Context: an optimization exercise on an open-source flow, tuned for small area. The choices shown serve that exercise and are no tape-out recipe.
The RTL was checked by simulation tests, not by an equivalence proof against the original design.
Some runs may be left out. An edit can pass the tests and still lose a function that they never use.

## flow/config.mk

```make
export PLATFORM = sky130hd
export DESIGN_NAME = ip_full_stack
export DESIGN_NICKNAME = ip_full_stack
export VERILOG_FILES = /design/flow/design.v
export SDC_FILE = /design/flow/constraint.sdc
export NUM_CORES = 4
export LEC_CHECK = 0
export CAP_MARGIN = 20
export CORE_MARGIN = 2
export CORE_UTILIZATION = 40
export SLEW_MARGIN = 20
```

## flow/constraint.sdc

```tcl
create_clock -name core_clock -period 10.0 [get_ports {clk}]
set_input_delay 2.0000 -clock core_clock [delete_from_list [all_inputs] [get_ports {clk}]]
set_output_delay 2.0000 -clock core_clock [all_outputs]
set_load 0.01 [all_outputs]
```

## flow/design.v

```verilog
`timescale 1ns / 1ps
module eth_dp_ram#(
    parameter DATAW     = 8,
    parameter SIZE      = 256,
    parameter BYTEENW   = 1,
    parameter OUT_REG   = 0,
    parameter ADDRW     = $clog2(SIZE),
    parameter INIT_ENABLE = 1,  
    parameter INIT_FILE   = "",  
    parameter [DATAW-1:0] INIT_VALUE = 0
)(
    input  logic                 clk,
    input  logic [BYTEENW-1 : 0] wren,
    input  logic [ADDRW-1 : 0]   raddr,
    input  logic [ADDRW-1 : 0]   waddr,
    input  logic [DATAW-1 : 0]   wdata,
    output logic [DATAW-1 : 0]   rdata
);
    if(OUT_REG)
    begin
        logic [DATAW-1:0] rdata_r;
        if(BYTEENW > 1)
        begin
            logic [BYTEENW-1:0][7:0] ram [SIZE-1:0];
            always@(posedge clk) 
            begin : RAM_operations
                for(integer i = 0 ; i < BYTEENW; i++)
                begin
                    if(wren[i])
                        ram[waddr][i] <= wdata[i*8 +: 8];
                end 
                rdata_r <= ram[raddr];
            end 
        end 
        else begin
            logic [DATAW-1:0] ram [SIZE-1:0];
            integer i;
            always @(posedge clk) 
            begin
                if(wren)
                    ram[waddr] <= wdata;
                rdata_r <= ram[raddr];
            end
        end
        assign rdata = rdata_r;
    end
    else begin
        if(BYTEENW > 1)
        begin
            logic [BYTEENW-1:0][7:0] ram [SIZE-1:0]; 
            always@(posedge clk)
            begin : RAM_Operations1
                for(integer i = 0 ; i < BYTEENW; i++)
                begin
                    if(wren[i])
                        ram[waddr][i] <= wdata[i*8 +: 8];
                end 
            end 
            assign rdata  = ram[raddr];
        end 
        else begin
            logic [DATAW-1:0] ram [SIZE-1:0];
            integer i;
            always @(posedge clk) 
            begin 
                if(wren)
                    ram[waddr] <= wdata;
            end
            assign rdata  = ram[raddr];
        end
    end
endmodule
`timescale 1ns / 1ps
module priority_encoder#(
    parameter N       = 4,
    parameter REVERSE = 0,
    parameter MODEL   = 2, 
    parameter LN      =  (((N) > 1) ? $clog2(N) : 1) 
)(
    input  wire [N-1 : 0]  data_in, 
    output wire [N-1 : 0]  onehot,
    output wire [LN-1 : 0] index,
    output wire            valid_out
);
    integer j;
    genvar  i;
    wire [N-1 : 0] reversed;
    generate
        if(REVERSE)
        begin
            for ( i = 0; i < N; i =i+1)
            begin
                assign reversed[N-i-1] = data_in[i];
            end 
        end
        else begin
            assign reversed = data_in;
        end
        if(N == 1)
        begin
            assign onehot    = reversed;
            assign index     = 0;
            assign valid_out = reversed;
        end
        else if(N == 2)
        begin
           assign onehot    = {~reversed[0], reversed[0]};
           assign index     = ~reversed[0];
           assign valid_out = (| reversed);
        end
        else if(MODEL == 1)
        begin
            wire [N-1 : 0] scan_lo;
            scan #(
                .N  (N),
                .OP (2)
            ) scan (
                .data_in  (reversed),  
                .data_out (scan_lo)    
            );
            lazy_counter #(
                .N (N)
            ) lzc (
                .in_i   (reversed),     
                .cnt_o  (index),        
                .valid_o() 
            );
            assign onehot    = scan_lo & {(~scan_lo[N-2:0]), 1'b1};
            assign valid_out = scan_lo[N-1];
        end
        else begin
            reg [LN-1 : 0] index_r;
            reg [N-1 : 0]  onehot_r;
            always@(*)
            begin
                index_r  = {LN{1'bx}}; 
                onehot_r = {N{1'bx}};
                for(j = N-1 ; j >= 0 ; j = j-1)
                begin
                    if(reversed[j])
                    begin
                        index_r     = j[LN-1 : 0];
                        onehot_r    = 0;
                        onehot_r[j] = 1'b1;
                    end
                end
            end
            assign index     = index_r;
            assign onehot    = onehot_r;
            assign valid_out = (| reversed); 
        end
    endgenerate
endmodule
`timescale 1ns / 1ps
module eth_stream_arbiter#(
    parameter NUM_REQS       = 4,
    parameter ARB_TYPE       = "P",
    parameter ARB_BLOCK      = 0,
    parameter REVERSE        = 0,
    parameter ARB_BLOCK_ACK  = 1,
    parameter INDEXW         = $clog2(NUM_REQS)
)(
    input  logic clk,
    input  logic reset,
    input  logic [NUM_REQS-1 : 0]  valid_req,
    input  logic [NUM_REQS-1 : 0]  acknowledge,
    output logic [NUM_REQS-1 : 0]  grant,
    output logic                   valid,
    output logic [INDEXW-1 : 0]    grant_index
);
    logic [NUM_REQS-1 : 0] grant_r, grant_n;
    logic [INDEXW-1 : 0]   index_r, index_n;
    logic valid_r, valid_n;
    assign grant        = grant_r;
    assign valid        = valid_r;
    assign grant_index  = index_r;
    logic req_valid;
    logic [INDEXW-1 : 0]   req_index;
    logic [NUM_REQS-1 : 0] req_mask;
    priority_encoder #(
        .N (NUM_REQS),
        .REVERSE(REVERSE)
    ) priority_encoder_1 (
        .data_in   (valid_req),
        .index     (req_index),
        .onehot    (req_mask),
        .valid_out (req_valid)
    );
    logic [NUM_REQS-1 : 0] mask_r, mask_n;
    logic req_valid_masked;
    logic [INDEXW-1 : 0]   req_index_masked;
    logic [NUM_REQS-1 : 0] req_mask_masked;
    priority_encoder #(
        .N (NUM_REQS),
        .REVERSE(REVERSE)
    ) priority_encoder_2 (
        .data_in   (mask_r & valid_req),
        .index     (req_index_masked),
        .onehot    (req_mask_masked),
        .valid_out (req_valid_masked)
    );
    always_comb begin
        grant_n = 0;
        valid_n = 0;
        index_n = 0;
        mask_n  = mask_r;
        if(ARB_BLOCK && !ARB_BLOCK_ACK && grant_r & valid_req) begin
            valid_n = valid_r;
            grant_n = grant_r;
            index_n = index_r;
        end else if(ARB_BLOCK && ARB_BLOCK_ACK && valid && !(grant_r & acknowledge)) begin
            valid_n = valid_r;
            grant_n = grant_r;
            index_n = index_r;
        end else if(req_valid) begin
            if(ARB_TYPE == "R") begin
                if(req_valid_masked) begin
                    valid_n = 1'b1;
                    grant_n = req_mask_masked;
                    index_n = req_index_masked;
                    if(!REVERSE) begin
                        mask_n = {NUM_REQS{1'b1}} << (req_index_masked + 1);
                    end
                    else begin
                        mask_n = {NUM_REQS{1'b1}} >> (NUM_REQS - req_index_masked);
                    end
                end else begin
                    valid_n = 1'b1;
                    grant_n = req_mask;
                    index_n = req_index;
                    if(!REVERSE) begin
                        mask_n = {NUM_REQS{1'b1}} << (req_index + 1);
                    end
                    else begin
                        mask_n = {NUM_REQS{1'b1}} >> (NUM_REQS - req_index);
                    end
                end
            end else begin
                valid_n = 1'b1;
                grant_n = req_mask;
                index_n = req_index;
            end
        end
    end
    always@(posedge clk) begin
        grant_r  <= grant_n;
        valid_r  <= valid_n; 
        index_r  <= index_n;
        mask_r   <= mask_n;
        if(reset) begin
            grant_r  <= 0;
            valid_r  <= 0; 
            index_r  <= 0;
            mask_r   <= 0;
        end
    end
endmodule
`timescale 1ns / 1ps
module eth_arb_mux#(
    parameter NUM_REQS   = 2,
    parameter DATAW      = 8,
    parameter KEEP_EN    = (DATAW > 8),
    parameter TDATAW     = DATAW/8,
    parameter ID_EN      = 0,
    parameter ID_WIDTH   = 8,
    parameter DEST_EN    = 0,
    parameter DEST_WIDTH = 8,
    parameter USER_EN    = 1,
    parameter USER_WIDTH = 1,
    parameter ARB_TYPE   = "P"
)(
    input  logic clk,
    input  logic reset,
    input  logic [NUM_REQS-1 : 0]             s_eth_hdr_valid,
    input  logic [(NUM_REQS*48)-1 : 0]        s_eth_dest_mac,
    input  logic [(NUM_REQS*48)-1 : 0]        s_eth_src_mac,
    input  logic [(NUM_REQS*16)-1 : 0]        s_eth_type,    
    input  logic [NUM_REQS*DATAW-1  : 0]      s_eth_axi_payload_tdata,
    input  logic [NUM_REQS*TDATAW-1 : 0]      s_eth_axi_payload_tkeep,
    input  logic [NUM_REQS-1 : 0]             s_eth_axi_payload_tvalid,
    input  logic [NUM_REQS-1 : 0]             s_eth_axi_payload_tlast,   
    input  logic [NUM_REQS*USER_WIDTH-1 : 0]  s_eth_axi_payload_tuser,   
    input  logic [NUM_REQS*ID_WIDTH-1 : 0]    s_eth_axi_payload_tid,
    input  logic [NUM_REQS*DEST_WIDTH-1 : 0]  s_eth_axi_payload_tdest,
    output logic [NUM_REQS-1 : 0]             s_eth_hdr_ready,
    output logic [NUM_REQS-1 : 0]             s_eth_axi_payload_tready,
    input  logic                              m_eth_hdr_ready,
    input  logic                              m_eth_axi_payload_tready,
    output logic                              m_eth_hdr_valid,
    output logic [47 : 0]                     m_eth_dest_mac,
    output logic [47 : 0]                     m_eth_src_mac,
    output logic [15 : 0]                     m_eth_type,    
    output logic [DATAW-1  : 0]               m_eth_axi_payload_tdata,
    output logic                              m_eth_axi_payload_tvalid,
    output logic                              m_eth_axi_payload_tlast,
    output logic [TDATAW-1 : 0]               m_eth_axi_payload_tkeep,
    output logic [USER_WIDTH-1 : 0]           m_eth_axi_payload_tuser,   
    output logic [ID_WIDTH-1 : 0]             m_eth_axi_payload_tid,
    output logic [DEST_WIDTH-1 : 0]           m_eth_axi_payload_tdest
);
    localparam INDEXW = $clog2(NUM_REQS);
    logic frame_r, frame_n;
    logic [NUM_REQS-1 : 0] s_eth_hdr_ready_r, s_eth_hdr_ready_n;
    logic                     m_eth_hdr_valid_r, m_eth_hdr_valid_n;
    logic [47 : 0]            m_eth_dest_mac_r, m_eth_dest_mac_n;
    logic [47 : 0]            m_eth_src_mac_r, m_eth_src_mac_n;
    logic [15 : 0]            m_eth_type_r, m_eth_type_n; 
    logic [NUM_REQS-1 : 0] valid_req;
    logic [NUM_REQS-1 : 0] acknowledge;
    logic [NUM_REQS-1 : 0]  grant;
    logic                   valid;
    logic [INDEXW-1 : 0]    grant_index;
    logic [DATAW-1  : 0]      m_eth_axi_payload_tdata_internal;
    logic                     m_eth_axi_payload_tvalid_internal;
    logic                     m_eth_axi_payload_tlast_internal;
    logic [TDATAW-1 : 0]      m_eth_axi_payload_tkeep_internal;
    logic [USER_WIDTH-1 : 0]  m_eth_axi_payload_tuser_internal;   
    logic [ID_WIDTH-1 : 0]    m_eth_axi_payload_tid_internal;
    logic [DEST_WIDTH-1 : 0]  m_eth_axi_payload_tdest_internal;
    logic                     m_eth_axi_payload_tready_internal;
    logic                     m_eth_axi_payload_tready_e;
    assign s_eth_hdr_ready = s_eth_hdr_ready_r;
    assign s_eth_axi_payload_tready = (m_eth_axi_payload_tready_internal && valid) << grant_index;
    assign m_eth_hdr_valid = m_eth_hdr_valid_r;
    assign m_eth_dest_mac  = m_eth_dest_mac_r;
    assign m_eth_src_mac   = m_eth_src_mac_r;
    assign m_eth_type      = m_eth_type_r;
	logic                     selected_tvalid;
	logic                     selected_tready;
    logic [DATAW-1 : 0]       selected_tdata;
    logic [TDATAW-1 : 0]      selected_tkeep;  
    logic [USER_WIDTH-1 : 0]  selected_tuser;   
    logic [ID_WIDTH-1 : 0]    selected_tid;
    logic [DEST_WIDTH-1 : 0]  selected_tdest;
    logic                     selected_tlast;
	assign selected_tvalid  = s_eth_axi_payload_tvalid[grant_index];
    assign selected_tready  = s_eth_axi_payload_tready[grant_index];
    assign selected_tdata   = s_eth_axi_payload_tdata[grant_index*DATAW +: DATAW];
    assign selected_tkeep   = s_eth_axi_payload_tkeep[grant_index*TDATAW +: TDATAW];  
    assign selected_tuser   = s_eth_axi_payload_tuser[grant_index*USER_WIDTH +: USER_WIDTH];   
    assign selected_tid     = s_eth_axi_payload_tid[grant_index*ID_WIDTH +: ID_WIDTH];
    assign selected_tdest   = s_eth_axi_payload_tdest[grant_index*DEST_WIDTH +: DEST_WIDTH];
    assign selected_tlast   = s_eth_axi_payload_tlast[grant_index];
    eth_stream_arbiter#(
        .NUM_REQS(2),
        .ARB_TYPE(ARB_TYPE),
        .ARB_BLOCK(1),
        .ARB_BLOCK_ACK(1)
    ) arbiter (
        .clk(clk),
        .reset(reset),
        .valid_req(valid_req),
        .acknowledge(acknowledge),
        .grant(grant),
        .valid(valid),
        .grant_index(grant_index)
    );
    assign valid_req   = s_eth_hdr_valid & ~grant;
    assign acknowledge = grant & s_eth_axi_payload_tvalid & s_eth_axi_payload_tready & s_eth_axi_payload_tlast;
    always_comb begin
        frame_n = frame_r;
        s_eth_hdr_ready_n = 0;
        m_eth_hdr_valid_n = m_eth_hdr_valid_r && !m_eth_hdr_ready;
        m_eth_dest_mac_n  = m_eth_dest_mac_r;
        m_eth_src_mac_n   = m_eth_src_mac_r;
        m_eth_type_n      = m_eth_type_r;
        if(s_eth_axi_payload_tvalid[grant_index] && s_eth_axi_payload_tready[grant_index]) begin
            if(s_eth_axi_payload_tlast[grant_index])
                frame_n = 1'b0;
        end
        if (!frame_r && valid && (m_eth_hdr_ready || !m_eth_hdr_valid)) begin
            frame_n = 1'b1;
            s_eth_hdr_ready_n = grant;
            m_eth_hdr_valid_n = 1'b1;
            m_eth_dest_mac_n  = s_eth_dest_mac[grant_index*48 +: 48];
            m_eth_src_mac_n   = s_eth_src_mac[grant_index*48 +: 48];
            m_eth_type_n      = s_eth_type[grant_index*16 +: 16];
        end
        m_eth_axi_payload_tdata_internal  = selected_tdata;
        m_eth_axi_payload_tkeep_internal  = selected_tkeep;
        m_eth_axi_payload_tvalid_internal = selected_tvalid && m_eth_axi_payload_tready_internal && valid;
        m_eth_axi_payload_tlast_internal  = selected_tlast;
        m_eth_axi_payload_tid_internal    = selected_tid;
        m_eth_axi_payload_tdest_internal  = selected_tdest;
        m_eth_axi_payload_tuser_internal  = selected_tuser;
    end
    always @(posedge clk) begin
            frame_r <= frame_n;
            s_eth_hdr_ready_r <= s_eth_hdr_ready_n;
            m_eth_hdr_valid_r <= m_eth_hdr_valid_n;
            m_eth_dest_mac_r  <= m_eth_dest_mac_n;
            m_eth_src_mac_r   <= m_eth_src_mac_n;
            m_eth_type_r      <= m_eth_type_n;
            if (reset) begin
                frame_r <= 1'b0;
                s_eth_hdr_ready_r <= 0;
                m_eth_hdr_valid_r <= 0;
            end
    end
    logic [DATAW-1  : 0]      m_eth_axi_payload_tdata_r;
    logic                     m_eth_axi_payload_tvalid_r, m_eth_axi_payload_tvalid_n;
    logic                     m_eth_axi_payload_tlast_r;
    logic [TDATAW-1 : 0]      m_eth_axi_payload_tkeep_r;
    logic [USER_WIDTH-1 : 0]  m_eth_axi_payload_tuser_r;   
    logic [ID_WIDTH-1 : 0]    m_eth_axi_payload_tid_r;
    logic [DEST_WIDTH-1 : 0]  m_eth_axi_payload_tdest_r;
    logic [DATAW-1  : 0]      m_eth_axi_payload_tdata_temp;
    logic                     m_eth_axi_payload_tvalid_temp_r, m_eth_axi_payload_tvalid_temp_n;
    logic                     m_eth_axi_payload_tlast_temp;
    logic [TDATAW-1 : 0]      m_eth_axi_payload_tkeep_temp;
    logic [USER_WIDTH-1 : 0]  m_eth_axi_payload_tuser_temp;   
    logic [ID_WIDTH-1 : 0]    m_eth_axi_payload_tid_temp;
    logic [DEST_WIDTH-1 : 0]  m_eth_axi_payload_tdest_temp;
    logic str_axi_internal_to_out;
    logic str_axi_internal_to_temp;
    logic str_axi_temp_to_out;
    assign m_eth_axi_payload_tdata  = m_eth_axi_payload_tdata_r;
    assign m_eth_axi_payload_tvalid = m_eth_axi_payload_tvalid_r;
    assign m_eth_axi_payload_tlast  = m_eth_axi_payload_tlast_r;
    assign m_eth_axi_payload_tkeep  = KEEP_EN ? m_eth_axi_payload_tkeep_r : 0;
    assign m_eth_axi_payload_tuser  = USER_EN ? m_eth_axi_payload_tuser_r : 0;
    assign m_eth_axi_payload_tid    = ID_EN   ? m_eth_axi_payload_tid_r   : 0;
    assign m_eth_axi_payload_tdest  = DEST_EN ? m_eth_axi_payload_tdest_r : 0;
    assign m_eth_axi_payload_tready_e = m_eth_axi_payload_tready || (!m_eth_axi_payload_tvalid_temp_r && !m_eth_axi_payload_tvalid_r);
    always_comb begin
            m_eth_axi_payload_tvalid_n      = m_eth_axi_payload_tvalid_r;
            m_eth_axi_payload_tvalid_temp_n = m_eth_axi_payload_tvalid_temp_r;
            str_axi_internal_to_out  = 1'b0;
            str_axi_internal_to_temp = 1'b0;
            str_axi_temp_to_out      = 1'b0;
            if (m_eth_axi_payload_tready_internal) begin
                if (m_eth_axi_payload_tready || !m_eth_axi_payload_tvalid_r) begin
                    m_eth_axi_payload_tvalid_n  = m_eth_axi_payload_tvalid_internal;
                    str_axi_internal_to_out     = 1'b1;
                end else begin
                    m_eth_axi_payload_tvalid_temp_n = m_eth_axi_payload_tvalid_internal;
                    str_axi_internal_to_temp        = 1'b1;
                end
            end else if (m_eth_axi_payload_tready) begin
                m_eth_axi_payload_tvalid_n      = m_eth_axi_payload_tvalid_temp_r;
                m_eth_axi_payload_tvalid_temp_n = 1'b0;
                str_axi_temp_to_out             = 1'b1;
            end
    end
    always@(posedge clk) begin
        m_eth_axi_payload_tvalid_r        <= m_eth_axi_payload_tvalid_n;
        m_eth_axi_payload_tready_internal <= m_eth_axi_payload_tready_e;
        m_eth_axi_payload_tvalid_temp_r   <= m_eth_axi_payload_tvalid_temp_n;
        if(str_axi_internal_to_out) begin
            m_eth_axi_payload_tdata_r <= m_eth_axi_payload_tdata_internal;
            m_eth_axi_payload_tkeep_r <= m_eth_axi_payload_tkeep_internal;
            m_eth_axi_payload_tlast_r <= m_eth_axi_payload_tlast_internal;
            m_eth_axi_payload_tid_r   <= m_eth_axi_payload_tid_internal;
            m_eth_axi_payload_tdest_r <= m_eth_axi_payload_tdest_internal;
            m_eth_axi_payload_tuser_r <= m_eth_axi_payload_tuser_internal;
        end else if(str_axi_temp_to_out) begin
            m_eth_axi_payload_tdata_r <= m_eth_axi_payload_tdata_temp;
            m_eth_axi_payload_tkeep_r <= m_eth_axi_payload_tkeep_temp;
            m_eth_axi_payload_tlast_r <= m_eth_axi_payload_tlast_temp;
            m_eth_axi_payload_tid_r   <= m_eth_axi_payload_tid_temp;
            m_eth_axi_payload_tdest_r <= m_eth_axi_payload_tdest_temp;
            m_eth_axi_payload_tuser_r <= m_eth_axi_payload_tuser_temp;
        end
        if(str_axi_internal_to_temp) begin
            m_eth_axi_payload_tdata_temp <= m_eth_axi_payload_tdata_internal;
            m_eth_axi_payload_tkeep_temp <= m_eth_axi_payload_tkeep_internal;
            m_eth_axi_payload_tlast_temp <= m_eth_axi_payload_tlast_internal;
            m_eth_axi_payload_tid_temp   <= m_eth_axi_payload_tid_internal;
            m_eth_axi_payload_tdest_temp <= m_eth_axi_payload_tdest_internal;
            m_eth_axi_payload_tuser_temp <= m_eth_axi_payload_tuser_internal;
        end
        if(reset) begin
            m_eth_axi_payload_tvalid_r        <= 1'b0;
            m_eth_axi_payload_tready_internal <= 1'b0;
            m_eth_axi_payload_tvalid_temp_r   <= 1'b0;
        end
    end
endmodule
`timescale 1ns / 1ps
module lfsr#(
    parameter POLY_EQU          = 32'h5c618b7,
    parameter LSFRW             = 32,
    parameter LSFR_Config       = "F",
    parameter LSFR_FEED_FORWARD = 0,
    parameter REVERSE           = 1,
    parameter DATAW             = 32
)(
    input  logic [DATAW-1 : 0] data_in,
    input  logic [LSFRW-1 : 0] state_in,
    output logic [DATAW-1 : 0] data_out,
    output logic [LSFRW-1 : 0] state_out
);
    logic [LSFRW-1 : 0] s_in;
    logic [DATAW-1 : 0] d_in;
    logic [LSFRW-1 : 0] lfsr_v;
    logic [DATAW-1 : 0] out_v;
    logic               fb;
    integer i, j, b;
    always_comb begin
        for(i = 0; i < LSFRW; i++)
            s_in[i] = REVERSE ? state_in[LSFRW-i-1] : state_in[i];
        for(i = 0; i < DATAW; i++)
            d_in[i] = REVERSE ? data_in[DATAW-i-1] : data_in[i];
        lfsr_v = s_in;
        for(i = 0; i < DATAW; i++)
            out_v[i] = (i < LSFRW) ? s_in[i] : 1'b0;
        for(b = DATAW-1; b >= 0; b--) begin
            fb = lfsr_v[LSFRW-1] ^ d_in[b];
            if(LSFR_Config == "F") begin
                for(j = 1; j < LSFRW; j++)
                    if((POLY_EQU >> j) & 1)
                        fb = lfsr_v[j-1] ^ fb;
            end
            for(j = LSFRW-1; j > 0; j--)
                lfsr_v[j] = lfsr_v[j-1];
            for(j = DATAW-1; j > 0; j--)
                out_v[j] = out_v[j-1];
            out_v[0] = fb;
            if(LSFR_FEED_FORWARD)
                fb = d_in[b];
            lfsr_v[0] = fb;
            if(LSFR_Config == "G") begin
                for(j = 1; j < LSFRW; j++)
                    if((POLY_EQU >> j) & 1)
                        lfsr_v[j] = lfsr_v[j-1] ^ fb;
            end
        end
        for(i = 0; i < LSFRW; i++)
            state_out[i] = REVERSE ? lfsr_v[LSFRW-i-1] : lfsr_v[i];
        for(i = 0; i < DATAW; i++)
            data_out[i] = REVERSE ? out_v[DATAW-i-1] : out_v[i];
    end
endmodule
`timescale 1ns / 1ps
module arb_cache#(
    parameter CACHE_ADDRW = 4
)(
    input  logic clk,
    input  logic reset,
    input  logic clear_cache,
    input  logic           query_req_valid,
    input  logic [31 : 0]  query_req_ip,
    output logic           query_req_ready,
    input  logic           query_rsp_ready,
    output logic           query_rsp_valid,
    output logic           query_rsp_err,
    output logic [47 : 0]  query_rsp_mac,
    input  logic           write_req_valid,
    input  logic [31 : 0]  write_req_ip,
    input  logic [47 : 0]  write_req_mac,
    output logic           write_req_ready
);
    logic mem_write;
    logic store_query;
    logic store_write;
    logic query_ip_valid_r, query_ip_valid_n;
    logic write_ip_valid_r, write_ip_valid_n;
    logic clear_cache_r, clear_cache_n;
    logic [31 : 0] query_ip_r;
    logic [31 : 0] write_ip_r;
    logic [47 : 0] write_mac_r;
    logic [CACHE_ADDRW-1 : 0] wr_ptr_r, wr_ptr_n;
    logic [CACHE_ADDRW-1 : 0] rd_ptr_r, rd_ptr_n;
    logic query_req_ready_r, query_req_ready_n; 
    logic query_rsp_valid_r, query_rsp_valid_n; 
    logic query_rsp_err_r, query_rsp_err_n; 
    logic write_req_ready_r, write_req_ready_n;
    logic [47 : 0]  query_rsp_mac_r;
    logic [31 : 0] query_req_hash;
    logic [31 : 0] write_req_hash;
    assign query_req_ready = query_req_ready_r;
    assign query_rsp_valid = query_rsp_valid_r;
    assign query_rsp_err   = query_rsp_err_r;
    assign query_rsp_mac   = query_rsp_mac_r;
    assign write_req_ready = write_req_ready_r;
    logic [32 : 0] rdata_ip;        
    logic [32 : 0] wdata_ip;        
    logic [47 : 0] rdata_mac;        
    logic [47 : 0] wdata_mac;        
    eth_dp_ram#(
        .DATAW(33),
        .SIZE(2**CACHE_ADDRW),
        .INIT_ENABLE(0)
    )IP_store(
        .clk(clk),
        .wren(mem_write),
        .raddr(rd_ptr_r),
        .waddr(wr_ptr_r),
        .wdata(wdata_ip),
        .rdata(rdata_ip)
    );
    eth_dp_ram#(
        .DATAW(48),
        .SIZE(2**CACHE_ADDRW),
        .INIT_ENABLE(0)
    )MAC_store(
        .clk(clk),
        .wren(mem_write),
        .raddr(rd_ptr_r),
        .waddr(wr_ptr_r),
        .wdata(wdata_mac),
        .rdata(rdata_mac)
    );
    assign wdata_ip  = {!clear_cache_r, write_ip_r};
    assign wdata_mac = write_mac_r;
    lfsr#(
        .POLY_EQU(32'h4c11db7),
        .LSFRW(32),
        .LSFR_Config("G"),
        .LSFR_FEED_FORWARD(0),
        .REVERSE(1),
        .DATAW(32)
    )rd_hash(
        .data_in(query_req_ip),
        .state_in(32'hffffffff),
        .data_out(),
        .state_out(query_req_hash)
    );
    lfsr#(
        .POLY_EQU(32'h4c11db7),
        .LSFRW(32),
        .LSFR_Config("G"),
        .LSFR_FEED_FORWARD(0),
        .REVERSE(1),
        .DATAW(32)
    )wr_hash(
        .data_in(write_req_ip),
        .state_in(32'hffffffff),
        .data_out(),
        .state_out(write_req_hash)
    );
    always @(*)  begin
        mem_write = 1'b0;
        store_query = 1'b0;
        store_write = 1'b0;
        wr_ptr_n = wr_ptr_r;
        rd_ptr_n = rd_ptr_r;
        clear_cache_n = clear_cache_r | clear_cache;
        query_ip_valid_n  = query_ip_valid_r;
        query_req_ready_n = (~query_ip_valid_r || ~query_req_valid || query_rsp_ready) && !clear_cache;
        query_rsp_valid_n = query_rsp_valid_r & ~query_rsp_ready;
        query_rsp_err_n   = query_rsp_err_r; 
        if(query_ip_valid_r && (~query_req_valid || query_rsp_ready)) begin
            query_rsp_valid_n = 1;
            query_ip_valid_n  = 0;
            if(rdata_ip[32] && rdata_ip[31:0] == query_ip_r) 
                query_rsp_err_n = 0;
            else 
                query_rsp_err_n = 1;
        end
        if(query_req_valid && query_req_ready && (~query_ip_valid_r || ~query_req_valid || query_rsp_ready)) begin
            store_query = 1;
            query_ip_valid_n = 1;
            rd_ptr_n = query_req_hash[CACHE_ADDRW-1 : 0];
        end
        write_ip_valid_n  = write_ip_valid_r;
        write_req_ready_n = !clear_cache_n;
        if(write_ip_valid_r) begin
            write_ip_valid_n = 0;
            mem_write        = 1;
        end
        if(write_req_valid && write_req_ready) begin
            store_write      = 1;
            write_ip_valid_n = 1;
            wr_ptr_n         = write_req_hash[CACHE_ADDRW-1 : 0];
        end
        if(clear_cache) begin
            clear_cache_n = 1'b1;
            wr_ptr_n      = 0;
        end else if(clear_cache_r) begin
            wr_ptr_n      = wr_ptr_r + 1;
            clear_cache_n = wr_ptr_n != 0;
            mem_write     = 1;
        end
    end
    always@(posedge clk) begin
        if(reset) begin
            query_ip_valid_r  <= 1'b0;
            query_req_ready_r <= 1'b0;
            query_rsp_valid_r <= 1'b0;
            write_ip_valid_r  <= 1'b0;
            write_req_ready_r <= 1'b0;
            clear_cache_r     <= 1'b0;
            wr_ptr_r          <= 1'b0;
        end else begin
            query_ip_valid_r  <= query_ip_valid_n;
            query_req_ready_r <= query_req_ready_n;
            query_rsp_valid_r <= query_rsp_valid_n;
            write_ip_valid_r  <= write_ip_valid_n;
            write_req_ready_r <= write_req_ready_n;
            clear_cache_r     <= clear_cache_n;
            wr_ptr_r          <= wr_ptr_n;
        end
        query_rsp_err_r <= query_rsp_err_n;
        if(store_query) begin
            query_ip_r <= query_req_ip;
        end
        if(store_write) begin
            write_ip_r  <= write_req_ip;
            write_mac_r <= write_req_mac;
        end
        rd_ptr_r <= rd_ptr_n;
        query_rsp_mac_r <= rdata_mac;
    end
endmodule
`timescale 1ns / 1ps
module arp_eth_rx#(
    parameter DATAW = 8,
    parameter KEEP_EN = (DATAW > 8),
    parameter TDATAW  = DATAW/8
)(
    input  logic clk,
    input  logic reset,
    input  logic                s_eth_hdr_valid,
    input  logic [47 : 0]       s_eth_dest_mac,
    input  logic [47 : 0]       s_eth_src_mac,
    input  logic [15 : 0]       s_eth_type,
    input  logic [DATAW-1 : 0]  s_eth_axi_payload_tdata,
    input  logic [TDATAW-1 : 0] s_eth_axi_payload_tkeep,
    input  logic                s_eth_axi_payload_tvalid,
    input  logic                s_eth_axi_payload_tlast,    
    input  logic                s_eth_axi_payload_tuser,    
    output logic                s_eth_hdr_ready,
    output logic                s_eth_axi_payload_tready,
    input  logic                m_frame_ready,
    output logic                m_frame_valid,
    output logic [47 : 0]       m_eth_dest_mac,
    output logic [47 : 0]       m_eth_src_mac,
    output logic [15 : 0]       m_eth_type,   
    output logic [15 : 0]       m_arp_htype,
    output logic [15 : 0]       m_arp_ptype,
    output logic [7  : 0]       m_arp_hlen,
    output logic [7  : 0]       m_arp_plen,
    output logic [15 : 0]       m_arp_oper,
    output logic [47 : 0]       m_arp_sha,
    output logic [31 : 0]       m_arp_spa,
    output logic [47 : 0]       m_arp_tha,
    output logic [31 : 0]       m_arp_tpa,
    output logic                busy,
    output logic                err_invalid_hdr,
    output logic                err_hdr_early_termination
);
    localparam BYTE_NUM = KEEP_EN ? TDATAW : 1;
    localparam HDR_SIZE = 28;
    localparam CYCLE_COUNT = (HDR_SIZE+BYTE_NUM-1)/BYTE_NUM;
    localparam PTRW = $clog2(CYCLE_COUNT);
    logic str_eth_hdr;
    logic rd_eth_hdr_r, rd_eth_hdr_n;
    logic rd_arp_hdr_r, rd_arp_hdr_n;
    logic [PTRW-1 : 0] ptr_r, ptr_n;
    logic s_eth_hdr_ready_r, s_eth_hdr_ready_n;
    logic s_eth_axi_payload_tready_r, s_eth_axi_payload_tready_n;
    logic m_frame_valid_r, m_frame_valid_n;
    logic [47 : 0]  m_eth_dest_mac_r;
    logic [47 : 0]  m_eth_src_mac_r;
    logic [15 : 0]  m_eth_type_r;
    logic [15 : 0]  m_arp_htype_r, m_arp_htype_n;
    logic [15 : 0]  m_arp_ptype_r, m_arp_ptype_n;
    logic [7  : 0]  m_arp_hlen_r, m_arp_hlen_n;
    logic [7  : 0]  m_arp_plen_r, m_arp_plen_n;
    logic [15  : 0] m_arp_oper_r, m_arp_oper_n;
    logic [47  : 0] m_arp_sha_r, m_arp_sha_n;
    logic [31  : 0] m_arp_spa_r, m_arp_spa_n;
    logic [47  : 0] m_arp_tha_r, m_arp_tha_n;
    logic [31  : 0] m_arp_tpa_r, m_arp_tpa_n;
    logic busy_r;
    logic err_invalid_hdr_r, err_invalid_hdr_n;
    logic err_hdr_early_termination_r, err_hdr_early_termination_n;
    assign s_eth_hdr_ready          = s_eth_hdr_ready_r;
    assign s_eth_axi_payload_tready = s_eth_axi_payload_tready_r;
    assign m_frame_valid  = m_frame_valid_r;
    assign m_eth_dest_mac = m_eth_dest_mac_r;
    assign m_eth_src_mac  = m_eth_src_mac_r;
    assign m_eth_type     = m_eth_type_r;
    assign m_arp_htype    = m_arp_htype_r;
    assign m_arp_ptype    = m_arp_ptype_r;
    assign m_arp_hlen     = m_arp_hlen_r;
    assign m_arp_plen     = m_arp_plen_r;
    assign m_arp_oper     = m_arp_oper_r;
    assign m_arp_sha      = m_arp_sha_r;
    assign m_arp_spa      = m_arp_spa_r;
    assign m_arp_tha      = m_arp_tha_r;
    assign m_arp_tpa      = m_arp_tpa_r;
    assign busy                      = busy_r;
    assign err_invalid_hdr           = err_invalid_hdr_r;
    assign err_hdr_early_termination = err_hdr_early_termination_r;
    always_comb begin
        rd_eth_hdr_n = rd_eth_hdr_r;
        rd_arp_hdr_n = rd_arp_hdr_r;
        ptr_n        = ptr_r;
        s_eth_hdr_ready_n          = 1'b0;
        s_eth_axi_payload_tready_n = 1'b0;
        str_eth_hdr = 1'b0;
        m_frame_valid_n = m_frame_valid_r && !m_frame_ready;
        m_arp_htype_n = m_arp_htype_r;
        m_arp_ptype_n = m_arp_ptype_r;
        m_arp_hlen_n  = m_arp_hlen_r;
        m_arp_plen_n  = m_arp_plen_r;
        m_arp_oper_n  = m_arp_oper_r;
        m_arp_sha_n   = m_arp_sha_r;
        m_arp_spa_n   = m_arp_spa_r;
        m_arp_tha_n   = m_arp_tha_r;
        m_arp_tpa_n   = m_arp_tpa_r;
        err_hdr_early_termination_n = 1'b0;
        err_invalid_hdr_n           = 1'b0;
        if(s_eth_hdr_ready && s_eth_hdr_valid) begin
            if(rd_eth_hdr_r) begin
                str_eth_hdr  = 1'b1;
                ptr_n        = 0;
                rd_eth_hdr_n = 1'b0;
                rd_arp_hdr_n = 1'b1;
            end
        end
        if(s_eth_axi_payload_tvalid && s_eth_axi_payload_tready) begin
            if(rd_arp_hdr_r) begin
                ptr_n = ptr_r + 1;
                if(DATAW == 8) begin
                    case(ptr_r)
                        0:  if(s_eth_axi_payload_tkeep[0] == 1'b1)  m_arp_htype_n[15:8]  = s_eth_axi_payload_tdata;
                        1:  if(s_eth_axi_payload_tkeep[0] == 1'b1)  m_arp_htype_n[7:0]   = s_eth_axi_payload_tdata;
                        2:  if(s_eth_axi_payload_tkeep[0] == 1'b1)  m_arp_ptype_n[15:8]  = s_eth_axi_payload_tdata;
                        3:  if(s_eth_axi_payload_tkeep[0] == 1'b1)  m_arp_ptype_n[7:0]   = s_eth_axi_payload_tdata;
                        4:  if(s_eth_axi_payload_tkeep[0] == 1'b1)  m_arp_hlen_n[7:0]    = s_eth_axi_payload_tdata;
                        5:  if(s_eth_axi_payload_tkeep[0] == 1'b1)  m_arp_plen_n[7:0]    = s_eth_axi_payload_tdata;
                        6:  if(s_eth_axi_payload_tkeep[0] == 1'b1)  m_arp_oper_n[15:8]   = s_eth_axi_payload_tdata;
                        7:  if(s_eth_axi_payload_tkeep[0] == 1'b1)  m_arp_oper_n[7:0]    = s_eth_axi_payload_tdata;
                        8:  if(s_eth_axi_payload_tkeep[0] == 1'b1)  m_arp_sha_n[47:40]   = s_eth_axi_payload_tdata;
                        9:  if(s_eth_axi_payload_tkeep[0] == 1'b1)  m_arp_sha_n[39:32]   = s_eth_axi_payload_tdata;
                        10: if(s_eth_axi_payload_tkeep[0] == 1'b1)  m_arp_sha_n[31:24]   = s_eth_axi_payload_tdata;
                        11: if(s_eth_axi_payload_tkeep[0] == 1'b1)  m_arp_sha_n[23:16]   = s_eth_axi_payload_tdata;
                        12: if(s_eth_axi_payload_tkeep[0] == 1'b1)  m_arp_sha_n[15:8]    = s_eth_axi_payload_tdata;
                        13: if(s_eth_axi_payload_tkeep[0] == 1'b1)  m_arp_sha_n[7:0]     = s_eth_axi_payload_tdata;
                        14: if(s_eth_axi_payload_tkeep[0] == 1'b1)  m_arp_spa_n[31:24]   = s_eth_axi_payload_tdata;
                        15: if(s_eth_axi_payload_tkeep[0] == 1'b1)  m_arp_spa_n[23:16]   = s_eth_axi_payload_tdata;
                        16: if(s_eth_axi_payload_tkeep[0] == 1'b1)  m_arp_spa_n[15:8]    = s_eth_axi_payload_tdata;
                        17: if(s_eth_axi_payload_tkeep[0] == 1'b1)  m_arp_spa_n[7:0]     = s_eth_axi_payload_tdata;
                        18: if(s_eth_axi_payload_tkeep[0] == 1'b1)  m_arp_tha_n[47:40]   = s_eth_axi_payload_tdata;
                        19: if(s_eth_axi_payload_tkeep[0] == 1'b1)  m_arp_tha_n[39:32]   = s_eth_axi_payload_tdata;
                        20: if(s_eth_axi_payload_tkeep[0] == 1'b1)  m_arp_tha_n[31:24]   = s_eth_axi_payload_tdata;
                        21: if(s_eth_axi_payload_tkeep[0] == 1'b1)  m_arp_tha_n[23:16]   = s_eth_axi_payload_tdata;
                        22: if(s_eth_axi_payload_tkeep[0] == 1'b1)  m_arp_tha_n[15:8]    = s_eth_axi_payload_tdata;
                        23: if(s_eth_axi_payload_tkeep[0] == 1'b1)  m_arp_tha_n[7:0]     = s_eth_axi_payload_tdata;
                        24: if(s_eth_axi_payload_tkeep[0] == 1'b1)  m_arp_tpa_n[31:24]   = s_eth_axi_payload_tdata;
                        25: if(s_eth_axi_payload_tkeep[0] == 1'b1)  m_arp_tpa_n[23:16]   = s_eth_axi_payload_tdata;
                        26: if(s_eth_axi_payload_tkeep[0] == 1'b1)  m_arp_tpa_n[15:8]    = s_eth_axi_payload_tdata;
                        27: if(s_eth_axi_payload_tkeep[0] == 1'b1)  
                            begin 
                                m_arp_tpa_n[7:0] = s_eth_axi_payload_tdata; 
                                rd_arp_hdr_n     = 1'b0; 
                            end
                    endcase
                end 
                else if(DATAW == 64) begin
                    case(ptr_r)
                        0: begin
                            if(s_eth_axi_payload_tkeep[0] == 1'b1)  m_arp_htype_n[15:8]  = s_eth_axi_payload_tdata[7:0];
                            if(s_eth_axi_payload_tkeep[1] == 1'b1)  m_arp_htype_n[7:0]   = s_eth_axi_payload_tdata[15:8];
                            if(s_eth_axi_payload_tkeep[2] == 1'b1)  m_arp_ptype_n[15:8]  = s_eth_axi_payload_tdata[23:16];
                            if(s_eth_axi_payload_tkeep[3] == 1'b1)  m_arp_ptype_n[7:0]   = s_eth_axi_payload_tdata[31:24];
                            if(s_eth_axi_payload_tkeep[4] == 1'b1)  m_arp_hlen_n[7:0]    = s_eth_axi_payload_tdata[39:32];
                            if(s_eth_axi_payload_tkeep[5] == 1'b1)  m_arp_plen_n[7:0]    = s_eth_axi_payload_tdata[47:40];
                            if(s_eth_axi_payload_tkeep[6] == 1'b1)  m_arp_oper_n[15:8]   = s_eth_axi_payload_tdata[55:48];
                            if(s_eth_axi_payload_tkeep[7] == 1'b1)  m_arp_oper_n[7:0]    = s_eth_axi_payload_tdata[63:56]; 
                        end
                        1: begin
                            if(s_eth_axi_payload_tkeep[0] == 1'b1)  m_arp_sha_n[47:40]   = s_eth_axi_payload_tdata[7:0];
                            if(s_eth_axi_payload_tkeep[1] == 1'b1)  m_arp_sha_n[39:32]   = s_eth_axi_payload_tdata[15:8];
                            if(s_eth_axi_payload_tkeep[2] == 1'b1)  m_arp_sha_n[31:24]   = s_eth_axi_payload_tdata[23:16];
                            if(s_eth_axi_payload_tkeep[3] == 1'b1)  m_arp_sha_n[23:16]   = s_eth_axi_payload_tdata[31:24];
                            if(s_eth_axi_payload_tkeep[4] == 1'b1)  m_arp_sha_n[15:8]    = s_eth_axi_payload_tdata[39:32];
                            if(s_eth_axi_payload_tkeep[5] == 1'b1)  m_arp_sha_n[7:0]     = s_eth_axi_payload_tdata[47:40];
                            if(s_eth_axi_payload_tkeep[6] == 1'b1)  m_arp_spa_n[31:24]   = s_eth_axi_payload_tdata[55:48];
                            if(s_eth_axi_payload_tkeep[7] == 1'b1)  m_arp_spa_n[23:16]   = s_eth_axi_payload_tdata[63:56];
                        end
                        2: begin
                            if(s_eth_axi_payload_tkeep[0] == 1'b1)  m_arp_spa_n[15:8]    = s_eth_axi_payload_tdata[7:0];
                            if(s_eth_axi_payload_tkeep[1] == 1'b1)  m_arp_spa_n[7:0]     = s_eth_axi_payload_tdata[15:8];
                            if(s_eth_axi_payload_tkeep[2] == 1'b1)  m_arp_tha_n[47:40]   = s_eth_axi_payload_tdata[23:16];
                            if(s_eth_axi_payload_tkeep[3] == 1'b1)  m_arp_tha_n[39:32]   = s_eth_axi_payload_tdata[31:24];
                            if(s_eth_axi_payload_tkeep[4] == 1'b1)  m_arp_tha_n[31:24]   = s_eth_axi_payload_tdata[39:32];
                            if(s_eth_axi_payload_tkeep[5] == 1'b1)  m_arp_tha_n[23:16]   = s_eth_axi_payload_tdata[47:40];
                            if(s_eth_axi_payload_tkeep[6] == 1'b1)  m_arp_tha_n[15:8]    = s_eth_axi_payload_tdata[55:48];
                            if(s_eth_axi_payload_tkeep[7] == 1'b1)  m_arp_tha_n[7:0]     = s_eth_axi_payload_tdata[63:56];
                        end
                        3: begin
                            if(s_eth_axi_payload_tkeep[0] == 1'b1)  m_arp_tpa_n[31:24]   = s_eth_axi_payload_tdata[7:0];
                            if(s_eth_axi_payload_tkeep[1] == 1'b1)  m_arp_tpa_n[23:16]   = s_eth_axi_payload_tdata[15:8];
                            if(s_eth_axi_payload_tkeep[2] == 1'b1)  m_arp_tpa_n[15:8]    = s_eth_axi_payload_tdata[23:16]; 
                            if(s_eth_axi_payload_tkeep[3] == 1'b1)  
                            begin 
                                    m_arp_tpa_n[7:0] = s_eth_axi_payload_tdata[31:24]; 
                                    rd_arp_hdr_n     = 1'b0; 
                            end
                        end
                    endcase
                end 
            end 
            if(s_eth_axi_payload_tlast) begin
                if(rd_arp_hdr_n)
                    err_hdr_early_termination_n = 1'b1;
                else if(m_arp_hlen_n != 4'd6 || m_arp_plen_n != 4'd4)
                    err_invalid_hdr_n = 1'b1;
                else 
                    m_frame_valid_n = !s_eth_axi_payload_tuser;
                ptr_n = 1'b0;
                rd_eth_hdr_n = 1'b1;
                rd_arp_hdr_n = 1'b1;
            end
        end 
        if(rd_eth_hdr_n) 
            s_eth_hdr_ready_n = !m_frame_valid_n;
        else 
            s_eth_axi_payload_tready_n = 1'b1;
    end
    always@(posedge clk) begin
        rd_eth_hdr_r  <= rd_eth_hdr_n;
        rd_arp_hdr_r  <= rd_arp_hdr_n;
        ptr_r         <= ptr_n;
        s_eth_hdr_ready_r          <= s_eth_hdr_ready_n;
        s_eth_axi_payload_tready_r <= s_eth_axi_payload_tready_n;
        m_frame_valid_r            <= m_frame_valid_n;
        m_arp_htype_r <= m_arp_htype_n;
        m_arp_ptype_r <= m_arp_ptype_n;
        m_arp_hlen_r  <= m_arp_hlen_n;
        m_arp_plen_r  <= m_arp_plen_n;
        m_arp_oper_r  <= m_arp_oper_n;
        m_arp_sha_r   <= m_arp_sha_n;
        m_arp_spa_r   <= m_arp_spa_n;
        m_arp_tha_r   <= m_arp_tha_n;
        m_arp_tpa_r   <= m_arp_tpa_n;
        err_hdr_early_termination_r <= err_hdr_early_termination_n;
        err_invalid_hdr_r           <= err_invalid_hdr_n;
        busy_r <= rd_arp_hdr_n;
        if(str_eth_hdr) begin
            m_eth_dest_mac_r <= s_eth_dest_mac;
            m_eth_src_mac_r  <= s_eth_src_mac;
            m_eth_type_r     <= s_eth_type;
        end
        if(reset) begin
            rd_eth_hdr_r <= 1'b1;
            rd_arp_hdr_r <= 1'b0;
            ptr_r        <= 0;
            s_eth_axi_payload_tready_r <= 1'b0;
            m_frame_valid_r            <= 1'b0;
            busy_r                     <= 1'b0;
            err_hdr_early_termination_r <= 1'b0;
            err_invalid_hdr_r           <= 1'b0;
        end
    end
endmodule
`timescale 1ns / 1ps
module arp_eth_tx#(
    parameter DATAW = 8,
    parameter KEEP_EN = (DATAW > 8),
    parameter TDATAW  = DATAW/8
)(
    input  logic clk,
    input  logic reset,    
    input  logic                s_frame_valid,
    input  logic [47 : 0]       s_eth_dest_mac,
    input  logic [47 : 0]       s_eth_src_mac,
    input  logic [15 : 0]       s_eth_type,   
    input  logic [15 : 0]       s_arp_htype,
    input  logic [15 : 0]       s_arp_ptype,
    input  logic [15 : 0]       s_arp_oper,
    input  logic [47 : 0]       s_arp_sha,
    input  logic [31 : 0]       s_arp_spa,
    input  logic [47 : 0]       s_arp_tha,
    input  logic [31 : 0]       s_arp_tpa,
    output logic                s_frame_ready,
	input  logic                m_eth_hdr_ready,
    input  logic                m_eth_axi_payload_tready,
    output logic                m_eth_hdr_valid,
    output logic [47 : 0]       m_eth_dest_mac,
    output logic [47 : 0]       m_eth_src_mac,
    output logic [15 : 0]       m_eth_type,
    output logic [DATAW-1 : 0]  m_eth_axi_payload_tdata,
    output logic [TDATAW-1 : 0] m_eth_axi_payload_tkeep,
    output logic                m_eth_axi_payload_tvalid,
    output logic                m_eth_axi_payload_tlast,    
    output logic                m_eth_axi_payload_tuser,    
    output logic                busy
);
    localparam BYTE_NUM = KEEP_EN ? TDATAW : 1;
    localparam HDR_SIZE = 28;
    localparam CYCLE_COUNT = (HDR_SIZE+BYTE_NUM-1)/BYTE_NUM;
    localparam PTRW = $clog2(CYCLE_COUNT);
    logic str_frame;
    logic send_arp_hdr_r, send_arp_hdr_n;
    logic [PTRW-1 : 0] ptr_r, ptr_n;
    logic [15 : 0]  arp_htype_r;
    logic [15 : 0]  arp_ptype_r;
    logic [15  : 0] arp_oper_r;
    logic [47  : 0] arp_sha_r;
    logic [31  : 0] arp_spa_r;
    logic [47  : 0] arp_tha_r;
    logic [31  : 0] arp_tpa_r;
    logic s_frame_ready_r, s_frame_ready_n;
    logic m_eth_hdr_valid_r, m_eth_hdr_valid_n;
    logic busy_r;
    logic [47 : 0]  m_eth_dest_mac_r;
    logic [47 : 0]  m_eth_src_mac_r;
    logic [15 : 0]  m_eth_type_r;
    logic [DATAW-1 : 0]  m_eth_axi_payload_tdata_i;
    logic [TDATAW-1 : 0] m_eth_axi_payload_tkeep_i;
    logic                m_eth_axi_payload_tvalid_i;
    logic                m_eth_axi_payload_tready_i;
    logic                m_eth_axi_payload_tready_e;
    logic                m_eth_axi_payload_tlast_i;
    logic                m_eth_axi_payload_tuser_i;
    assign s_frame_ready   = s_frame_ready_r;
    assign m_eth_hdr_valid = m_eth_hdr_valid_r;
    assign m_eth_dest_mac  = m_eth_dest_mac_r;
    assign m_eth_src_mac   = m_eth_src_mac_r;
    assign m_eth_type      = m_eth_type_r;
    assign busy            = busy_r;
    always_comb begin
        send_arp_hdr_n  = send_arp_hdr_r;
        s_frame_ready_n = 1'b0;
        ptr_n     = ptr_r;
        str_frame = 1'b0;
        m_eth_hdr_valid_n = m_eth_hdr_valid_r && !m_eth_hdr_ready;
        m_eth_axi_payload_tdata_i  = 0;
        m_eth_axi_payload_tkeep_i  = 0;
        m_eth_axi_payload_tvalid_i = 1'b0;
        m_eth_axi_payload_tlast_i  = 1'b0;
        m_eth_axi_payload_tuser_i  = 1'b0;
        if(s_frame_ready && s_frame_valid) begin
            str_frame = 1'b1;
            ptr_n     = 0;
            m_eth_hdr_valid_n = 1'b1;
            send_arp_hdr_n    = 1'b1;
        end
        if(m_eth_axi_payload_tready_i) begin
            if(send_arp_hdr_r) begin
                ptr_n = ptr_r + 1;
                m_eth_axi_payload_tdata_i  = 0;
                m_eth_axi_payload_tkeep_i  = 0;
                m_eth_axi_payload_tvalid_i = 1'b1;
                m_eth_axi_payload_tlast_i  = 1'b0;
                m_eth_axi_payload_tuser_i  = 1'b0;
                if(DATAW == 8) begin
                    m_eth_axi_payload_tkeep_i = 1'b1;
                    case(ptr_r)
                        0:  m_eth_axi_payload_tdata_i = arp_htype_r[15:8];
                        1:  m_eth_axi_payload_tdata_i = arp_htype_r[7:0];
                        2:  m_eth_axi_payload_tdata_i = arp_ptype_r[15:8];
                        3:  m_eth_axi_payload_tdata_i = arp_ptype_r[7:0];
                        4:  m_eth_axi_payload_tdata_i = 8'd6;
                        5:  m_eth_axi_payload_tdata_i = 8'd4;
                        6:  m_eth_axi_payload_tdata_i = arp_oper_r[15:8];
                        7:  m_eth_axi_payload_tdata_i = arp_oper_r[7:0];
                        8:  m_eth_axi_payload_tdata_i = arp_sha_r[47:40];
                        9:  m_eth_axi_payload_tdata_i = arp_sha_r[39:32];
                        10: m_eth_axi_payload_tdata_i = arp_sha_r[31:24];
                        11: m_eth_axi_payload_tdata_i = arp_sha_r[23:16];
                        12: m_eth_axi_payload_tdata_i = arp_sha_r[15:8];
                        13: m_eth_axi_payload_tdata_i = arp_sha_r[7:0];
                        14: m_eth_axi_payload_tdata_i = arp_spa_r[31:24];
                        15: m_eth_axi_payload_tdata_i = arp_spa_r[23:16];
                        16: m_eth_axi_payload_tdata_i = arp_spa_r[15:8];
                        17: m_eth_axi_payload_tdata_i = arp_spa_r[7:0];
                        18: m_eth_axi_payload_tdata_i = arp_tha_r[47:40];
                        19: m_eth_axi_payload_tdata_i = arp_tha_r[39:32];
                        20: m_eth_axi_payload_tdata_i = arp_tha_r[31:24];
                        21: m_eth_axi_payload_tdata_i = arp_tha_r[23:16];
                        22: m_eth_axi_payload_tdata_i = arp_tha_r[15:8];
                        23: m_eth_axi_payload_tdata_i = arp_tha_r[7:0];
                        24: m_eth_axi_payload_tdata_i = arp_tpa_r[31:24];
                        25: m_eth_axi_payload_tdata_i = arp_tpa_r[23:16];
                        26: m_eth_axi_payload_tdata_i = arp_tpa_r[15:8];
                        27: begin 
                                m_eth_axi_payload_tdata_i  = arp_tpa_r[7:0];
                                m_eth_axi_payload_tlast_i  = 1'b1;
                                send_arp_hdr_n             = 1'b0;
                            end
                    endcase
                end 
                if(DATAW == 64) begin
                    case(ptr_r)
                        0: begin
                            m_eth_axi_payload_tdata_i[7:0]   = arp_htype_r[15:8];
                            m_eth_axi_payload_tdata_i[15:8]  = arp_htype_r[7:0]; 
                            m_eth_axi_payload_tdata_i[23:16] = arp_ptype_r[15:8];
                            m_eth_axi_payload_tdata_i[31:24] = arp_ptype_r[7 :0]; 
                            m_eth_axi_payload_tdata_i[39:32] = 8'd6;
                            m_eth_axi_payload_tdata_i[47:40] = 8'd4;
                            m_eth_axi_payload_tdata_i[55:48] = arp_oper_r[15:8];
                            m_eth_axi_payload_tdata_i[63:56] = arp_oper_r[7:0];
                            m_eth_axi_payload_tkeep_i = 8'hff;
                        end
                        1: begin
                            m_eth_axi_payload_tdata_i[7:0]   = arp_sha_r[47:40];
                            m_eth_axi_payload_tdata_i[15:8]  = arp_sha_r[39:32]; 
                            m_eth_axi_payload_tdata_i[23:16] = arp_sha_r[31:24];
                            m_eth_axi_payload_tdata_i[31:24] = arp_sha_r[23:16]; 
                            m_eth_axi_payload_tdata_i[39:32] = arp_sha_r[15:8]; 
                            m_eth_axi_payload_tdata_i[47:40] = arp_sha_r[7:0]; 
                            m_eth_axi_payload_tdata_i[55:48] = arp_spa_r[31:24];
                            m_eth_axi_payload_tdata_i[63:56] = arp_spa_r[23:16];
                            m_eth_axi_payload_tkeep_i = 8'hff;
                        end
                        2: begin
                            m_eth_axi_payload_tdata_i[7:0]   = arp_spa_r[15:8];
                            m_eth_axi_payload_tdata_i[15:8]  = arp_spa_r[7:0]; 
                            m_eth_axi_payload_tdata_i[23:16] = arp_tha_r[47:40];
                            m_eth_axi_payload_tdata_i[31:24] = arp_tha_r[39:32]; 
                            m_eth_axi_payload_tdata_i[39:32] = arp_tha_r[31:24]; 
                            m_eth_axi_payload_tdata_i[47:40] = arp_tha_r[23:16]; 
                            m_eth_axi_payload_tdata_i[55:48] = arp_tha_r[15:8];
                            m_eth_axi_payload_tdata_i[63:56] = arp_tha_r[7:0];
                            m_eth_axi_payload_tkeep_i = 8'hff;
                        end 
                        3: begin
                            m_eth_axi_payload_tdata_i[7:0]   = arp_tpa_r[31:24];
                            m_eth_axi_payload_tdata_i[15:8]  = arp_tpa_r[23:16]; 
                            m_eth_axi_payload_tdata_i[23:16] = arp_tpa_r[15:8];
                            m_eth_axi_payload_tdata_i[31:24] = arp_tpa_r[7:0]; 
                            m_eth_axi_payload_tdata_i[39:32] = 8'hff; 
                            m_eth_axi_payload_tdata_i[47:40] = 8'hff; 
                            m_eth_axi_payload_tdata_i[55:48] = 8'hff;
                            m_eth_axi_payload_tdata_i[63:56] = 8'hff;
                            m_eth_axi_payload_tkeep_i  = 8'h0f;
                            m_eth_axi_payload_tlast_i  = 1'b1;
                            send_arp_hdr_n             = 1'b0;
                        end                                                 
                    endcase
                end 
            end 
        end 
        s_frame_ready_n = !m_eth_hdr_valid_n && !send_arp_hdr_n;
    end
    always@(posedge clk) begin
        send_arp_hdr_r <= send_arp_hdr_n;
        ptr_r          <= ptr_n;
        s_frame_ready_r   <= s_frame_ready_n;
        m_eth_hdr_valid_r <= m_eth_hdr_valid_n;
        busy_r            <= send_arp_hdr_n;
        if(str_frame) begin
            m_eth_dest_mac_r <= s_eth_dest_mac;
            m_eth_src_mac_r  <= s_eth_src_mac;
            m_eth_type_r     <= s_eth_type;
            arp_htype_r      <= s_arp_htype;
            arp_ptype_r      <= s_arp_ptype;
            arp_oper_r       <= s_arp_oper;
            arp_sha_r        <= s_arp_sha;
            arp_spa_r        <= s_arp_spa;
            arp_tha_r        <= s_arp_tha;
            arp_tpa_r        <= s_arp_tpa;
        end
        if(reset) begin
            send_arp_hdr_r <= 1'b0;
            ptr_r          <= 0;
            busy_r         <= 1'b0;
            s_frame_ready_r   <= 1'b0;
            m_eth_hdr_valid_r <= 1'b0;
        end
    end
    logic [DATAW-1 : 0]  m_eth_axi_payload_tdata_r;
    logic [TDATAW-1 : 0] m_eth_axi_payload_tkeep_r;
    logic                m_eth_axi_payload_tvalid_r;
    logic                m_eth_axi_payload_tvalid_n;
    logic                m_eth_axi_payload_tlast_r;
    logic                m_eth_axi_payload_tuser_r;
    logic [DATAW-1 : 0]  m_eth_axi_payload_tdata_tmp;
    logic [TDATAW-1 : 0] m_eth_axi_payload_tkeep_tmp;
    logic                m_eth_axi_payload_tvalid_tmp_r;
    logic                m_eth_axi_payload_tvalid_tmp_n;
    logic                m_eth_axi_payload_tlast_tmp;
    logic                m_eth_axi_payload_tuser_tmp;
    logic str_eth_payload_i;                     
    logic str_eth_payload_temp;                  
    logic str_eth_axi_payload_temp_to_output;
    assign m_eth_axi_payload_tdata  = m_eth_axi_payload_tdata_r;
    assign m_eth_axi_payload_tkeep  = m_eth_axi_payload_tkeep_r;
    assign m_eth_axi_payload_tvalid = m_eth_axi_payload_tvalid_r;
    assign m_eth_axi_payload_tlast  = m_eth_axi_payload_tlast_r;
    assign m_eth_axi_payload_tuser  = m_eth_axi_payload_tuser_r;
    assign m_eth_axi_payload_tready_e = m_eth_axi_payload_tready || (!m_eth_axi_payload_tvalid_tmp_r && !m_eth_axi_payload_tvalid_r);
    always_comb begin
        m_eth_axi_payload_tvalid_n     = m_eth_axi_payload_tvalid_r;
        m_eth_axi_payload_tvalid_tmp_n = m_eth_axi_payload_tvalid_tmp_r;
        str_eth_payload_i                  = 1'b0;
        str_eth_payload_temp               = 1'b0;
        str_eth_axi_payload_temp_to_output = 1'b0;
        if(m_eth_axi_payload_tready_i) begin
            if(m_eth_axi_payload_tready || !m_eth_axi_payload_tvalid_r) begin
                m_eth_axi_payload_tvalid_n = m_eth_axi_payload_tvalid_i;
                str_eth_payload_i          = 1'b1;
            end else begin
                m_eth_axi_payload_tvalid_tmp_n = m_eth_axi_payload_tvalid_i;
                str_eth_payload_temp           = 1'b1;
            end
        end else if(m_eth_axi_payload_tready) begin
            m_eth_axi_payload_tvalid_n     = m_eth_axi_payload_tvalid_tmp_r;
            m_eth_axi_payload_tvalid_tmp_n = 1'b0;
            str_eth_axi_payload_temp_to_output = 1'b1;
        end
    end
    always@(posedge clk) begin
        m_eth_axi_payload_tvalid_r  <= m_eth_axi_payload_tvalid_n;
        m_eth_axi_payload_tready_i  <= m_eth_axi_payload_tready_e;
        m_eth_axi_payload_tvalid_tmp_r <= m_eth_axi_payload_tvalid_tmp_n;
        if(str_eth_payload_i) begin
            m_eth_axi_payload_tdata_r <= m_eth_axi_payload_tdata_i;
            m_eth_axi_payload_tkeep_r <= m_eth_axi_payload_tkeep_i;
            m_eth_axi_payload_tlast_r <= m_eth_axi_payload_tlast_i;
            m_eth_axi_payload_tuser_r <= m_eth_axi_payload_tuser_i;
        end else if(str_eth_axi_payload_temp_to_output) begin
            m_eth_axi_payload_tdata_r <= m_eth_axi_payload_tdata_tmp;
            m_eth_axi_payload_tkeep_r <= m_eth_axi_payload_tkeep_tmp;
            m_eth_axi_payload_tlast_r <= m_eth_axi_payload_tlast_tmp;
            m_eth_axi_payload_tuser_r <= m_eth_axi_payload_tuser_tmp;
        end
        if(str_eth_payload_temp) begin
            m_eth_axi_payload_tdata_tmp <= m_eth_axi_payload_tdata_i;
            m_eth_axi_payload_tkeep_tmp <= m_eth_axi_payload_tkeep_i;
            m_eth_axi_payload_tlast_tmp <= m_eth_axi_payload_tlast_i;
            m_eth_axi_payload_tuser_tmp <= m_eth_axi_payload_tuser_i;
        end
        if(reset) begin
            m_eth_axi_payload_tvalid_r     <= 1'b0;
            m_eth_axi_payload_tready_i     <= 1'b0;
            m_eth_axi_payload_tvalid_tmp_r <= 1'b0;
        end
    end
endmodule
`timescale 1ns / 1ps
module ARP#(
    parameter DATAW = 8,
    parameter KEEP_EN = (DATAW > 8),
    parameter TDATAW  = DATAW/8,
    parameter CACHE_ADDRW = 8,
    parameter REQ_RET_CNT = 4,
    parameter REQ_RET_INT = 125000000*2,
    parameter REQ_TIMEOUT = 125000000*30
)(
    input  logic clk,
    input  logic reset,
    input  logic [47 : 0]       local_mac,
    input  logic [31 : 0]       local_ip,
    input  logic [31 : 0]       gateway_ip,
    input  logic [31 : 0]       subnet_mask,
    input  logic                clear_cache,
    input  logic                s_eth_hdr_valid,
    input  logic [47 : 0]       s_eth_dest_mac,
    input  logic [47 : 0]       s_eth_src_mac,
    input  logic [15 : 0]       s_eth_type,
    input  logic [DATAW-1 : 0]  s_eth_axi_payload_tdata,
    input  logic [TDATAW-1 : 0] s_eth_axi_payload_tkeep,
    input  logic                s_eth_axi_payload_tvalid,
    input  logic                s_eth_axi_payload_tlast,   
    input  logic                s_eth_axi_payload_tuser,   
    output logic                s_eth_hdr_ready,
    output logic                s_eth_axi_payload_tready,
    input  logic                m_eth_hdr_ready,
    input  logic                m_eth_axi_payload_tready,
    output logic                m_eth_hdr_valid,
    output logic [47 : 0]       m_eth_dest_mac,
    output logic [47 : 0]       m_eth_src_mac,
    output logic [15 : 0]       m_eth_type,
    output logic [DATAW-1 : 0]  m_eth_axi_payload_tdata,
    output logic [TDATAW-1 : 0] m_eth_axi_payload_tkeep,
    output logic                m_eth_axi_payload_tvalid,
    output logic                m_eth_axi_payload_tlast,   
    output logic                m_eth_axi_payload_tuser,   
    input  logic                arp_req_valid,
    input  logic [31 : 0]       arp_req_ip,
    input  logic                arp_rsp_ready,
    output logic                arp_req_ready,
    output logic                arp_rsp_valid,
    output logic                arp_rsp_err,
    output logic [47 : 0]       arp_rsp_mac
);
    localparam [15 : 0] ARP_OPER_REQ   = 16'h1;      
    localparam [15 : 0] ARP_OPER_REP   = 16'h2;      
    localparam [15 : 0] INARP_OPER_REQ = 16'h8;      
    localparam [15 : 0] INARP_OPER_REP = 16'h9;      
    logic In_frame_valid;
    logic In_frame_ready;
    logic [47 : 0] In_eth_dest_mac;
    logic [47 : 0] In_eth_src_mac;
    logic [15 : 0] In_eth_type;
    logic [15 : 0] In_arp_htype;
    logic [15 : 0] In_arp_ptype;
    logic [7  : 0] In_arp_hlen;
    logic [7  : 0] In_arp_plen;
    logic [15 : 0] In_arp_oper;
    logic [47 : 0] In_arp_sha;
    logic [31 : 0] In_arp_spa;
    logic [47 : 0] In_arp_tha;
    logic [31 : 0] In_arp_tpa;
    arp_eth_rx#(
        .DATAW(DATAW),
        .KEEP_EN(KEEP_EN),
        .TDATAW(TDATAW)
    )arp_rx(
        .clk(clk),
        .reset(reset),
        .s_eth_hdr_valid(s_eth_hdr_valid),
        .s_eth_dest_mac(s_eth_dest_mac),
        .s_eth_src_mac(s_eth_src_mac),
        .s_eth_type(s_eth_type),
        .s_eth_axi_payload_tdata(s_eth_axi_payload_tdata),
        .s_eth_axi_payload_tkeep(s_eth_axi_payload_tkeep),
        .s_eth_axi_payload_tvalid(s_eth_axi_payload_tvalid),
        .s_eth_axi_payload_tlast(s_eth_axi_payload_tlast),   
        .s_eth_axi_payload_tuser(s_eth_axi_payload_tuser),   
        .s_eth_hdr_ready(s_eth_hdr_ready),
        .s_eth_axi_payload_tready(s_eth_axi_payload_tready),
        .m_frame_ready(In_frame_ready),
        .m_frame_valid(In_frame_valid),
        .m_eth_dest_mac(In_eth_dest_mac),
        .m_eth_src_mac(In_eth_src_mac),
        .m_eth_type(In_eth_type),   
        .m_arp_htype(In_arp_htype),
        .m_arp_ptype(In_arp_ptype),
        .m_arp_hlen(In_arp_hlen),
        .m_arp_plen(In_arp_plen),
        .m_arp_oper(In_arp_oper),
        .m_arp_sha(In_arp_sha),
        .m_arp_spa(In_arp_spa),
        .m_arp_tha(In_arp_tha),
        .m_arp_tpa(In_arp_tpa),
        .busy(),
        .err_invalid_hdr(),
        .err_hdr_early_termination()
    );
    logic Out_frame_valid_r, Out_frame_valid_n;
    logic Out_frame_ready;
    logic [47 : 0] Out_eth_dest_mac_r, Out_eth_dest_mac_n;
    logic [15 : 0] Out_arp_oper_r, Out_arp_oper_n;
    logic [47 : 0] Out_arp_tha_r, Out_arp_tha_n;
    logic [31 : 0] Out_arp_tpa_r, Out_arp_tpa_n;
    arp_eth_tx#(
        .DATAW(DATAW),
        .KEEP_EN(KEEP_EN),
        .TDATAW(TDATAW)
    )arp_tx(
        .clk(clk),
        .reset(reset),
        .m_eth_hdr_valid(m_eth_hdr_valid),
        .m_eth_dest_mac(m_eth_dest_mac),
        .m_eth_src_mac(m_eth_src_mac),
        .m_eth_type(m_eth_type),
        .m_eth_axi_payload_tdata(m_eth_axi_payload_tdata),
        .m_eth_axi_payload_tkeep(m_eth_axi_payload_tkeep),
        .m_eth_axi_payload_tvalid(m_eth_axi_payload_tvalid),
        .m_eth_axi_payload_tlast(m_eth_axi_payload_tlast),   
        .m_eth_axi_payload_tuser(m_eth_axi_payload_tuser),   
        .m_eth_hdr_ready(m_eth_hdr_ready),
        .m_eth_axi_payload_tready(m_eth_axi_payload_tready),
        .s_frame_ready(Out_frame_ready),
        .s_frame_valid(Out_frame_valid_r),
        .s_eth_dest_mac(Out_eth_dest_mac_r),
        .s_eth_src_mac(local_mac),
        .s_eth_type(16'h0806),   
        .s_arp_htype(16'h1),
        .s_arp_ptype(16'h0800),
        .s_arp_oper(Out_arp_oper_r),
        .s_arp_sha(local_mac),
        .s_arp_spa(local_ip),
        .s_arp_tha(Out_arp_tha_r),
        .s_arp_tpa(Out_arp_tpa_r),
        .busy()
    );
    logic cache_query_req_valid_r, cache_query_req_valid_n;
    logic cache_query_rsp_valid;
    logic cache_query_rsp_err;
    logic [31 : 0] cache_query_req_ip_r, cache_query_req_ip_n;
    logic [47 : 0] cache_query_rsp_mac;
    logic cache_write_req_valid_r, cache_write_req_valid_n;
    logic [31 : 0] cache_write_req_ip_r, cache_write_req_ip_n;
    logic [47 : 0] cache_write_rsp_mac_r, cache_write_rsp_mac_n;
    arb_cache#(
        .CACHE_ADDRW(CACHE_ADDRW)
    )cache(
        .clk(clk),
        .reset(reset),
        .clear_cache(clear_cache),
        .query_req_valid(cache_query_req_valid_r),
        .query_req_ip(cache_query_req_ip_r),
        .query_req_ready(),
        .query_rsp_ready(1'b1),
        .query_rsp_valid(cache_query_rsp_valid),
        .query_rsp_err(cache_query_rsp_err),
        .query_rsp_mac(cache_query_rsp_mac),
        .write_req_valid(cache_write_req_valid_r),
        .write_req_ip(cache_write_req_ip_r),
        .write_req_mac(cache_write_rsp_mac_r),
        .write_req_ready()
    );
    logic send_arp_request_r, send_arp_request_n;
    logic arp_req_ready_r, arp_req_ready_n;
    logic arp_rsp_valid_r, arp_rsp_valid_n;
    logic arp_rsp_err_r, arp_rsp_err_n;
    logic [31 : 0] arp_req_ip_r, arp_req_ip_n;
    logic [47 : 0] arp_rsp_mac_r, arp_rsp_mac_n;
    logic [5  : 0] arp_req_retry_cnt_r, arp_req_retry_cnt_n;
    logic [35 : 0] arp_req_timer_r, arp_req_timer_n;
    assign arp_req_ready = arp_req_ready_r;
    assign arp_rsp_valid = arp_rsp_valid_r;
    assign arp_rsp_err   = arp_rsp_err_r;
    assign arp_rsp_mac   = arp_rsp_mac_r;
    always_comb begin
        In_frame_ready = 1'b0;
        Out_frame_valid_n  = Out_frame_valid_r;
        Out_eth_dest_mac_n = Out_eth_dest_mac_r;
        Out_arp_oper_n     = Out_arp_oper_r;
        Out_arp_tha_n      = Out_arp_tha_r;
        Out_arp_tpa_n      = Out_arp_tpa_r;
        cache_query_req_valid_n = 1'b0;
        cache_query_req_ip_n    = cache_query_req_ip_r;
        cache_write_req_valid_n = 1'b0;
        cache_write_rsp_mac_n   = cache_write_rsp_mac_r;
        cache_write_req_ip_n    = cache_write_req_ip_r;
        arp_req_ready_n     = 1'b0;
        arp_req_ip_n        = arp_req_ip_r;
        send_arp_request_n  = send_arp_request_r;
        arp_req_retry_cnt_n = arp_req_retry_cnt_r;
        arp_req_timer_n     = arp_req_timer_r;
        arp_rsp_valid_n     = arp_rsp_valid_r && !arp_rsp_ready;
        arp_rsp_err_n       = 1'b0;
        arp_rsp_mac_n       = 48'h0;
        In_frame_ready = Out_frame_ready;
        if(In_frame_valid && In_frame_ready) begin
            if(In_eth_type == 16'h0806 && In_arp_htype == 16'h1 && In_arp_ptype == 16'h0800) begin
                cache_write_req_valid_n = 1'b1;
                cache_write_rsp_mac_n   = In_arp_sha;
                cache_write_req_ip_n    = In_arp_spa;
                if(In_arp_oper == ARP_OPER_REQ) begin
                    if(In_arp_tpa == local_ip) begin
                        Out_frame_valid_n  = 1'b1;
                        Out_eth_dest_mac_n = In_eth_src_mac;
                        Out_arp_oper_n     = ARP_OPER_REP;
                        Out_arp_tha_n      = In_arp_sha;
                        Out_arp_tpa_n      = In_arp_spa;
                    end
                end else if(In_arp_oper == INARP_OPER_REQ) begin
                    if(In_arp_tpa == local_mac) begin
                        Out_frame_valid_n  = 1'b1;
                        Out_eth_dest_mac_n = In_eth_src_mac;
                        Out_arp_oper_n     = INARP_OPER_REP;
                        Out_arp_tha_n      = In_arp_sha;
                        Out_arp_tpa_n      = In_arp_spa;
                    end
                end
            end
        end
        if(send_arp_request_r) begin
            arp_req_ready_n         = 1'b0;
            cache_query_req_valid_n = 1'b1;
            arp_req_timer_n         = arp_req_timer_r - 1;
            if(cache_query_rsp_valid && !cache_query_rsp_err) begin
                send_arp_request_n      = 1'b0;
                cache_query_req_valid_n = 1'b0;
                arp_rsp_valid_n         = 1'b1;
                arp_rsp_err_n           = 1'b0;
                arp_rsp_mac_n           = cache_query_rsp_mac;
            end
            if(arp_req_timer_r == 0) begin
                if(arp_req_retry_cnt_r > 0) begin
                    Out_frame_valid_n  = 1'b1;
                    Out_eth_dest_mac_n = 48'hffffffffffff;
                    Out_arp_oper_n     = ARP_OPER_REQ;
                    Out_arp_tha_n      = 48'h0;
                    Out_arp_tpa_n      = arp_req_ip_r;
                    arp_req_retry_cnt_n = arp_req_retry_cnt_r - 1;
                    if(arp_req_retry_cnt_r > 1) 
                        arp_req_timer_n = REQ_RET_INT;
                    else
                        arp_req_timer_n = REQ_TIMEOUT;
                end else begin
                    send_arp_request_n = 1'b0;
                    arp_rsp_valid_n    = 1'b1;
                    arp_rsp_err_n      = 1'b1;
                    cache_query_req_valid_n = 1'b0;
                end
            end  
        end else begin
            arp_req_ready_n = !arp_rsp_valid_n;
            if(cache_query_req_valid_r) begin
                cache_query_req_valid_n = 1'b1;
                if(cache_query_rsp_valid) begin
                    if(cache_query_rsp_err) begin
                        send_arp_request_n = 1'b1;
                        Out_frame_valid_n  = 1'b1;
                        Out_eth_dest_mac_n = 48'hffffffffffff;
                        Out_arp_oper_n     = ARP_OPER_REQ;
                        Out_arp_tha_n      = 48'h0;
                        Out_arp_tpa_n      = arp_req_ip_r;
                        arp_req_retry_cnt_n = REQ_RET_CNT-1;
                        arp_req_timer_n     = REQ_RET_INT;
                    end else begin
                        cache_query_req_valid_n = 1'b0;
                        arp_rsp_valid_n         = 1'b1;
                        arp_rsp_err_n           = 1'b0;
                        arp_rsp_mac_n           = cache_query_rsp_mac;
                    end
                end
            end else if(arp_req_valid && arp_req_ready)begin
                if(arp_req_ip == 32'hffffffff) begin
                    arp_rsp_valid_n = 1'b1;
                    arp_rsp_err_n   = 1'b0;
                    arp_rsp_mac_n   = 48'hffffffffffff;
                end else if(((arp_req_ip ^ gateway_ip) & subnet_mask) == 0) begin
                    if(~(arp_req_ip | subnet_mask) == 0) begin
                        arp_rsp_valid_n = 1'b1;
                        arp_rsp_err_n   = 1'b0;
                        arp_rsp_mac_n   = 48'hffffffffffff;
                    end else begin
                        cache_query_req_valid_n = 1'b1;
                        cache_query_req_ip_n    = arp_req_ip;
                        arp_req_ip_n            = arp_req_ip;
                    end
                end else begin
                    cache_query_req_valid_n = 1'b1;
                    cache_query_req_ip_n    = gateway_ip;
                    arp_req_ip_n            = gateway_ip;
                end
            end
        end
    end
    always@(posedge clk) begin
        if(reset) begin
            Out_frame_valid_r       <= 1'b0;   
            cache_query_req_valid_r <= 1'b0;
            cache_write_req_valid_r <= 1'b0;
            arp_req_ready_r     <= 1'b0;
            send_arp_request_r  <= 1'b0;
            arp_req_retry_cnt_r <= 0;
            arp_req_timer_r     <= 0;
            arp_rsp_valid_r     <= 1'b0;
        end else begin
            Out_frame_valid_r       <= Out_frame_valid_n;   
            cache_query_req_valid_r <= cache_query_req_valid_n;
            cache_write_req_valid_r <= cache_write_req_valid_n;
            arp_req_ready_r     <= arp_req_ready_n;
            send_arp_request_r  <= send_arp_request_n;
            arp_req_retry_cnt_r <= arp_req_retry_cnt_n;
            arp_req_timer_r     <= arp_req_timer_n;
            arp_rsp_valid_r     <= arp_rsp_valid_n;
        end
        cache_query_req_ip_r   <= cache_query_req_ip_n;
        Out_eth_dest_mac_r     <= Out_eth_dest_mac_n;
        Out_arp_oper_r         <= Out_arp_oper_n;
        Out_arp_tha_r          <= Out_arp_tha_n;
        Out_arp_tpa_r          <= Out_arp_tpa_n;
        cache_write_rsp_mac_r  <= cache_write_rsp_mac_n;
        cache_write_req_ip_r   <= cache_write_req_ip_n;
        arp_req_ip_r           <= arp_req_ip_n;
        arp_rsp_err_r          <= arp_rsp_err_n;
        arp_rsp_mac_r          <= arp_rsp_mac_n;
    end
endmodule
`timescale 1ns / 1ps
module ip_eth_rx(
    input  logic clk,
    input  logic reset,
    input  logic           s_eth_hdr_valid,
    input  logic [47 : 0]  s_eth_dest_mac,
    input  logic [47 : 0]  s_eth_src_mac,
    input  logic [15 : 0]  s_eth_type,
    input  logic [7  : 0]  s_eth_axi_payload_tdata,
    input  logic           s_eth_axi_payload_tvalid,
    input  logic           s_eth_axi_payload_tlast,    
    input  logic           s_eth_axi_payload_tuser,    
    output logic           s_eth_hdr_ready,
    output logic           s_eth_axi_payload_tready,
    input  logic           m_ip_hdr_ready,
    input  logic           m_ip_axi_payload_tready,
    output logic [47 : 0]  m_eth_dest_mac,
    output logic [47 : 0]  m_eth_src_mac,
    output logic [15 : 0]  m_eth_type, 
    output logic           m_ip_hdr_valid,
    output logic [3  : 0]  m_ip_version,
    output logic [3  : 0]  m_ip_ihl,
    output logic [5  : 0]  m_ip_dscp,
    output logic [1  : 0]  m_ip_ecn,
    output logic [15 : 0]  m_ip_len,       
    output logic [15 : 0]  m_ip_iden,
    output logic [2  : 0]  m_ip_flags,
    output logic [12 : 0]  m_ip_frag_off,
    output logic [7  : 0]  m_ip_ttl,
    output logic [7  : 0]  m_ip_protocol,
    output logic [15 : 0]  m_ip_checksum,
    output logic [31 : 0]  m_ip_src_ip,
    output logic [31 : 0]  m_ip_dest_ip,
    output logic [7  : 0]  m_ip_axi_payload_tdata,
    output logic           m_ip_axi_payload_tvalid,
    output logic           m_ip_axi_payload_tlast,
    output logic           m_ip_axi_payload_tuser,
    output logic           busy,
    output logic           err_invalid_hdr,
    output logic           err_invalid_checksum,
    output logic           err_hdr_early_termination,
    output logic           err_payload_early_termination
);
    localparam [2 : 0] IDLE         = 0;
    localparam [2 : 0] HEADER_RD    = 1;      
    localparam [2 : 0] PAYLOAD_RD   = 2;      
    localparam [2 : 0] PAYLOAD_LAST = 3;
    localparam [2 : 0] WAIT_LAST    = 4;
    logic [2 : 0] current_state, next_state;
    logic [5  : 0] hdr_ptr_r, hdr_ptr_n;
    logic [15 : 0] byte_count_r, byte_count_n;
    logic [15 : 0] hdr_sum_r, hdr_sum_n;    
    logic [7  : 0] last_data_byte_r;
    logic s_eth_hdr_ready_r, s_eth_hdr_ready_n;
    logic s_eth_axi_payload_tready_r, s_eth_axi_payload_tready_n;
    logic str_eth_hdr;
    logic str_last_byte;
	logic           m_ip_hdr_valid_r, m_ip_hdr_valid_n;    
    logic [47 : 0]  m_eth_dest_mac_r;
    logic [47 : 0]  m_eth_src_mac_r;
    logic [15 : 0]  m_eth_type_r, m_eth_type_n; 
    logic [3  : 0]  m_ip_version_r, m_ip_version_n;
    logic [3  : 0]  m_ip_ihl_r, m_ip_ihl_n;
    logic [5  : 0]  m_ip_dscp_r, m_ip_dscp_n;
    logic [1  : 0]  m_ip_ecn_r, m_ip_ecn_n;
    logic [15 : 0]  m_ip_len_r, m_ip_len_n;       
    logic [15 : 0]  m_ip_iden_r, m_ip_iden_n;
    logic [2  : 0]  m_ip_flags_r, m_ip_flags_n;
    logic [12 : 0]  m_ip_frag_off_r, m_ip_frag_off_n;
    logic [7  : 0]  m_ip_ttl_r, m_ip_ttl_n;
    logic [7  : 0]  m_ip_protocol_r, m_ip_protocol_n;
    logic [15 : 0]  m_ip_checksum_r, m_ip_checksum_n;
    logic [31 : 0]  m_ip_src_ip_r, m_ip_src_ip_n;
    logic [31 : 0]  m_ip_dest_ip_r, m_ip_dest_ip_n;
    logic busy_r;
    logic err_invalid_hdr_r, err_invalid_hdr_n;
    logic err_invalid_checksum_r, err_invalid_checksum_n;
    logic err_hdr_early_termination_r, err_hdr_early_termination_n;
    logic err_payload_early_termination_r, err_payload_early_termination_n;
    logic [7 : 0] m_ip_axi_payload_tdata_internal;
    logic         m_ip_axi_payload_tvalid_internal;
    logic         m_ip_axi_payload_tready_internal;
    logic         m_ip_axi_payload_tready_internal_e;
    logic         m_ip_axi_payload_tlast_internal;
    logic         m_ip_axi_payload_tuser_internal;
    assign s_eth_hdr_ready          = s_eth_hdr_ready_r;
    assign s_eth_axi_payload_tready = s_eth_axi_payload_tready_r;
    assign m_ip_hdr_valid = m_ip_hdr_valid_r;
    assign m_eth_dest_mac = m_eth_dest_mac_r;
    assign m_eth_src_mac  = m_eth_src_mac_r;
    assign m_eth_type     = m_eth_type_r;
    assign m_ip_version   = m_ip_version_r;
    assign m_ip_ihl       = m_ip_ihl_r;
    assign m_ip_dscp      = m_ip_dscp_r;
    assign m_ip_ecn       = m_ip_ecn_r;
    assign m_ip_len       = m_ip_len_r;
    assign m_ip_iden      = m_ip_iden_r;
    assign m_ip_flags     = m_ip_flags_r;
    assign m_ip_frag_off  = m_ip_frag_off_r;
    assign m_ip_ttl       = m_ip_ttl_r;
    assign m_ip_protocol  = m_ip_protocol_r;
    assign m_ip_checksum  = m_ip_checksum_r;
    assign m_ip_src_ip    = m_ip_src_ip_r;
    assign m_ip_dest_ip   = m_ip_dest_ip_r;
    assign busy                          = busy_r;
    assign err_invalid_hdr               = err_invalid_hdr_r;
    assign err_invalid_checksum          = err_invalid_checksum_r;
    assign err_hdr_early_termination     = err_hdr_early_termination_r;
    assign err_payload_early_termination = err_payload_early_termination_r;
    function logic [15 : 0] sum1c (input logic [15 : 0] a, b);
        logic [16 : 0] sum;
        begin
            sum   = a + b;
            sum1c = sum[15:0] + sum[16]; 
        end
    endfunction
    always_comb begin
        next_state = IDLE;
        s_eth_hdr_ready_n          = 1'b0;
        s_eth_axi_payload_tready_n = 1'b0;
        str_last_byte = 1'b0;
        str_eth_hdr   = 1'b0;
        hdr_ptr_n    = hdr_ptr_r;
        byte_count_n = byte_count_r;
        hdr_sum_n    = hdr_sum_r;
        m_ip_hdr_valid_n = m_ip_hdr_valid_r && !m_ip_hdr_ready;
        err_hdr_early_termination_n     = 1'b0;
        err_payload_early_termination_n = 1'b0;
        err_invalid_hdr_n      = 1'b0;
        err_invalid_checksum_n = 1'b0;
        m_ip_axi_payload_tdata_internal  = 8'b0;
        m_ip_axi_payload_tvalid_internal = 1'b0;
        m_ip_axi_payload_tlast_internal  = 1'b0;
        m_ip_axi_payload_tuser_internal  = 1'b0;
        m_ip_version_n   = m_ip_version_r;
        m_ip_ihl_n       = m_ip_ihl_r;
        m_ip_dscp_n      = m_ip_dscp_r;
        m_ip_ecn_n       = m_ip_ecn_r;
        m_ip_len_n       = m_ip_len_r;
        m_ip_iden_n      = m_ip_iden_r;
        m_ip_flags_n     = m_ip_flags_r;
        m_ip_frag_off_n  = m_ip_frag_off_r;
        m_ip_ttl_n       = m_ip_ttl_r;
        m_ip_protocol_n  = m_ip_protocol_r;
        m_ip_checksum_n  = m_ip_checksum_r;
        m_ip_src_ip_n    = m_ip_src_ip_r;
        m_ip_dest_ip_n   = m_ip_dest_ip_r;
        case(current_state)
            IDLE: begin
                hdr_ptr_n = 6'b0;
                hdr_sum_n = 16'b0;
                s_eth_hdr_ready_n = !m_ip_hdr_valid_n;
                if(s_eth_hdr_valid && s_eth_hdr_ready) begin
                    s_eth_hdr_ready_n          = 1'b0;
                    s_eth_axi_payload_tready_n = 1'b1; 
                    str_eth_hdr                = 1'b1;
                    next_state                 = HEADER_RD;
                end
                else begin
                    next_state = IDLE;
                end
            end 
            HEADER_RD: begin
                s_eth_axi_payload_tready_n = 1'b1;
                byte_count_n = m_ip_len_r - 16'h14;
                if(s_eth_axi_payload_tvalid && s_eth_axi_payload_tready) begin
                    hdr_ptr_n  = hdr_ptr_r + 1;
                    next_state = HEADER_RD;
                    if(hdr_ptr_n[0]) 
                        hdr_sum_n = sum1c(hdr_sum_r, {8'b0, s_eth_axi_payload_tdata});
                    else
                        hdr_sum_n = sum1c(hdr_sum_r, {s_eth_axi_payload_tdata, 8'b0});
                    case(hdr_ptr_r)
                        6'h0 : {m_ip_version_n, m_ip_ihl_n}            = s_eth_axi_payload_tdata; 
                        6'h1 : {m_ip_dscp_n, m_ip_ecn_n}               = s_eth_axi_payload_tdata; 
                        6'h2 : m_ip_len_n[15 : 8]                      = s_eth_axi_payload_tdata; 
                        6'h3 : m_ip_len_n[7  : 0]                      = s_eth_axi_payload_tdata;
                        6'h4 : m_ip_iden_n[15 : 0]                     = s_eth_axi_payload_tdata; 
                        6'h5 : m_ip_iden_n[7  : 0]                     = s_eth_axi_payload_tdata; 
                        6'h6 : {m_ip_flags_n, m_ip_frag_off_n[12 : 8]} = s_eth_axi_payload_tdata;
                        6'h7 : m_ip_frag_off_n[7  : 0]                 = s_eth_axi_payload_tdata;
                        6'h8 : m_ip_ttl_n                              = s_eth_axi_payload_tdata;
                        6'h9 : m_ip_protocol_n                         = s_eth_axi_payload_tdata;
                        6'ha : m_ip_checksum_n[15 : 8]                 = s_eth_axi_payload_tdata;
                        6'hb : m_ip_checksum_n[7  : 0]                 = s_eth_axi_payload_tdata;
                        6'hc : m_ip_src_ip_n[31 : 24]                  = s_eth_axi_payload_tdata;
                        6'hd : m_ip_src_ip_n[23 : 16]                  = s_eth_axi_payload_tdata;
                        6'he : m_ip_src_ip_n[15 : 8]                   = s_eth_axi_payload_tdata;
                        6'hf : m_ip_src_ip_n[7  : 0]                   = s_eth_axi_payload_tdata;
                        6'h10: m_ip_dest_ip_n[31 : 24]                 = s_eth_axi_payload_tdata;
                        6'h11: m_ip_dest_ip_n[23 : 16]                 = s_eth_axi_payload_tdata;
                        6'h12: m_ip_dest_ip_n[15  : 8]                 = s_eth_axi_payload_tdata;
                        6'h13: begin
                            m_ip_dest_ip_n[7 : 0] = s_eth_axi_payload_tdata;
                            if(m_ip_version_r != 4'h4 || m_ip_ihl_r != 4'h5) begin
                                err_invalid_hdr_n = 1'b1;
                                next_state = WAIT_LAST;
                            end else if(hdr_sum_n != 16'hffff) begin
                                 err_invalid_checksum_n = 1'b1;   
                                 next_state             = WAIT_LAST;
                            end else begin
                                m_ip_hdr_valid_n = 1'b1;
                                next_state       = PAYLOAD_RD;
                                s_eth_axi_payload_tready_n = m_ip_axi_payload_tready_internal_e;
                            end
                        end
                    endcase
                    if(s_eth_axi_payload_tlast) begin
                        err_hdr_early_termination_n = 1'b1;
                        m_ip_hdr_valid_n            = 1'b0;
                        s_eth_hdr_ready_n           = !m_ip_hdr_valid_n;
                        s_eth_axi_payload_tready_n  = 1'b0;
                        next_state                  = IDLE;
                    end
                end else begin
                    next_state = HEADER_RD;
                end
            end 
            PAYLOAD_RD: begin
                s_eth_axi_payload_tready_n = m_ip_axi_payload_tready_internal_e;
                m_ip_axi_payload_tdata_internal = s_eth_axi_payload_tdata;
                m_ip_axi_payload_tlast_internal = s_eth_axi_payload_tlast;
                m_ip_axi_payload_tuser_internal = s_eth_axi_payload_tuser;
                if(s_eth_axi_payload_tvalid && s_eth_axi_payload_tready) begin
                    byte_count_n = byte_count_r - 1; 
                    m_ip_axi_payload_tvalid_internal = 1'b1;    
                    if(s_eth_axi_payload_tlast) begin
                        if(byte_count_r > 1) begin
                            m_ip_axi_payload_tuser_internal = 1'b1;
                            err_payload_early_termination_n = 1'b1;
                        end
                        s_eth_hdr_ready_n           = !m_ip_hdr_valid_n;
                        s_eth_axi_payload_tready_n  = 1'b0;
                        next_state                  = IDLE;
                    end else begin
                        if(byte_count_r == 1) begin
                            str_last_byte                    = 1'b1;
                            m_ip_axi_payload_tvalid_internal = 1'b0;
                            next_state                       = PAYLOAD_LAST;
                        end else begin
                            next_state = PAYLOAD_RD;
                        end
                    end          
                end else begin
                    next_state = PAYLOAD_RD;
                end
            end 
            PAYLOAD_LAST: begin
                s_eth_axi_payload_tready_n = m_ip_axi_payload_tready_internal_e;
                m_ip_axi_payload_tdata_internal = last_data_byte_r;
                m_ip_axi_payload_tlast_internal = s_eth_axi_payload_tlast;
                m_ip_axi_payload_tuser_internal = s_eth_axi_payload_tuser;
                if(s_eth_axi_payload_tvalid && s_eth_axi_payload_tready) begin
                    if(s_eth_axi_payload_tlast) begin
                        s_eth_hdr_ready_n                = !m_ip_hdr_valid_n;
                        s_eth_axi_payload_tready_n       = 1'b0;
                        m_ip_axi_payload_tvalid_internal = 1'b0;
                        next_state                       = IDLE;
                    end else begin
                        next_state = PAYLOAD_LAST;
                    end
                end else begin
                    next_state = PAYLOAD_LAST;
                end
            end 
            WAIT_LAST: begin
                s_eth_axi_payload_tready_n = 1'b1;
                if(s_eth_axi_payload_tvalid && s_eth_axi_payload_tready) begin
                    if(s_eth_axi_payload_tlast) begin
                        s_eth_hdr_ready_n                = !m_ip_hdr_valid_n;
                        s_eth_axi_payload_tready_n       = 1'b0;
                        next_state                       = IDLE;
                    end else begin
                        next_state = WAIT_LAST;
                    end
                end else begin
                    next_state = WAIT_LAST;
                end
            end 
        endcase
    end
    always@(posedge clk) begin
        m_ip_version_r   <= m_ip_version_n;
        m_ip_ihl_r       <= m_ip_ihl_n;
        m_ip_dscp_r      <= m_ip_dscp_n;
        m_ip_ecn_r       <= m_ip_ecn_n;
        m_ip_len_r       <= m_ip_len_n;
        m_ip_iden_r      <= m_ip_iden_n;
        m_ip_flags_r     <= m_ip_flags_n;
        m_ip_frag_off_r  <= m_ip_frag_off_n;
        m_ip_ttl_r       <= m_ip_ttl_n;
        m_ip_protocol_r  <= m_ip_protocol_n;
        m_ip_checksum_r  <= m_ip_checksum_n;
        m_ip_src_ip_r    <= m_ip_src_ip_n;
        m_ip_dest_ip_r   <= m_ip_dest_ip_n;
        if(reset) begin
            current_state                    <= IDLE;
            s_eth_hdr_ready_r                <= 1'b0;
            s_eth_axi_payload_tready_r       <= 1'b0;
            m_ip_hdr_valid_r                 <= 1'b0;
            busy_r                           <= 1'b0;
            err_invalid_hdr_r                <= 1'b0;
            err_invalid_checksum_r           <= 1'b0;
            err_hdr_early_termination_r      <= 1'b0;
            err_payload_early_termination_r  <= 1'b0;
        end else begin
            current_state                    <= next_state;
            s_eth_hdr_ready_r                <= s_eth_hdr_ready_n;
            s_eth_axi_payload_tready_r       <= s_eth_axi_payload_tready_n;
            m_ip_hdr_valid_r                 <= m_ip_hdr_valid_n;
            busy_r                           <= next_state != IDLE;
            err_invalid_hdr_r                <= err_invalid_hdr_n;
            err_invalid_checksum_r           <= err_invalid_checksum_n;
            err_hdr_early_termination_r      <= err_hdr_early_termination_n;
            err_payload_early_termination_r  <= err_payload_early_termination_n;
        end
        hdr_ptr_r     <= hdr_ptr_n;
        byte_count_r  <= byte_count_n;
        hdr_sum_r     <= hdr_sum_n;
        if(str_eth_hdr) begin
            m_eth_dest_mac_r  <= s_eth_dest_mac;
            m_eth_src_mac_r   <= s_eth_src_mac;
            m_eth_type_r      <= s_eth_type;
        end
        if(str_last_byte) begin
            last_data_byte_r <= m_ip_axi_payload_tdata_internal;
        end
    end
    logic [7 : 0] m_ip_axi_payload_tdata_r;
    logic         m_ip_axi_payload_tvalid_r, m_ip_axi_payload_tvalid_n;
    logic         m_ip_axi_payload_tlast_r;
    logic         m_ip_axi_payload_tuser_r;
    logic [7 : 0] m_ip_axi_payload_tdata_temp;
    logic         m_ip_axi_payload_tvalid_temp, m_ip_axi_payload_tvalid_temp_n;
    logic         m_ip_axi_payload_tlast_temp;
    logic         m_ip_axi_payload_tuser_temp;
    logic str_ip_payload_internal_to_out;
    logic str_ip_payload_internal_to_temp;
    logic str_ip_payload_temp_to_out;
    assign m_ip_axi_payload_tdata  = m_ip_axi_payload_tdata_r;
    assign m_ip_axi_payload_tvalid = m_ip_axi_payload_tvalid_r;
    assign m_ip_axi_payload_tlast  = m_ip_axi_payload_tlast_r;
    assign m_ip_axi_payload_tuser  = m_ip_axi_payload_tuser_r;
    assign m_ip_axi_payload_tready_internal_e = m_ip_axi_payload_tready || (!m_ip_axi_payload_tvalid_temp && !m_ip_axi_payload_tvalid_r);
    always_comb begin
        m_ip_axi_payload_tvalid_n      = m_ip_axi_payload_tvalid_r;
        m_ip_axi_payload_tvalid_temp_n = m_ip_axi_payload_tvalid_temp;
        str_ip_payload_internal_to_out  = 1'b0;
        str_ip_payload_internal_to_temp = 1'b0;
        str_ip_payload_temp_to_out      = 1'b0;
        if(m_ip_axi_payload_tready_internal) begin
            if(m_ip_axi_payload_tready || !m_ip_axi_payload_tvalid_r) begin
                m_ip_axi_payload_tvalid_n      = m_ip_axi_payload_tvalid_internal;
                str_ip_payload_internal_to_out = 1'b1;
            end else begin
                m_ip_axi_payload_tvalid_temp_n   = m_ip_axi_payload_tvalid_internal;
                str_ip_payload_internal_to_temp  = 1'b1;
            end
        end else if(m_ip_axi_payload_tready) begin
            m_ip_axi_payload_tvalid_n      = m_ip_axi_payload_tvalid_temp;
            m_ip_axi_payload_tvalid_temp_n = 1'b0;
            str_ip_payload_temp_to_out     = 1'b1;
        end
    end
    always@(posedge clk) begin
        m_ip_axi_payload_tvalid_r        <= m_ip_axi_payload_tvalid_n;
        m_ip_axi_payload_tvalid_temp     <= m_ip_axi_payload_tvalid_temp_n;
        m_ip_axi_payload_tready_internal <= m_ip_axi_payload_tready_internal_e;
        if(str_ip_payload_internal_to_out) begin
            m_ip_axi_payload_tdata_r <= m_ip_axi_payload_tdata_internal;
            m_ip_axi_payload_tlast_r <= m_ip_axi_payload_tlast_internal;
            m_ip_axi_payload_tuser_r <= m_ip_axi_payload_tuser_internal;
        end else if(str_ip_payload_temp_to_out) begin
            m_ip_axi_payload_tdata_r <= m_ip_axi_payload_tdata_temp;
            m_ip_axi_payload_tlast_r <= m_ip_axi_payload_tlast_temp;
            m_ip_axi_payload_tuser_r <= m_ip_axi_payload_tuser_temp;
        end
        if(str_ip_payload_internal_to_temp) begin
            m_ip_axi_payload_tdata_temp <= m_ip_axi_payload_tdata_internal;
            m_ip_axi_payload_tlast_temp <= m_ip_axi_payload_tlast_internal;
            m_ip_axi_payload_tuser_temp <= m_ip_axi_payload_tuser_internal;
        end
        if(reset) begin
            m_ip_axi_payload_tvalid_r        <= 1'b0;
            m_ip_axi_payload_tvalid_temp     <= 1'b0;
            m_ip_axi_payload_tready_internal <= 1'b0;
        end
    end
endmodule
`timescale 1ns / 1ps
module ip_eth_tx(
    input  logic clk,
    input  logic reset,
    input  logic [47 : 0]  s_eth_dest_mac,
    input  logic [47 : 0]  s_eth_src_mac,
    input  logic [15 : 0]  s_eth_type,         
    input  logic           s_ip_hdr_valid,
    input  logic [5  : 0]  s_ip_dscp,
    input  logic [1  : 0]  s_ip_ecn,
    input  logic [15 : 0]  s_ip_len,       
    input  logic [15 : 0]  s_ip_iden,
    input  logic [2  : 0]  s_ip_flags,
    input  logic [12 : 0]  s_ip_frag_off,
    input  logic [7  : 0]  s_ip_ttl,
    input  logic [7  : 0]  s_ip_protocol,
    input  logic [31 : 0]  s_ip_src_ip,
    input  logic [31 : 0]  s_ip_dest_ip,
    input  logic [7  : 0]  s_ip_axi_payload_tdata,
    input  logic           s_ip_axi_payload_tvalid,
    input  logic           s_ip_axi_payload_tlast,
    input  logic           s_ip_axi_payload_tuser,
    output logic           s_ip_hdr_ready,
    output logic           s_ip_axi_payload_tready,
    input  logic           m_eth_hdr_ready,
    input  logic           m_eth_axi_payload_tready,
    output logic           m_eth_hdr_valid,
    output logic [47 : 0]  m_eth_dest_mac,
    output logic [47 : 0]  m_eth_src_mac,
    output logic [15 : 0]  m_eth_type,    
    output logic [7  : 0]  m_eth_axi_payload_tdata,
    output logic           m_eth_axi_payload_tvalid,
    output logic           m_eth_axi_payload_tlast,    
    output logic           m_eth_axi_payload_tuser,    
    output logic           busy,
    output logic           err_payload_early_termination
);
    localparam [2 : 0] IDLE         = 0;
    localparam [2 : 0] HEADER_WR    = 1;      
    localparam [2 : 0] PAYLOAD_WR   = 2;      
    localparam [2 : 0] PAYLOAD_LAST = 3;
    logic [2 : 0] current_state, next_state;
    logic [5  : 0] hdr_ptr_r, hdr_ptr_n;
    logic [15 : 0] byte_count_r, byte_count_n;
    logic [15 : 0] hdr_sum_r, hdr_sum_n;    
    logic [7  : 0] last_data_byte_r;
    logic [5  : 0]  ip_dscp_r;
    logic [1  : 0]  ip_ecn_r;
    logic [15 : 0]  ip_len_r;       
    logic [15 : 0]  ip_iden_r;
    logic [2  : 0]  ip_flags_r;
    logic [12 : 0]  ip_frag_off_r;
    logic [7  : 0]  ip_ttl_r; 
    logic [7  : 0]  ip_protocol_r;
    logic [31 : 0]  ip_src_ip_r;
    logic [31 : 0]  ip_dest_ip_r;
    logic str_ip_hdr;
    logic str_last_byte;
    logic s_ip_hdr_ready_r, s_ip_hdr_ready_n;
    logic s_ip_axi_payload_tready_r, s_ip_axi_payload_tready_n;
    logic           m_eth_hdr_valid_r, m_eth_hdr_valid_n;
    logic [47 : 0]  m_eth_dest_mac_r, m_eth_dest_mac_n;
    logic [47 : 0]  m_eth_src_mac_r, m_eth_src_mac_n;
    logic [15 : 0]  m_eth_type_r, m_eth_type_n;
    logic busy_r;
    logic err_payload_early_termination_r, err_payload_early_termination_n;
    logic [7 : 0] m_eth_axi_payload_tdata_internal;
    logic         m_eth_axi_payload_tvalid_internal;
    logic         m_eth_axi_payload_tready_internal;
    logic         m_eth_axi_payload_tready_internal_e;
    logic         m_eth_axi_payload_tlast_internal;
    logic         m_eth_axi_payload_tuser_internal;
    assign s_ip_hdr_ready          = s_ip_hdr_ready_r;
    assign s_ip_axi_payload_tready = s_ip_axi_payload_tready_r;
    assign m_eth_hdr_valid = m_eth_hdr_valid_r;
    assign m_eth_dest_mac  = m_eth_dest_mac_r;
    assign m_eth_src_mac   = m_eth_src_mac_r;
    assign m_eth_type      = m_eth_type_r;
    assign busy                          = busy_r;
    assign err_payload_early_termination = err_payload_early_termination_r;
    function logic [15 : 0] sum1c (input logic [15 : 0] a, b);
        logic [16 : 0] sum;
        begin
            sum   = a + b;
            sum1c = sum[15:0] + sum[16]; 
        end
    endfunction
    always_comb begin
        next_state = IDLE;
        s_ip_hdr_ready_n          = 1'b0;
        s_ip_axi_payload_tready_n = 1'b0;
        str_last_byte = 1'b0;
        str_ip_hdr    = 1'b0;
        hdr_ptr_n    = hdr_ptr_r;
        byte_count_n = byte_count_r;
        hdr_sum_n    = hdr_sum_r;
        m_eth_hdr_valid_n = m_eth_hdr_valid_r && !m_eth_hdr_ready;
        err_payload_early_termination_n = 1'b0;
        m_eth_axi_payload_tdata_internal  = 8'b0;
        m_eth_axi_payload_tvalid_internal = 1'b0;
        m_eth_axi_payload_tlast_internal  = 1'b0;
        m_eth_axi_payload_tuser_internal  = 1'b0;
        case(current_state)
            IDLE: begin
                hdr_ptr_n = 6'b0;
                hdr_sum_n = 16'b0;
                s_ip_hdr_ready_n = !m_eth_hdr_valid_n;
                if(s_ip_hdr_valid && s_ip_hdr_ready) begin
                    s_ip_hdr_ready_n           = 1'b0;
                    str_ip_hdr                 = 1'b1;
                    m_eth_hdr_valid_n          = 1'b1;
                    if(m_eth_axi_payload_tready_internal) begin
                        m_eth_axi_payload_tvalid_internal = 1'b1;
                        m_eth_axi_payload_tdata_internal  = {4'h4, 4'h5};  
                        hdr_ptr_n = 6'h1; 
                    end
                    next_state = HEADER_WR;
                end
                else begin
                    next_state = IDLE;
                end
            end 
            HEADER_WR: begin
                byte_count_n = ip_len_r - 16'h14;
                if(m_eth_axi_payload_tready_internal) begin
                    hdr_ptr_n  = hdr_ptr_r + 1;
                    next_state = HEADER_WR;
                    m_eth_axi_payload_tvalid_internal = 1'b1;
                    case(hdr_ptr_r) 
                        6'h0: begin
                            m_eth_axi_payload_tdata_internal  = {4'h4, 4'h5};
                        end
                        6'h1: begin
                            m_eth_axi_payload_tdata_internal  = {ip_dscp_r, ip_ecn_r};
                            hdr_sum_n = {4'h4, 4'h5, ip_dscp_r, ip_ecn_r};
                        end
                        6'h2: begin
                            m_eth_axi_payload_tdata_internal  = ip_len_r[15:8];
                            hdr_sum_n = sum1c(hdr_sum_r, ip_len_r);
                        end
                        6'h3: begin
                            m_eth_axi_payload_tdata_internal  = ip_len_r[7:0];
                            hdr_sum_n = sum1c(hdr_sum_r, ip_iden_r);
                        end
                        6'h4: begin
                            m_eth_axi_payload_tdata_internal  = ip_iden_r[15:8];
                            hdr_sum_n = sum1c(hdr_sum_r, {ip_flags_r, ip_frag_off_r});
                        end        
                        6'h5: begin
                            m_eth_axi_payload_tdata_internal  = ip_iden_r[7:0];
                            hdr_sum_n = sum1c(hdr_sum_r, {ip_ttl_r, ip_protocol_r});
                        end   
                        6'h6: begin
                            m_eth_axi_payload_tdata_internal  = {ip_flags_r, ip_frag_off_r[12:8]};
                            hdr_sum_n = sum1c(hdr_sum_r, {ip_ttl_r, ip_src_ip_r[31:16]});
                        end   
                        6'h7: begin
                            m_eth_axi_payload_tdata_internal  = ip_frag_off_r[7:0];
                            hdr_sum_n = sum1c(hdr_sum_r, {ip_ttl_r, ip_src_ip_r[15:0]});
                        end 
                        6'h8: begin
                            m_eth_axi_payload_tdata_internal  = ip_ttl_r;
                            hdr_sum_n = sum1c(hdr_sum_r, {ip_ttl_r, ip_dest_ip_r[31:16]});
                        end  
                        6'h9: begin
                            m_eth_axi_payload_tdata_internal  = ip_protocol_r;
                            hdr_sum_n = sum1c(hdr_sum_r, {ip_ttl_r, ip_dest_ip_r[15:0]});
                        end
                        6'ha : m_eth_axi_payload_tdata_internal = ~hdr_sum_n[15:8];
                        6'hb : m_eth_axi_payload_tdata_internal = ~hdr_sum_n[7 :0]; 
                        6'hc : m_eth_axi_payload_tdata_internal = ip_src_ip_r[31:24];
                        6'hd : m_eth_axi_payload_tdata_internal = ip_src_ip_r[23:16];
                        6'he : m_eth_axi_payload_tdata_internal = ip_src_ip_r[15:8];   
                        6'hf : m_eth_axi_payload_tdata_internal = ip_src_ip_r[7 :0];  
                        6'h10: m_eth_axi_payload_tdata_internal = ip_dest_ip_r[31:24];
                        6'h11: m_eth_axi_payload_tdata_internal = ip_dest_ip_r[23:16];
                        6'h12: m_eth_axi_payload_tdata_internal = ip_dest_ip_r[15:8];   
                        6'h13: begin
                            m_eth_axi_payload_tdata_internal = ip_dest_ip_r[7:0];   
                            s_ip_axi_payload_tready_n        = m_eth_axi_payload_tready_internal_e;
                            next_state                       = PAYLOAD_WR;
                        end
                    endcase
                end else begin
                    next_state = HEADER_WR;
                end
            end 
            PAYLOAD_WR: begin
                s_ip_axi_payload_tready_n = m_eth_axi_payload_tready_internal_e;
                m_eth_axi_payload_tdata_internal = s_ip_axi_payload_tdata;
                m_eth_axi_payload_tlast_internal = s_ip_axi_payload_tlast;
                m_eth_axi_payload_tuser_internal = s_ip_axi_payload_tuser;
                if(s_ip_axi_payload_tvalid && s_ip_axi_payload_tready) begin
                    byte_count_n                      = byte_count_r - 1; 
                    m_eth_axi_payload_tvalid_internal = 1'b1;
                    if(s_ip_axi_payload_tlast) begin
                        if(byte_count_r != 1) begin
                            m_eth_axi_payload_tuser_internal = 1'b1;
                            err_payload_early_termination_n = 1'b1;
                        end
                        s_ip_hdr_ready_n           = !m_eth_hdr_valid_n;
                        s_ip_axi_payload_tready_n  = 1'b0;
                        next_state                 = IDLE;
                    end else begin
                        if(byte_count_r == 1) begin
                            str_last_byte                     = 1'b1;
                            m_eth_axi_payload_tvalid_internal = 1'b0;
                            next_state                        = PAYLOAD_LAST;
                        end else begin
                            next_state = PAYLOAD_WR;
                        end
                    end
                end else begin
                    next_state = PAYLOAD_WR;
                end
            end 
            PAYLOAD_LAST: begin
                s_ip_axi_payload_tready_n = m_eth_axi_payload_tready_internal_e;
                m_eth_axi_payload_tdata_internal = last_data_byte_r;
                m_eth_axi_payload_tlast_internal = s_ip_axi_payload_tlast;
                m_eth_axi_payload_tuser_internal = s_ip_axi_payload_tuser;
                if(s_ip_axi_payload_tvalid && s_ip_axi_payload_tready) begin
                    if(s_ip_axi_payload_tlast) begin
                        s_ip_hdr_ready_n                  = !m_eth_hdr_valid_n;
                        s_ip_axi_payload_tready_n         = 1'b0;
                        m_eth_axi_payload_tvalid_internal = 1'b0;
                        next_state                        = IDLE;
                    end else begin
                        next_state = PAYLOAD_LAST;
                    end
                end else begin
                    next_state = PAYLOAD_LAST;
                end
            end 
        endcase
    end
    always@(posedge clk) begin
        if(reset) begin
            current_state                    <= IDLE;
            s_ip_hdr_ready_r                 <= 1'b0;
            s_ip_axi_payload_tready_r        <= 1'b0;
            m_eth_hdr_valid_r                <= 1'b0;
            busy_r                           <= 1'b0;
            err_payload_early_termination_r  <= 1'b0;
        end else begin
            current_state                    <= next_state;
            s_ip_hdr_ready_r                 <= s_ip_hdr_ready_n;
            s_ip_axi_payload_tready_r        <= s_ip_axi_payload_tready_n;
            m_eth_hdr_valid_r                <= m_eth_hdr_valid_n;
            busy_r                           <= next_state != IDLE;
            err_payload_early_termination_r  <= err_payload_early_termination_n;
        end
        hdr_ptr_r     <= hdr_ptr_n;
        byte_count_r  <= byte_count_n;
        hdr_sum_r     <= hdr_sum_n;
        if(str_ip_hdr) begin
            m_eth_dest_mac_r  <= s_eth_dest_mac;
            m_eth_src_mac_r   <= s_eth_src_mac;
            m_eth_type_r      <= s_eth_type;
            ip_dscp_r         <= s_ip_dscp;
            ip_ecn_r          <= s_ip_ecn;
            ip_len_r          <= s_ip_len;       
            ip_iden_r         <= s_ip_iden;
            ip_flags_r        <= s_ip_flags;
            ip_frag_off_r     <= s_ip_frag_off;
            ip_ttl_r          <= s_ip_ttl; 
            ip_protocol_r     <= s_ip_protocol;
            ip_src_ip_r       <= s_ip_src_ip;
            ip_dest_ip_r      <= s_ip_dest_ip;
        end
        if(str_last_byte) begin
            last_data_byte_r <= m_eth_axi_payload_tdata_internal;
        end
    end
    logic [7 : 0] m_eth_axi_payload_tdata_r;
    logic         m_eth_axi_payload_tvalid_r, m_eth_axi_payload_tvalid_n;
    logic         m_eth_axi_payload_tlast_r;
    logic         m_eth_axi_payload_tuser_r;
    logic [7 : 0] m_eth_axi_payload_tdata_temp;
    logic         m_eth_axi_payload_tvalid_temp, m_eth_axi_payload_tvalid_temp_n;
    logic         m_eth_axi_payload_tlast_temp;
    logic         m_eth_axi_payload_tuser_temp;
    logic str_eth_payload_internal_to_out;
    logic str_eth_payload_internal_to_temp;
    logic str_eth_payload_temp_to_out;
    assign m_eth_axi_payload_tdata  = m_eth_axi_payload_tdata_r;
    assign m_eth_axi_payload_tvalid = m_eth_axi_payload_tvalid_r;
    assign m_eth_axi_payload_tlast  = m_eth_axi_payload_tlast_r;
    assign m_eth_axi_payload_tuser  = m_eth_axi_payload_tuser_r;
    assign m_eth_axi_payload_tready_internal_e = m_eth_axi_payload_tready || (!m_eth_axi_payload_tvalid_temp && !m_eth_axi_payload_tvalid_r);
    always_comb begin
        m_eth_axi_payload_tvalid_n      = m_eth_axi_payload_tvalid_r;
        m_eth_axi_payload_tvalid_temp_n = m_eth_axi_payload_tvalid_temp;
        str_eth_payload_internal_to_out  = 1'b0;
        str_eth_payload_internal_to_temp = 1'b0;
        str_eth_payload_temp_to_out      = 1'b0;
        if(m_eth_axi_payload_tready_internal) begin
            if(m_eth_axi_payload_tready || !m_eth_axi_payload_tvalid_r) begin
                m_eth_axi_payload_tvalid_n      = m_eth_axi_payload_tvalid_internal;
                str_eth_payload_internal_to_out = 1'b1;
            end else begin
                m_eth_axi_payload_tvalid_temp_n   = m_eth_axi_payload_tvalid_internal;
                str_eth_payload_internal_to_temp  = 1'b1;
            end
        end else if(m_eth_axi_payload_tready) begin
            m_eth_axi_payload_tvalid_n      = m_eth_axi_payload_tvalid_temp;
            m_eth_axi_payload_tvalid_temp_n = 1'b0;
            str_eth_payload_temp_to_out     = 1'b1;
        end
    end
    always@(posedge clk) begin
        m_eth_axi_payload_tvalid_r        <= m_eth_axi_payload_tvalid_n;
        m_eth_axi_payload_tvalid_temp     <= m_eth_axi_payload_tvalid_temp_n;
        m_eth_axi_payload_tready_internal <= m_eth_axi_payload_tready_internal_e;
        if(str_eth_payload_internal_to_out) begin
            m_eth_axi_payload_tdata_r <= m_eth_axi_payload_tdata_internal;
            m_eth_axi_payload_tlast_r <= m_eth_axi_payload_tlast_internal;
            m_eth_axi_payload_tuser_r <= m_eth_axi_payload_tuser_internal;
        end else if(str_eth_payload_temp_to_out) begin
            m_eth_axi_payload_tdata_r <= m_eth_axi_payload_tdata_temp;
            m_eth_axi_payload_tlast_r <= m_eth_axi_payload_tlast_temp;
            m_eth_axi_payload_tuser_r <= m_eth_axi_payload_tuser_temp;
        end
        if(str_eth_payload_internal_to_temp) begin
            m_eth_axi_payload_tdata_temp <= m_eth_axi_payload_tdata_internal;
            m_eth_axi_payload_tlast_temp <= m_eth_axi_payload_tlast_internal;
            m_eth_axi_payload_tuser_temp <= m_eth_axi_payload_tuser_internal;
        end
        if(reset) begin
            m_eth_axi_payload_tvalid_r        <= 1'b0;
            m_eth_axi_payload_tvalid_temp     <= 1'b0;
            m_eth_axi_payload_tready_internal <= 1'b0;
        end
    end
endmodule
`timescale 1ns / 1ps
module IP(
    input  logic clk,
    input  logic reset,
    input  logic [47 : 0]  local_mac,
    input  logic           s_eth_hdr_valid,
    input  logic [47 : 0]  s_eth_dest_mac,
    input  logic [47 : 0]  s_eth_src_mac,
    input  logic [15 : 0]  s_eth_type,    
    input  logic [7  : 0]  s_eth_axi_payload_tdata,
    input  logic           s_eth_axi_payload_tvalid,
    input  logic           s_eth_axi_payload_tlast,    
    input  logic           s_eth_axi_payload_tuser,    
    output logic           s_eth_hdr_ready,
    output logic           s_eth_axi_payload_tready,
    input  logic           m_eth_hdr_ready,
    input  logic           m_eth_axi_payload_tready,
    output logic           m_eth_hdr_valid,
    output logic [47 : 0]  m_eth_dest_mac,
    output logic [47 : 0]  m_eth_src_mac,
    output logic [15 : 0]  m_eth_type,    
    output logic [7  : 0]  m_eth_axi_payload_tdata,
    output logic           m_eth_axi_payload_tvalid,
    output logic           m_eth_axi_payload_tlast,    
    output logic           m_eth_axi_payload_tuser,    
    input  logic           arp_req_ready,
    input  logic           arp_rsp_valid,
    input  logic           arp_rsp_err,
    input  logic [47 : 0]  arp_rsp_mac,
    output logic           arp_req_valid,
    output logic [31 : 0]  arp_req_ip,
    output logic           arp_rsp_ready,
    input  logic           s_ip_hdr_valid,
    input  logic [5  : 0]  s_ip_dscp,
    input  logic [1  : 0]  s_ip_ecn,
    input  logic [15 : 0]  s_ip_len,       
    input  logic [7  : 0]  s_ip_ttl,
    input  logic [7  : 0]  s_ip_protocol,
    input  logic [31 : 0]  s_ip_src_ip,
    input  logic [31 : 0]  s_ip_dest_ip,
    input  logic [7  : 0]  s_ip_axi_payload_tdata,
    input  logic           s_ip_axi_payload_tvalid,
    input  logic           s_ip_axi_payload_tlast,
    input  logic           s_ip_axi_payload_tuser,
    output logic           s_ip_hdr_ready,
    output logic           s_ip_axi_payload_tready,
    input  logic           m_ip_hdr_ready,
    input  logic           m_ip_axi_payload_tready,
    output logic [47 : 0]  m_ip_eth_dest_mac,
    output logic [47 : 0]  m_ip_eth_src_mac,
    output logic [15 : 0]  m_ip_eth_type, 
    output logic           m_ip_hdr_valid,
    output logic [3  : 0]  m_ip_version,
    output logic [3  : 0]  m_ip_ihl,
    output logic [5  : 0]  m_ip_dscp,
    output logic [1  : 0]  m_ip_ecn,
    output logic [15 : 0]  m_ip_len,       
    output logic [15 : 0]  m_ip_iden,
    output logic [2  : 0]  m_ip_flags,
    output logic [12 : 0]  m_ip_frag_off,
    output logic [7  : 0]  m_ip_ttl,
    output logic [7  : 0]  m_ip_protocol,
    output logic [15 : 0]  m_ip_checksum,
    output logic [31 : 0]  m_ip_src_ip,
    output logic [31 : 0]  m_ip_dest_ip,
    output logic [7  : 0]  m_ip_axi_payload_tdata,
    output logic           m_ip_axi_payload_tvalid,
    output logic           m_ip_axi_payload_tlast,
    output logic           m_ip_axi_payload_tuser,
    output logic           rx_busy,
    output logic           tx_busy,
    output logic           rx_err_invalid_hdr,
    output logic           rx_err_invalid_checksum,
    output logic           rx_err_hdr_early_termination,
    output logic           rx_err_payload_early_termination,
    output logic           tx_err_payload_early_termination,
    output logic           tx_err_arp_failed
);
    localparam [1 : 0] IDLE         = 0;
    localparam [1 : 0] ARP_QUERY    = 1;     
    localparam [1 : 0] WAIT_PACKET  = 2;  
    logic [1 : 0] current_state, next_state;  
    logic out_ip_hdr_valid_r, out_ip_hdr_valid_n;
    logic out_ip_hdr_ready;
    logic out_ip_axi_payload_tready;
    logic [47 : 0] out_eth_dest_mac_r, out_eth_dest_mac_n; 
    ip_eth_rx ip_eth_rx_inst(
        .clk(clk),
        .reset(reset),
        .s_eth_hdr_valid(s_eth_hdr_valid),
        .s_eth_dest_mac(s_eth_dest_mac),
        .s_eth_src_mac(s_eth_src_mac),
        .s_eth_type(s_eth_type),
        .s_eth_axi_payload_tdata(s_eth_axi_payload_tdata),
        .s_eth_axi_payload_tvalid(s_eth_axi_payload_tvalid),
        .s_eth_axi_payload_tlast(s_eth_axi_payload_tlast),   
        .s_eth_axi_payload_tuser(s_eth_axi_payload_tuser),   
        .s_eth_hdr_ready(s_eth_hdr_ready),
        .s_eth_axi_payload_tready(s_eth_axi_payload_tready),
        .m_ip_hdr_ready(m_ip_hdr_ready),
        .m_ip_axi_payload_tready(m_ip_axi_payload_tready),
        .m_eth_dest_mac(m_ip_eth_dest_mac),
        .m_eth_src_mac(m_ip_eth_src_mac),
        .m_eth_type(m_ip_eth_type), 
        .m_ip_hdr_valid(m_ip_hdr_valid),
        .m_ip_version(m_ip_version),
        .m_ip_ihl(m_ip_ihl),
        .m_ip_dscp(m_ip_dscp),
        .m_ip_ecn(m_ip_ecn),
        .m_ip_len(m_ip_len),       
        .m_ip_iden(m_ip_iden),
        .m_ip_flags(m_ip_flags),
        .m_ip_frag_off(m_ip_frag_off),
        .m_ip_ttl(m_ip_ttl),
        .m_ip_protocol(m_ip_protocol),
        .m_ip_checksum(m_ip_checksum),
        .m_ip_src_ip(m_ip_src_ip),
        .m_ip_dest_ip(m_ip_dest_ip),
        .m_ip_axi_payload_tdata(m_ip_axi_payload_tdata),
        .m_ip_axi_payload_tvalid(m_ip_axi_payload_tvalid),
        .m_ip_axi_payload_tlast(m_ip_axi_payload_tlast),
        .m_ip_axi_payload_tuser(m_ip_axi_payload_tuser),
        .busy(rx_busy),
        .err_invalid_hdr(rx_err_invalid_hdr),
        .err_invalid_checksum(rx_err_invalid_checksum),
        .err_hdr_early_termination(rx_err_hdr_early_termination),
        .err_payload_early_termination(rx_err_payload_early_termination)
    );
    ip_eth_tx ip_eth_tx_inst(
        .clk(clk),
        .reset(reset),
        .m_eth_hdr_valid(m_eth_hdr_valid),
        .m_eth_dest_mac(m_eth_dest_mac),
        .m_eth_src_mac(m_eth_src_mac),
        .m_eth_type(m_eth_type),
        .m_eth_axi_payload_tdata(m_eth_axi_payload_tdata),
        .m_eth_axi_payload_tvalid(m_eth_axi_payload_tvalid),
        .m_eth_axi_payload_tlast(m_eth_axi_payload_tlast),   
        .m_eth_axi_payload_tuser(m_eth_axi_payload_tuser),   
        .m_eth_hdr_ready(m_eth_hdr_ready),
        .m_eth_axi_payload_tready(m_eth_axi_payload_tready),
        .s_ip_hdr_ready(out_ip_hdr_ready),
        .s_ip_axi_payload_tready(out_ip_axi_payload_tready),
        .s_eth_dest_mac(out_eth_dest_mac_r),
        .s_eth_src_mac(local_mac),
        .s_eth_type(16'h0800), 
        .s_ip_hdr_valid(out_ip_hdr_valid_r),
        .s_ip_dscp(s_ip_dscp),
        .s_ip_ecn(s_ip_ecn),
        .s_ip_len(s_ip_len),       
        .s_ip_iden(16'h0),
        .s_ip_flags(3'h2),
        .s_ip_frag_off(13'h0),
        .s_ip_ttl(s_ip_ttl),
        .s_ip_protocol(s_ip_protocol),
        .s_ip_src_ip(s_ip_src_ip),
        .s_ip_dest_ip(s_ip_dest_ip),
        .s_ip_axi_payload_tdata(s_ip_axi_payload_tdata),
        .s_ip_axi_payload_tvalid(s_ip_axi_payload_tvalid),
        .s_ip_axi_payload_tlast(s_ip_axi_payload_tlast),
        .s_ip_axi_payload_tuser(s_ip_axi_payload_tuser),
        .busy(tx_busy),
        .err_payload_early_termination(tx_err_payload_early_termination)
    );
    logic s_ip_hdr_ready_r, s_ip_hdr_ready_n;
    logic arp_req_valid_r, arp_req_valid_n;
    logic arp_rsp_ready_r, arp_rsp_ready_n;
    logic drop_packet_r, drop_packet_n;
    assign s_ip_hdr_ready          = s_ip_hdr_ready_r;
    assign s_ip_axi_payload_tready = out_ip_axi_payload_tready || drop_packet_r;
    assign arp_req_valid = arp_req_valid_r;
    assign arp_req_ip    = s_ip_dest_ip;
    assign arp_rsp_ready = arp_rsp_ready_r;
    assign tx_err_arp_failed = arp_rsp_err;
    always_comb begin
        next_state = IDLE;
        arp_req_valid_n = arp_req_valid_r && !arp_req_ready;
        arp_rsp_ready_n = 1'b0;
        drop_packet_n   = 1'b0;
        s_ip_hdr_ready_n = 1'b0;
        out_ip_hdr_valid_n = out_ip_hdr_valid_r && !out_ip_hdr_ready;
        out_eth_dest_mac_n = out_eth_dest_mac_r;
        case(current_state)
            IDLE: begin
                if(s_ip_hdr_valid) begin
                    arp_req_valid_n = 1'b1;
                    arp_rsp_ready_n = 1'b1;
                    next_state      = ARP_QUERY;
                end else begin
                    next_state = IDLE;
                end
            end 
            ARP_QUERY: begin
                if(arp_rsp_valid) begin
                    if(arp_rsp_err) begin
                        s_ip_hdr_ready_n = 1'b1;
                        drop_packet_n    = 1'b1;
                        next_state       = WAIT_PACKET;
                    end else begin
                        s_ip_hdr_ready_n   = 1'b1;
                        out_ip_hdr_valid_n = 1'b1;
                        out_eth_dest_mac_n = arp_rsp_mac;
                        next_state         = WAIT_PACKET;
                    end
                end else begin
                    arp_rsp_ready_n = 1'b1;
                    next_state      = ARP_QUERY;
                end
            end 
            WAIT_PACKET: begin
                drop_packet_n = drop_packet_r;
                if(s_ip_axi_payload_tlast && s_ip_axi_payload_tready && s_ip_axi_payload_tvalid) begin
                    next_state = IDLE;
                end else begin
                    next_state = WAIT_PACKET;
                end
            end 
        endcase
    end
    always@(posedge clk) begin
        if(reset) begin
            current_state      <= IDLE;
            arp_req_valid_r    <= 1'b0;
            arp_rsp_ready_r    <= 1'b0;
            drop_packet_r      <= 1'b0;
            s_ip_hdr_ready_r   <= 1'b0;
            out_ip_hdr_valid_r <= 1'b0;
        end else begin
            current_state      <= next_state;
            arp_req_valid_r    <= arp_req_valid_n;
            arp_rsp_ready_r    <= arp_rsp_ready_n;
            drop_packet_r      <= drop_packet_n;
            s_ip_hdr_ready_r   <= s_ip_hdr_ready_n;
            out_ip_hdr_valid_r <= out_ip_hdr_valid_n;
        end
        out_eth_dest_mac_r <= out_eth_dest_mac_n;
    end
endmodule
`timescale 1ns / 1ps
module ip_full_stack#(
    parameter CACHE_ADDRW = 5,
    parameter REQ_RET_CNT = 4,
    parameter REQ_RET_INT = 5,
    parameter REQ_TIMEOUT = 5
)(
    input  logic clk,
    input  logic reset,
    input  logic [47 : 0]  local_mac,
    input  logic [31 : 0]  local_ip,
    input  logic [31 : 0]  gateway_ip,
    input  logic [31 : 0]  subnet_mask,
    input  logic           clear_cache,
    input  logic           s_eth_hdr_valid,
    input  logic [47 : 0]  s_eth_dest_mac,
    input  logic [47 : 0]  s_eth_src_mac,
    input  logic [15 : 0]  s_eth_type,    
    input  logic [7  : 0]  s_eth_axi_payload_tdata,
    input  logic           s_eth_axi_payload_tvalid,
    input  logic           s_eth_axi_payload_tlast,    
    input  logic           s_eth_axi_payload_tuser,    
    output logic           s_eth_hdr_ready,
    output logic           s_eth_axi_payload_tready,
    input  logic           m_eth_hdr_ready,
    input  logic           m_eth_axi_payload_tready,
    output logic           m_eth_hdr_valid,
    output logic [47 : 0]  m_eth_dest_mac,
    output logic [47 : 0]  m_eth_src_mac,
    output logic [15 : 0]  m_eth_type,    
    output logic [7  : 0]  m_eth_axi_payload_tdata,
    output logic           m_eth_axi_payload_tvalid,
    output logic           m_eth_axi_payload_tlast,    
    output logic           m_eth_axi_payload_tuser,    
    input  logic           s_ip_hdr_valid,
    input  logic [5  : 0]  s_ip_dscp,
    input  logic [1  : 0]  s_ip_ecn,
    input  logic [15 : 0]  s_ip_len,       
    input  logic [7  : 0]  s_ip_ttl,
    input  logic [7  : 0]  s_ip_protocol,
    input  logic [31 : 0]  s_ip_src_ip,
    input  logic [31 : 0]  s_ip_dest_ip,
    input  logic [7  : 0]  s_ip_axi_payload_tdata,
    input  logic           s_ip_axi_payload_tvalid,
    input  logic           s_ip_axi_payload_tlast,
    input  logic           s_ip_axi_payload_tuser,
    output logic           s_ip_hdr_ready,
    output logic           s_ip_axi_payload_tready,
    input  logic           m_ip_hdr_ready,
    input  logic           m_ip_axi_payload_tready,
    output logic [47 : 0]  m_ip_eth_dest_mac,
    output logic [47 : 0]  m_ip_eth_src_mac,
    output logic [15 : 0]  m_ip_eth_type, 
    output logic           m_ip_hdr_valid,
    output logic [3  : 0]  m_ip_version,
    output logic [3  : 0]  m_ip_ihl,
    output logic [5  : 0]  m_ip_dscp,
    output logic [1  : 0]  m_ip_ecn,
    output logic [15 : 0]  m_ip_len,       
    output logic [15 : 0]  m_ip_iden,
    output logic [2  : 0]  m_ip_flags,
    output logic [12 : 0]  m_ip_frag_off,
    output logic [7  : 0]  m_ip_ttl,
    output logic [7  : 0]  m_ip_protocol,
    output logic [15 : 0]  m_ip_checksum,
    output logic [31 : 0]  m_ip_src_ip,
    output logic [31 : 0]  m_ip_dest_ip,
    output logic [7  : 0]  m_ip_axi_payload_tdata,
    output logic           m_ip_axi_payload_tvalid,
    output logic           m_ip_axi_payload_tlast,
    output logic           m_ip_axi_payload_tuser,
    output logic           rx_busy,
    output logic           tx_busy,
    output logic           rx_err_invalid_hdr,
    output logic           rx_err_invalid_checksum,
    output logic           rx_err_hdr_early_termination,
    output logic           rx_err_payload_early_termination,
    output logic           tx_err_payload_early_termination,
    output logic           tx_err_arp_failed
);
    logic arp_req_valid;
    logic arp_req_ready;
    logic arp_rsp_valid;
    logic arp_rsp_ready;
    logic arp_rsp_err;
    logic [47 : 0] arp_rsp_mac;
    logic [31 : 0] arp_req_ip;
    logic ip_rx_eth_hdr_valid;
    logic ip_rx_eth_hdr_ready;
    logic ip_rx_eth_axi_payload_tvalid;
    logic ip_rx_eth_axi_payload_tready;
    logic ip_rx_eth_axi_payload_tlast;
    logic ip_rx_eth_axi_payload_tuser;
    logic [47 : 0] ip_rx_eth_dest_mac;
    logic [47 : 0] ip_rx_eth_src_mac;
    logic [15 : 0] ip_rx_eth_type;
    logic [7  : 0] ip_rx_eth_axi_payload_tdata;
    logic ip_tx_eth_hdr_valid;
    logic ip_tx_eth_hdr_ready;
    logic ip_tx_eth_axi_payload_tvalid;
    logic ip_tx_eth_axi_payload_tready;
    logic ip_tx_eth_axi_payload_tlast;
    logic ip_tx_eth_axi_payload_tuser;
    logic [47 : 0] ip_tx_eth_dest_mac;
    logic [47 : 0] ip_tx_eth_src_mac;
    logic [15 : 0] ip_tx_eth_type;
    logic [7  : 0] ip_tx_eth_axi_payload_tdata;
    logic arp_rx_eth_hdr_valid;
    logic arp_rx_eth_hdr_ready;
    logic arp_rx_eth_axi_payload_tvalid;
    logic arp_rx_eth_axi_payload_tready;
    logic arp_rx_eth_axi_payload_tlast;
    logic arp_rx_eth_axi_payload_tuser;
    logic [47 : 0] arp_rx_eth_dest_mac;
    logic [47 : 0] arp_rx_eth_src_mac;
    logic [15 : 0] arp_rx_eth_type;
    logic [7  : 0] arp_rx_eth_axi_payload_tdata;
    logic arp_tx_eth_hdr_valid;
    logic arp_tx_eth_hdr_ready;
    logic arp_tx_eth_axi_payload_tvalid;
    logic arp_tx_eth_axi_payload_tready;
    logic arp_tx_eth_axi_payload_tlast;
    logic arp_tx_eth_axi_payload_tuser;
    logic [47 : 0] arp_tx_eth_dest_mac;
    logic [47 : 0] arp_tx_eth_src_mac;
    logic [15 : 0] arp_tx_eth_type;
    logic [7  : 0] arp_tx_eth_axi_payload_tdata;
    logic s_ip_select;
    logic s_arp_select;
    logic s_non_valid;
    assign s_ip_select  = s_eth_type == 16'h0800;
    assign s_arp_select = s_eth_type == 16'h0806;
    assign s_non_valid  = !(s_ip_select || s_arp_select);
    logic s_ip_select_r, s_arp_select_r, s_non_valid_r;
    always@(posedge clk) begin
        if(reset) begin
            s_ip_select_r  <= 1'b0; 
            s_arp_select_r <= 1'b0;   
            s_non_valid_r  <= 1'b0;   
        end else begin
            if(!(s_ip_select_r && s_arp_select_r && s_non_valid_r) ||
                (s_eth_axi_payload_tvalid && s_eth_axi_payload_tready && s_eth_axi_payload_tlast)) 
            begin
                s_ip_select_r  <= s_ip_select; 
                s_arp_select_r <= s_arp_select;   
                s_non_valid_r  <= s_non_valid;   
            end else begin
                s_ip_select_r  <= 1'b0; 
                s_arp_select_r <= 1'b0;   
                s_non_valid_r  <= 1'b0;  
            end
        end
    end
    assign ip_rx_eth_hdr_valid = s_ip_select && s_eth_hdr_valid;
    assign ip_rx_eth_dest_mac  = s_eth_dest_mac;
    assign ip_rx_eth_src_mac   = s_eth_src_mac;
    assign ip_rx_eth_type      = 16'h0800;
    assign ip_rx_eth_axi_payload_tdata  = s_eth_axi_payload_tdata;
    assign ip_rx_eth_axi_payload_tvalid = s_ip_select_r && s_eth_axi_payload_tvalid;
    assign ip_rx_eth_axi_payload_tlast  = s_eth_axi_payload_tlast;
    assign ip_rx_eth_axi_payload_tuser  = s_eth_axi_payload_tuser;
    assign arp_rx_eth_hdr_valid = s_arp_select && s_eth_hdr_valid;
    assign arp_rx_eth_dest_mac  = s_eth_dest_mac;
    assign arp_rx_eth_src_mac   = s_eth_src_mac;
    assign arp_rx_eth_type      = 16'h0806;
    assign arp_rx_eth_axi_payload_tdata  = s_eth_axi_payload_tdata;
    assign arp_rx_eth_axi_payload_tvalid = s_arp_select_r && s_eth_axi_payload_tvalid;
    assign arp_rx_eth_axi_payload_tlast  = s_eth_axi_payload_tlast;
    assign arp_rx_eth_axi_payload_tuser  = s_eth_axi_payload_tuser;     
    assign s_eth_hdr_ready = (s_ip_select  && ip_rx_eth_hdr_ready)  ||
                             (s_arp_select && arp_rx_eth_hdr_ready) ||
                             (s_non_valid); 
    assign s_eth_axi_payload_tready = (s_ip_select_r && ip_rx_eth_axi_payload_tready)   ||
                                      (s_arp_select_r && arp_rx_eth_axi_payload_tready) ||
                                      (s_non_valid_r);
    eth_arb_mux#(
        .NUM_REQS(2),
        .DATAW(8),
        .KEEP_EN(0),
        .ID_EN(0),
        .DEST_EN(0),
        .USER_EN(1),
        .ARB_TYPE("P")  
    )arp_ip_mux(
        .clk(clk),
        .reset(reset),
        .s_eth_hdr_valid({ip_tx_eth_hdr_valid, arp_tx_eth_hdr_valid}),
        .s_eth_dest_mac({ip_tx_eth_dest_mac, arp_tx_eth_dest_mac}),
        .s_eth_src_mac({ip_tx_eth_src_mac, arp_tx_eth_src_mac}),
        .s_eth_type({ip_tx_eth_type, arp_tx_eth_type}),    
        .s_eth_axi_payload_tdata({ip_tx_eth_axi_payload_tdata, arp_tx_eth_axi_payload_tdata}),
        .s_eth_axi_payload_tkeep(0),
        .s_eth_axi_payload_tvalid({ip_tx_eth_axi_payload_tvalid, arp_tx_eth_axi_payload_tvalid}),
        .s_eth_axi_payload_tlast({ip_tx_eth_axi_payload_tlast, arp_tx_eth_axi_payload_tlast}),   
        .s_eth_axi_payload_tuser({ip_tx_eth_axi_payload_tuser, arp_tx_eth_axi_payload_tuser}),   
        .s_eth_axi_payload_tid(0),
        .s_eth_axi_payload_tdest(0),
        .s_eth_hdr_ready({ip_tx_eth_hdr_ready, arp_tx_eth_hdr_ready}),
        .s_eth_axi_payload_tready({ip_tx_eth_axi_payload_tready, arp_tx_eth_axi_payload_tready}),
        .m_eth_hdr_ready(m_eth_hdr_ready),
        .m_eth_axi_payload_tready(m_eth_axi_payload_tready),
        .m_eth_hdr_valid(m_eth_hdr_valid),
        .m_eth_dest_mac(m_eth_dest_mac),
        .m_eth_src_mac(m_eth_src_mac),
        .m_eth_type(m_eth_type),    
        .m_eth_axi_payload_tdata(m_eth_axi_payload_tdata),
        .m_eth_axi_payload_tvalid(m_eth_axi_payload_tvalid),
        .m_eth_axi_payload_tlast(m_eth_axi_payload_tlast),
        .m_eth_axi_payload_tkeep(),
        .m_eth_axi_payload_tuser(m_eth_axi_payload_tuser),   
        .m_eth_axi_payload_tid(),
        .m_eth_axi_payload_tdest()
    );
    IP ip_inst(
        .clk(clk),
        .reset(reset),
        .local_mac(local_mac),
        .s_eth_hdr_valid(ip_rx_eth_hdr_valid),
        .s_eth_dest_mac(ip_rx_eth_dest_mac),
        .s_eth_src_mac(ip_rx_eth_src_mac),
        .s_eth_type(ip_rx_eth_type),    
        .s_eth_axi_payload_tdata(ip_rx_eth_axi_payload_tdata),
        .s_eth_axi_payload_tvalid(ip_rx_eth_axi_payload_tvalid),
        .s_eth_axi_payload_tlast(ip_rx_eth_axi_payload_tlast),   
        .s_eth_axi_payload_tuser(ip_rx_eth_axi_payload_tuser),   
        .s_eth_hdr_ready(ip_rx_eth_hdr_ready),
        .s_eth_axi_payload_tready(ip_rx_eth_axi_payload_tready),
        .m_eth_hdr_ready(ip_tx_eth_hdr_ready),
        .m_eth_axi_payload_tready(ip_tx_eth_axi_payload_tready),
        .m_eth_hdr_valid(ip_tx_eth_hdr_valid),
        .m_eth_dest_mac(ip_tx_eth_dest_mac),
        .m_eth_src_mac(ip_tx_eth_src_mac),
        .m_eth_type(ip_tx_eth_type),    
        .m_eth_axi_payload_tdata(ip_tx_eth_axi_payload_tdata),
        .m_eth_axi_payload_tvalid(ip_tx_eth_axi_payload_tvalid),
        .m_eth_axi_payload_tlast(ip_tx_eth_axi_payload_tlast),   
        .m_eth_axi_payload_tuser(ip_tx_eth_axi_payload_tuser),   
        .arp_req_ready(arp_req_ready),
        .arp_rsp_valid(arp_rsp_valid),
        .arp_rsp_err(arp_rsp_err),
        .arp_rsp_mac(arp_rsp_mac),
        .arp_req_valid(arp_req_valid),
        .arp_req_ip(arp_req_ip),
        .arp_rsp_ready(arp_rsp_ready),
        .s_ip_hdr_valid(s_ip_hdr_valid),
        .s_ip_dscp(s_ip_dscp),
        .s_ip_ecn(s_ip_ecn),
        .s_ip_len(s_ip_len),       
        .s_ip_ttl(s_ip_ttl),
        .s_ip_protocol(s_ip_protocol),
        .s_ip_src_ip(s_ip_src_ip),
        .s_ip_dest_ip(s_ip_dest_ip),
        .s_ip_axi_payload_tdata(s_ip_axi_payload_tdata),
        .s_ip_axi_payload_tvalid(s_ip_axi_payload_tvalid),
        .s_ip_axi_payload_tlast(s_ip_axi_payload_tlast),
        .s_ip_axi_payload_tuser(s_ip_axi_payload_tuser),
        .s_ip_hdr_ready(s_ip_hdr_ready),
        .s_ip_axi_payload_tready(s_ip_axi_payload_tready),
        .m_ip_hdr_ready(m_ip_hdr_ready),
        .m_ip_axi_payload_tready(m_ip_axi_payload_tready),
        .m_ip_eth_dest_mac(m_ip_eth_dest_mac),
        .m_ip_eth_src_mac(m_ip_eth_src_mac),
        .m_ip_eth_type(m_ip_eth_type), 
        .m_ip_hdr_valid(m_ip_hdr_valid),
        .m_ip_version(m_ip_version),
        .m_ip_ihl(m_ip_ihl),
        .m_ip_dscp(m_ip_dscp),
        .m_ip_ecn(m_ip_ecn),
        .m_ip_len(m_ip_len),       
        .m_ip_iden(m_ip_iden),
        .m_ip_flags(m_ip_flags),
        .m_ip_frag_off(m_ip_frag_off),
        .m_ip_ttl(m_ip_ttl),
        .m_ip_protocol(m_ip_protocol),
        .m_ip_checksum(m_ip_checksum),
        .m_ip_src_ip(m_ip_src_ip),
        .m_ip_dest_ip(m_ip_dest_ip),
        .m_ip_axi_payload_tdata(m_ip_axi_payload_tdata),
        .m_ip_axi_payload_tvalid(m_ip_axi_payload_tvalid),
        .m_ip_axi_payload_tlast(m_ip_axi_payload_tlast),
        .m_ip_axi_payload_tuser(m_ip_axi_payload_tuser),
        .rx_busy(rx_busy),
        .tx_busy(tx_busy),
        .rx_err_invalid_hdr(rx_err_invalid_hdr),
        .rx_err_invalid_checksum(rx_err_invalid_checksum),
        .rx_err_hdr_early_termination(rx_err_hdr_early_termination),
        .rx_err_payload_early_termination(rx_err_payload_early_termination),
        .tx_err_payload_early_termination(tx_err_payload_early_termination),
        .tx_err_arp_failed(tx_err_arp_failed)
    );
    ARP#(
        .CACHE_ADDRW(CACHE_ADDRW),
        .REQ_RET_CNT(REQ_RET_CNT),
        .REQ_RET_INT(REQ_RET_INT),
        .REQ_TIMEOUT(REQ_TIMEOUT)
    )arp_inst(
        .clk(clk),
        .reset(reset),
        .local_mac(local_mac),
        .local_ip(local_ip),
        .gateway_ip(gateway_ip),
        .subnet_mask(subnet_mask),
        .clear_cache(clear_cache),
        .s_eth_hdr_valid(arp_rx_eth_hdr_valid),
        .s_eth_dest_mac(arp_rx_eth_dest_mac),
        .s_eth_src_mac(arp_rx_eth_src_mac),
        .s_eth_type(arp_rx_eth_type),
        .s_eth_axi_payload_tdata(arp_rx_eth_axi_payload_tdata),
        .s_eth_axi_payload_tkeep(1'b1),
        .s_eth_axi_payload_tvalid(arp_rx_eth_axi_payload_tvalid),
        .s_eth_axi_payload_tlast(arp_rx_eth_axi_payload_tlast),   
        .s_eth_axi_payload_tuser(arp_rx_eth_axi_payload_tuser),   
        .s_eth_hdr_ready(arp_rx_eth_hdr_ready),
        .s_eth_axi_payload_tready(arp_rx_eth_axi_payload_tready),
        .m_eth_hdr_ready(arp_tx_eth_hdr_ready),
        .m_eth_axi_payload_tready(arp_tx_eth_axi_payload_tready),
        .m_eth_hdr_valid(arp_tx_eth_hdr_valid),
        .m_eth_dest_mac(arp_tx_eth_dest_mac),
        .m_eth_src_mac(arp_tx_eth_src_mac),
        .m_eth_type(arp_tx_eth_type),
        .m_eth_axi_payload_tdata(arp_tx_eth_axi_payload_tdata),
        .m_eth_axi_payload_tkeep(),
        .m_eth_axi_payload_tvalid(arp_tx_eth_axi_payload_tvalid),
        .m_eth_axi_payload_tlast(arp_tx_eth_axi_payload_tlast),   
        .m_eth_axi_payload_tuser(arp_tx_eth_axi_payload_tuser),   
        .arp_req_valid(arp_req_valid),
        .arp_req_ip(arp_req_ip),
        .arp_rsp_ready(arp_rsp_ready),
        .arp_req_ready(arp_req_ready),
        .arp_rsp_valid(arp_rsp_valid),
        .arp_rsp_err(arp_rsp_err),
        .arp_rsp_mac(arp_rsp_mac)
    );
endmodule
```

## flow/run.sh

```bash
#!/bin/bash
# synth_recipe.tcl (not shown) runs the flow's synth.tcl, then flattens the netlist and writes it again
# the make line also repeats each setting of config.mk as NAME=value (left out here)
make -C /OpenROAD-flow-scripts/flow DESIGN_CONFIG=/design/flow/config.mk WORK_HOME=/design/flow/orfs CLKGATE_MAP_FILE= SYNTH_SCRIPT=/design/flow/synth_recipe.tcl finish
```

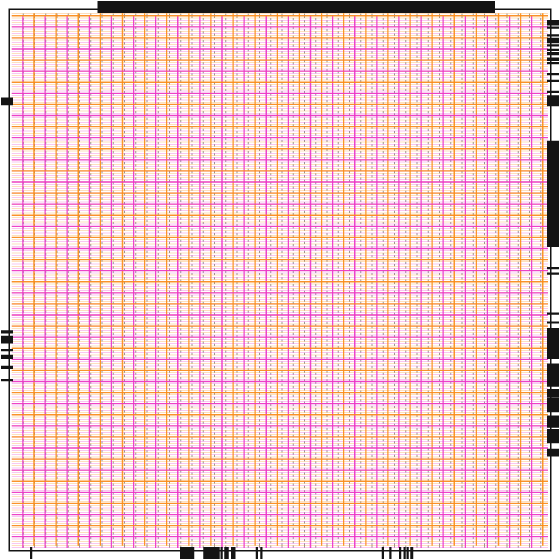
Figure 1: run 1, PDN straps and rails.
Pins as bars on the die edge. Tap cells in grey.
VDD -> orange
VSS -> magenta
tap cells = 5710
met4 straps = 48
Core Region: 431000 um2
DIE WIDTH: 663 um

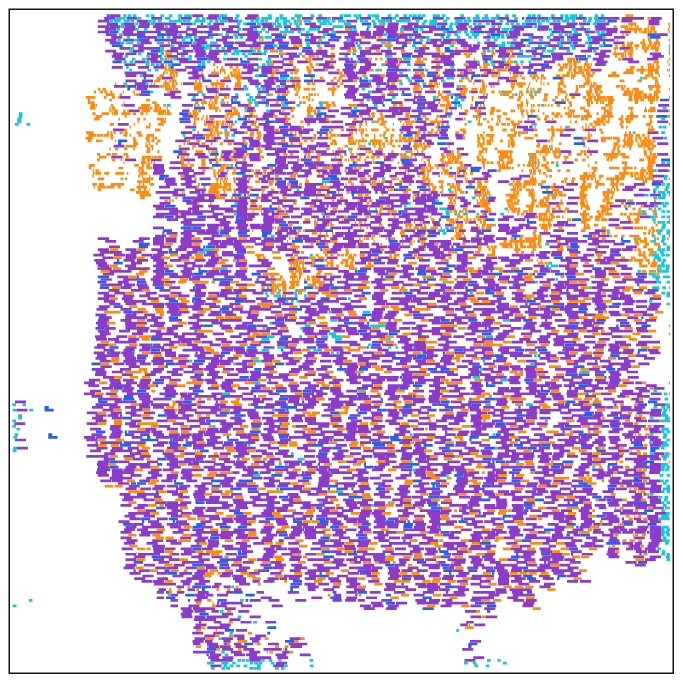
Figure 2: run 1, cells coloured by class.
Drawn at 1 px/um.
all other logic -> orange  # cells 4451, share of their area 22%
flip-flops -> purple  # cells 4403, share of their area 66%
clock drivers and dummy loads -> blue  # cells 831, share of their area 7.4%
other buffers and delay cells -> cyan  # cells 934, share of their area 4.7%

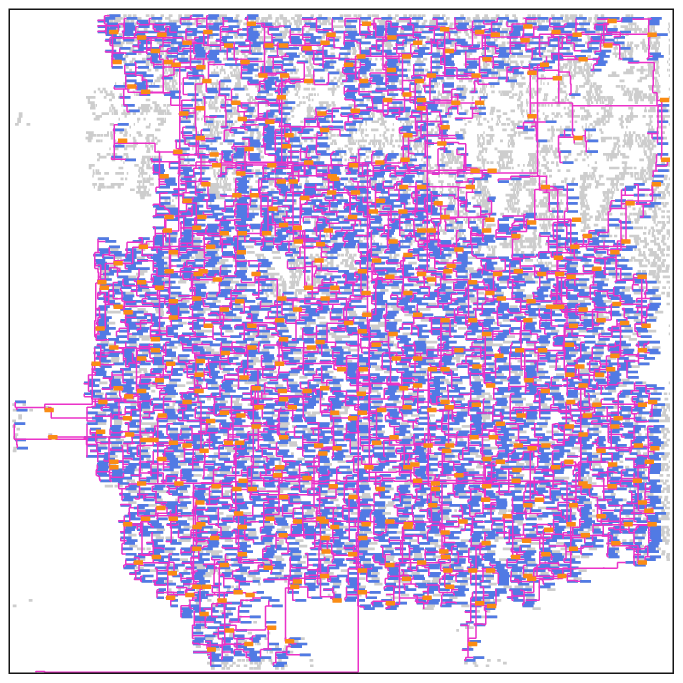
Figure 3: run 1, clock wires, drivers and flops.
Drawn at 1 px/um.
clock wires -> magenta  # length 51.2 mm
flip-flops -> blue  # count 4403
cells driving clock nets -> orange  # count 444
routed clock nets = 445
flops lie = spread over the die

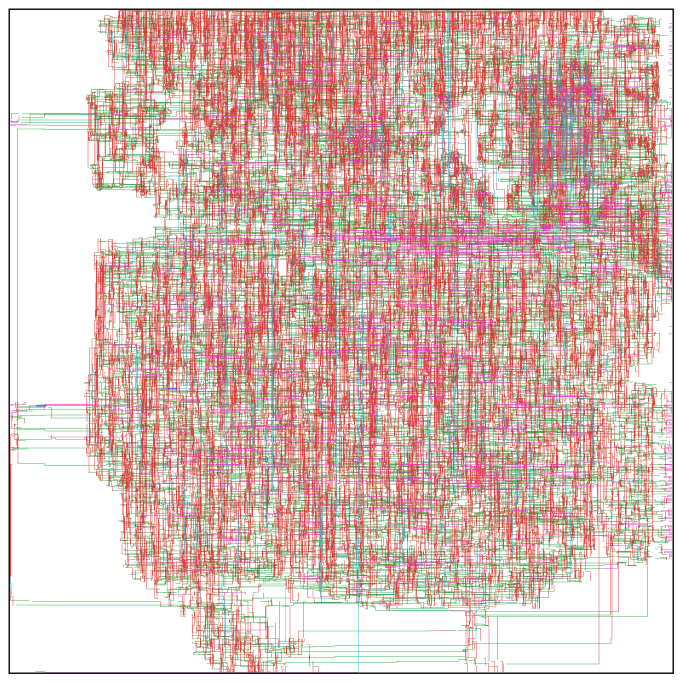
Figure 4: run 1, wiring by layer.
Drawn at 1 px/um.
met3 -> magenta  # wire length 39.8 mm
met4 -> cyan  # wire length 15900 um
met1 -> green  # wire length 219 mm
met5 -> blue  # wire length 16.6 um
met2 -> red  # wire length 246 mm

==> notes.md, run 1 <==
Status - finished clean
CTS Hold Buffers Added - 0
Area leader, netlist - edfxtp_1
Slew HR - 20.9%
RSZ-0062 raised after global routing - false
Setup CP Type - input pin to register
Crit path depth - 19
Crit path cell chain - buf_2 > buf_4 > ha_1 > o21a_1 > o31a_4 > o21ai_2 > nor3b_1 > ha_1 > ha_1 > nand2_1 > nor3_1 > xnor2_1 > a21oi_1 > or4b_1 > nor4b_1 > nand4b_1 > nor4b_2 > nand2_1 > a31o_1
DRT iter0 DRCs - 11300
Adder-Cell Fraction of Synth Area - 1.27%
Max Clk Rate - 149 MHz
Tapcells - 5710
Yosys warns - 16
# fillers - 35800
Fraction of registers with async set/reset - 0%
Root buf cell - clkbuf_16
Mapped Area - 173000 um2
Met3 WL - 39800 um
Final Cell Area - 203000 um2
Seq cells - 4403
NonClk Buf Share - 4.57%
Top-Level Pins - 811
Worst Path Buf+Inv - 2
Critical path arrival - 7570 ps
Most frequent cells after synthesis - edfxtp_1, mux4_2, nor2_1
Layout Cells excl Fill - 16400
Largest cells by area after synthesis - edfxtp_1, mux4_2, dfxtp_1
Total setup buffers inserted after CTS - 0
Share of layout cells above drive strength 1 - 18.7%
Worst R2R End - ip_inst.ip_eth_rx_inst.current_state[2]
Post-synthesis compound-gate area fraction - 3.75%
Area of the multi-input gates - 43400 um2
IO Port Bufs - 772
Worst-skew pair later-pin latency - 1010 ps
CP Max Fanout - 24
DRC Markers - 0
Minimum clock period - 6710 ps
Met3 Use GR - 3.74%
GRT met2 Usage - 36.8%
Syn Inst Count - 9205
Final Hold Fails - 0
Final wirelength - 521000 um
--- run 2: outline of the changes from run 1 ---
flow/design.v: 2851 -> 1913 lines; modules unchanged: 1
  eth_arb_mux: edited, 220 -> 139 lines
  arb_cache: edited, 171 -> 119 lines
  arp_eth_rx: edited, 244 -> 158 lines
  arp_eth_tx: edited, 276 -> 146 lines
  ARP: edited, 327 -> 242 lines
  ip_eth_rx: edited, 388 -> 326 lines
  ip_eth_tx: edited, 334 -> 241 lines
  IP: edited, 237 -> 224 lines
  ip_full_stack: edited, 333 -> 254 lines
  removed: eth_dp_ram, priority_encoder, eth_stream_arbiter
==> module ip_eth_rx as of run 2 <==
module ip_eth_rx (
    input  logic           clk,
    input  logic           reset,
    input  logic           s_eth_hdr_valid,
    input  logic [47 : 0]  s_eth_dest_mac,
    input  logic [47 : 0]  s_eth_src_mac,
    input  logic [7  : 0]  s_eth_axi_payload_tdata,
    input  logic           s_eth_axi_payload_tvalid,
    input  logic           s_eth_axi_payload_tlast,
    input  logic           s_eth_axi_payload_tuser,
    output logic           s_eth_hdr_ready,
    output logic           s_eth_axi_payload_tready,
    input  logic           m_ip_hdr_ready,
    input  logic           m_ip_axi_payload_tready,
    output logic [47 : 0]  m_eth_dest_mac,
    output logic [47 : 0]  m_eth_src_mac,
    output logic [15 : 0]  m_eth_type,
    output logic           m_ip_hdr_valid,
    output logic [3  : 0]  m_ip_version,
    output logic [3  : 0]  m_ip_ihl,
    output logic [5  : 0]  m_ip_dscp,
    output logic [1  : 0]  m_ip_ecn,
    output logic [15 : 0]  m_ip_len,
    output logic [15 : 0]  m_ip_iden,
    output logic [2  : 0]  m_ip_flags,
    output logic [12 : 0]  m_ip_frag_off,
    output logic [7  : 0]  m_ip_ttl,
    output logic [7  : 0]  m_ip_protocol,
    output logic [15 : 0]  m_ip_checksum,
    output logic [31 : 0]  m_ip_src_ip,
    output logic [31 : 0]  m_ip_dest_ip,
    output logic [7  : 0]  m_ip_axi_payload_tdata,
    output logic           m_ip_axi_payload_tvalid,
    output logic           m_ip_axi_payload_tlast,
    output logic           m_ip_axi_payload_tuser,
    output logic           busy,
    output logic           err_invalid_hdr,
    output logic           err_invalid_checksum,
    output logic           err_hdr_early_termination,
    output logic           err_payload_early_termination
);
    localparam [2 : 0] IDLE         = 0;
    localparam [2 : 0] HEADER_RD    = 1;
    localparam [2 : 0] PAYLOAD_RD   = 2;
    localparam [2 : 0] PAYLOAD_LAST = 3;
    localparam [2 : 0] WAIT_LAST    = 4;
    logic [2 : 0]  current_state, next_state;
    logic [4 : 0]  hdr_ptr_r, hdr_ptr_n;
    logic [15 : 0] cnt_r, cnt_n;            
    logic s_eth_hdr_ready_r, s_eth_hdr_ready_n;
    logic s_eth_axi_payload_tready_r, s_eth_axi_payload_tready_n;
    logic str_eth_hdr;
    logic           m_ip_hdr_valid_r, m_ip_hdr_valid_n;
    logic [47 : 0]  m_eth_dest_mac_r;
    logic [47 : 0]  m_eth_src_mac_r;
    logic           vihl_ok_r, vihl_ok_n;
    logic [7  : 0]  dscp_ecn_r, dscp_ecn_n;
    logic [15 : 0]  len_r, len_n;
    logic [7  : 0]  iden_r, iden_n;
    logic [15 : 0]  flags_frag_r, flags_frag_n;
    logic [7  : 0]  ttl_r, ttl_n;
    logic [7  : 0]  protocol_r, protocol_n;
    logic [15 : 0]  checksum_r, checksum_n;
    logic [31 : 0]  src_ip_r, src_ip_n;
    logic [31 : 0]  dest_ip_r, dest_ip_n;
    logic busy_r;
    logic err_invalid_hdr_r, err_invalid_hdr_n;
    logic err_invalid_checksum_r, err_invalid_checksum_n;
    logic err_hdr_early_termination_r, err_hdr_early_termination_n;
    logic err_payload_early_termination_r, err_payload_early_termination_n;
    logic [7 : 0] int_tdata;
    logic         int_tvalid;
    logic         tready_internal;
    logic         tready_internal_e;
    logic         int_tlast;
    logic         int_tuser;
    assign s_eth_hdr_ready          = s_eth_hdr_ready_r;
    assign s_eth_axi_payload_tready = s_eth_axi_payload_tready_r;
    assign m_ip_hdr_valid = m_ip_hdr_valid_r;
    assign m_eth_dest_mac = m_eth_dest_mac_r;
    assign m_eth_src_mac  = m_eth_src_mac_r;
    assign m_eth_type     = 16'h0800;
    assign m_ip_version   = 4'h4;
    assign m_ip_ihl       = 4'h5;
    assign m_ip_dscp      = dscp_ecn_r[7:2];
    assign m_ip_ecn       = dscp_ecn_r[1:0];
    assign m_ip_len       = len_r;
    assign m_ip_iden      = {8'h00, iden_r};
    assign m_ip_flags     = flags_frag_r[15:13];
    assign m_ip_frag_off  = flags_frag_r[12:0];
    assign m_ip_ttl       = ttl_r;
    assign m_ip_protocol  = protocol_r;
    assign m_ip_checksum  = checksum_r;
    assign m_ip_src_ip    = src_ip_r;
    assign m_ip_dest_ip   = dest_ip_r;
    assign busy                          = busy_r;
    assign err_invalid_hdr               = err_invalid_hdr_r;
    assign err_invalid_checksum          = err_invalid_checksum_r;
    assign err_hdr_early_termination     = err_hdr_early_termination_r;
    assign err_payload_early_termination = err_payload_early_termination_r;
    function automatic logic [15 : 0] sum1c (input logic [15 : 0] a, b);
        logic [16 : 0] sum;
        sum   = a + b;
        sum1c = sum[15:0] + sum[16];
    endfunction
    logic [7 : 0]  d;
    logic [4 : 0]  ptr_inc;
    logic [15 : 0] hdr_sum;
    assign d       = s_eth_axi_payload_tdata;
    assign ptr_inc = hdr_ptr_r + 5'd1;
    assign hdr_sum = sum1c(cnt_r, ptr_inc[0] ? {8'h00, d} : {d, 8'h00});
    always_comb begin
        next_state = IDLE;
        s_eth_hdr_ready_n          = 1'b0;
        s_eth_axi_payload_tready_n = 1'b0;
        str_eth_hdr = 1'b0;
        hdr_ptr_n = hdr_ptr_r;
        cnt_n     = cnt_r;
        m_ip_hdr_valid_n = m_ip_hdr_valid_r && !m_ip_hdr_ready;
        err_hdr_early_termination_n     = 1'b0;
        err_payload_early_termination_n = 1'b0;
        err_invalid_hdr_n               = 1'b0;
        err_invalid_checksum_n          = 1'b0;
        int_tdata  = d;
        int_tvalid = 1'b0;
        int_tlast  = s_eth_axi_payload_tlast;
        int_tuser  = s_eth_axi_payload_tuser;
        vihl_ok_n    = vihl_ok_r;
        dscp_ecn_n   = dscp_ecn_r;
        len_n        = len_r;
        iden_n       = iden_r;
        flags_frag_n = flags_frag_r;
        ttl_n        = ttl_r;
        protocol_n   = protocol_r;
        checksum_n   = checksum_r;
        src_ip_n     = src_ip_r;
        dest_ip_n    = dest_ip_r;
        case (current_state)
            IDLE: begin
                hdr_ptr_n = 5'd0;
                cnt_n     = 16'd0;
                s_eth_hdr_ready_n = !m_ip_hdr_valid_n;
                if (s_eth_hdr_valid && s_eth_hdr_ready_r) begin
                    s_eth_hdr_ready_n          = 1'b0;
                    s_eth_axi_payload_tready_n = 1'b1;
                    str_eth_hdr                = 1'b1;
                    next_state                 = HEADER_RD;
                end else begin
                    next_state = IDLE;
                end
            end
            HEADER_RD: begin
                s_eth_axi_payload_tready_n = 1'b1;
                next_state                 = HEADER_RD;
                if (s_eth_axi_payload_tvalid && s_eth_axi_payload_tready_r) begin
                    hdr_ptr_n = ptr_inc;
                    cnt_n     = hdr_sum;
                    case (hdr_ptr_r)
                        5'h00: vihl_ok_n           = d == 8'h45;
                        5'h01: dscp_ecn_n          = d;
                        5'h02: len_n[15:8]         = d;
                        5'h03: len_n[7:0]          = d;
                        5'h05: iden_n              = d;
                        5'h06: flags_frag_n[15:8]  = d;
                        5'h07: flags_frag_n[7:0]   = d;
                        5'h08: ttl_n               = d;
                        5'h09: protocol_n          = d;
                        5'h0a: checksum_n[15:8]    = d;
                        5'h0b: checksum_n[7:0]     = d;
                        5'h0c: src_ip_n[31:24]     = d;
                        5'h0d: src_ip_n[23:16]     = d;
                        5'h0e: src_ip_n[15:8]      = d;
                        5'h0f: src_ip_n[7:0]       = d;
                        5'h10: dest_ip_n[31:24]    = d;
                        5'h11: dest_ip_n[23:16]    = d;
                        5'h12: dest_ip_n[15:8]     = d;
                        5'h13: begin
                            dest_ip_n[7:0] = d;
                            if (!vihl_ok_r) begin
                                err_invalid_hdr_n = 1'b1;
                                next_state        = WAIT_LAST;
                            end else if (hdr_sum != 16'hffff) begin
                                err_invalid_checksum_n = 1'b1;
                                next_state             = WAIT_LAST;
                            end else begin
                                m_ip_hdr_valid_n           = 1'b1;
                                next_state                 = PAYLOAD_RD;
                                s_eth_axi_payload_tready_n = tready_internal_e;
                                cnt_n                      = len_r - 16'h14;
                            end
                        end
                        default: ;
                    endcase
                    if (s_eth_axi_payload_tlast) begin
                        err_hdr_early_termination_n = 1'b1;
                        m_ip_hdr_valid_n            = 1'b0;
                        s_eth_hdr_ready_n           = 1'b1;
                        s_eth_axi_payload_tready_n  = 1'b0;
                        next_state                  = IDLE;
                    end
                end
            end
            PAYLOAD_RD: begin
                s_eth_axi_payload_tready_n = tready_internal_e;
                next_state                 = PAYLOAD_RD;
                if (s_eth_axi_payload_tvalid && s_eth_axi_payload_tready_r) begin
                    cnt_n      = cnt_r - 16'd1;
                    int_tvalid = 1'b1;
                    if (s_eth_axi_payload_tlast) begin
                        if (cnt_r > 16'd1) begin
                            int_tuser                       = 1'b1;
                            err_payload_early_termination_n = 1'b1;
                        end
                        s_eth_hdr_ready_n          = !m_ip_hdr_valid_n;
                        s_eth_axi_payload_tready_n = 1'b0;
                        next_state                 = IDLE;
                    end else if (cnt_r == 16'd1) begin
                        int_tvalid = 1'b0;
                        next_state = PAYLOAD_LAST;
                    end
                end
            end
            PAYLOAD_LAST: begin
                s_eth_axi_payload_tready_n = tready_internal_e;
                next_state                 = PAYLOAD_LAST;
                if (s_eth_axi_payload_tvalid && s_eth_axi_payload_tready_r && s_eth_axi_payload_tlast) begin
                    s_eth_hdr_ready_n          = !m_ip_hdr_valid_n;
                    s_eth_axi_payload_tready_n = 1'b0;
                    next_state                 = IDLE;
                end
            end
            WAIT_LAST: begin
                s_eth_axi_payload_tready_n = 1'b1;
                next_state                 = WAIT_LAST;
                if (s_eth_axi_payload_tvalid && s_eth_axi_payload_tready_r && s_eth_axi_payload_tlast) begin
                    s_eth_hdr_ready_n          = !m_ip_hdr_valid_n;
                    s_eth_axi_payload_tready_n = 1'b0;
                    next_state                 = IDLE;
                end
            end
            default: ;
        endcase
    end
    always @(posedge clk) begin
        vihl_ok_r    <= vihl_ok_n;
        dscp_ecn_r   <= dscp_ecn_n;
        len_r        <= len_n;
        iden_r       <= iden_n;
        flags_frag_r <= flags_frag_n;
        ttl_r        <= ttl_n;
        protocol_r   <= protocol_n;
        checksum_r   <= checksum_n;
        src_ip_r     <= src_ip_n;
        dest_ip_r    <= dest_ip_n;
        if (reset) begin
            current_state                   <= IDLE;
            s_eth_hdr_ready_r               <= 1'b0;
            s_eth_axi_payload_tready_r      <= 1'b0;
            m_ip_hdr_valid_r                <= 1'b0;
            busy_r                          <= 1'b0;
            err_invalid_hdr_r               <= 1'b0;
            err_invalid_checksum_r          <= 1'b0;
            err_hdr_early_termination_r     <= 1'b0;
            err_payload_early_termination_r <= 1'b0;
        end else begin
            current_state                   <= next_state;
            s_eth_hdr_ready_r               <= s_eth_hdr_ready_n;
            s_eth_axi_payload_tready_r      <= s_eth_axi_payload_tready_n;
            m_ip_hdr_valid_r                <= m_ip_hdr_valid_n;
            busy_r                          <= next_state != IDLE;
            err_invalid_hdr_r               <= err_invalid_hdr_n;
            err_invalid_checksum_r          <= err_invalid_checksum_n;
            err_hdr_early_termination_r     <= err_hdr_early_termination_n;
            err_payload_early_termination_r <= err_payload_early_termination_n;
        end
        hdr_ptr_r <= hdr_ptr_n;
        cnt_r     <= cnt_n;
        if (str_eth_hdr) begin
            m_eth_dest_mac_r <= s_eth_dest_mac;
            m_eth_src_mac_r  <= s_eth_src_mac;
        end
    end
    logic [7 : 0] out_tdata_r, tmp_tdata;
    logic         out_tvalid_r, tmp_tvalid_r;
    logic         out_tlast_r, tmp_tlast;
    logic         out_tuser_r, tmp_tuser;
    assign m_ip_axi_payload_tdata  = out_tdata_r;
    assign m_ip_axi_payload_tvalid = out_tvalid_r;
    assign m_ip_axi_payload_tlast  = out_tlast_r;
    assign m_ip_axi_payload_tuser  = out_tuser_r;
    assign tready_internal_e = m_ip_axi_payload_tready || (!tmp_tvalid_r && !out_tvalid_r);
    logic to_out, to_tmp, tmp_to_out;
    assign to_out     = tready_internal && (m_ip_axi_payload_tready || !out_tvalid_r);
    assign to_tmp     = tready_internal && !(m_ip_axi_payload_tready || !out_tvalid_r);
    assign tmp_to_out = !tready_internal && m_ip_axi_payload_tready;
    always @(posedge clk) begin
        tready_internal <= tready_internal_e;
        if (to_out)
            out_tvalid_r <= int_tvalid;
        else if (tmp_to_out)
            out_tvalid_r <= tmp_tvalid_r;
        if (to_tmp)
            tmp_tvalid_r <= int_tvalid;
        else if (tmp_to_out)
            tmp_tvalid_r <= 1'b0;
        if (to_out) begin
            out_tdata_r <= int_tdata;
            out_tlast_r <= int_tlast;
            out_tuser_r <= int_tuser;
        end else if (tmp_to_out) begin
            out_tdata_r <= tmp_tdata;
            out_tlast_r <= tmp_tlast;
            out_tuser_r <= tmp_tuser;
        end
        if (to_tmp) begin
            tmp_tdata <= int_tdata;
            tmp_tlast <= int_tlast;
            tmp_tuser <= int_tuser;
        end
        if (reset) begin
            out_tvalid_r    <= 1'b0;
            tready_internal <= 1'b0;
            tmp_tvalid_r    <= 1'b0;
        end
    end
endmodule
==> module arb_cache as of run 2 <==
module arb_cache (
    input  logic           clk,
    input  logic           reset,
    input  logic           clear_cache,
    input  logic           query_req_valid,
    input  logic [31 : 0]  query_req_ip,
    input  logic           query_hold,
    output logic           query_rsp_valid,
    output logic           query_rsp_err,
    output logic [47 : 0]  query_rsp_mac,
    input  logic           write_req_valid,
    input  logic [31 : 0]  write_req_ip,
    input  logic [47 : 0]  write_req_mac
);
    localparam ADDRW = 5;
    localparam ENTW  = 1 + 27 + 48;
    logic mem_write;
    logic query_ip_valid_r, query_ip_valid_n;
    logic query_req_ready_r;
    logic query_rsp_valid_r;
    logic query_rsp_err_r, query_rsp_err_n;
    logic write_ip_valid_r, write_ip_valid_n;
    logic write_req_ready_r;
    logic clear_cache_r, clear_cache_n;
    logic [ADDRW-1 : 0] wr_ptr_r, wr_ptr_n;
    logic [47 : 0]      query_rsp_mac_r;
    assign query_rsp_valid = query_rsp_valid_r;
    assign query_rsp_err   = query_rsp_err_r;
    assign query_rsp_mac   = query_rsp_mac_r;
    logic [31 : 0] query_req_hash;
    logic [31 : 0] write_req_hash;
    lfsr #(
        .POLY_EQU(32'h4c11db7),
        .LSFRW(32),
        .LSFR_Config("G"),
        .LSFR_FEED_FORWARD(0),
        .REVERSE(1),
        .DATAW(32)
    ) rd_hash (
        .data_in(query_req_ip),
        .state_in(32'hffffffff),
        .data_out(),
        .state_out(query_req_hash)
    );
    lfsr #(
        .POLY_EQU(32'h4c11db7),
        .LSFRW(32),
        .LSFR_Config("G"),
        .LSFR_FEED_FORWARD(0),
        .REVERSE(1),
        .DATAW(32)
    ) wr_hash (
        .data_in(write_req_ip),
        .state_in(32'hffffffff),
        .data_out(),
        .state_out(write_req_hash)
    );
    logic [ENTW-1 : 0] mem [0 : (1 << ADDRW) - 1];
    logic [ENTW-1 : 0] rdata;
    assign rdata = mem[query_req_hash[ADDRW-1 : 0]];
    always @(posedge clk) begin
        if (mem_write)
            mem[wr_ptr_r] <= {!clear_cache_r, write_req_ip[31:5], write_req_mac};
    end
    logic query_hit;
    assign query_hit = rdata[ENTW-1] && rdata[ENTW-2 : 48] == query_req_ip[31:5];
    always_comb begin
        mem_write = 1'b0;
        wr_ptr_n  = wr_ptr_r;
        clear_cache_n = clear_cache_r | clear_cache;
        query_ip_valid_n = query_ip_valid_r;
        query_rsp_err_n  = query_rsp_err_r;
        if (query_ip_valid_r) begin
            query_ip_valid_n = 1'b0;
            query_rsp_err_n  = !query_hit;
        end
        if (query_req_valid && query_req_ready_r)
            query_ip_valid_n = 1'b1;
        write_ip_valid_n = write_ip_valid_r;
        if (write_ip_valid_r) begin
            write_ip_valid_n = 1'b0;
            mem_write        = 1'b1;
        end
        if (write_req_valid && write_req_ready_r) begin
            write_ip_valid_n = 1'b1;
            wr_ptr_n         = write_req_hash[ADDRW-1 : 0];
        end
        if (clear_cache) begin
            clear_cache_n = 1'b1;
            wr_ptr_n      = '0;
        end else if (clear_cache_r) begin
            wr_ptr_n      = wr_ptr_r + 1'b1;
            clear_cache_n = wr_ptr_n != '0;
            mem_write     = 1'b1;
        end
    end
    always @(posedge clk) begin
        if (reset) begin
            query_ip_valid_r  <= 1'b0;
            query_req_ready_r <= 1'b0;
            query_rsp_valid_r <= 1'b0;
            write_ip_valid_r  <= 1'b0;
            write_req_ready_r <= 1'b0;
            clear_cache_r     <= 1'b0;
            wr_ptr_r          <= '0;
        end else begin
            query_ip_valid_r  <= query_ip_valid_n;
            query_req_ready_r <= !clear_cache;
            query_rsp_valid_r <= query_ip_valid_r;
            write_ip_valid_r  <= write_ip_valid_n;
            write_req_ready_r <= !(clear_cache_r | clear_cache);
            clear_cache_r     <= clear_cache_n;
            wr_ptr_r          <= wr_ptr_n;
        end
        query_rsp_err_r <= query_rsp_err_n;
        if (!query_hold)
            query_rsp_mac_r <= rdata[47:0];
    end
endmodule
--- a/flow/config.mk
+++ b/flow/config.mk
@@ -9,3 +9,4 @@
 export CORE_MARGIN = 2
 export CORE_UTILIZATION = 40
+export CTS_BUF_LIST = sky130_fd_sc_hd__clkbuf_4
 export SLEW_MARGIN = 20
==> run 2 against run 1 <==
Net effect:
- utilization is 0.063 points lower
- sequential share of layout area is 1.4 points lower
- non-clock buffer count is 107 higher
- register-to-register slack worse by 1900 ps
- synthesized cell count is 11% lower
- design area is 20% lower
- synthesized area is 20% lower
- global-route usage is 2.6 points higher
- routed wire length is 11% lower
- highest routed layer unchanged
==> notes.md, run 2 <==
Status - finished clean
IO Port Bufs - 764
Largest cells by area after synthesis - edfxtp_1, mux4_2, dfxtp_1
Layout Cells excl Fill - 14800
Setup CP Type - register to register
Tapcells - 4578
NonClk Buf Share - 6.37%
Adder-Cell Fraction of Synth Area - 0.714%
Top-Level Pins - 811
Met3 Use GR - 5.55%
CP peak stage delay - 680 ps
Yosys warns - 10
Area leader, netlist - edfxtp_1
GRT met2 Usage - 40.6%
Worst Path Buf+Inv - 2
Seq cells - 3422
Fraction of registers with async set/reset - 0%
DRT iter0 DRCs - 11000
Final Cell Area - 163000 um2
Syn Inst Count - 8196
Max_cap viols - 0
CP Max Fanout - 20
Root buf cell - clkbuf_4
Area of the multi-input gates - 35300 um2
Minimum clock period - 7480 ps
Post-synthesis compound-gate area fraction - 4.27%
Share of layout cells above drive strength 1 - 23.0%
Slew HR - 17.8%
CTS sink cnt - 3422
Worst R2R End - ip_inst.ip_eth_tx_inst.cnt_r[15]
Gp weighted congestion - 0.960
Crit path depth - 30
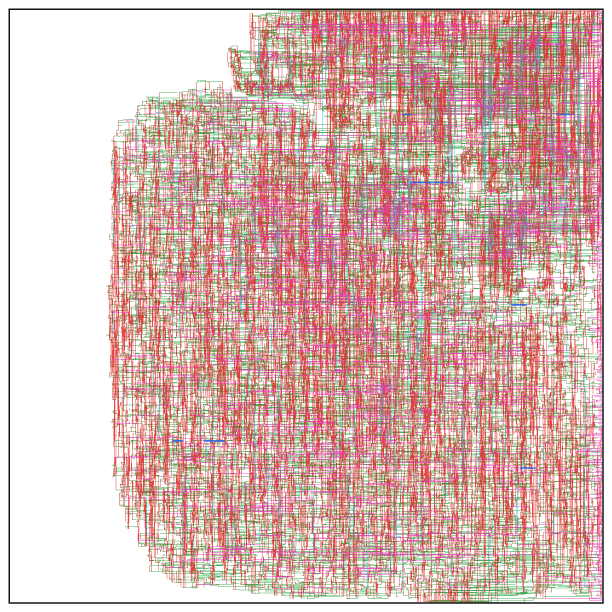
Figure 5: run 2, wiring by layer.
Drawn at 1 px/um.
met3 -> magenta  # wire length 45.1 mm
met1 -> green  # wire length 188 mm
met4 -> cyan  # wire length 13100 um
met2 -> red  # wire length 217 mm
met5 -> blue  # wire length 119 um
final wirelength: 464000 um
vias post-DR: 85200
wire per inst: 31.2 um
total global-route track usage: 25.7%

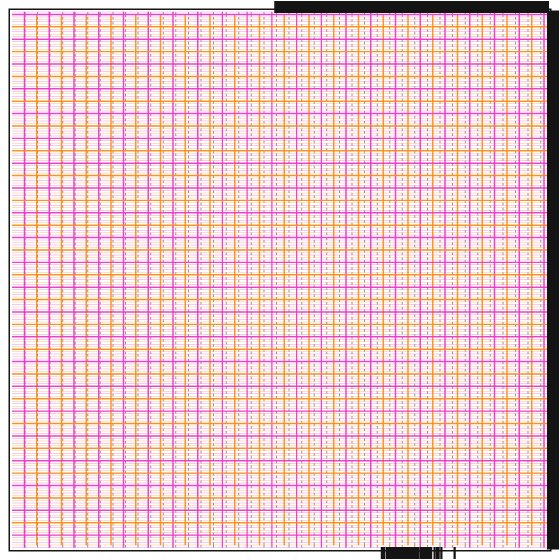
Figure 6: run 2, PDN straps and rails.
Pins as bars on the die edge. Tap cells in grey.
Core Region: 345000 um2

## Run 3: what changed since run 2
--- a/flow/config.mk
+++ b/flow/config.mk
@@ -10,3 +10,2 @@
 export CORE_UTILIZATION = 40
-export CTS_BUF_LIST = sky130_fd_sc_hd__clkbuf_4
 export SLEW_MARGIN = 20
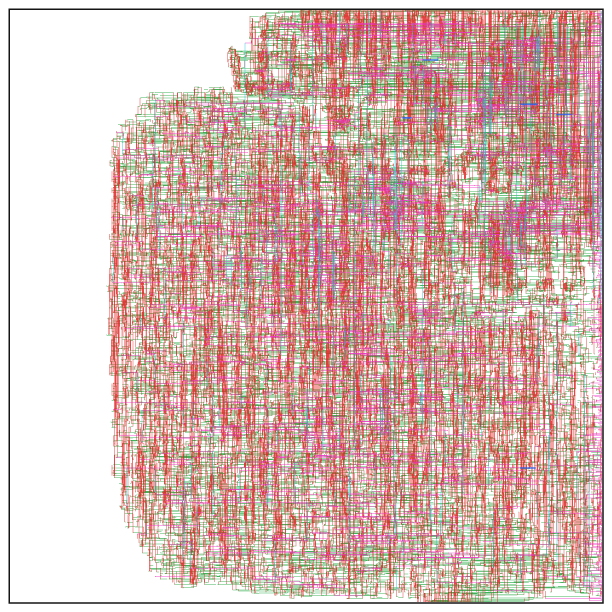
Figure 7: run 3, wiring by layer.
Drawn at 1 px/um.
met5 -> blue  # wire length 64.4 um
met3 -> magenta  # wire length 42.8 mm
met2 -> red  # wire length 215 mm
met4 -> cyan  # wire length 13200 um
met1 -> green  # wire length 189 mm
final wirelength: 460000 um
wire per inst: 32.9 um

==> run 3 against run 2 <==
Net effect:
- still clean on timing, DRC and antenna
- critical path depth down 2
- maximum frequency down 3.6%
- sequential share of layout area down 0.31 points
- via count down 3.7%
==> notes.md, run 3 <==
CTS sink cnt - 3422
Worst R2R End - ip_inst.ip_eth_tx_inst.cnt_r[15]
Yosys warns - 10
NonClk Buf Share - 6.36%
Mapped Area - 138000 um2
DRT iter0 DRCs - 11200
Final Hold Fails - 0
Adder-Cell Fraction of Synth Area - 0.714%
Status - finished clean
Max_cap viols - 0
Most frequent cells after synthesis - edfxtp_1, nand2_1, mux4_2
Syn Inst Count - 8196
Top-Level Pins - 811
Fraction of registers with async set/reset - 0%
Tapcells - 4578
Area leader, netlist - edfxtp_1
Slew HR - 21.7%
Max Clk Rate - 129 MHz
DRC Markers - 0
# fillers - 29000
Vias post-DR - 82000
Worst Path Buf+Inv - 2
CP Max Fanout - 17
IO Port Bufs - 764
CTS Hold Buffers Added - 0
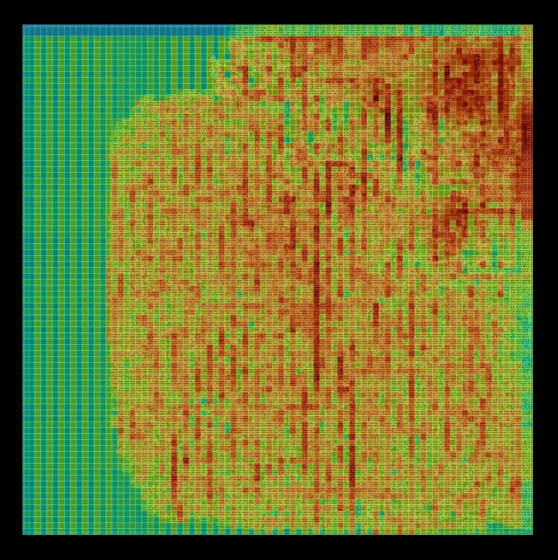
Figure 8: run 3, congestion heat map.
GRT Max-Usage Layer: met2
Core Util, Final: 47.3%
GRT met2 Usage: 40.1%
met3 Use GR: 4.60%

## Run 4: what changed since run 3
--- a/flow/config.mk
+++ b/flow/config.mk
@@ -10,2 +10,4 @@
 export CORE_UTILIZATION = 40
+export CTS_CLUSTER_DIAMETER = 60
+export CTS_CLUSTER_SIZE = 30
 export SLEW_MARGIN = 20
==> run 4 against run 3 <==
Net effect:
- global-route usage down 0.23 points
- maximum frequency up 0.52%
- die area unchanged
- first-iteration DRC count up 0.34%
- design area down 2.7%
- still clean
- utilization down 1.3 points
- final cell count down 2.0%
- via count down 1.4%
==> notes.md, run 4 <==
Final Hold Fails - 0
Layout Cells excl Fill - 13700
Core Util, Final - 46.1%
CTS Hold Buffers Added - 0
Wire per inst - 33.3 um
Worst R2R End - ip_inst.ip_eth_tx_inst.cnt_r[15]
Seq cells - 3422
Total setup buffers inserted after CTS - 0
GRT Max-Usage Layer - met2
Met3 WL - 41200 um
Syn Inst Count - 8196
Met3 Use GR - 4.45%
Area of the multi-input gates - 35300 um2
Final Cell Area - 159000 um2
Crit path depth - 28
CP peak stage delay - 570 ps
Max Clk Rate - 130 MHz
Worst Path Buf+Inv - 2
Vias post-DR - 80900
Tapcells - 4578
Critical path arrival - 8300 ps
CP Max Fanout - 17
CTS sink cnt - 3422
Status - finished clean
# fillers - 29500
Core Region - 345000 um2
NonClk Buf Share - 6.53%
Setup CP Type - input pin to register
Area leader, netlist - edfxtp_1
Most frequent cells after synthesis - edfxtp_1, nand2_1, mux4_2
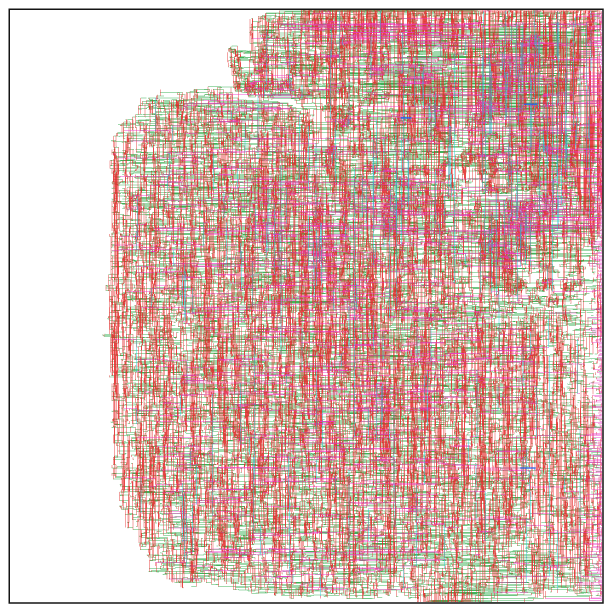
Figure 9: run 4, wiring by layer.
Drawn at 1 px/um.
met4 -> cyan  # wire length 11800 um
met3 -> magenta  # wire length 41.2 mm
met2 -> red  # wire length 214 mm
met1 -> green  # wire length 188 mm
met5 -> blue  # wire length 35.0 um

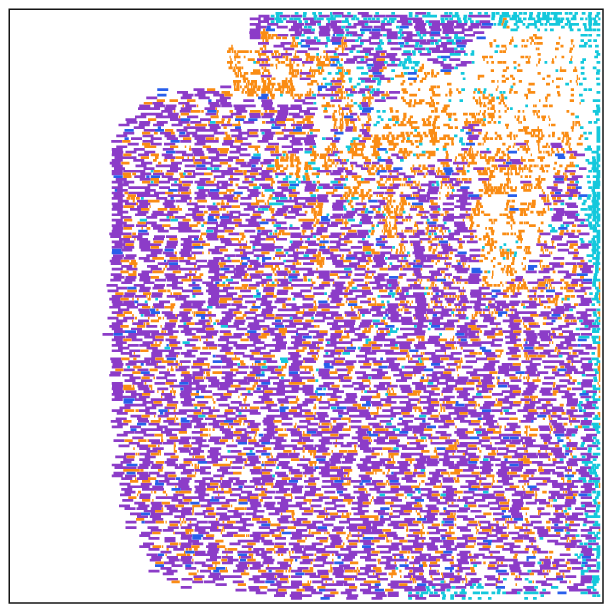
Figure 10: run 4, cells coloured by class.
Drawn at 1 px/um.
all other logic -> orange  # cells 4283, share of their area 23%
clock drivers and dummy loads -> blue  # cells 335, share of their area 4.4%
flip-flops -> purple  # cells 3422, share of their area 66%
other buffers and delay cells -> cyan  # cells 1043, share of their area 6.8%

## Run 5: what changed since run 4
==> flow/flow/run.sh (new file) <==
#!/bin/bash
# Layout flow: the standard flow (standard.sh, unchanged synthesis, floorplan,
# power grid and routing) with two placement/CTS choices changed:
#  - the port buffers that global placement inserts on every input and output
#    are sky130_fd_sc_hd__buf_1 instead of the resizer's default choice;
#  - clock tree synthesis clusters up to 30 sinks within 60 um per leaf buffer and
#    inserts no dummy loads.
# make's full output goes to flow_make.log here; ORFS's per-step logs are under
# orfs/logs/.
set -euo pipefail
export BUFFER_PORTS_ARGS="-buffer_cell sky130_fd_sc_hd__buf_1"
export CTS_ARGS="-sink_clustering_enable -repair_clock_nets -dont_use_dummy_load -sink_clustering_size 30 -sink_clustering_max_diameter 60"
bash standard.sh finish > flow_make.log 2>&1
==> flow/standard.sh (new file) <==
#!/bin/bash
# synth_recipe.tcl (not shown) runs the flow's synth.tcl, then flattens the netlist and writes it again
# the make line also repeats each setting of config.mk as NAME=value (left out here)
make -C /OpenROAD-flow-scripts/flow DESIGN_CONFIG=/design/flow/config.mk WORK_HOME=/design/flow/orfs CLKGATE_MAP_FILE= SYNTH_SCRIPT=/design/flow/synth_recipe.tcl "${@:-finish}"
removed: flow/run.sh
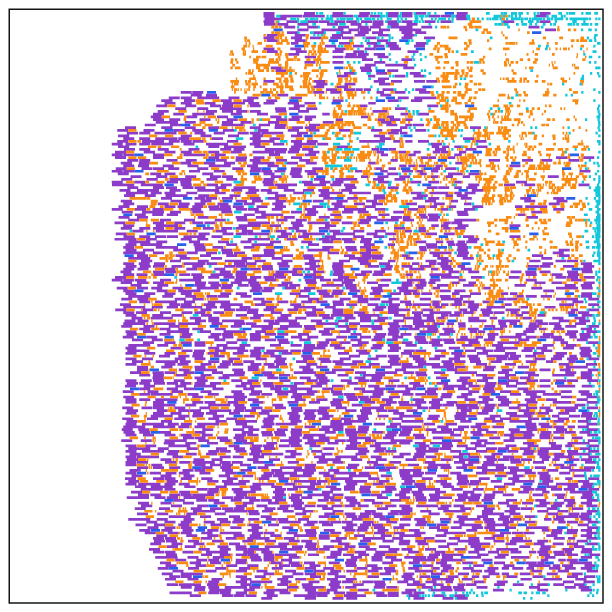
Figure 11: run 5, cells coloured by class.
Drawn at 1 px/um.
Seq/total area: 66.0%
Rows: 216

==> run 5 against run 4 <==
Net effect:
- still clean
- critical path depth down 9
- clock skew rose by 6.1 ps
- design area down 4.3%
- worst hold slack worse by 21 ps
- worst setup slack better by 160 ps
- utilization is 2.0 points lower
- largest cell class unchanged
- highest routed layer unchanged
==> notes.md, run 5 <==
Setup CP Type - input pin to register
Tapcells - 4578
DRC Markers - 0
Area leader, netlist - edfxtp_1
CP peak stage delay - 1020 ps
Crit path depth - 19
Layout Cells excl Fill - 13600
Met3 WL - 45700 um
Area of the multi-input gates - 35300 um2
Max_cap viols - 0
# fillers - 30100
Crit path cell chain - buf_1 > xor2_1 > a22oi_1 > nand4_1 > nor4_4 > mux2i_4 > buf_4 > buf_4 > buf_4 > mux2i_1 > nand2_1 > o211ai_1 > a21oi_1 > a21oi_1 > nand2_1 > o41a_1 > a211oi_1 > buf_4 > nand4_1
Status - finished clean
Seq cells - 3422
Total setup buffers inserted after CTS - 0
NonClk Buf Share - 3.67%
Final Cell Area - 152000 um2
IO Port Bufs - 764
Minimum clock period - 7550 ps
Final wirelength - 458000 um
Worst Path Buf+Inv - 5
Core Region - 345000 um2
Yosys warns - 10
CTS sink cnt - 3422
Largest cells by area after synthesis - edfxtp_1, mux4_2, dfxtp_1
Final Hold Fails - 0
Met3 Use GR - 5.87%
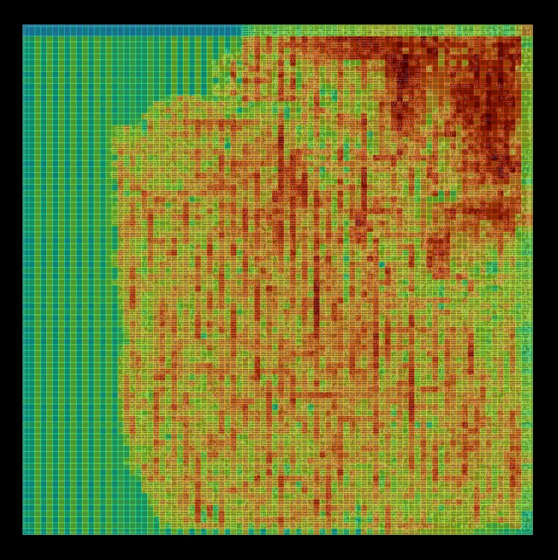
Figure 12: run 5, congestion heat map.
GRT met2 Usage: 39.8%
total global-route track usage: 25.4%

Figure 13. Clock wires, drivers and flops (run 5).
Drawn at 1 px/um.
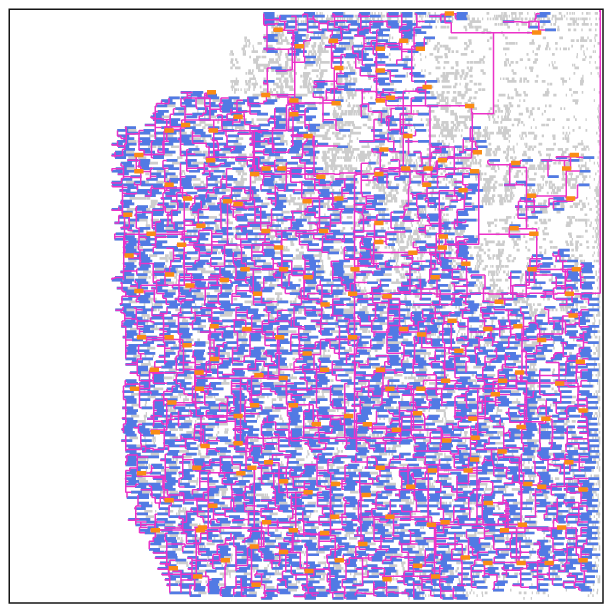

## Run 6: what changed since run 5
--- a/flow/design.v
+++ b/flow/design.v
@@ -914,2 +914,3 @@
     logic [15 : 0] cnt_r, cnt_n;            
+    logic          carry_r, carry_n;        
     logic s_eth_hdr_ready_r, s_eth_hdr_ready_n;
@@ -965,13 +966,13 @@
     assign err_payload_early_termination = err_payload_early_termination_r;
-    function automatic logic [15 : 0] sum1c (input logic [15 : 0] a, b);
-        logic [16 : 0] sum;
-        sum   = a + b;
-        sum1c = sum[15:0] + sum[16];
-    endfunction
     logic [7 : 0]  d;
     logic [4 : 0]  ptr_inc;
-    logic [15 : 0] hdr_sum;
+    logic [16 : 0] hdr_sum;
+    logic          hdr_sum_ok;
     assign d       = s_eth_axi_payload_tdata;
     assign ptr_inc = hdr_ptr_r + 5'd1;
-    assign hdr_sum = sum1c(cnt_r, ptr_inc[0] ? {8'h00, d} : {d, 8'h00});
+    assign hdr_sum = {1'b0, cnt_r} + {1'b0, (ptr_inc[0] ? {8'h00, d} : {d, 8'h00})} + {16'd0, carry_r};
+    assign hdr_sum_ok = hdr_sum == 17'h0ffff || hdr_sum == 17'h1fffe;
+    logic cnt_is_one, cnt_gt_one;
+    assign cnt_is_one = cnt_r == 16'd21;
+    assign cnt_gt_one = cnt_r != 16'd21 && cnt_r != 16'd20;
     always_comb begin
@@ -983,2 +984,3 @@
         cnt_n     = cnt_r;
+        carry_n   = carry_r;
         m_ip_hdr_valid_n = m_ip_hdr_valid_r && !m_ip_hdr_ready;
@@ -1006,2 +1008,3 @@
                 cnt_n     = 16'd0;
+                carry_n   = 1'b0;
                 s_eth_hdr_ready_n = !m_ip_hdr_valid_n;
@@ -1021,3 +1024,4 @@
                     hdr_ptr_n = ptr_inc;
-                    cnt_n     = hdr_sum;
+                    cnt_n     = hdr_sum[15:0];
+                    carry_n   = hdr_sum[16];
                     case (hdr_ptr_r)
@@ -1046,3 +1050,3 @@
                                 next_state        = WAIT_LAST;
-                            end else if (hdr_sum != 16'hffff) begin
+                            end else if (!hdr_sum_ok) begin
                                 err_invalid_checksum_n = 1'b1;
@@ -1053,3 +1057,3 @@
                                 s_eth_axi_payload_tready_n = tready_internal_e;
-                                cnt_n                      = len_r - 16'h14;
+                                cnt_n                      = len_r;
                             end
@@ -1074,3 +1078,3 @@
                     if (s_eth_axi_payload_tlast) begin
-                        if (cnt_r > 16'd1) begin
+                        if (cnt_gt_one) begin
                             int_tuser                       = 1'b1;
@@ -1081,3 +1085,3 @@
                         next_state                 = IDLE;
-                    end else if (cnt_r == 16'd1) begin
+                    end else if (cnt_is_one) begin
                         int_tvalid = 1'b0;
@@ -1142,2 +1146,3 @@
         cnt_r     <= cnt_n;
+        carry_r   <= carry_n;
         if (str_eth_hdr) begin
@@ -1228,2 +1233,3 @@
     logic [15 : 0] cnt_r, cnt_n;            
+    logic          carry_r, carry_n;        
     logic str_ip_hdr;
@@ -1247,7 +1253,2 @@
     assign err_payload_early_termination = err_payload_early_termination_r;
-    function automatic logic [15 : 0] sum1c (input logic [15 : 0] a, b);
-        logic [16 : 0] sum;
-        sum   = a + b;
-        sum1c = sum[15:0] + sum[16];
-    endfunction
     logic [15 : 0] sum_in;
@@ -1256,10 +1257,15 @@
             4'h2:    sum_in = s_ip_len;
-            4'h4:    sum_in = 16'h4000;
-            4'h5:    sum_in = {s_ip_ttl, s_ip_protocol};
-            4'h6:    sum_in = s_ip_src_ip[31:16];
-            4'h7:    sum_in = s_ip_src_ip[15:0];
-            4'h8:    sum_in = s_ip_dest_ip[31:16];
-            default: sum_in = s_ip_dest_ip[15:0];
+            4'h3:    sum_in = 16'h4000;
+            4'h4:    sum_in = {s_ip_ttl, s_ip_protocol};
+            4'h5:    sum_in = s_ip_src_ip[31:16];
+            4'h6:    sum_in = s_ip_src_ip[15:0];
+            4'h7:    sum_in = s_ip_dest_ip[31:16];
+            4'h8:    sum_in = s_ip_dest_ip[15:0];
+            default: sum_in = 16'h0000;
         endcase
     end
+    logic [16 : 0] sum_add;
+    assign sum_add = {1'b0, cnt_r} + {1'b0, sum_in} + {16'd0, carry_r};
+    logic cnt_is_one;
+    assign cnt_is_one = cnt_r == 16'd21;
     always_comb begin
@@ -1271,2 +1277,3 @@
         cnt_n     = cnt_r;
+        carry_n   = carry_r;
         m_eth_hdr_valid_n = m_eth_hdr_valid_r && !m_eth_hdr_ready;
@@ -1298,3 +1305,3 @@
                 if (hdr_ptr_r >= 5'h0c)
-                    cnt_n = s_ip_len - 16'h14;
+                    cnt_n = s_ip_len;
                 if (tready_internal) begin
@@ -1302,6 +1309,9 @@
                     int_tvalid = 1'b1;
-                    if (hdr_ptr_r == 5'h01)
-                        cnt_n = {8'h45, s_ip_dscp, s_ip_ecn};
-                    else if (hdr_ptr_r >= 5'h02 && hdr_ptr_r <= 5'h09 && hdr_ptr_r != 5'h03)
-                        cnt_n = sum1c(cnt_r, sum_in);
+                    if (hdr_ptr_r == 5'h01) begin
+                        cnt_n   = {8'h45, s_ip_dscp, s_ip_ecn};
+                        carry_n = 1'b0;
+                    end else if (hdr_ptr_r >= 5'h02 && hdr_ptr_r <= 5'h09) begin
+                        cnt_n   = sum_add[15:0];
+                        carry_n = sum_add[16];
+                    end
                     case (hdr_ptr_r)
@@ -1318,3 +1328,3 @@
                         5'h0a: int_tdata = ~cnt_r[15:8];
-                        5'h0b: int_tdata = ~cnt_r[7:0];
+                        5'h0b: int_tdata = ~{cnt_r[7:1], cnt_r[0] | carry_r};
                         5'h0c: int_tdata = s_ip_src_ip[31:24];
@@ -1344,3 +1354,3 @@
                     if (s_ip_axi_payload_tlast) begin
-                        if (cnt_r != 16'd1) begin
+                        if (!cnt_is_one) begin
                             int_tuser                       = 1'b1;
@@ -1351,3 +1361,3 @@
                         next_state                = IDLE;
-                    end else if (cnt_r == 16'd1) begin
+                    end else if (cnt_is_one) begin
                         int_tvalid = 1'b0;
@@ -1386,2 +1396,3 @@
         cnt_r     <= cnt_n;
+        carry_r   <= carry_n;
         if (str_ip_hdr)
--- a/flow/config.mk
+++ b/flow/config.mk
@@ -10,4 +10,2 @@
 export CORE_UTILIZATION = 40
-export CTS_CLUSTER_DIAMETER = 60
-export CTS_CLUSTER_SIZE = 30
 export SLEW_MARGIN = 20
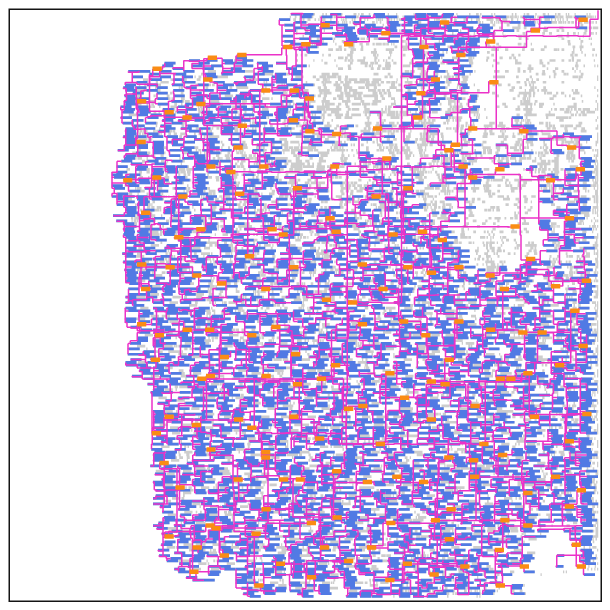
Figure 14: run 6, clock wires, drivers and flops.
Drawn at 1 px/um.
flip-flops -> blue  # count 3424
clock wires -> magenta  # length 35.4 mm
cells driving clock nets -> orange  # count 187
routed clock nets = 188
flops lie = spread over the die

==> run 6 against run 5 <==
Net effect:
- routed wire length is 0.11% higher
- worst hold slack improved by 5.9 ps
- first-iteration DRC count rose by 7.1%
- non-clock buffer count shrank 39
- critical endpoint unchanged
- highest routed layer unchanged
==> notes.md, run 6 <==
Core Util, Final - 44.1%
Tapcells - 4557
DRT Pass-1 Iters - 8
DIE WIDTH - 590 um
Share of layout cells above drive strength 1 - 12.7%
Initial core utilization - 40.1%
Vias post-DR - 82600
Total global-route track usage - 25.5%
Wire per inst - 33.3 um
Status - finished clean
Met3 Use GR - 4.30%
CP peak stage delay - 970 ps
Minimum clock period - 7480 ps
DRT iter0 DRCs - 11800
Multi-input combinational area share - 22.7%
Total setup buffers inserted after CTS - 0
RSZ-0062 raised after global routing - false
Final Hold Fails - 0
Yosys warns - 10
Max_cap viols - 0
Area of the multi-input gates - 34300 um2
Root buf cell - clkbuf_16
Final wirelength - 458000 um
Seq cells - 3424
Core Region - 343000 um2
Clk slew on worst S/H paths - 100 ps
Crit path cell chain - buf_1 > xor2_1 > a22oi_1 > nand4_1 > nor4_4 > buf_12 > mux2i_4 > buf_4 > and2_1 > a32oi_1 > a31oi_1 > o211ai_1 > xor2_1 > o2111ai_1 > a2111oi_0 > nand4_1
Critical path arrival - 8110 ps
Adder-Cell Fraction of Synth Area - 0.693%
CP Max Fanout - 50
Met3 WL - 42600 um
Fraction of registers with async set/reset - 0%
Slew HR - 16.4%
Worst Path Buf+Inv - 3
IO Port Bufs - 764
Max Clk Rate - 134 MHz
NonClk Buf Share - 3.56%
Worst-skew pair later-pin latency - 930 ps
CTS sink cnt - 3424
Area leader, netlist - edfxtp_1
H-tree depth - 4
Most frequent cells after synthesis - edfxtp_1, nand2_1, mux4_2
Mapped Area - 138000 um2
Largest cells by area after synthesis - edfxtp_1, mux4_2, nand2_1
GRT met2 Usage - 40.6%
DRC Markers - 0
Seq/total area - 66.6%
GRT Max-Usage Layer - met2
Gp weighted congestion - 0.963
Top-Level Pins - 811
Synth-to-layout area growth - 9.87%
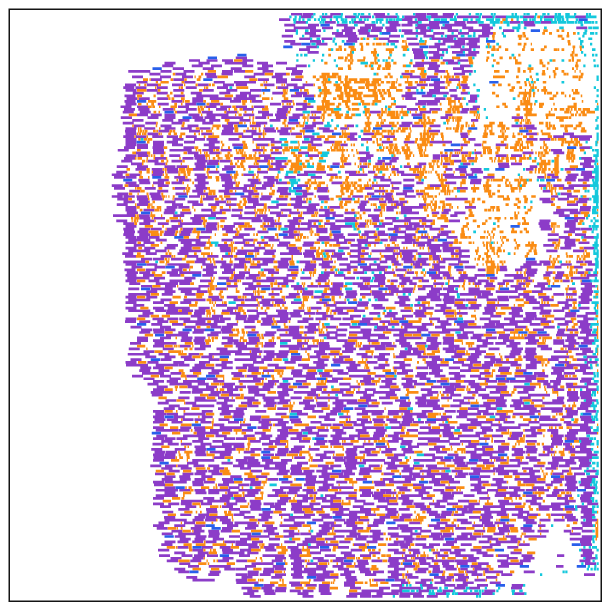
Figure 15: run 6, cells coloured by class.
Drawn at 1 px/um.
cells driving clock nets -> blue  # cells 187, share of their area 3.2%
flip-flops -> purple  # cells 3424, share of their area 69%
other buffers and delay cells -> cyan  # cells 1013, share of their area 3.7%
all other logic -> orange  # cells 4529, share of their area 24%

## Run 7: what changed since run 6
--- a/flow/config.mk
+++ b/flow/config.mk
@@ -7,5 +7,5 @@
 export LEC_CHECK = 0
-export CAP_MARGIN = 20
+export CAP_MARGIN = 12
 export CORE_MARGIN = 2
 export CORE_UTILIZATION = 40
-export SLEW_MARGIN = 20
+export SLEW_MARGIN = 12
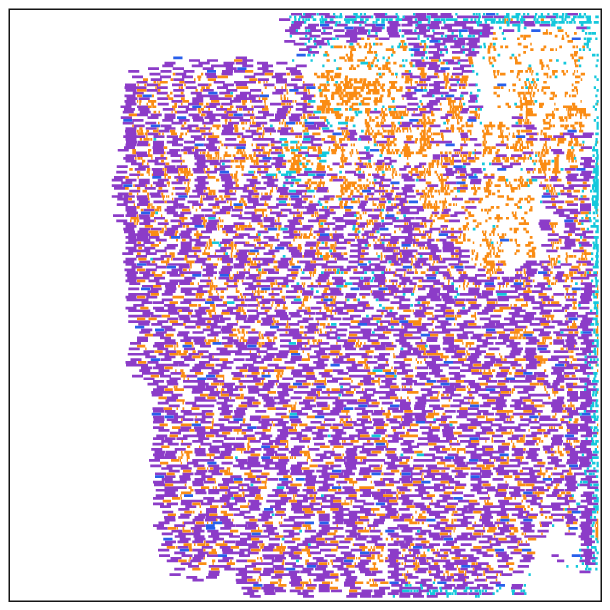
Figure 16: run 7, cells coloured by class.
Drawn at 1 px/um.
flip-flops -> purple  # cells 3424, share of their area 69%
cells driving clock nets -> blue  # cells 188, share of their area 3.2%
other buffers and delay cells -> cyan  # cells 995, share of their area 3.6%
all other logic -> orange  # cells 4529, share of their area 24%

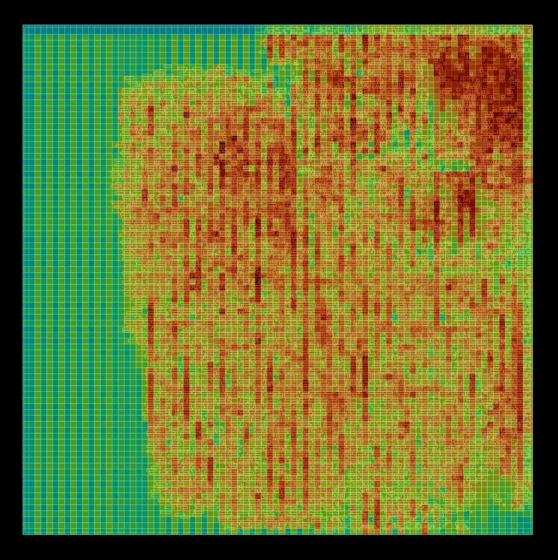
Figure 17: run 7, congestion heat map.
GRT met2 Usage: 40.7%
Core Util, Final: 44.0%
total global-route track usage: 25.5%
met1 Usage GRT: 34.8%

==> run 7 against run 6 <==
Net effect:
- still clean on timing, DRC and antenna
- die area unchanged
- via count rose by 0.30%
- sequential cell count unchanged
- global-route usage about the same
- routed wire length shrank 0.18%
- clock skew is 9.8 ps higher
- count of clock-buffer cells in the layout grew 1
- synthesized area did not move
- largest cell class unchanged
==> notes.md, run 7 <==
Max_cap viols - 0
Gp weighted congestion - 0.963
DRT Pass-1 Iters - 7
CP Max Fanout - 50
Top-Level Pins - 811
Share of layout cells above drive strength 1 - 12.5%
Worst R2R End - ip_inst.ip_eth_rx_inst.cnt_r[6]
Adder-Cell Fraction of Synth Area - 0.693%
Met3 WL - 44900 um
Area leader, netlist - edfxtp_1
Max Clk Rate - 135 MHz
Seq cells - 3424
Final wirelength - 458000 um
Crit path depth - 16
Total setup buffers inserted after CTS - 0
Wire per inst - 33.3 um
Final Cell Area - 151000 um2
Status - finished clean
IO Port Bufs - 764
CP peak stage delay - 970 ps
Initial core utilization - 40.1%
Minimum clock period - 7400 ps
# fillers - 30100
Most frequent cells after synthesis - edfxtp_1, nand2_1, mux4_2
Final Hold Fails - 0
H-tree depth - 4
Fraction of registers with async set/reset - 0%
CTS Hold Buffers Added - 0
Layout Cells excl Fill - 13700
Setup CP Type - input pin to register
Seq/total area - 66.7%
GRT Max-Usage Layer - met2
Worst Path Buf+Inv - 3
DRT iter0 DRCs - 11600
Yosys warns - 10
Vias post-DR - 82900
Multi-input combinational area share - 22.7%
DIE WIDTH - 590 um
Largest cells by area after synthesis - edfxtp_1, mux4_2, nand2_1
Clk slew on worst S/H paths - 110 ps
Slew HR - 6.29%
DRC Markers - 0
Mapped Area - 138000 um2
Post-synthesis compound-gate area fraction - 5.27%
RSZ-0062 raised after global routing - false
Core Region - 343000 um2
Synth-to-layout area growth - 9.72%
## Run 8: what changed since run 7
--- a/flow/design.v
+++ b/flow/design.v
@@ -255,3 +255,10 @@
     logic [ENTW-1 : 0] rdata;
-    assign rdata = mem[query_req_hash[ADDRW-1 : 0]];
+    logic [(1 << ADDRW) - 1 : 0] rsel;
+    always_comb begin
+        for (int i = 0; i < (1 << ADDRW); i++)
+            rsel[i] = query_req_hash[ADDRW-1 : 0] == i[ADDRW-1 : 0];
+        rdata = '0;
+        for (int i = 0; i < (1 << ADDRW); i++)
+            rdata = rdata | ({ENTW{rsel[i]}} & mem[i]);
+    end
     always @(posedge clk) begin
--- a/flow/config.mk
+++ b/flow/config.mk
@@ -7,5 +7,5 @@
 export LEC_CHECK = 0
-export CAP_MARGIN = 12
+export CAP_MARGIN = 20
 export CORE_MARGIN = 2
 export CORE_UTILIZATION = 40
-export SLEW_MARGIN = 12
+export SLEW_MARGIN = 20
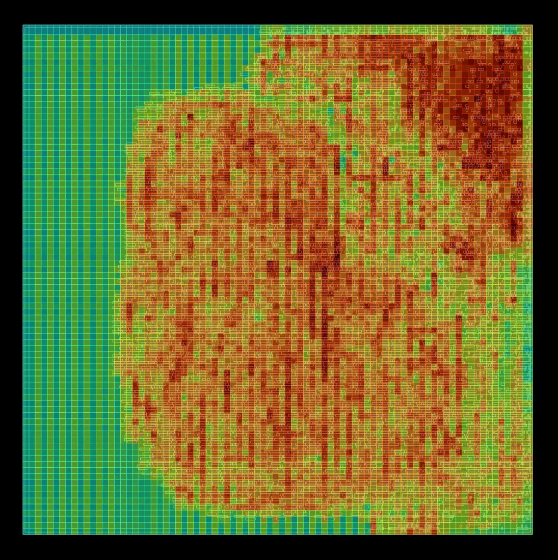
Figure 18: run 8, congestion heat map.
met3 Use GR: 7.74%
total global-route track usage: 29.4%
Core Util, Final: 44.4%
met1 Usage GRT: 40.3%
GRT met2 Usage: 45.2%

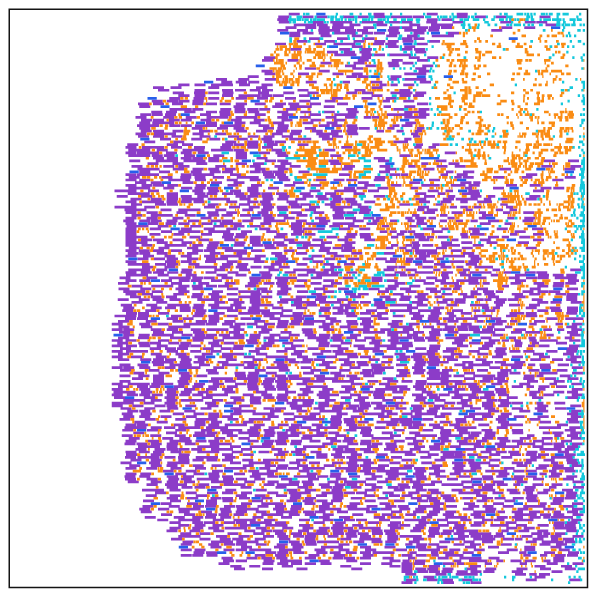
Figure 19: run 8, cells coloured by class.
Drawn at 1 px/um.
Final Cell Area: 145000 um2
Seq/total area: 69.3%

==> run 8 against run 7 <==
Net effect:
- critical path type unchanged
- register-to-register slack worse by 590 ps
- non-clock buffer count up 95
- maximum frequency down 9.1%
- largest cell class unchanged
- highest routed layer unchanged
- worst setup slack worse by 740 ps
- worst hold slack better by 5.4 ps
- routed wire length up 10%
==> notes.md, run 8 <==
Setup CP Type - input pin to register
RSZ-0062 raised after global routing - false
Most frequent cells after synthesis - edfxtp_1, a22oi_1, nand2_1
Rows - 210
Area leader, netlist - edfxtp_1
Multi-input combinational area share - 19.4%
Status - finished clean
Area of the multi-input gates - 28200 um2
GRT Max-Usage Layer - met2
Worst R2R End - ip_inst.ip_eth_rx_inst.cnt_r[13]
Adder-Cell Fraction of Synth Area - 0.727%
Seq cells - 3424
Synth-to-layout area growth - 10.8%
Vias post-DR - 85200
CP Max Fanout - 14
Root buf cell - clkbuf_16
Max Clk Rate - 123 MHz
CTS sink cnt - 3424
Syn Inst Count - 7988
Yosys warns - 10
Slew HR - 19.9%
Crit path cell chain - buf_1 > xor2_1 > a22oi_1 > nand4_1 > nor4_4 > buf_12 > mux2i_1 > nand3_1 > a221oi_4 > buf_4 > a22o_1 > a221oi_1 > nand4_1 > or4_1 > nand4_1 > nor4_1 > nand4_1
H-tree depth - 4
Top-Level Pins - 811
Worst-skew pair later-pin latency - 920 ps
Initial core utilization - 40.1%
DIE WIDTH - 577 um
## Run 9: what changed since run 8
--- a/flow/design.v
+++ b/flow/design.v
@@ -517,2 +517,17 @@
     assign m_eth_dest_mac  = dest_r;
+    logic [27 : 0] at;
+    logic [7 : 0]  hdr_byte;
+    always_comb begin
+        for (int i = 0; i < 28; i++)
+            at[i] = ptr_r == i[4:0];
+        hdr_byte = ({8{at[1]}} & 8'h01) | ({8{at[2]}} & 8'h08) |
+                   ({8{at[4]}} & 8'h06) | ({8{at[5]}} & 8'h04) |
+                   ({8{at[7]}} & {4'h0, oper3_r, 1'b0, !oper0_r, oper0_r});
+        for (int i = 0; i < 6; i++)
+            hdr_byte = hdr_byte | ({8{at[8 + i]}}  & local_mac[47 - 8*i -: 8])
+                                | ({8{at[18 + i]}} & tha_r[47 - 8*i -: 8]);
+        for (int i = 0; i < 4; i++)
+            hdr_byte = hdr_byte | ({8{at[14 + i]}} & local_ip[31 - 8*i -: 8])
+                                | ({8{at[24 + i]}} & tpa_r[31 - 8*i -: 8]);
+    end
     always_comb begin
@@ -534,37 +549,7 @@
             tvalid_i = 1'b1;
-            case (ptr_r)
-                5'd0:  tdata_i = 8'h00;
-                5'd1:  tdata_i = 8'h01;
-                5'd2:  tdata_i = 8'h08;
-                5'd3:  tdata_i = 8'h00;
-                5'd4:  tdata_i = 8'h06;
-                5'd5:  tdata_i = 8'h04;
-                5'd6:  tdata_i = 8'h00;
-                5'd7:  tdata_i = {4'h0, oper3_r, 1'b0, !oper0_r, oper0_r};
-                5'd8:  tdata_i = local_mac[47:40];
-                5'd9:  tdata_i = local_mac[39:32];
-                5'd10: tdata_i = local_mac[31:24];
-                5'd11: tdata_i = local_mac[23:16];
-                5'd12: tdata_i = local_mac[15:8];
-                5'd13: tdata_i = local_mac[7:0];
-                5'd14: tdata_i = local_ip[31:24];
-                5'd15: tdata_i = local_ip[23:16];
-                5'd16: tdata_i = local_ip[15:8];
-                5'd17: tdata_i = local_ip[7:0];
-                5'd18: tdata_i = tha_r[47:40];
-                5'd19: tdata_i = tha_r[39:32];
-                5'd20: tdata_i = tha_r[31:24];
-                5'd21: tdata_i = tha_r[23:16];
-                5'd22: tdata_i = tha_r[15:8];
-                5'd23: tdata_i = tha_r[7:0];
-                5'd24: tdata_i = tpa_r[31:24];
-                5'd25: tdata_i = tpa_r[23:16];
-                5'd26: tdata_i = tpa_r[15:8];
-                5'd27: begin
-                    tdata_i = tpa_r[7:0];
-                    tlast_i = 1'b1;
-                    send_n  = 1'b0;
-                end
-                default: tdata_i = 8'h00;
-            endcase
+            tdata_i = hdr_byte;
+            if (ptr_r == 5'd27) begin
+                tlast_i = 1'b1;
+                send_n  = 1'b0;
+            end
         end
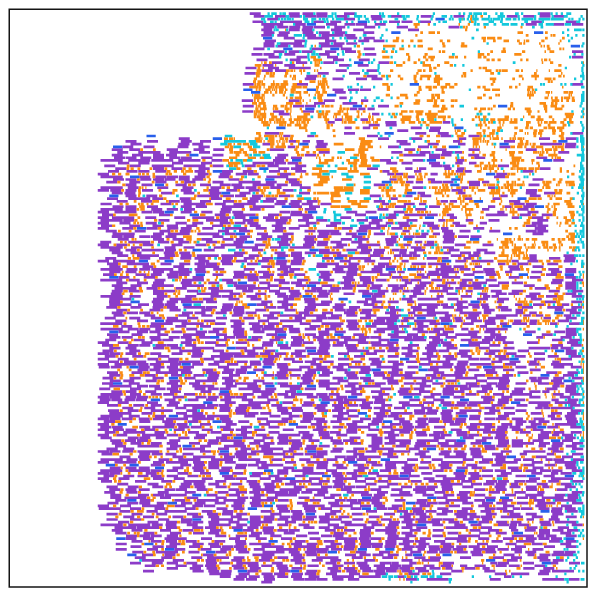
Figure 20: run 9, cells coloured by class.
Drawn at 1 px/um.
all other logic -> orange  # cells 4072, share of their area 20%
cells driving clock nets -> blue  # cells 187, share of their area 3.3%
flip-flops -> purple  # cells 3424, share of their area 72%
other buffers and delay cells -> cyan  # cells 1070, share of their area 4.2%
Rows: 210
Final Cell Area: 145000 um2
Core Region: 327000 um2
Seq/total area: 69.3%

==> run 9 against run 8 <==
Net effect:
- sequential share of layout area about the same
- critical endpoint unchanged
- worst hold slack better by 7.3 ps
- clock skew up 56 ps
- first-iteration DRC count down 0.35%
- count of clock-buffer cells in the layout up 6
- utilization about the same
- non-clock buffer count down 20
- synthesized area down 0.18%
==> notes.md, run 9 <==
Status - finished clean
Crit path cell chain - buf_1 > xor2_1 > a22oi_1 > nand4_1 > nor4_4 > buf_4 > mux2_4 > nand3_1 > buf_4 > a221oi_4 > buf_4 > a22oi_1 > nand4_1 > nor3_1 > a21oi_1 > o211ai_1 > nor4_1 > nand4_1
Mapped Area - 131000 um2
Worst R2R End - ip_inst.ip_eth_rx_inst.cnt_r[10]
CTS Hold Buffers Added - 0
Most frequent cells after synthesis - edfxtp_1, a22oi_1, nand2_1
Post-synthesis compound-gate area fraction - 11.3%
H-tree depth - 4
Slew HR - 15.0%
Initial core utilization - 40.1%
Seq cells - 3424
Area leader, netlist - edfxtp_1
Vias post-DR - 84800
GRT Max-Usage Layer - met2
Total global-route track usage - 30.3%
Worst-skew pair later-pin latency - 950 ps
DRT iter0 DRCs - 15300
Syn Inst Count - 8008
Layout Cells excl Fill - 13200
Max Clk Rate - 125 MHz
Synth-to-layout area growth - 11.0%
Clk slew on worst S/H paths - 110 ps
Root buf cell - clkbuf_16
RSZ-0062 raised after global routing - false
Largest cells by area after synthesis - edfxtp_1, a22oi_1, dfxtp_1
DIE WIDTH - 576 um
Yosys warns - 10
Crit path depth - 18
Tapcells - 4346
DRT Pass-1 Iters - 11
Final Hold Fails - 0
DRC Markers - 0
Adder-Cell Fraction of Synth Area - 0.720%
IO Port Bufs - 764
Area of the multi-input gates - 28200 um2
Share of layout cells above drive strength 1 - 9.07%
Gp weighted congestion - 0.992
Max_cap viols - 0
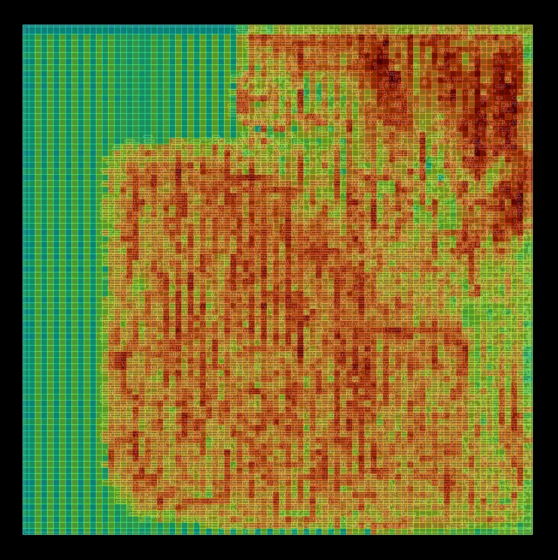
Figure 21: run 9, congestion heat map.
Core Util, Final: 44.5%
wire per inst: 39.5 um
met1 Usage GRT: 41.1%
GRT met2 Usage: 47.3%
met3 Use GR: 7.21%

## Run 10: what changed since run 9
--- a/flow/config.mk
+++ b/flow/config.mk
@@ -7,5 +7,5 @@
 export LEC_CHECK = 0
-export CAP_MARGIN = 20
+export CAP_MARGIN = 12
 export CORE_MARGIN = 2
 export CORE_UTILIZATION = 40
-export SLEW_MARGIN = 20
+export SLEW_MARGIN = 12
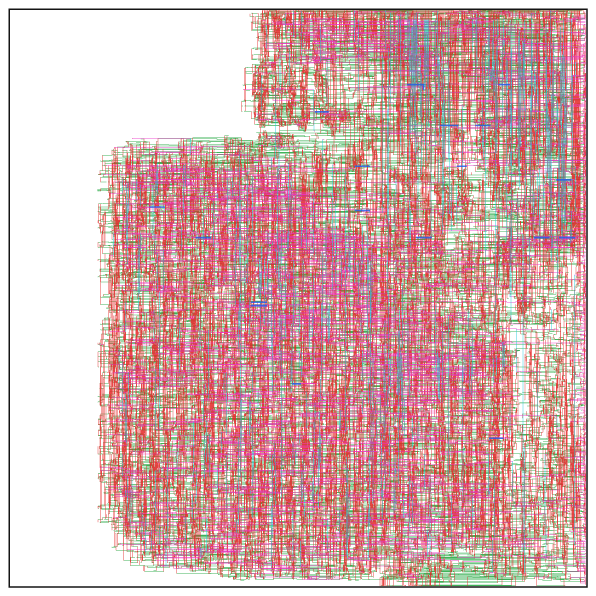
Figure 22: run 10, wiring by layer.
Drawn at 1 px/um.
met4 -> cyan  # wire length 22.9 mm
met3 -> magenta  # wire length 65.0 mm
met5 -> blue  # wire length 242 um
met1 -> green  # wire length 195 mm
met2 -> red  # wire length 235 mm
total global-route track usage: 30.2%
final wirelength: 519000 um

==> run 10 against run 9 <==
Net effect:
- synthesized cell count unchanged
- die area did not move
- global-route usage down 0.057 points
- critical endpoint unchanged
- maximum frequency up 0.13%
- design area is 0.10% lower
==> notes.md, run 10 <==
Status - finished clean
Layout Cells excl Fill - 13100
DRC Markers - 0
Initial core utilization - 40.1%
GRT met2 Usage - 47.2%
Most frequent cells after synthesis - edfxtp_1, a22oi_1, nand2_1
Fraction of registers with async set/reset - 0%
# fillers - 28400
DRT iter0 DRCs - 15000
Max_cap viols - 0
IO Port Bufs - 764
Syn Inst Count - 8008
Multi-input combinational area share - 19.5%
CTS Hold Buffers Added - 0
Rows - 210
Wire per inst - 39.5 um
Clk slew on worst S/H paths - 110 ps
Seq cells - 3424
Slew HR - 5.35%
Tapcells - 4346
H-tree depth - 4
Adder-Cell Fraction of Synth Area - 0.720%
Minimum clock period - 8020 ps
GRT Max-Usage Layer - met2
DIE WIDTH - 576 um
Setup CP Type - input pin to register
Met3 Use GR - 7.25%
Final Hold Fails - 0
CP Max Fanout - 51
Critical path arrival - 8680 ps
Largest cells by area after synthesis - edfxtp_1, a22oi_1, dfxtp_1
CTS sink cnt - 3424
RSZ-0062 raised after global routing - false
Core Region - 327000 um2
Vias post-DR - 85300
Top-Level Pins - 811
Max Clk Rate - 125 MHz
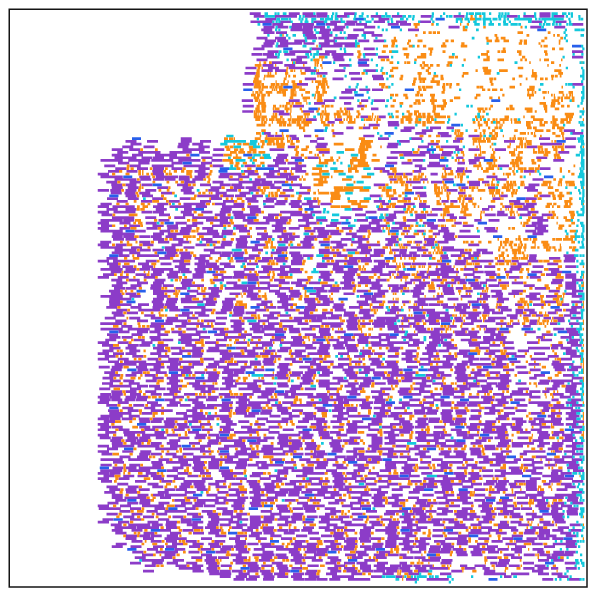
Figure 23: run 10, cells coloured by class.
Drawn at 1 px/um.
cells driving clock nets -> blue  # cells 186, share of their area 3.3%
flip-flops -> purple  # cells 3424, share of their area 72%
other buffers and delay cells -> cyan  # cells 1058, share of their area 4.1%
all other logic -> orange  # cells 4072, share of their area 20%
Core Util, Final: 44.4%
Final Cell Area: 145000 um2
Seq/total area: 69.3%

## Run 11: what changed since run 10
--- a/flow/flow/run.sh
+++ b/flow/flow/run.sh
@@ -6,3 +6,3 @@
 #  - clock tree synthesis clusters up to 30 sinks within 60 um per leaf buffer and
-#    inserts no dummy loads.
+#    inserts no dummy loads; buffers above the leaf level are clkbuf_4.
 # make's full output goes to flow_make.log here; ORFS's per-step logs are under
@@ -11,3 +11,3 @@
 export BUFFER_PORTS_ARGS="-buffer_cell sky130_fd_sc_hd__buf_1"
-export CTS_ARGS="-sink_clustering_enable -repair_clock_nets -dont_use_dummy_load -sink_clustering_size 30 -sink_clustering_max_diameter 60"
+export CTS_ARGS="-sink_clustering_enable -repair_clock_nets -dont_use_dummy_load -sink_clustering_size 30 -sink_clustering_max_diameter 60 -tree_buf sky130_fd_sc_hd__clkbuf_4"
 bash standard.sh finish > flow_make.log 2>&1
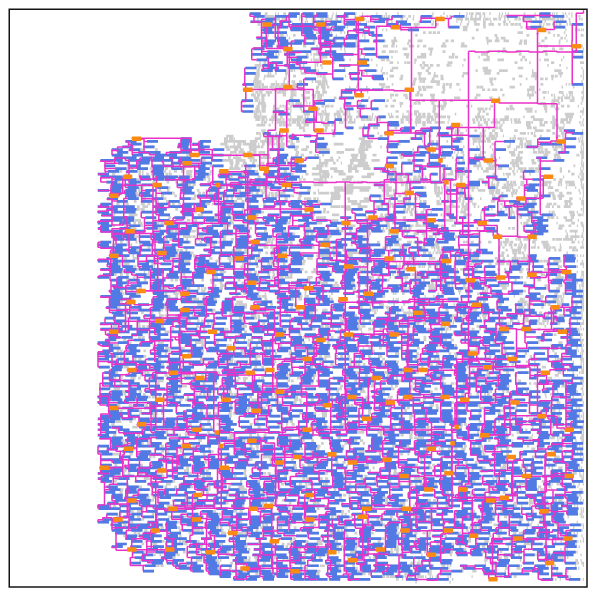
Figure 24: run 11, clock wires, drivers and flops.
Drawn at 1 px/um.
cells driving clock nets -> orange  # count 186
clock wires -> magenta  # length 34.9 mm
flip-flops -> blue  # count 3424
flops lie = spread over the die

==> run 11 against run 10 <==
Net effect:
- largest cell class unchanged
- highest routed layer unchanged
- die area did not move
- sequential cell count did not move
- design area fell by 0.11%
- count of clock-buffer cells in the layout did not move
==> notes.md, run 11 <==
Minimum clock period - 8000 ps
Worst-skew pair later-pin latency - 1010 ps
RSZ-0062 raised after global routing - false
Rows - 210
Final Cell Area - 145000 um2
Slew HR - 4.88%
WHS - 406 ps
Yosys warns - 10
Met3 WL - 67200 um
Worst R2R End - ip_inst.ip_eth_rx_inst.cnt_r[10]
Mapped Area - 131000 um2
Top-Level Pins - 811
Gp weighted congestion - 0.992
Critical path arrival - 8670 ps
Initial core utilization - 40.1%
Area leader, netlist - edfxtp_1
Largest cells by area after synthesis - edfxtp_1, a22oi_1, dfxtp_1
GRT met2 Usage - 47.2%
Fraction of registers with async set/reset - 0%
Final Hold Fails - 0
Skew final - 179 ps
Max Clk Rate - 125 MHz
CTS Hold Buffers Added - 0
Seq cells - 3424
Share of layout cells above drive strength 1 - 8.91%
H-tree depth - 4
Syn Inst Count - 8008
Root buf cell - clkbuf_16
Adder-Cell Fraction of Synth Area - 0.720%
IO Port Bufs - 764
CTS sink cnt - 3424
DIE WIDTH - 576 um
Clk slew on worst S/H paths - 110 ps
Crit path depth - 18
Max_cap viols - 0
Area of the multi-input gates - 28200 um2
# fillers - 28500
Most frequent cells after synthesis - edfxtp_1, a22oi_1, nand2_1
Status - finished clean
Vias post-DR - 85000
Final wirelength - 519000 um
DRC Markers - 0
Layout Cells excl Fill - 13100
NonClk Buf Share - 3.93%
DRT iter0 DRCs - 14800
Post-synthesis compound-gate area fraction - 11.3%
Core Region - 327000 um2
Crit path cell chain - buf_1 > xor2_1 > a22oi_1 > nand4_1 > nor4_4 > buf_4 > mux2i_1 > nand3_2 > a221oi_4 > buf_12 > buf_4 > a22oi_1 > nand4_1 > nor3_1 > a21oi_1 > o22ai_1 > nor4_1 > nand4_1
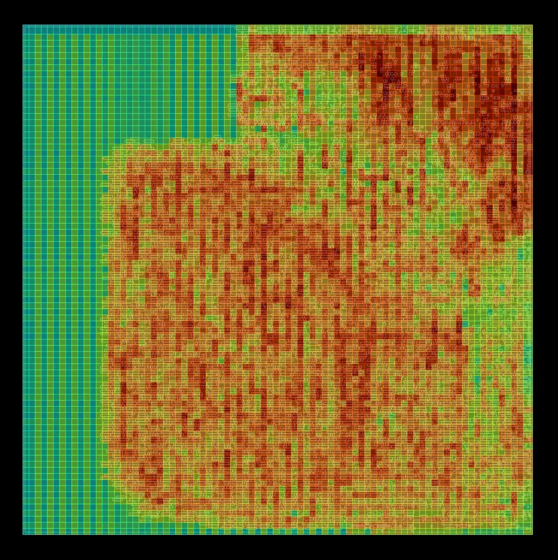
Figure 25: run 11, congestion heat map.
wire per inst: 39.5 um
met1 Usage GRT: 40.9%
met3 Use GR: 7.52%
total global-route track usage: 30.2%

Figure 26. Wiring by layer (run 11).
Drawn at 1 px/um.
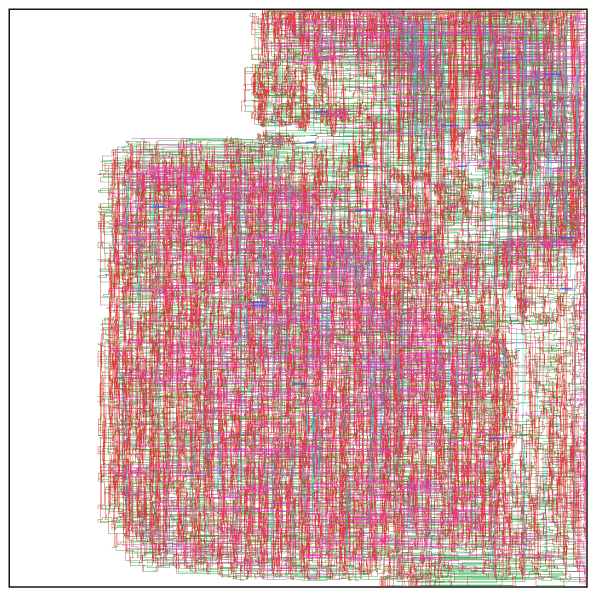

## Run 12: what changed since run 11
--- a/flow/config.mk
+++ b/flow/config.mk
@@ -7,5 +7,5 @@
 export LEC_CHECK = 0
-export CAP_MARGIN = 12
+export CAP_MARGIN = 10
 export CORE_MARGIN = 2
 export CORE_UTILIZATION = 40
-export SLEW_MARGIN = 12
+export SLEW_MARGIN = 10
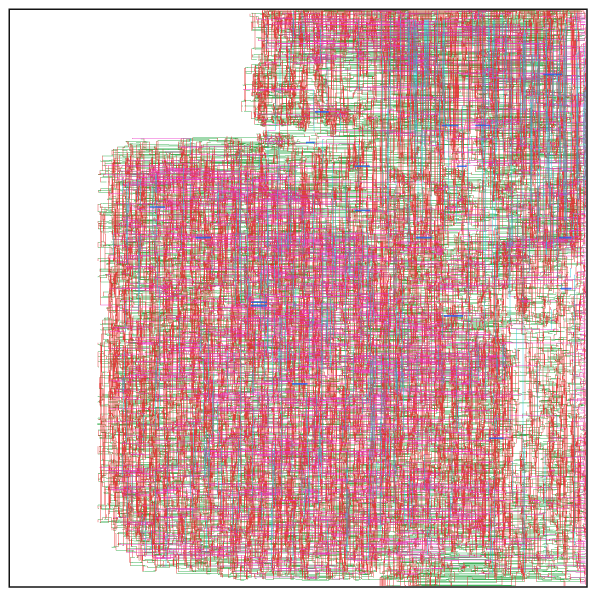
Figure 27: run 12, wiring by layer.
Drawn at 1 px/um.
vias post-DR: 85100
final wirelength: 518000 um

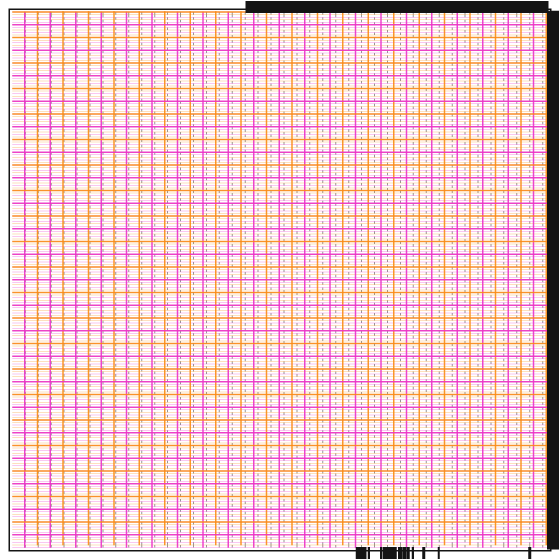
Figure 28: run 12, PDN straps and rails.
Pins as bars on the die edge. Tap cells in grey.
die height: 576 um
DIE WIDTH: 576 um

==> run 12 against run 11 <==
Net effect:
- design area about the same
- maximum frequency about the same
- global-route usage unchanged
- final cell count about the same
- first-iteration DRC count increased by 0.57%
==> notes.md, run 12 <==
Status - finished clean
CP peak stage delay - 1050 ps
Critical path arrival - 8670 ps
GRT met2 Usage - 47.2%
Rows - 210
Seq/total area - 69.4%
Root buf cell - clkbuf_16
DRT Pass-1 Iters - 6
Total global-route track usage - 30.2%
Layout Cells excl Fill - 13100
Max Clk Rate - 125 MHz
Worst R2R End - ip_inst.ip_eth_rx_inst.cnt_r[10]
Core Region - 327000 um2
Met3 WL - 66400 um
GRT Max-Usage Layer - met2
Met3 Use GR - 7.52%
Adder-Cell Fraction of Synth Area - 0.720%
Share of layout cells above drive strength 1 - 8.89%
Final Cell Area - 145000 um2
Crit path depth - 18
Setup CP Type - input pin to register
Total setup buffers inserted after CTS - 0
Mapped Area - 131000 um2
Clk slew on worst S/H paths - 110 ps
Worst Path Buf+Inv - 4
Wire per inst - 39.4 um
Minimum clock period - 7990 ps
Area leader, netlist - edfxtp_1
Core Util, Final - 44.4%
Tapcells - 4346

==> static timing again, ports no longer ideal <==
How much do the figures lean on ideal ports? The routed layouts below were timed once more, with nothing changed but the port constraints. Step 1: set_driving_cell puts a clkbuf_16 on clk and a buf_2 on each other input, an assumption about the parent block. Step 2, shift: input delay + t, output delay - t, t = (earliest + latest rising clock arrival at the registers) / 2. This alone moves slack from input paths to output paths. Three values: ideal, step 1, step 2; two values: the first two.
| run | t (ns) | setup slack, ns | cell pins on the clock port's net |
|---|---|---|---|
| run 1 | 1.097 | 3.285 / 3.226 / 2.270 | 1 |
| run 2 | 1.456 | 2.524 / 2.524 / 1.252 | 1 |
| run 3 | 0.993 | 2.245 / 2.342 / 1.349 | 1 |
| run 4 | 1.010 | 2.285 / 2.371 / 1.362 | 1 |
| run 5 | 0.992 | 2.450 / 2.476 / 1.484 | 1 |
| run 6 | 0.994 | 2.516 / 2.601 / 1.607 | 1 |
| run 7 | 0.995 | 2.601 / 2.687 / 1.692 | 1 |
| run 8 | 0.997 | 1.862 / 1.941 / 0.944 | 1 |
| run 9 | 0.984 | 1.968 / 2.042 / 1.058 | 1 |
| run 10 | 0.975 | 1.979 / 2.025 / 1.050 | 1 |
| run 11 | 1.031 | 2.005 / 2.082 / 1.051 | 1 |
| run 12 | 1.029 | 2.011 / 2.087 / 1.058 | 1 |
After both steps setup and hold are still met in every run listed. For run 2, which loses most, drivers alone change the setup slack by 0.000 ns; drivers and shift together by -1.272 ns.
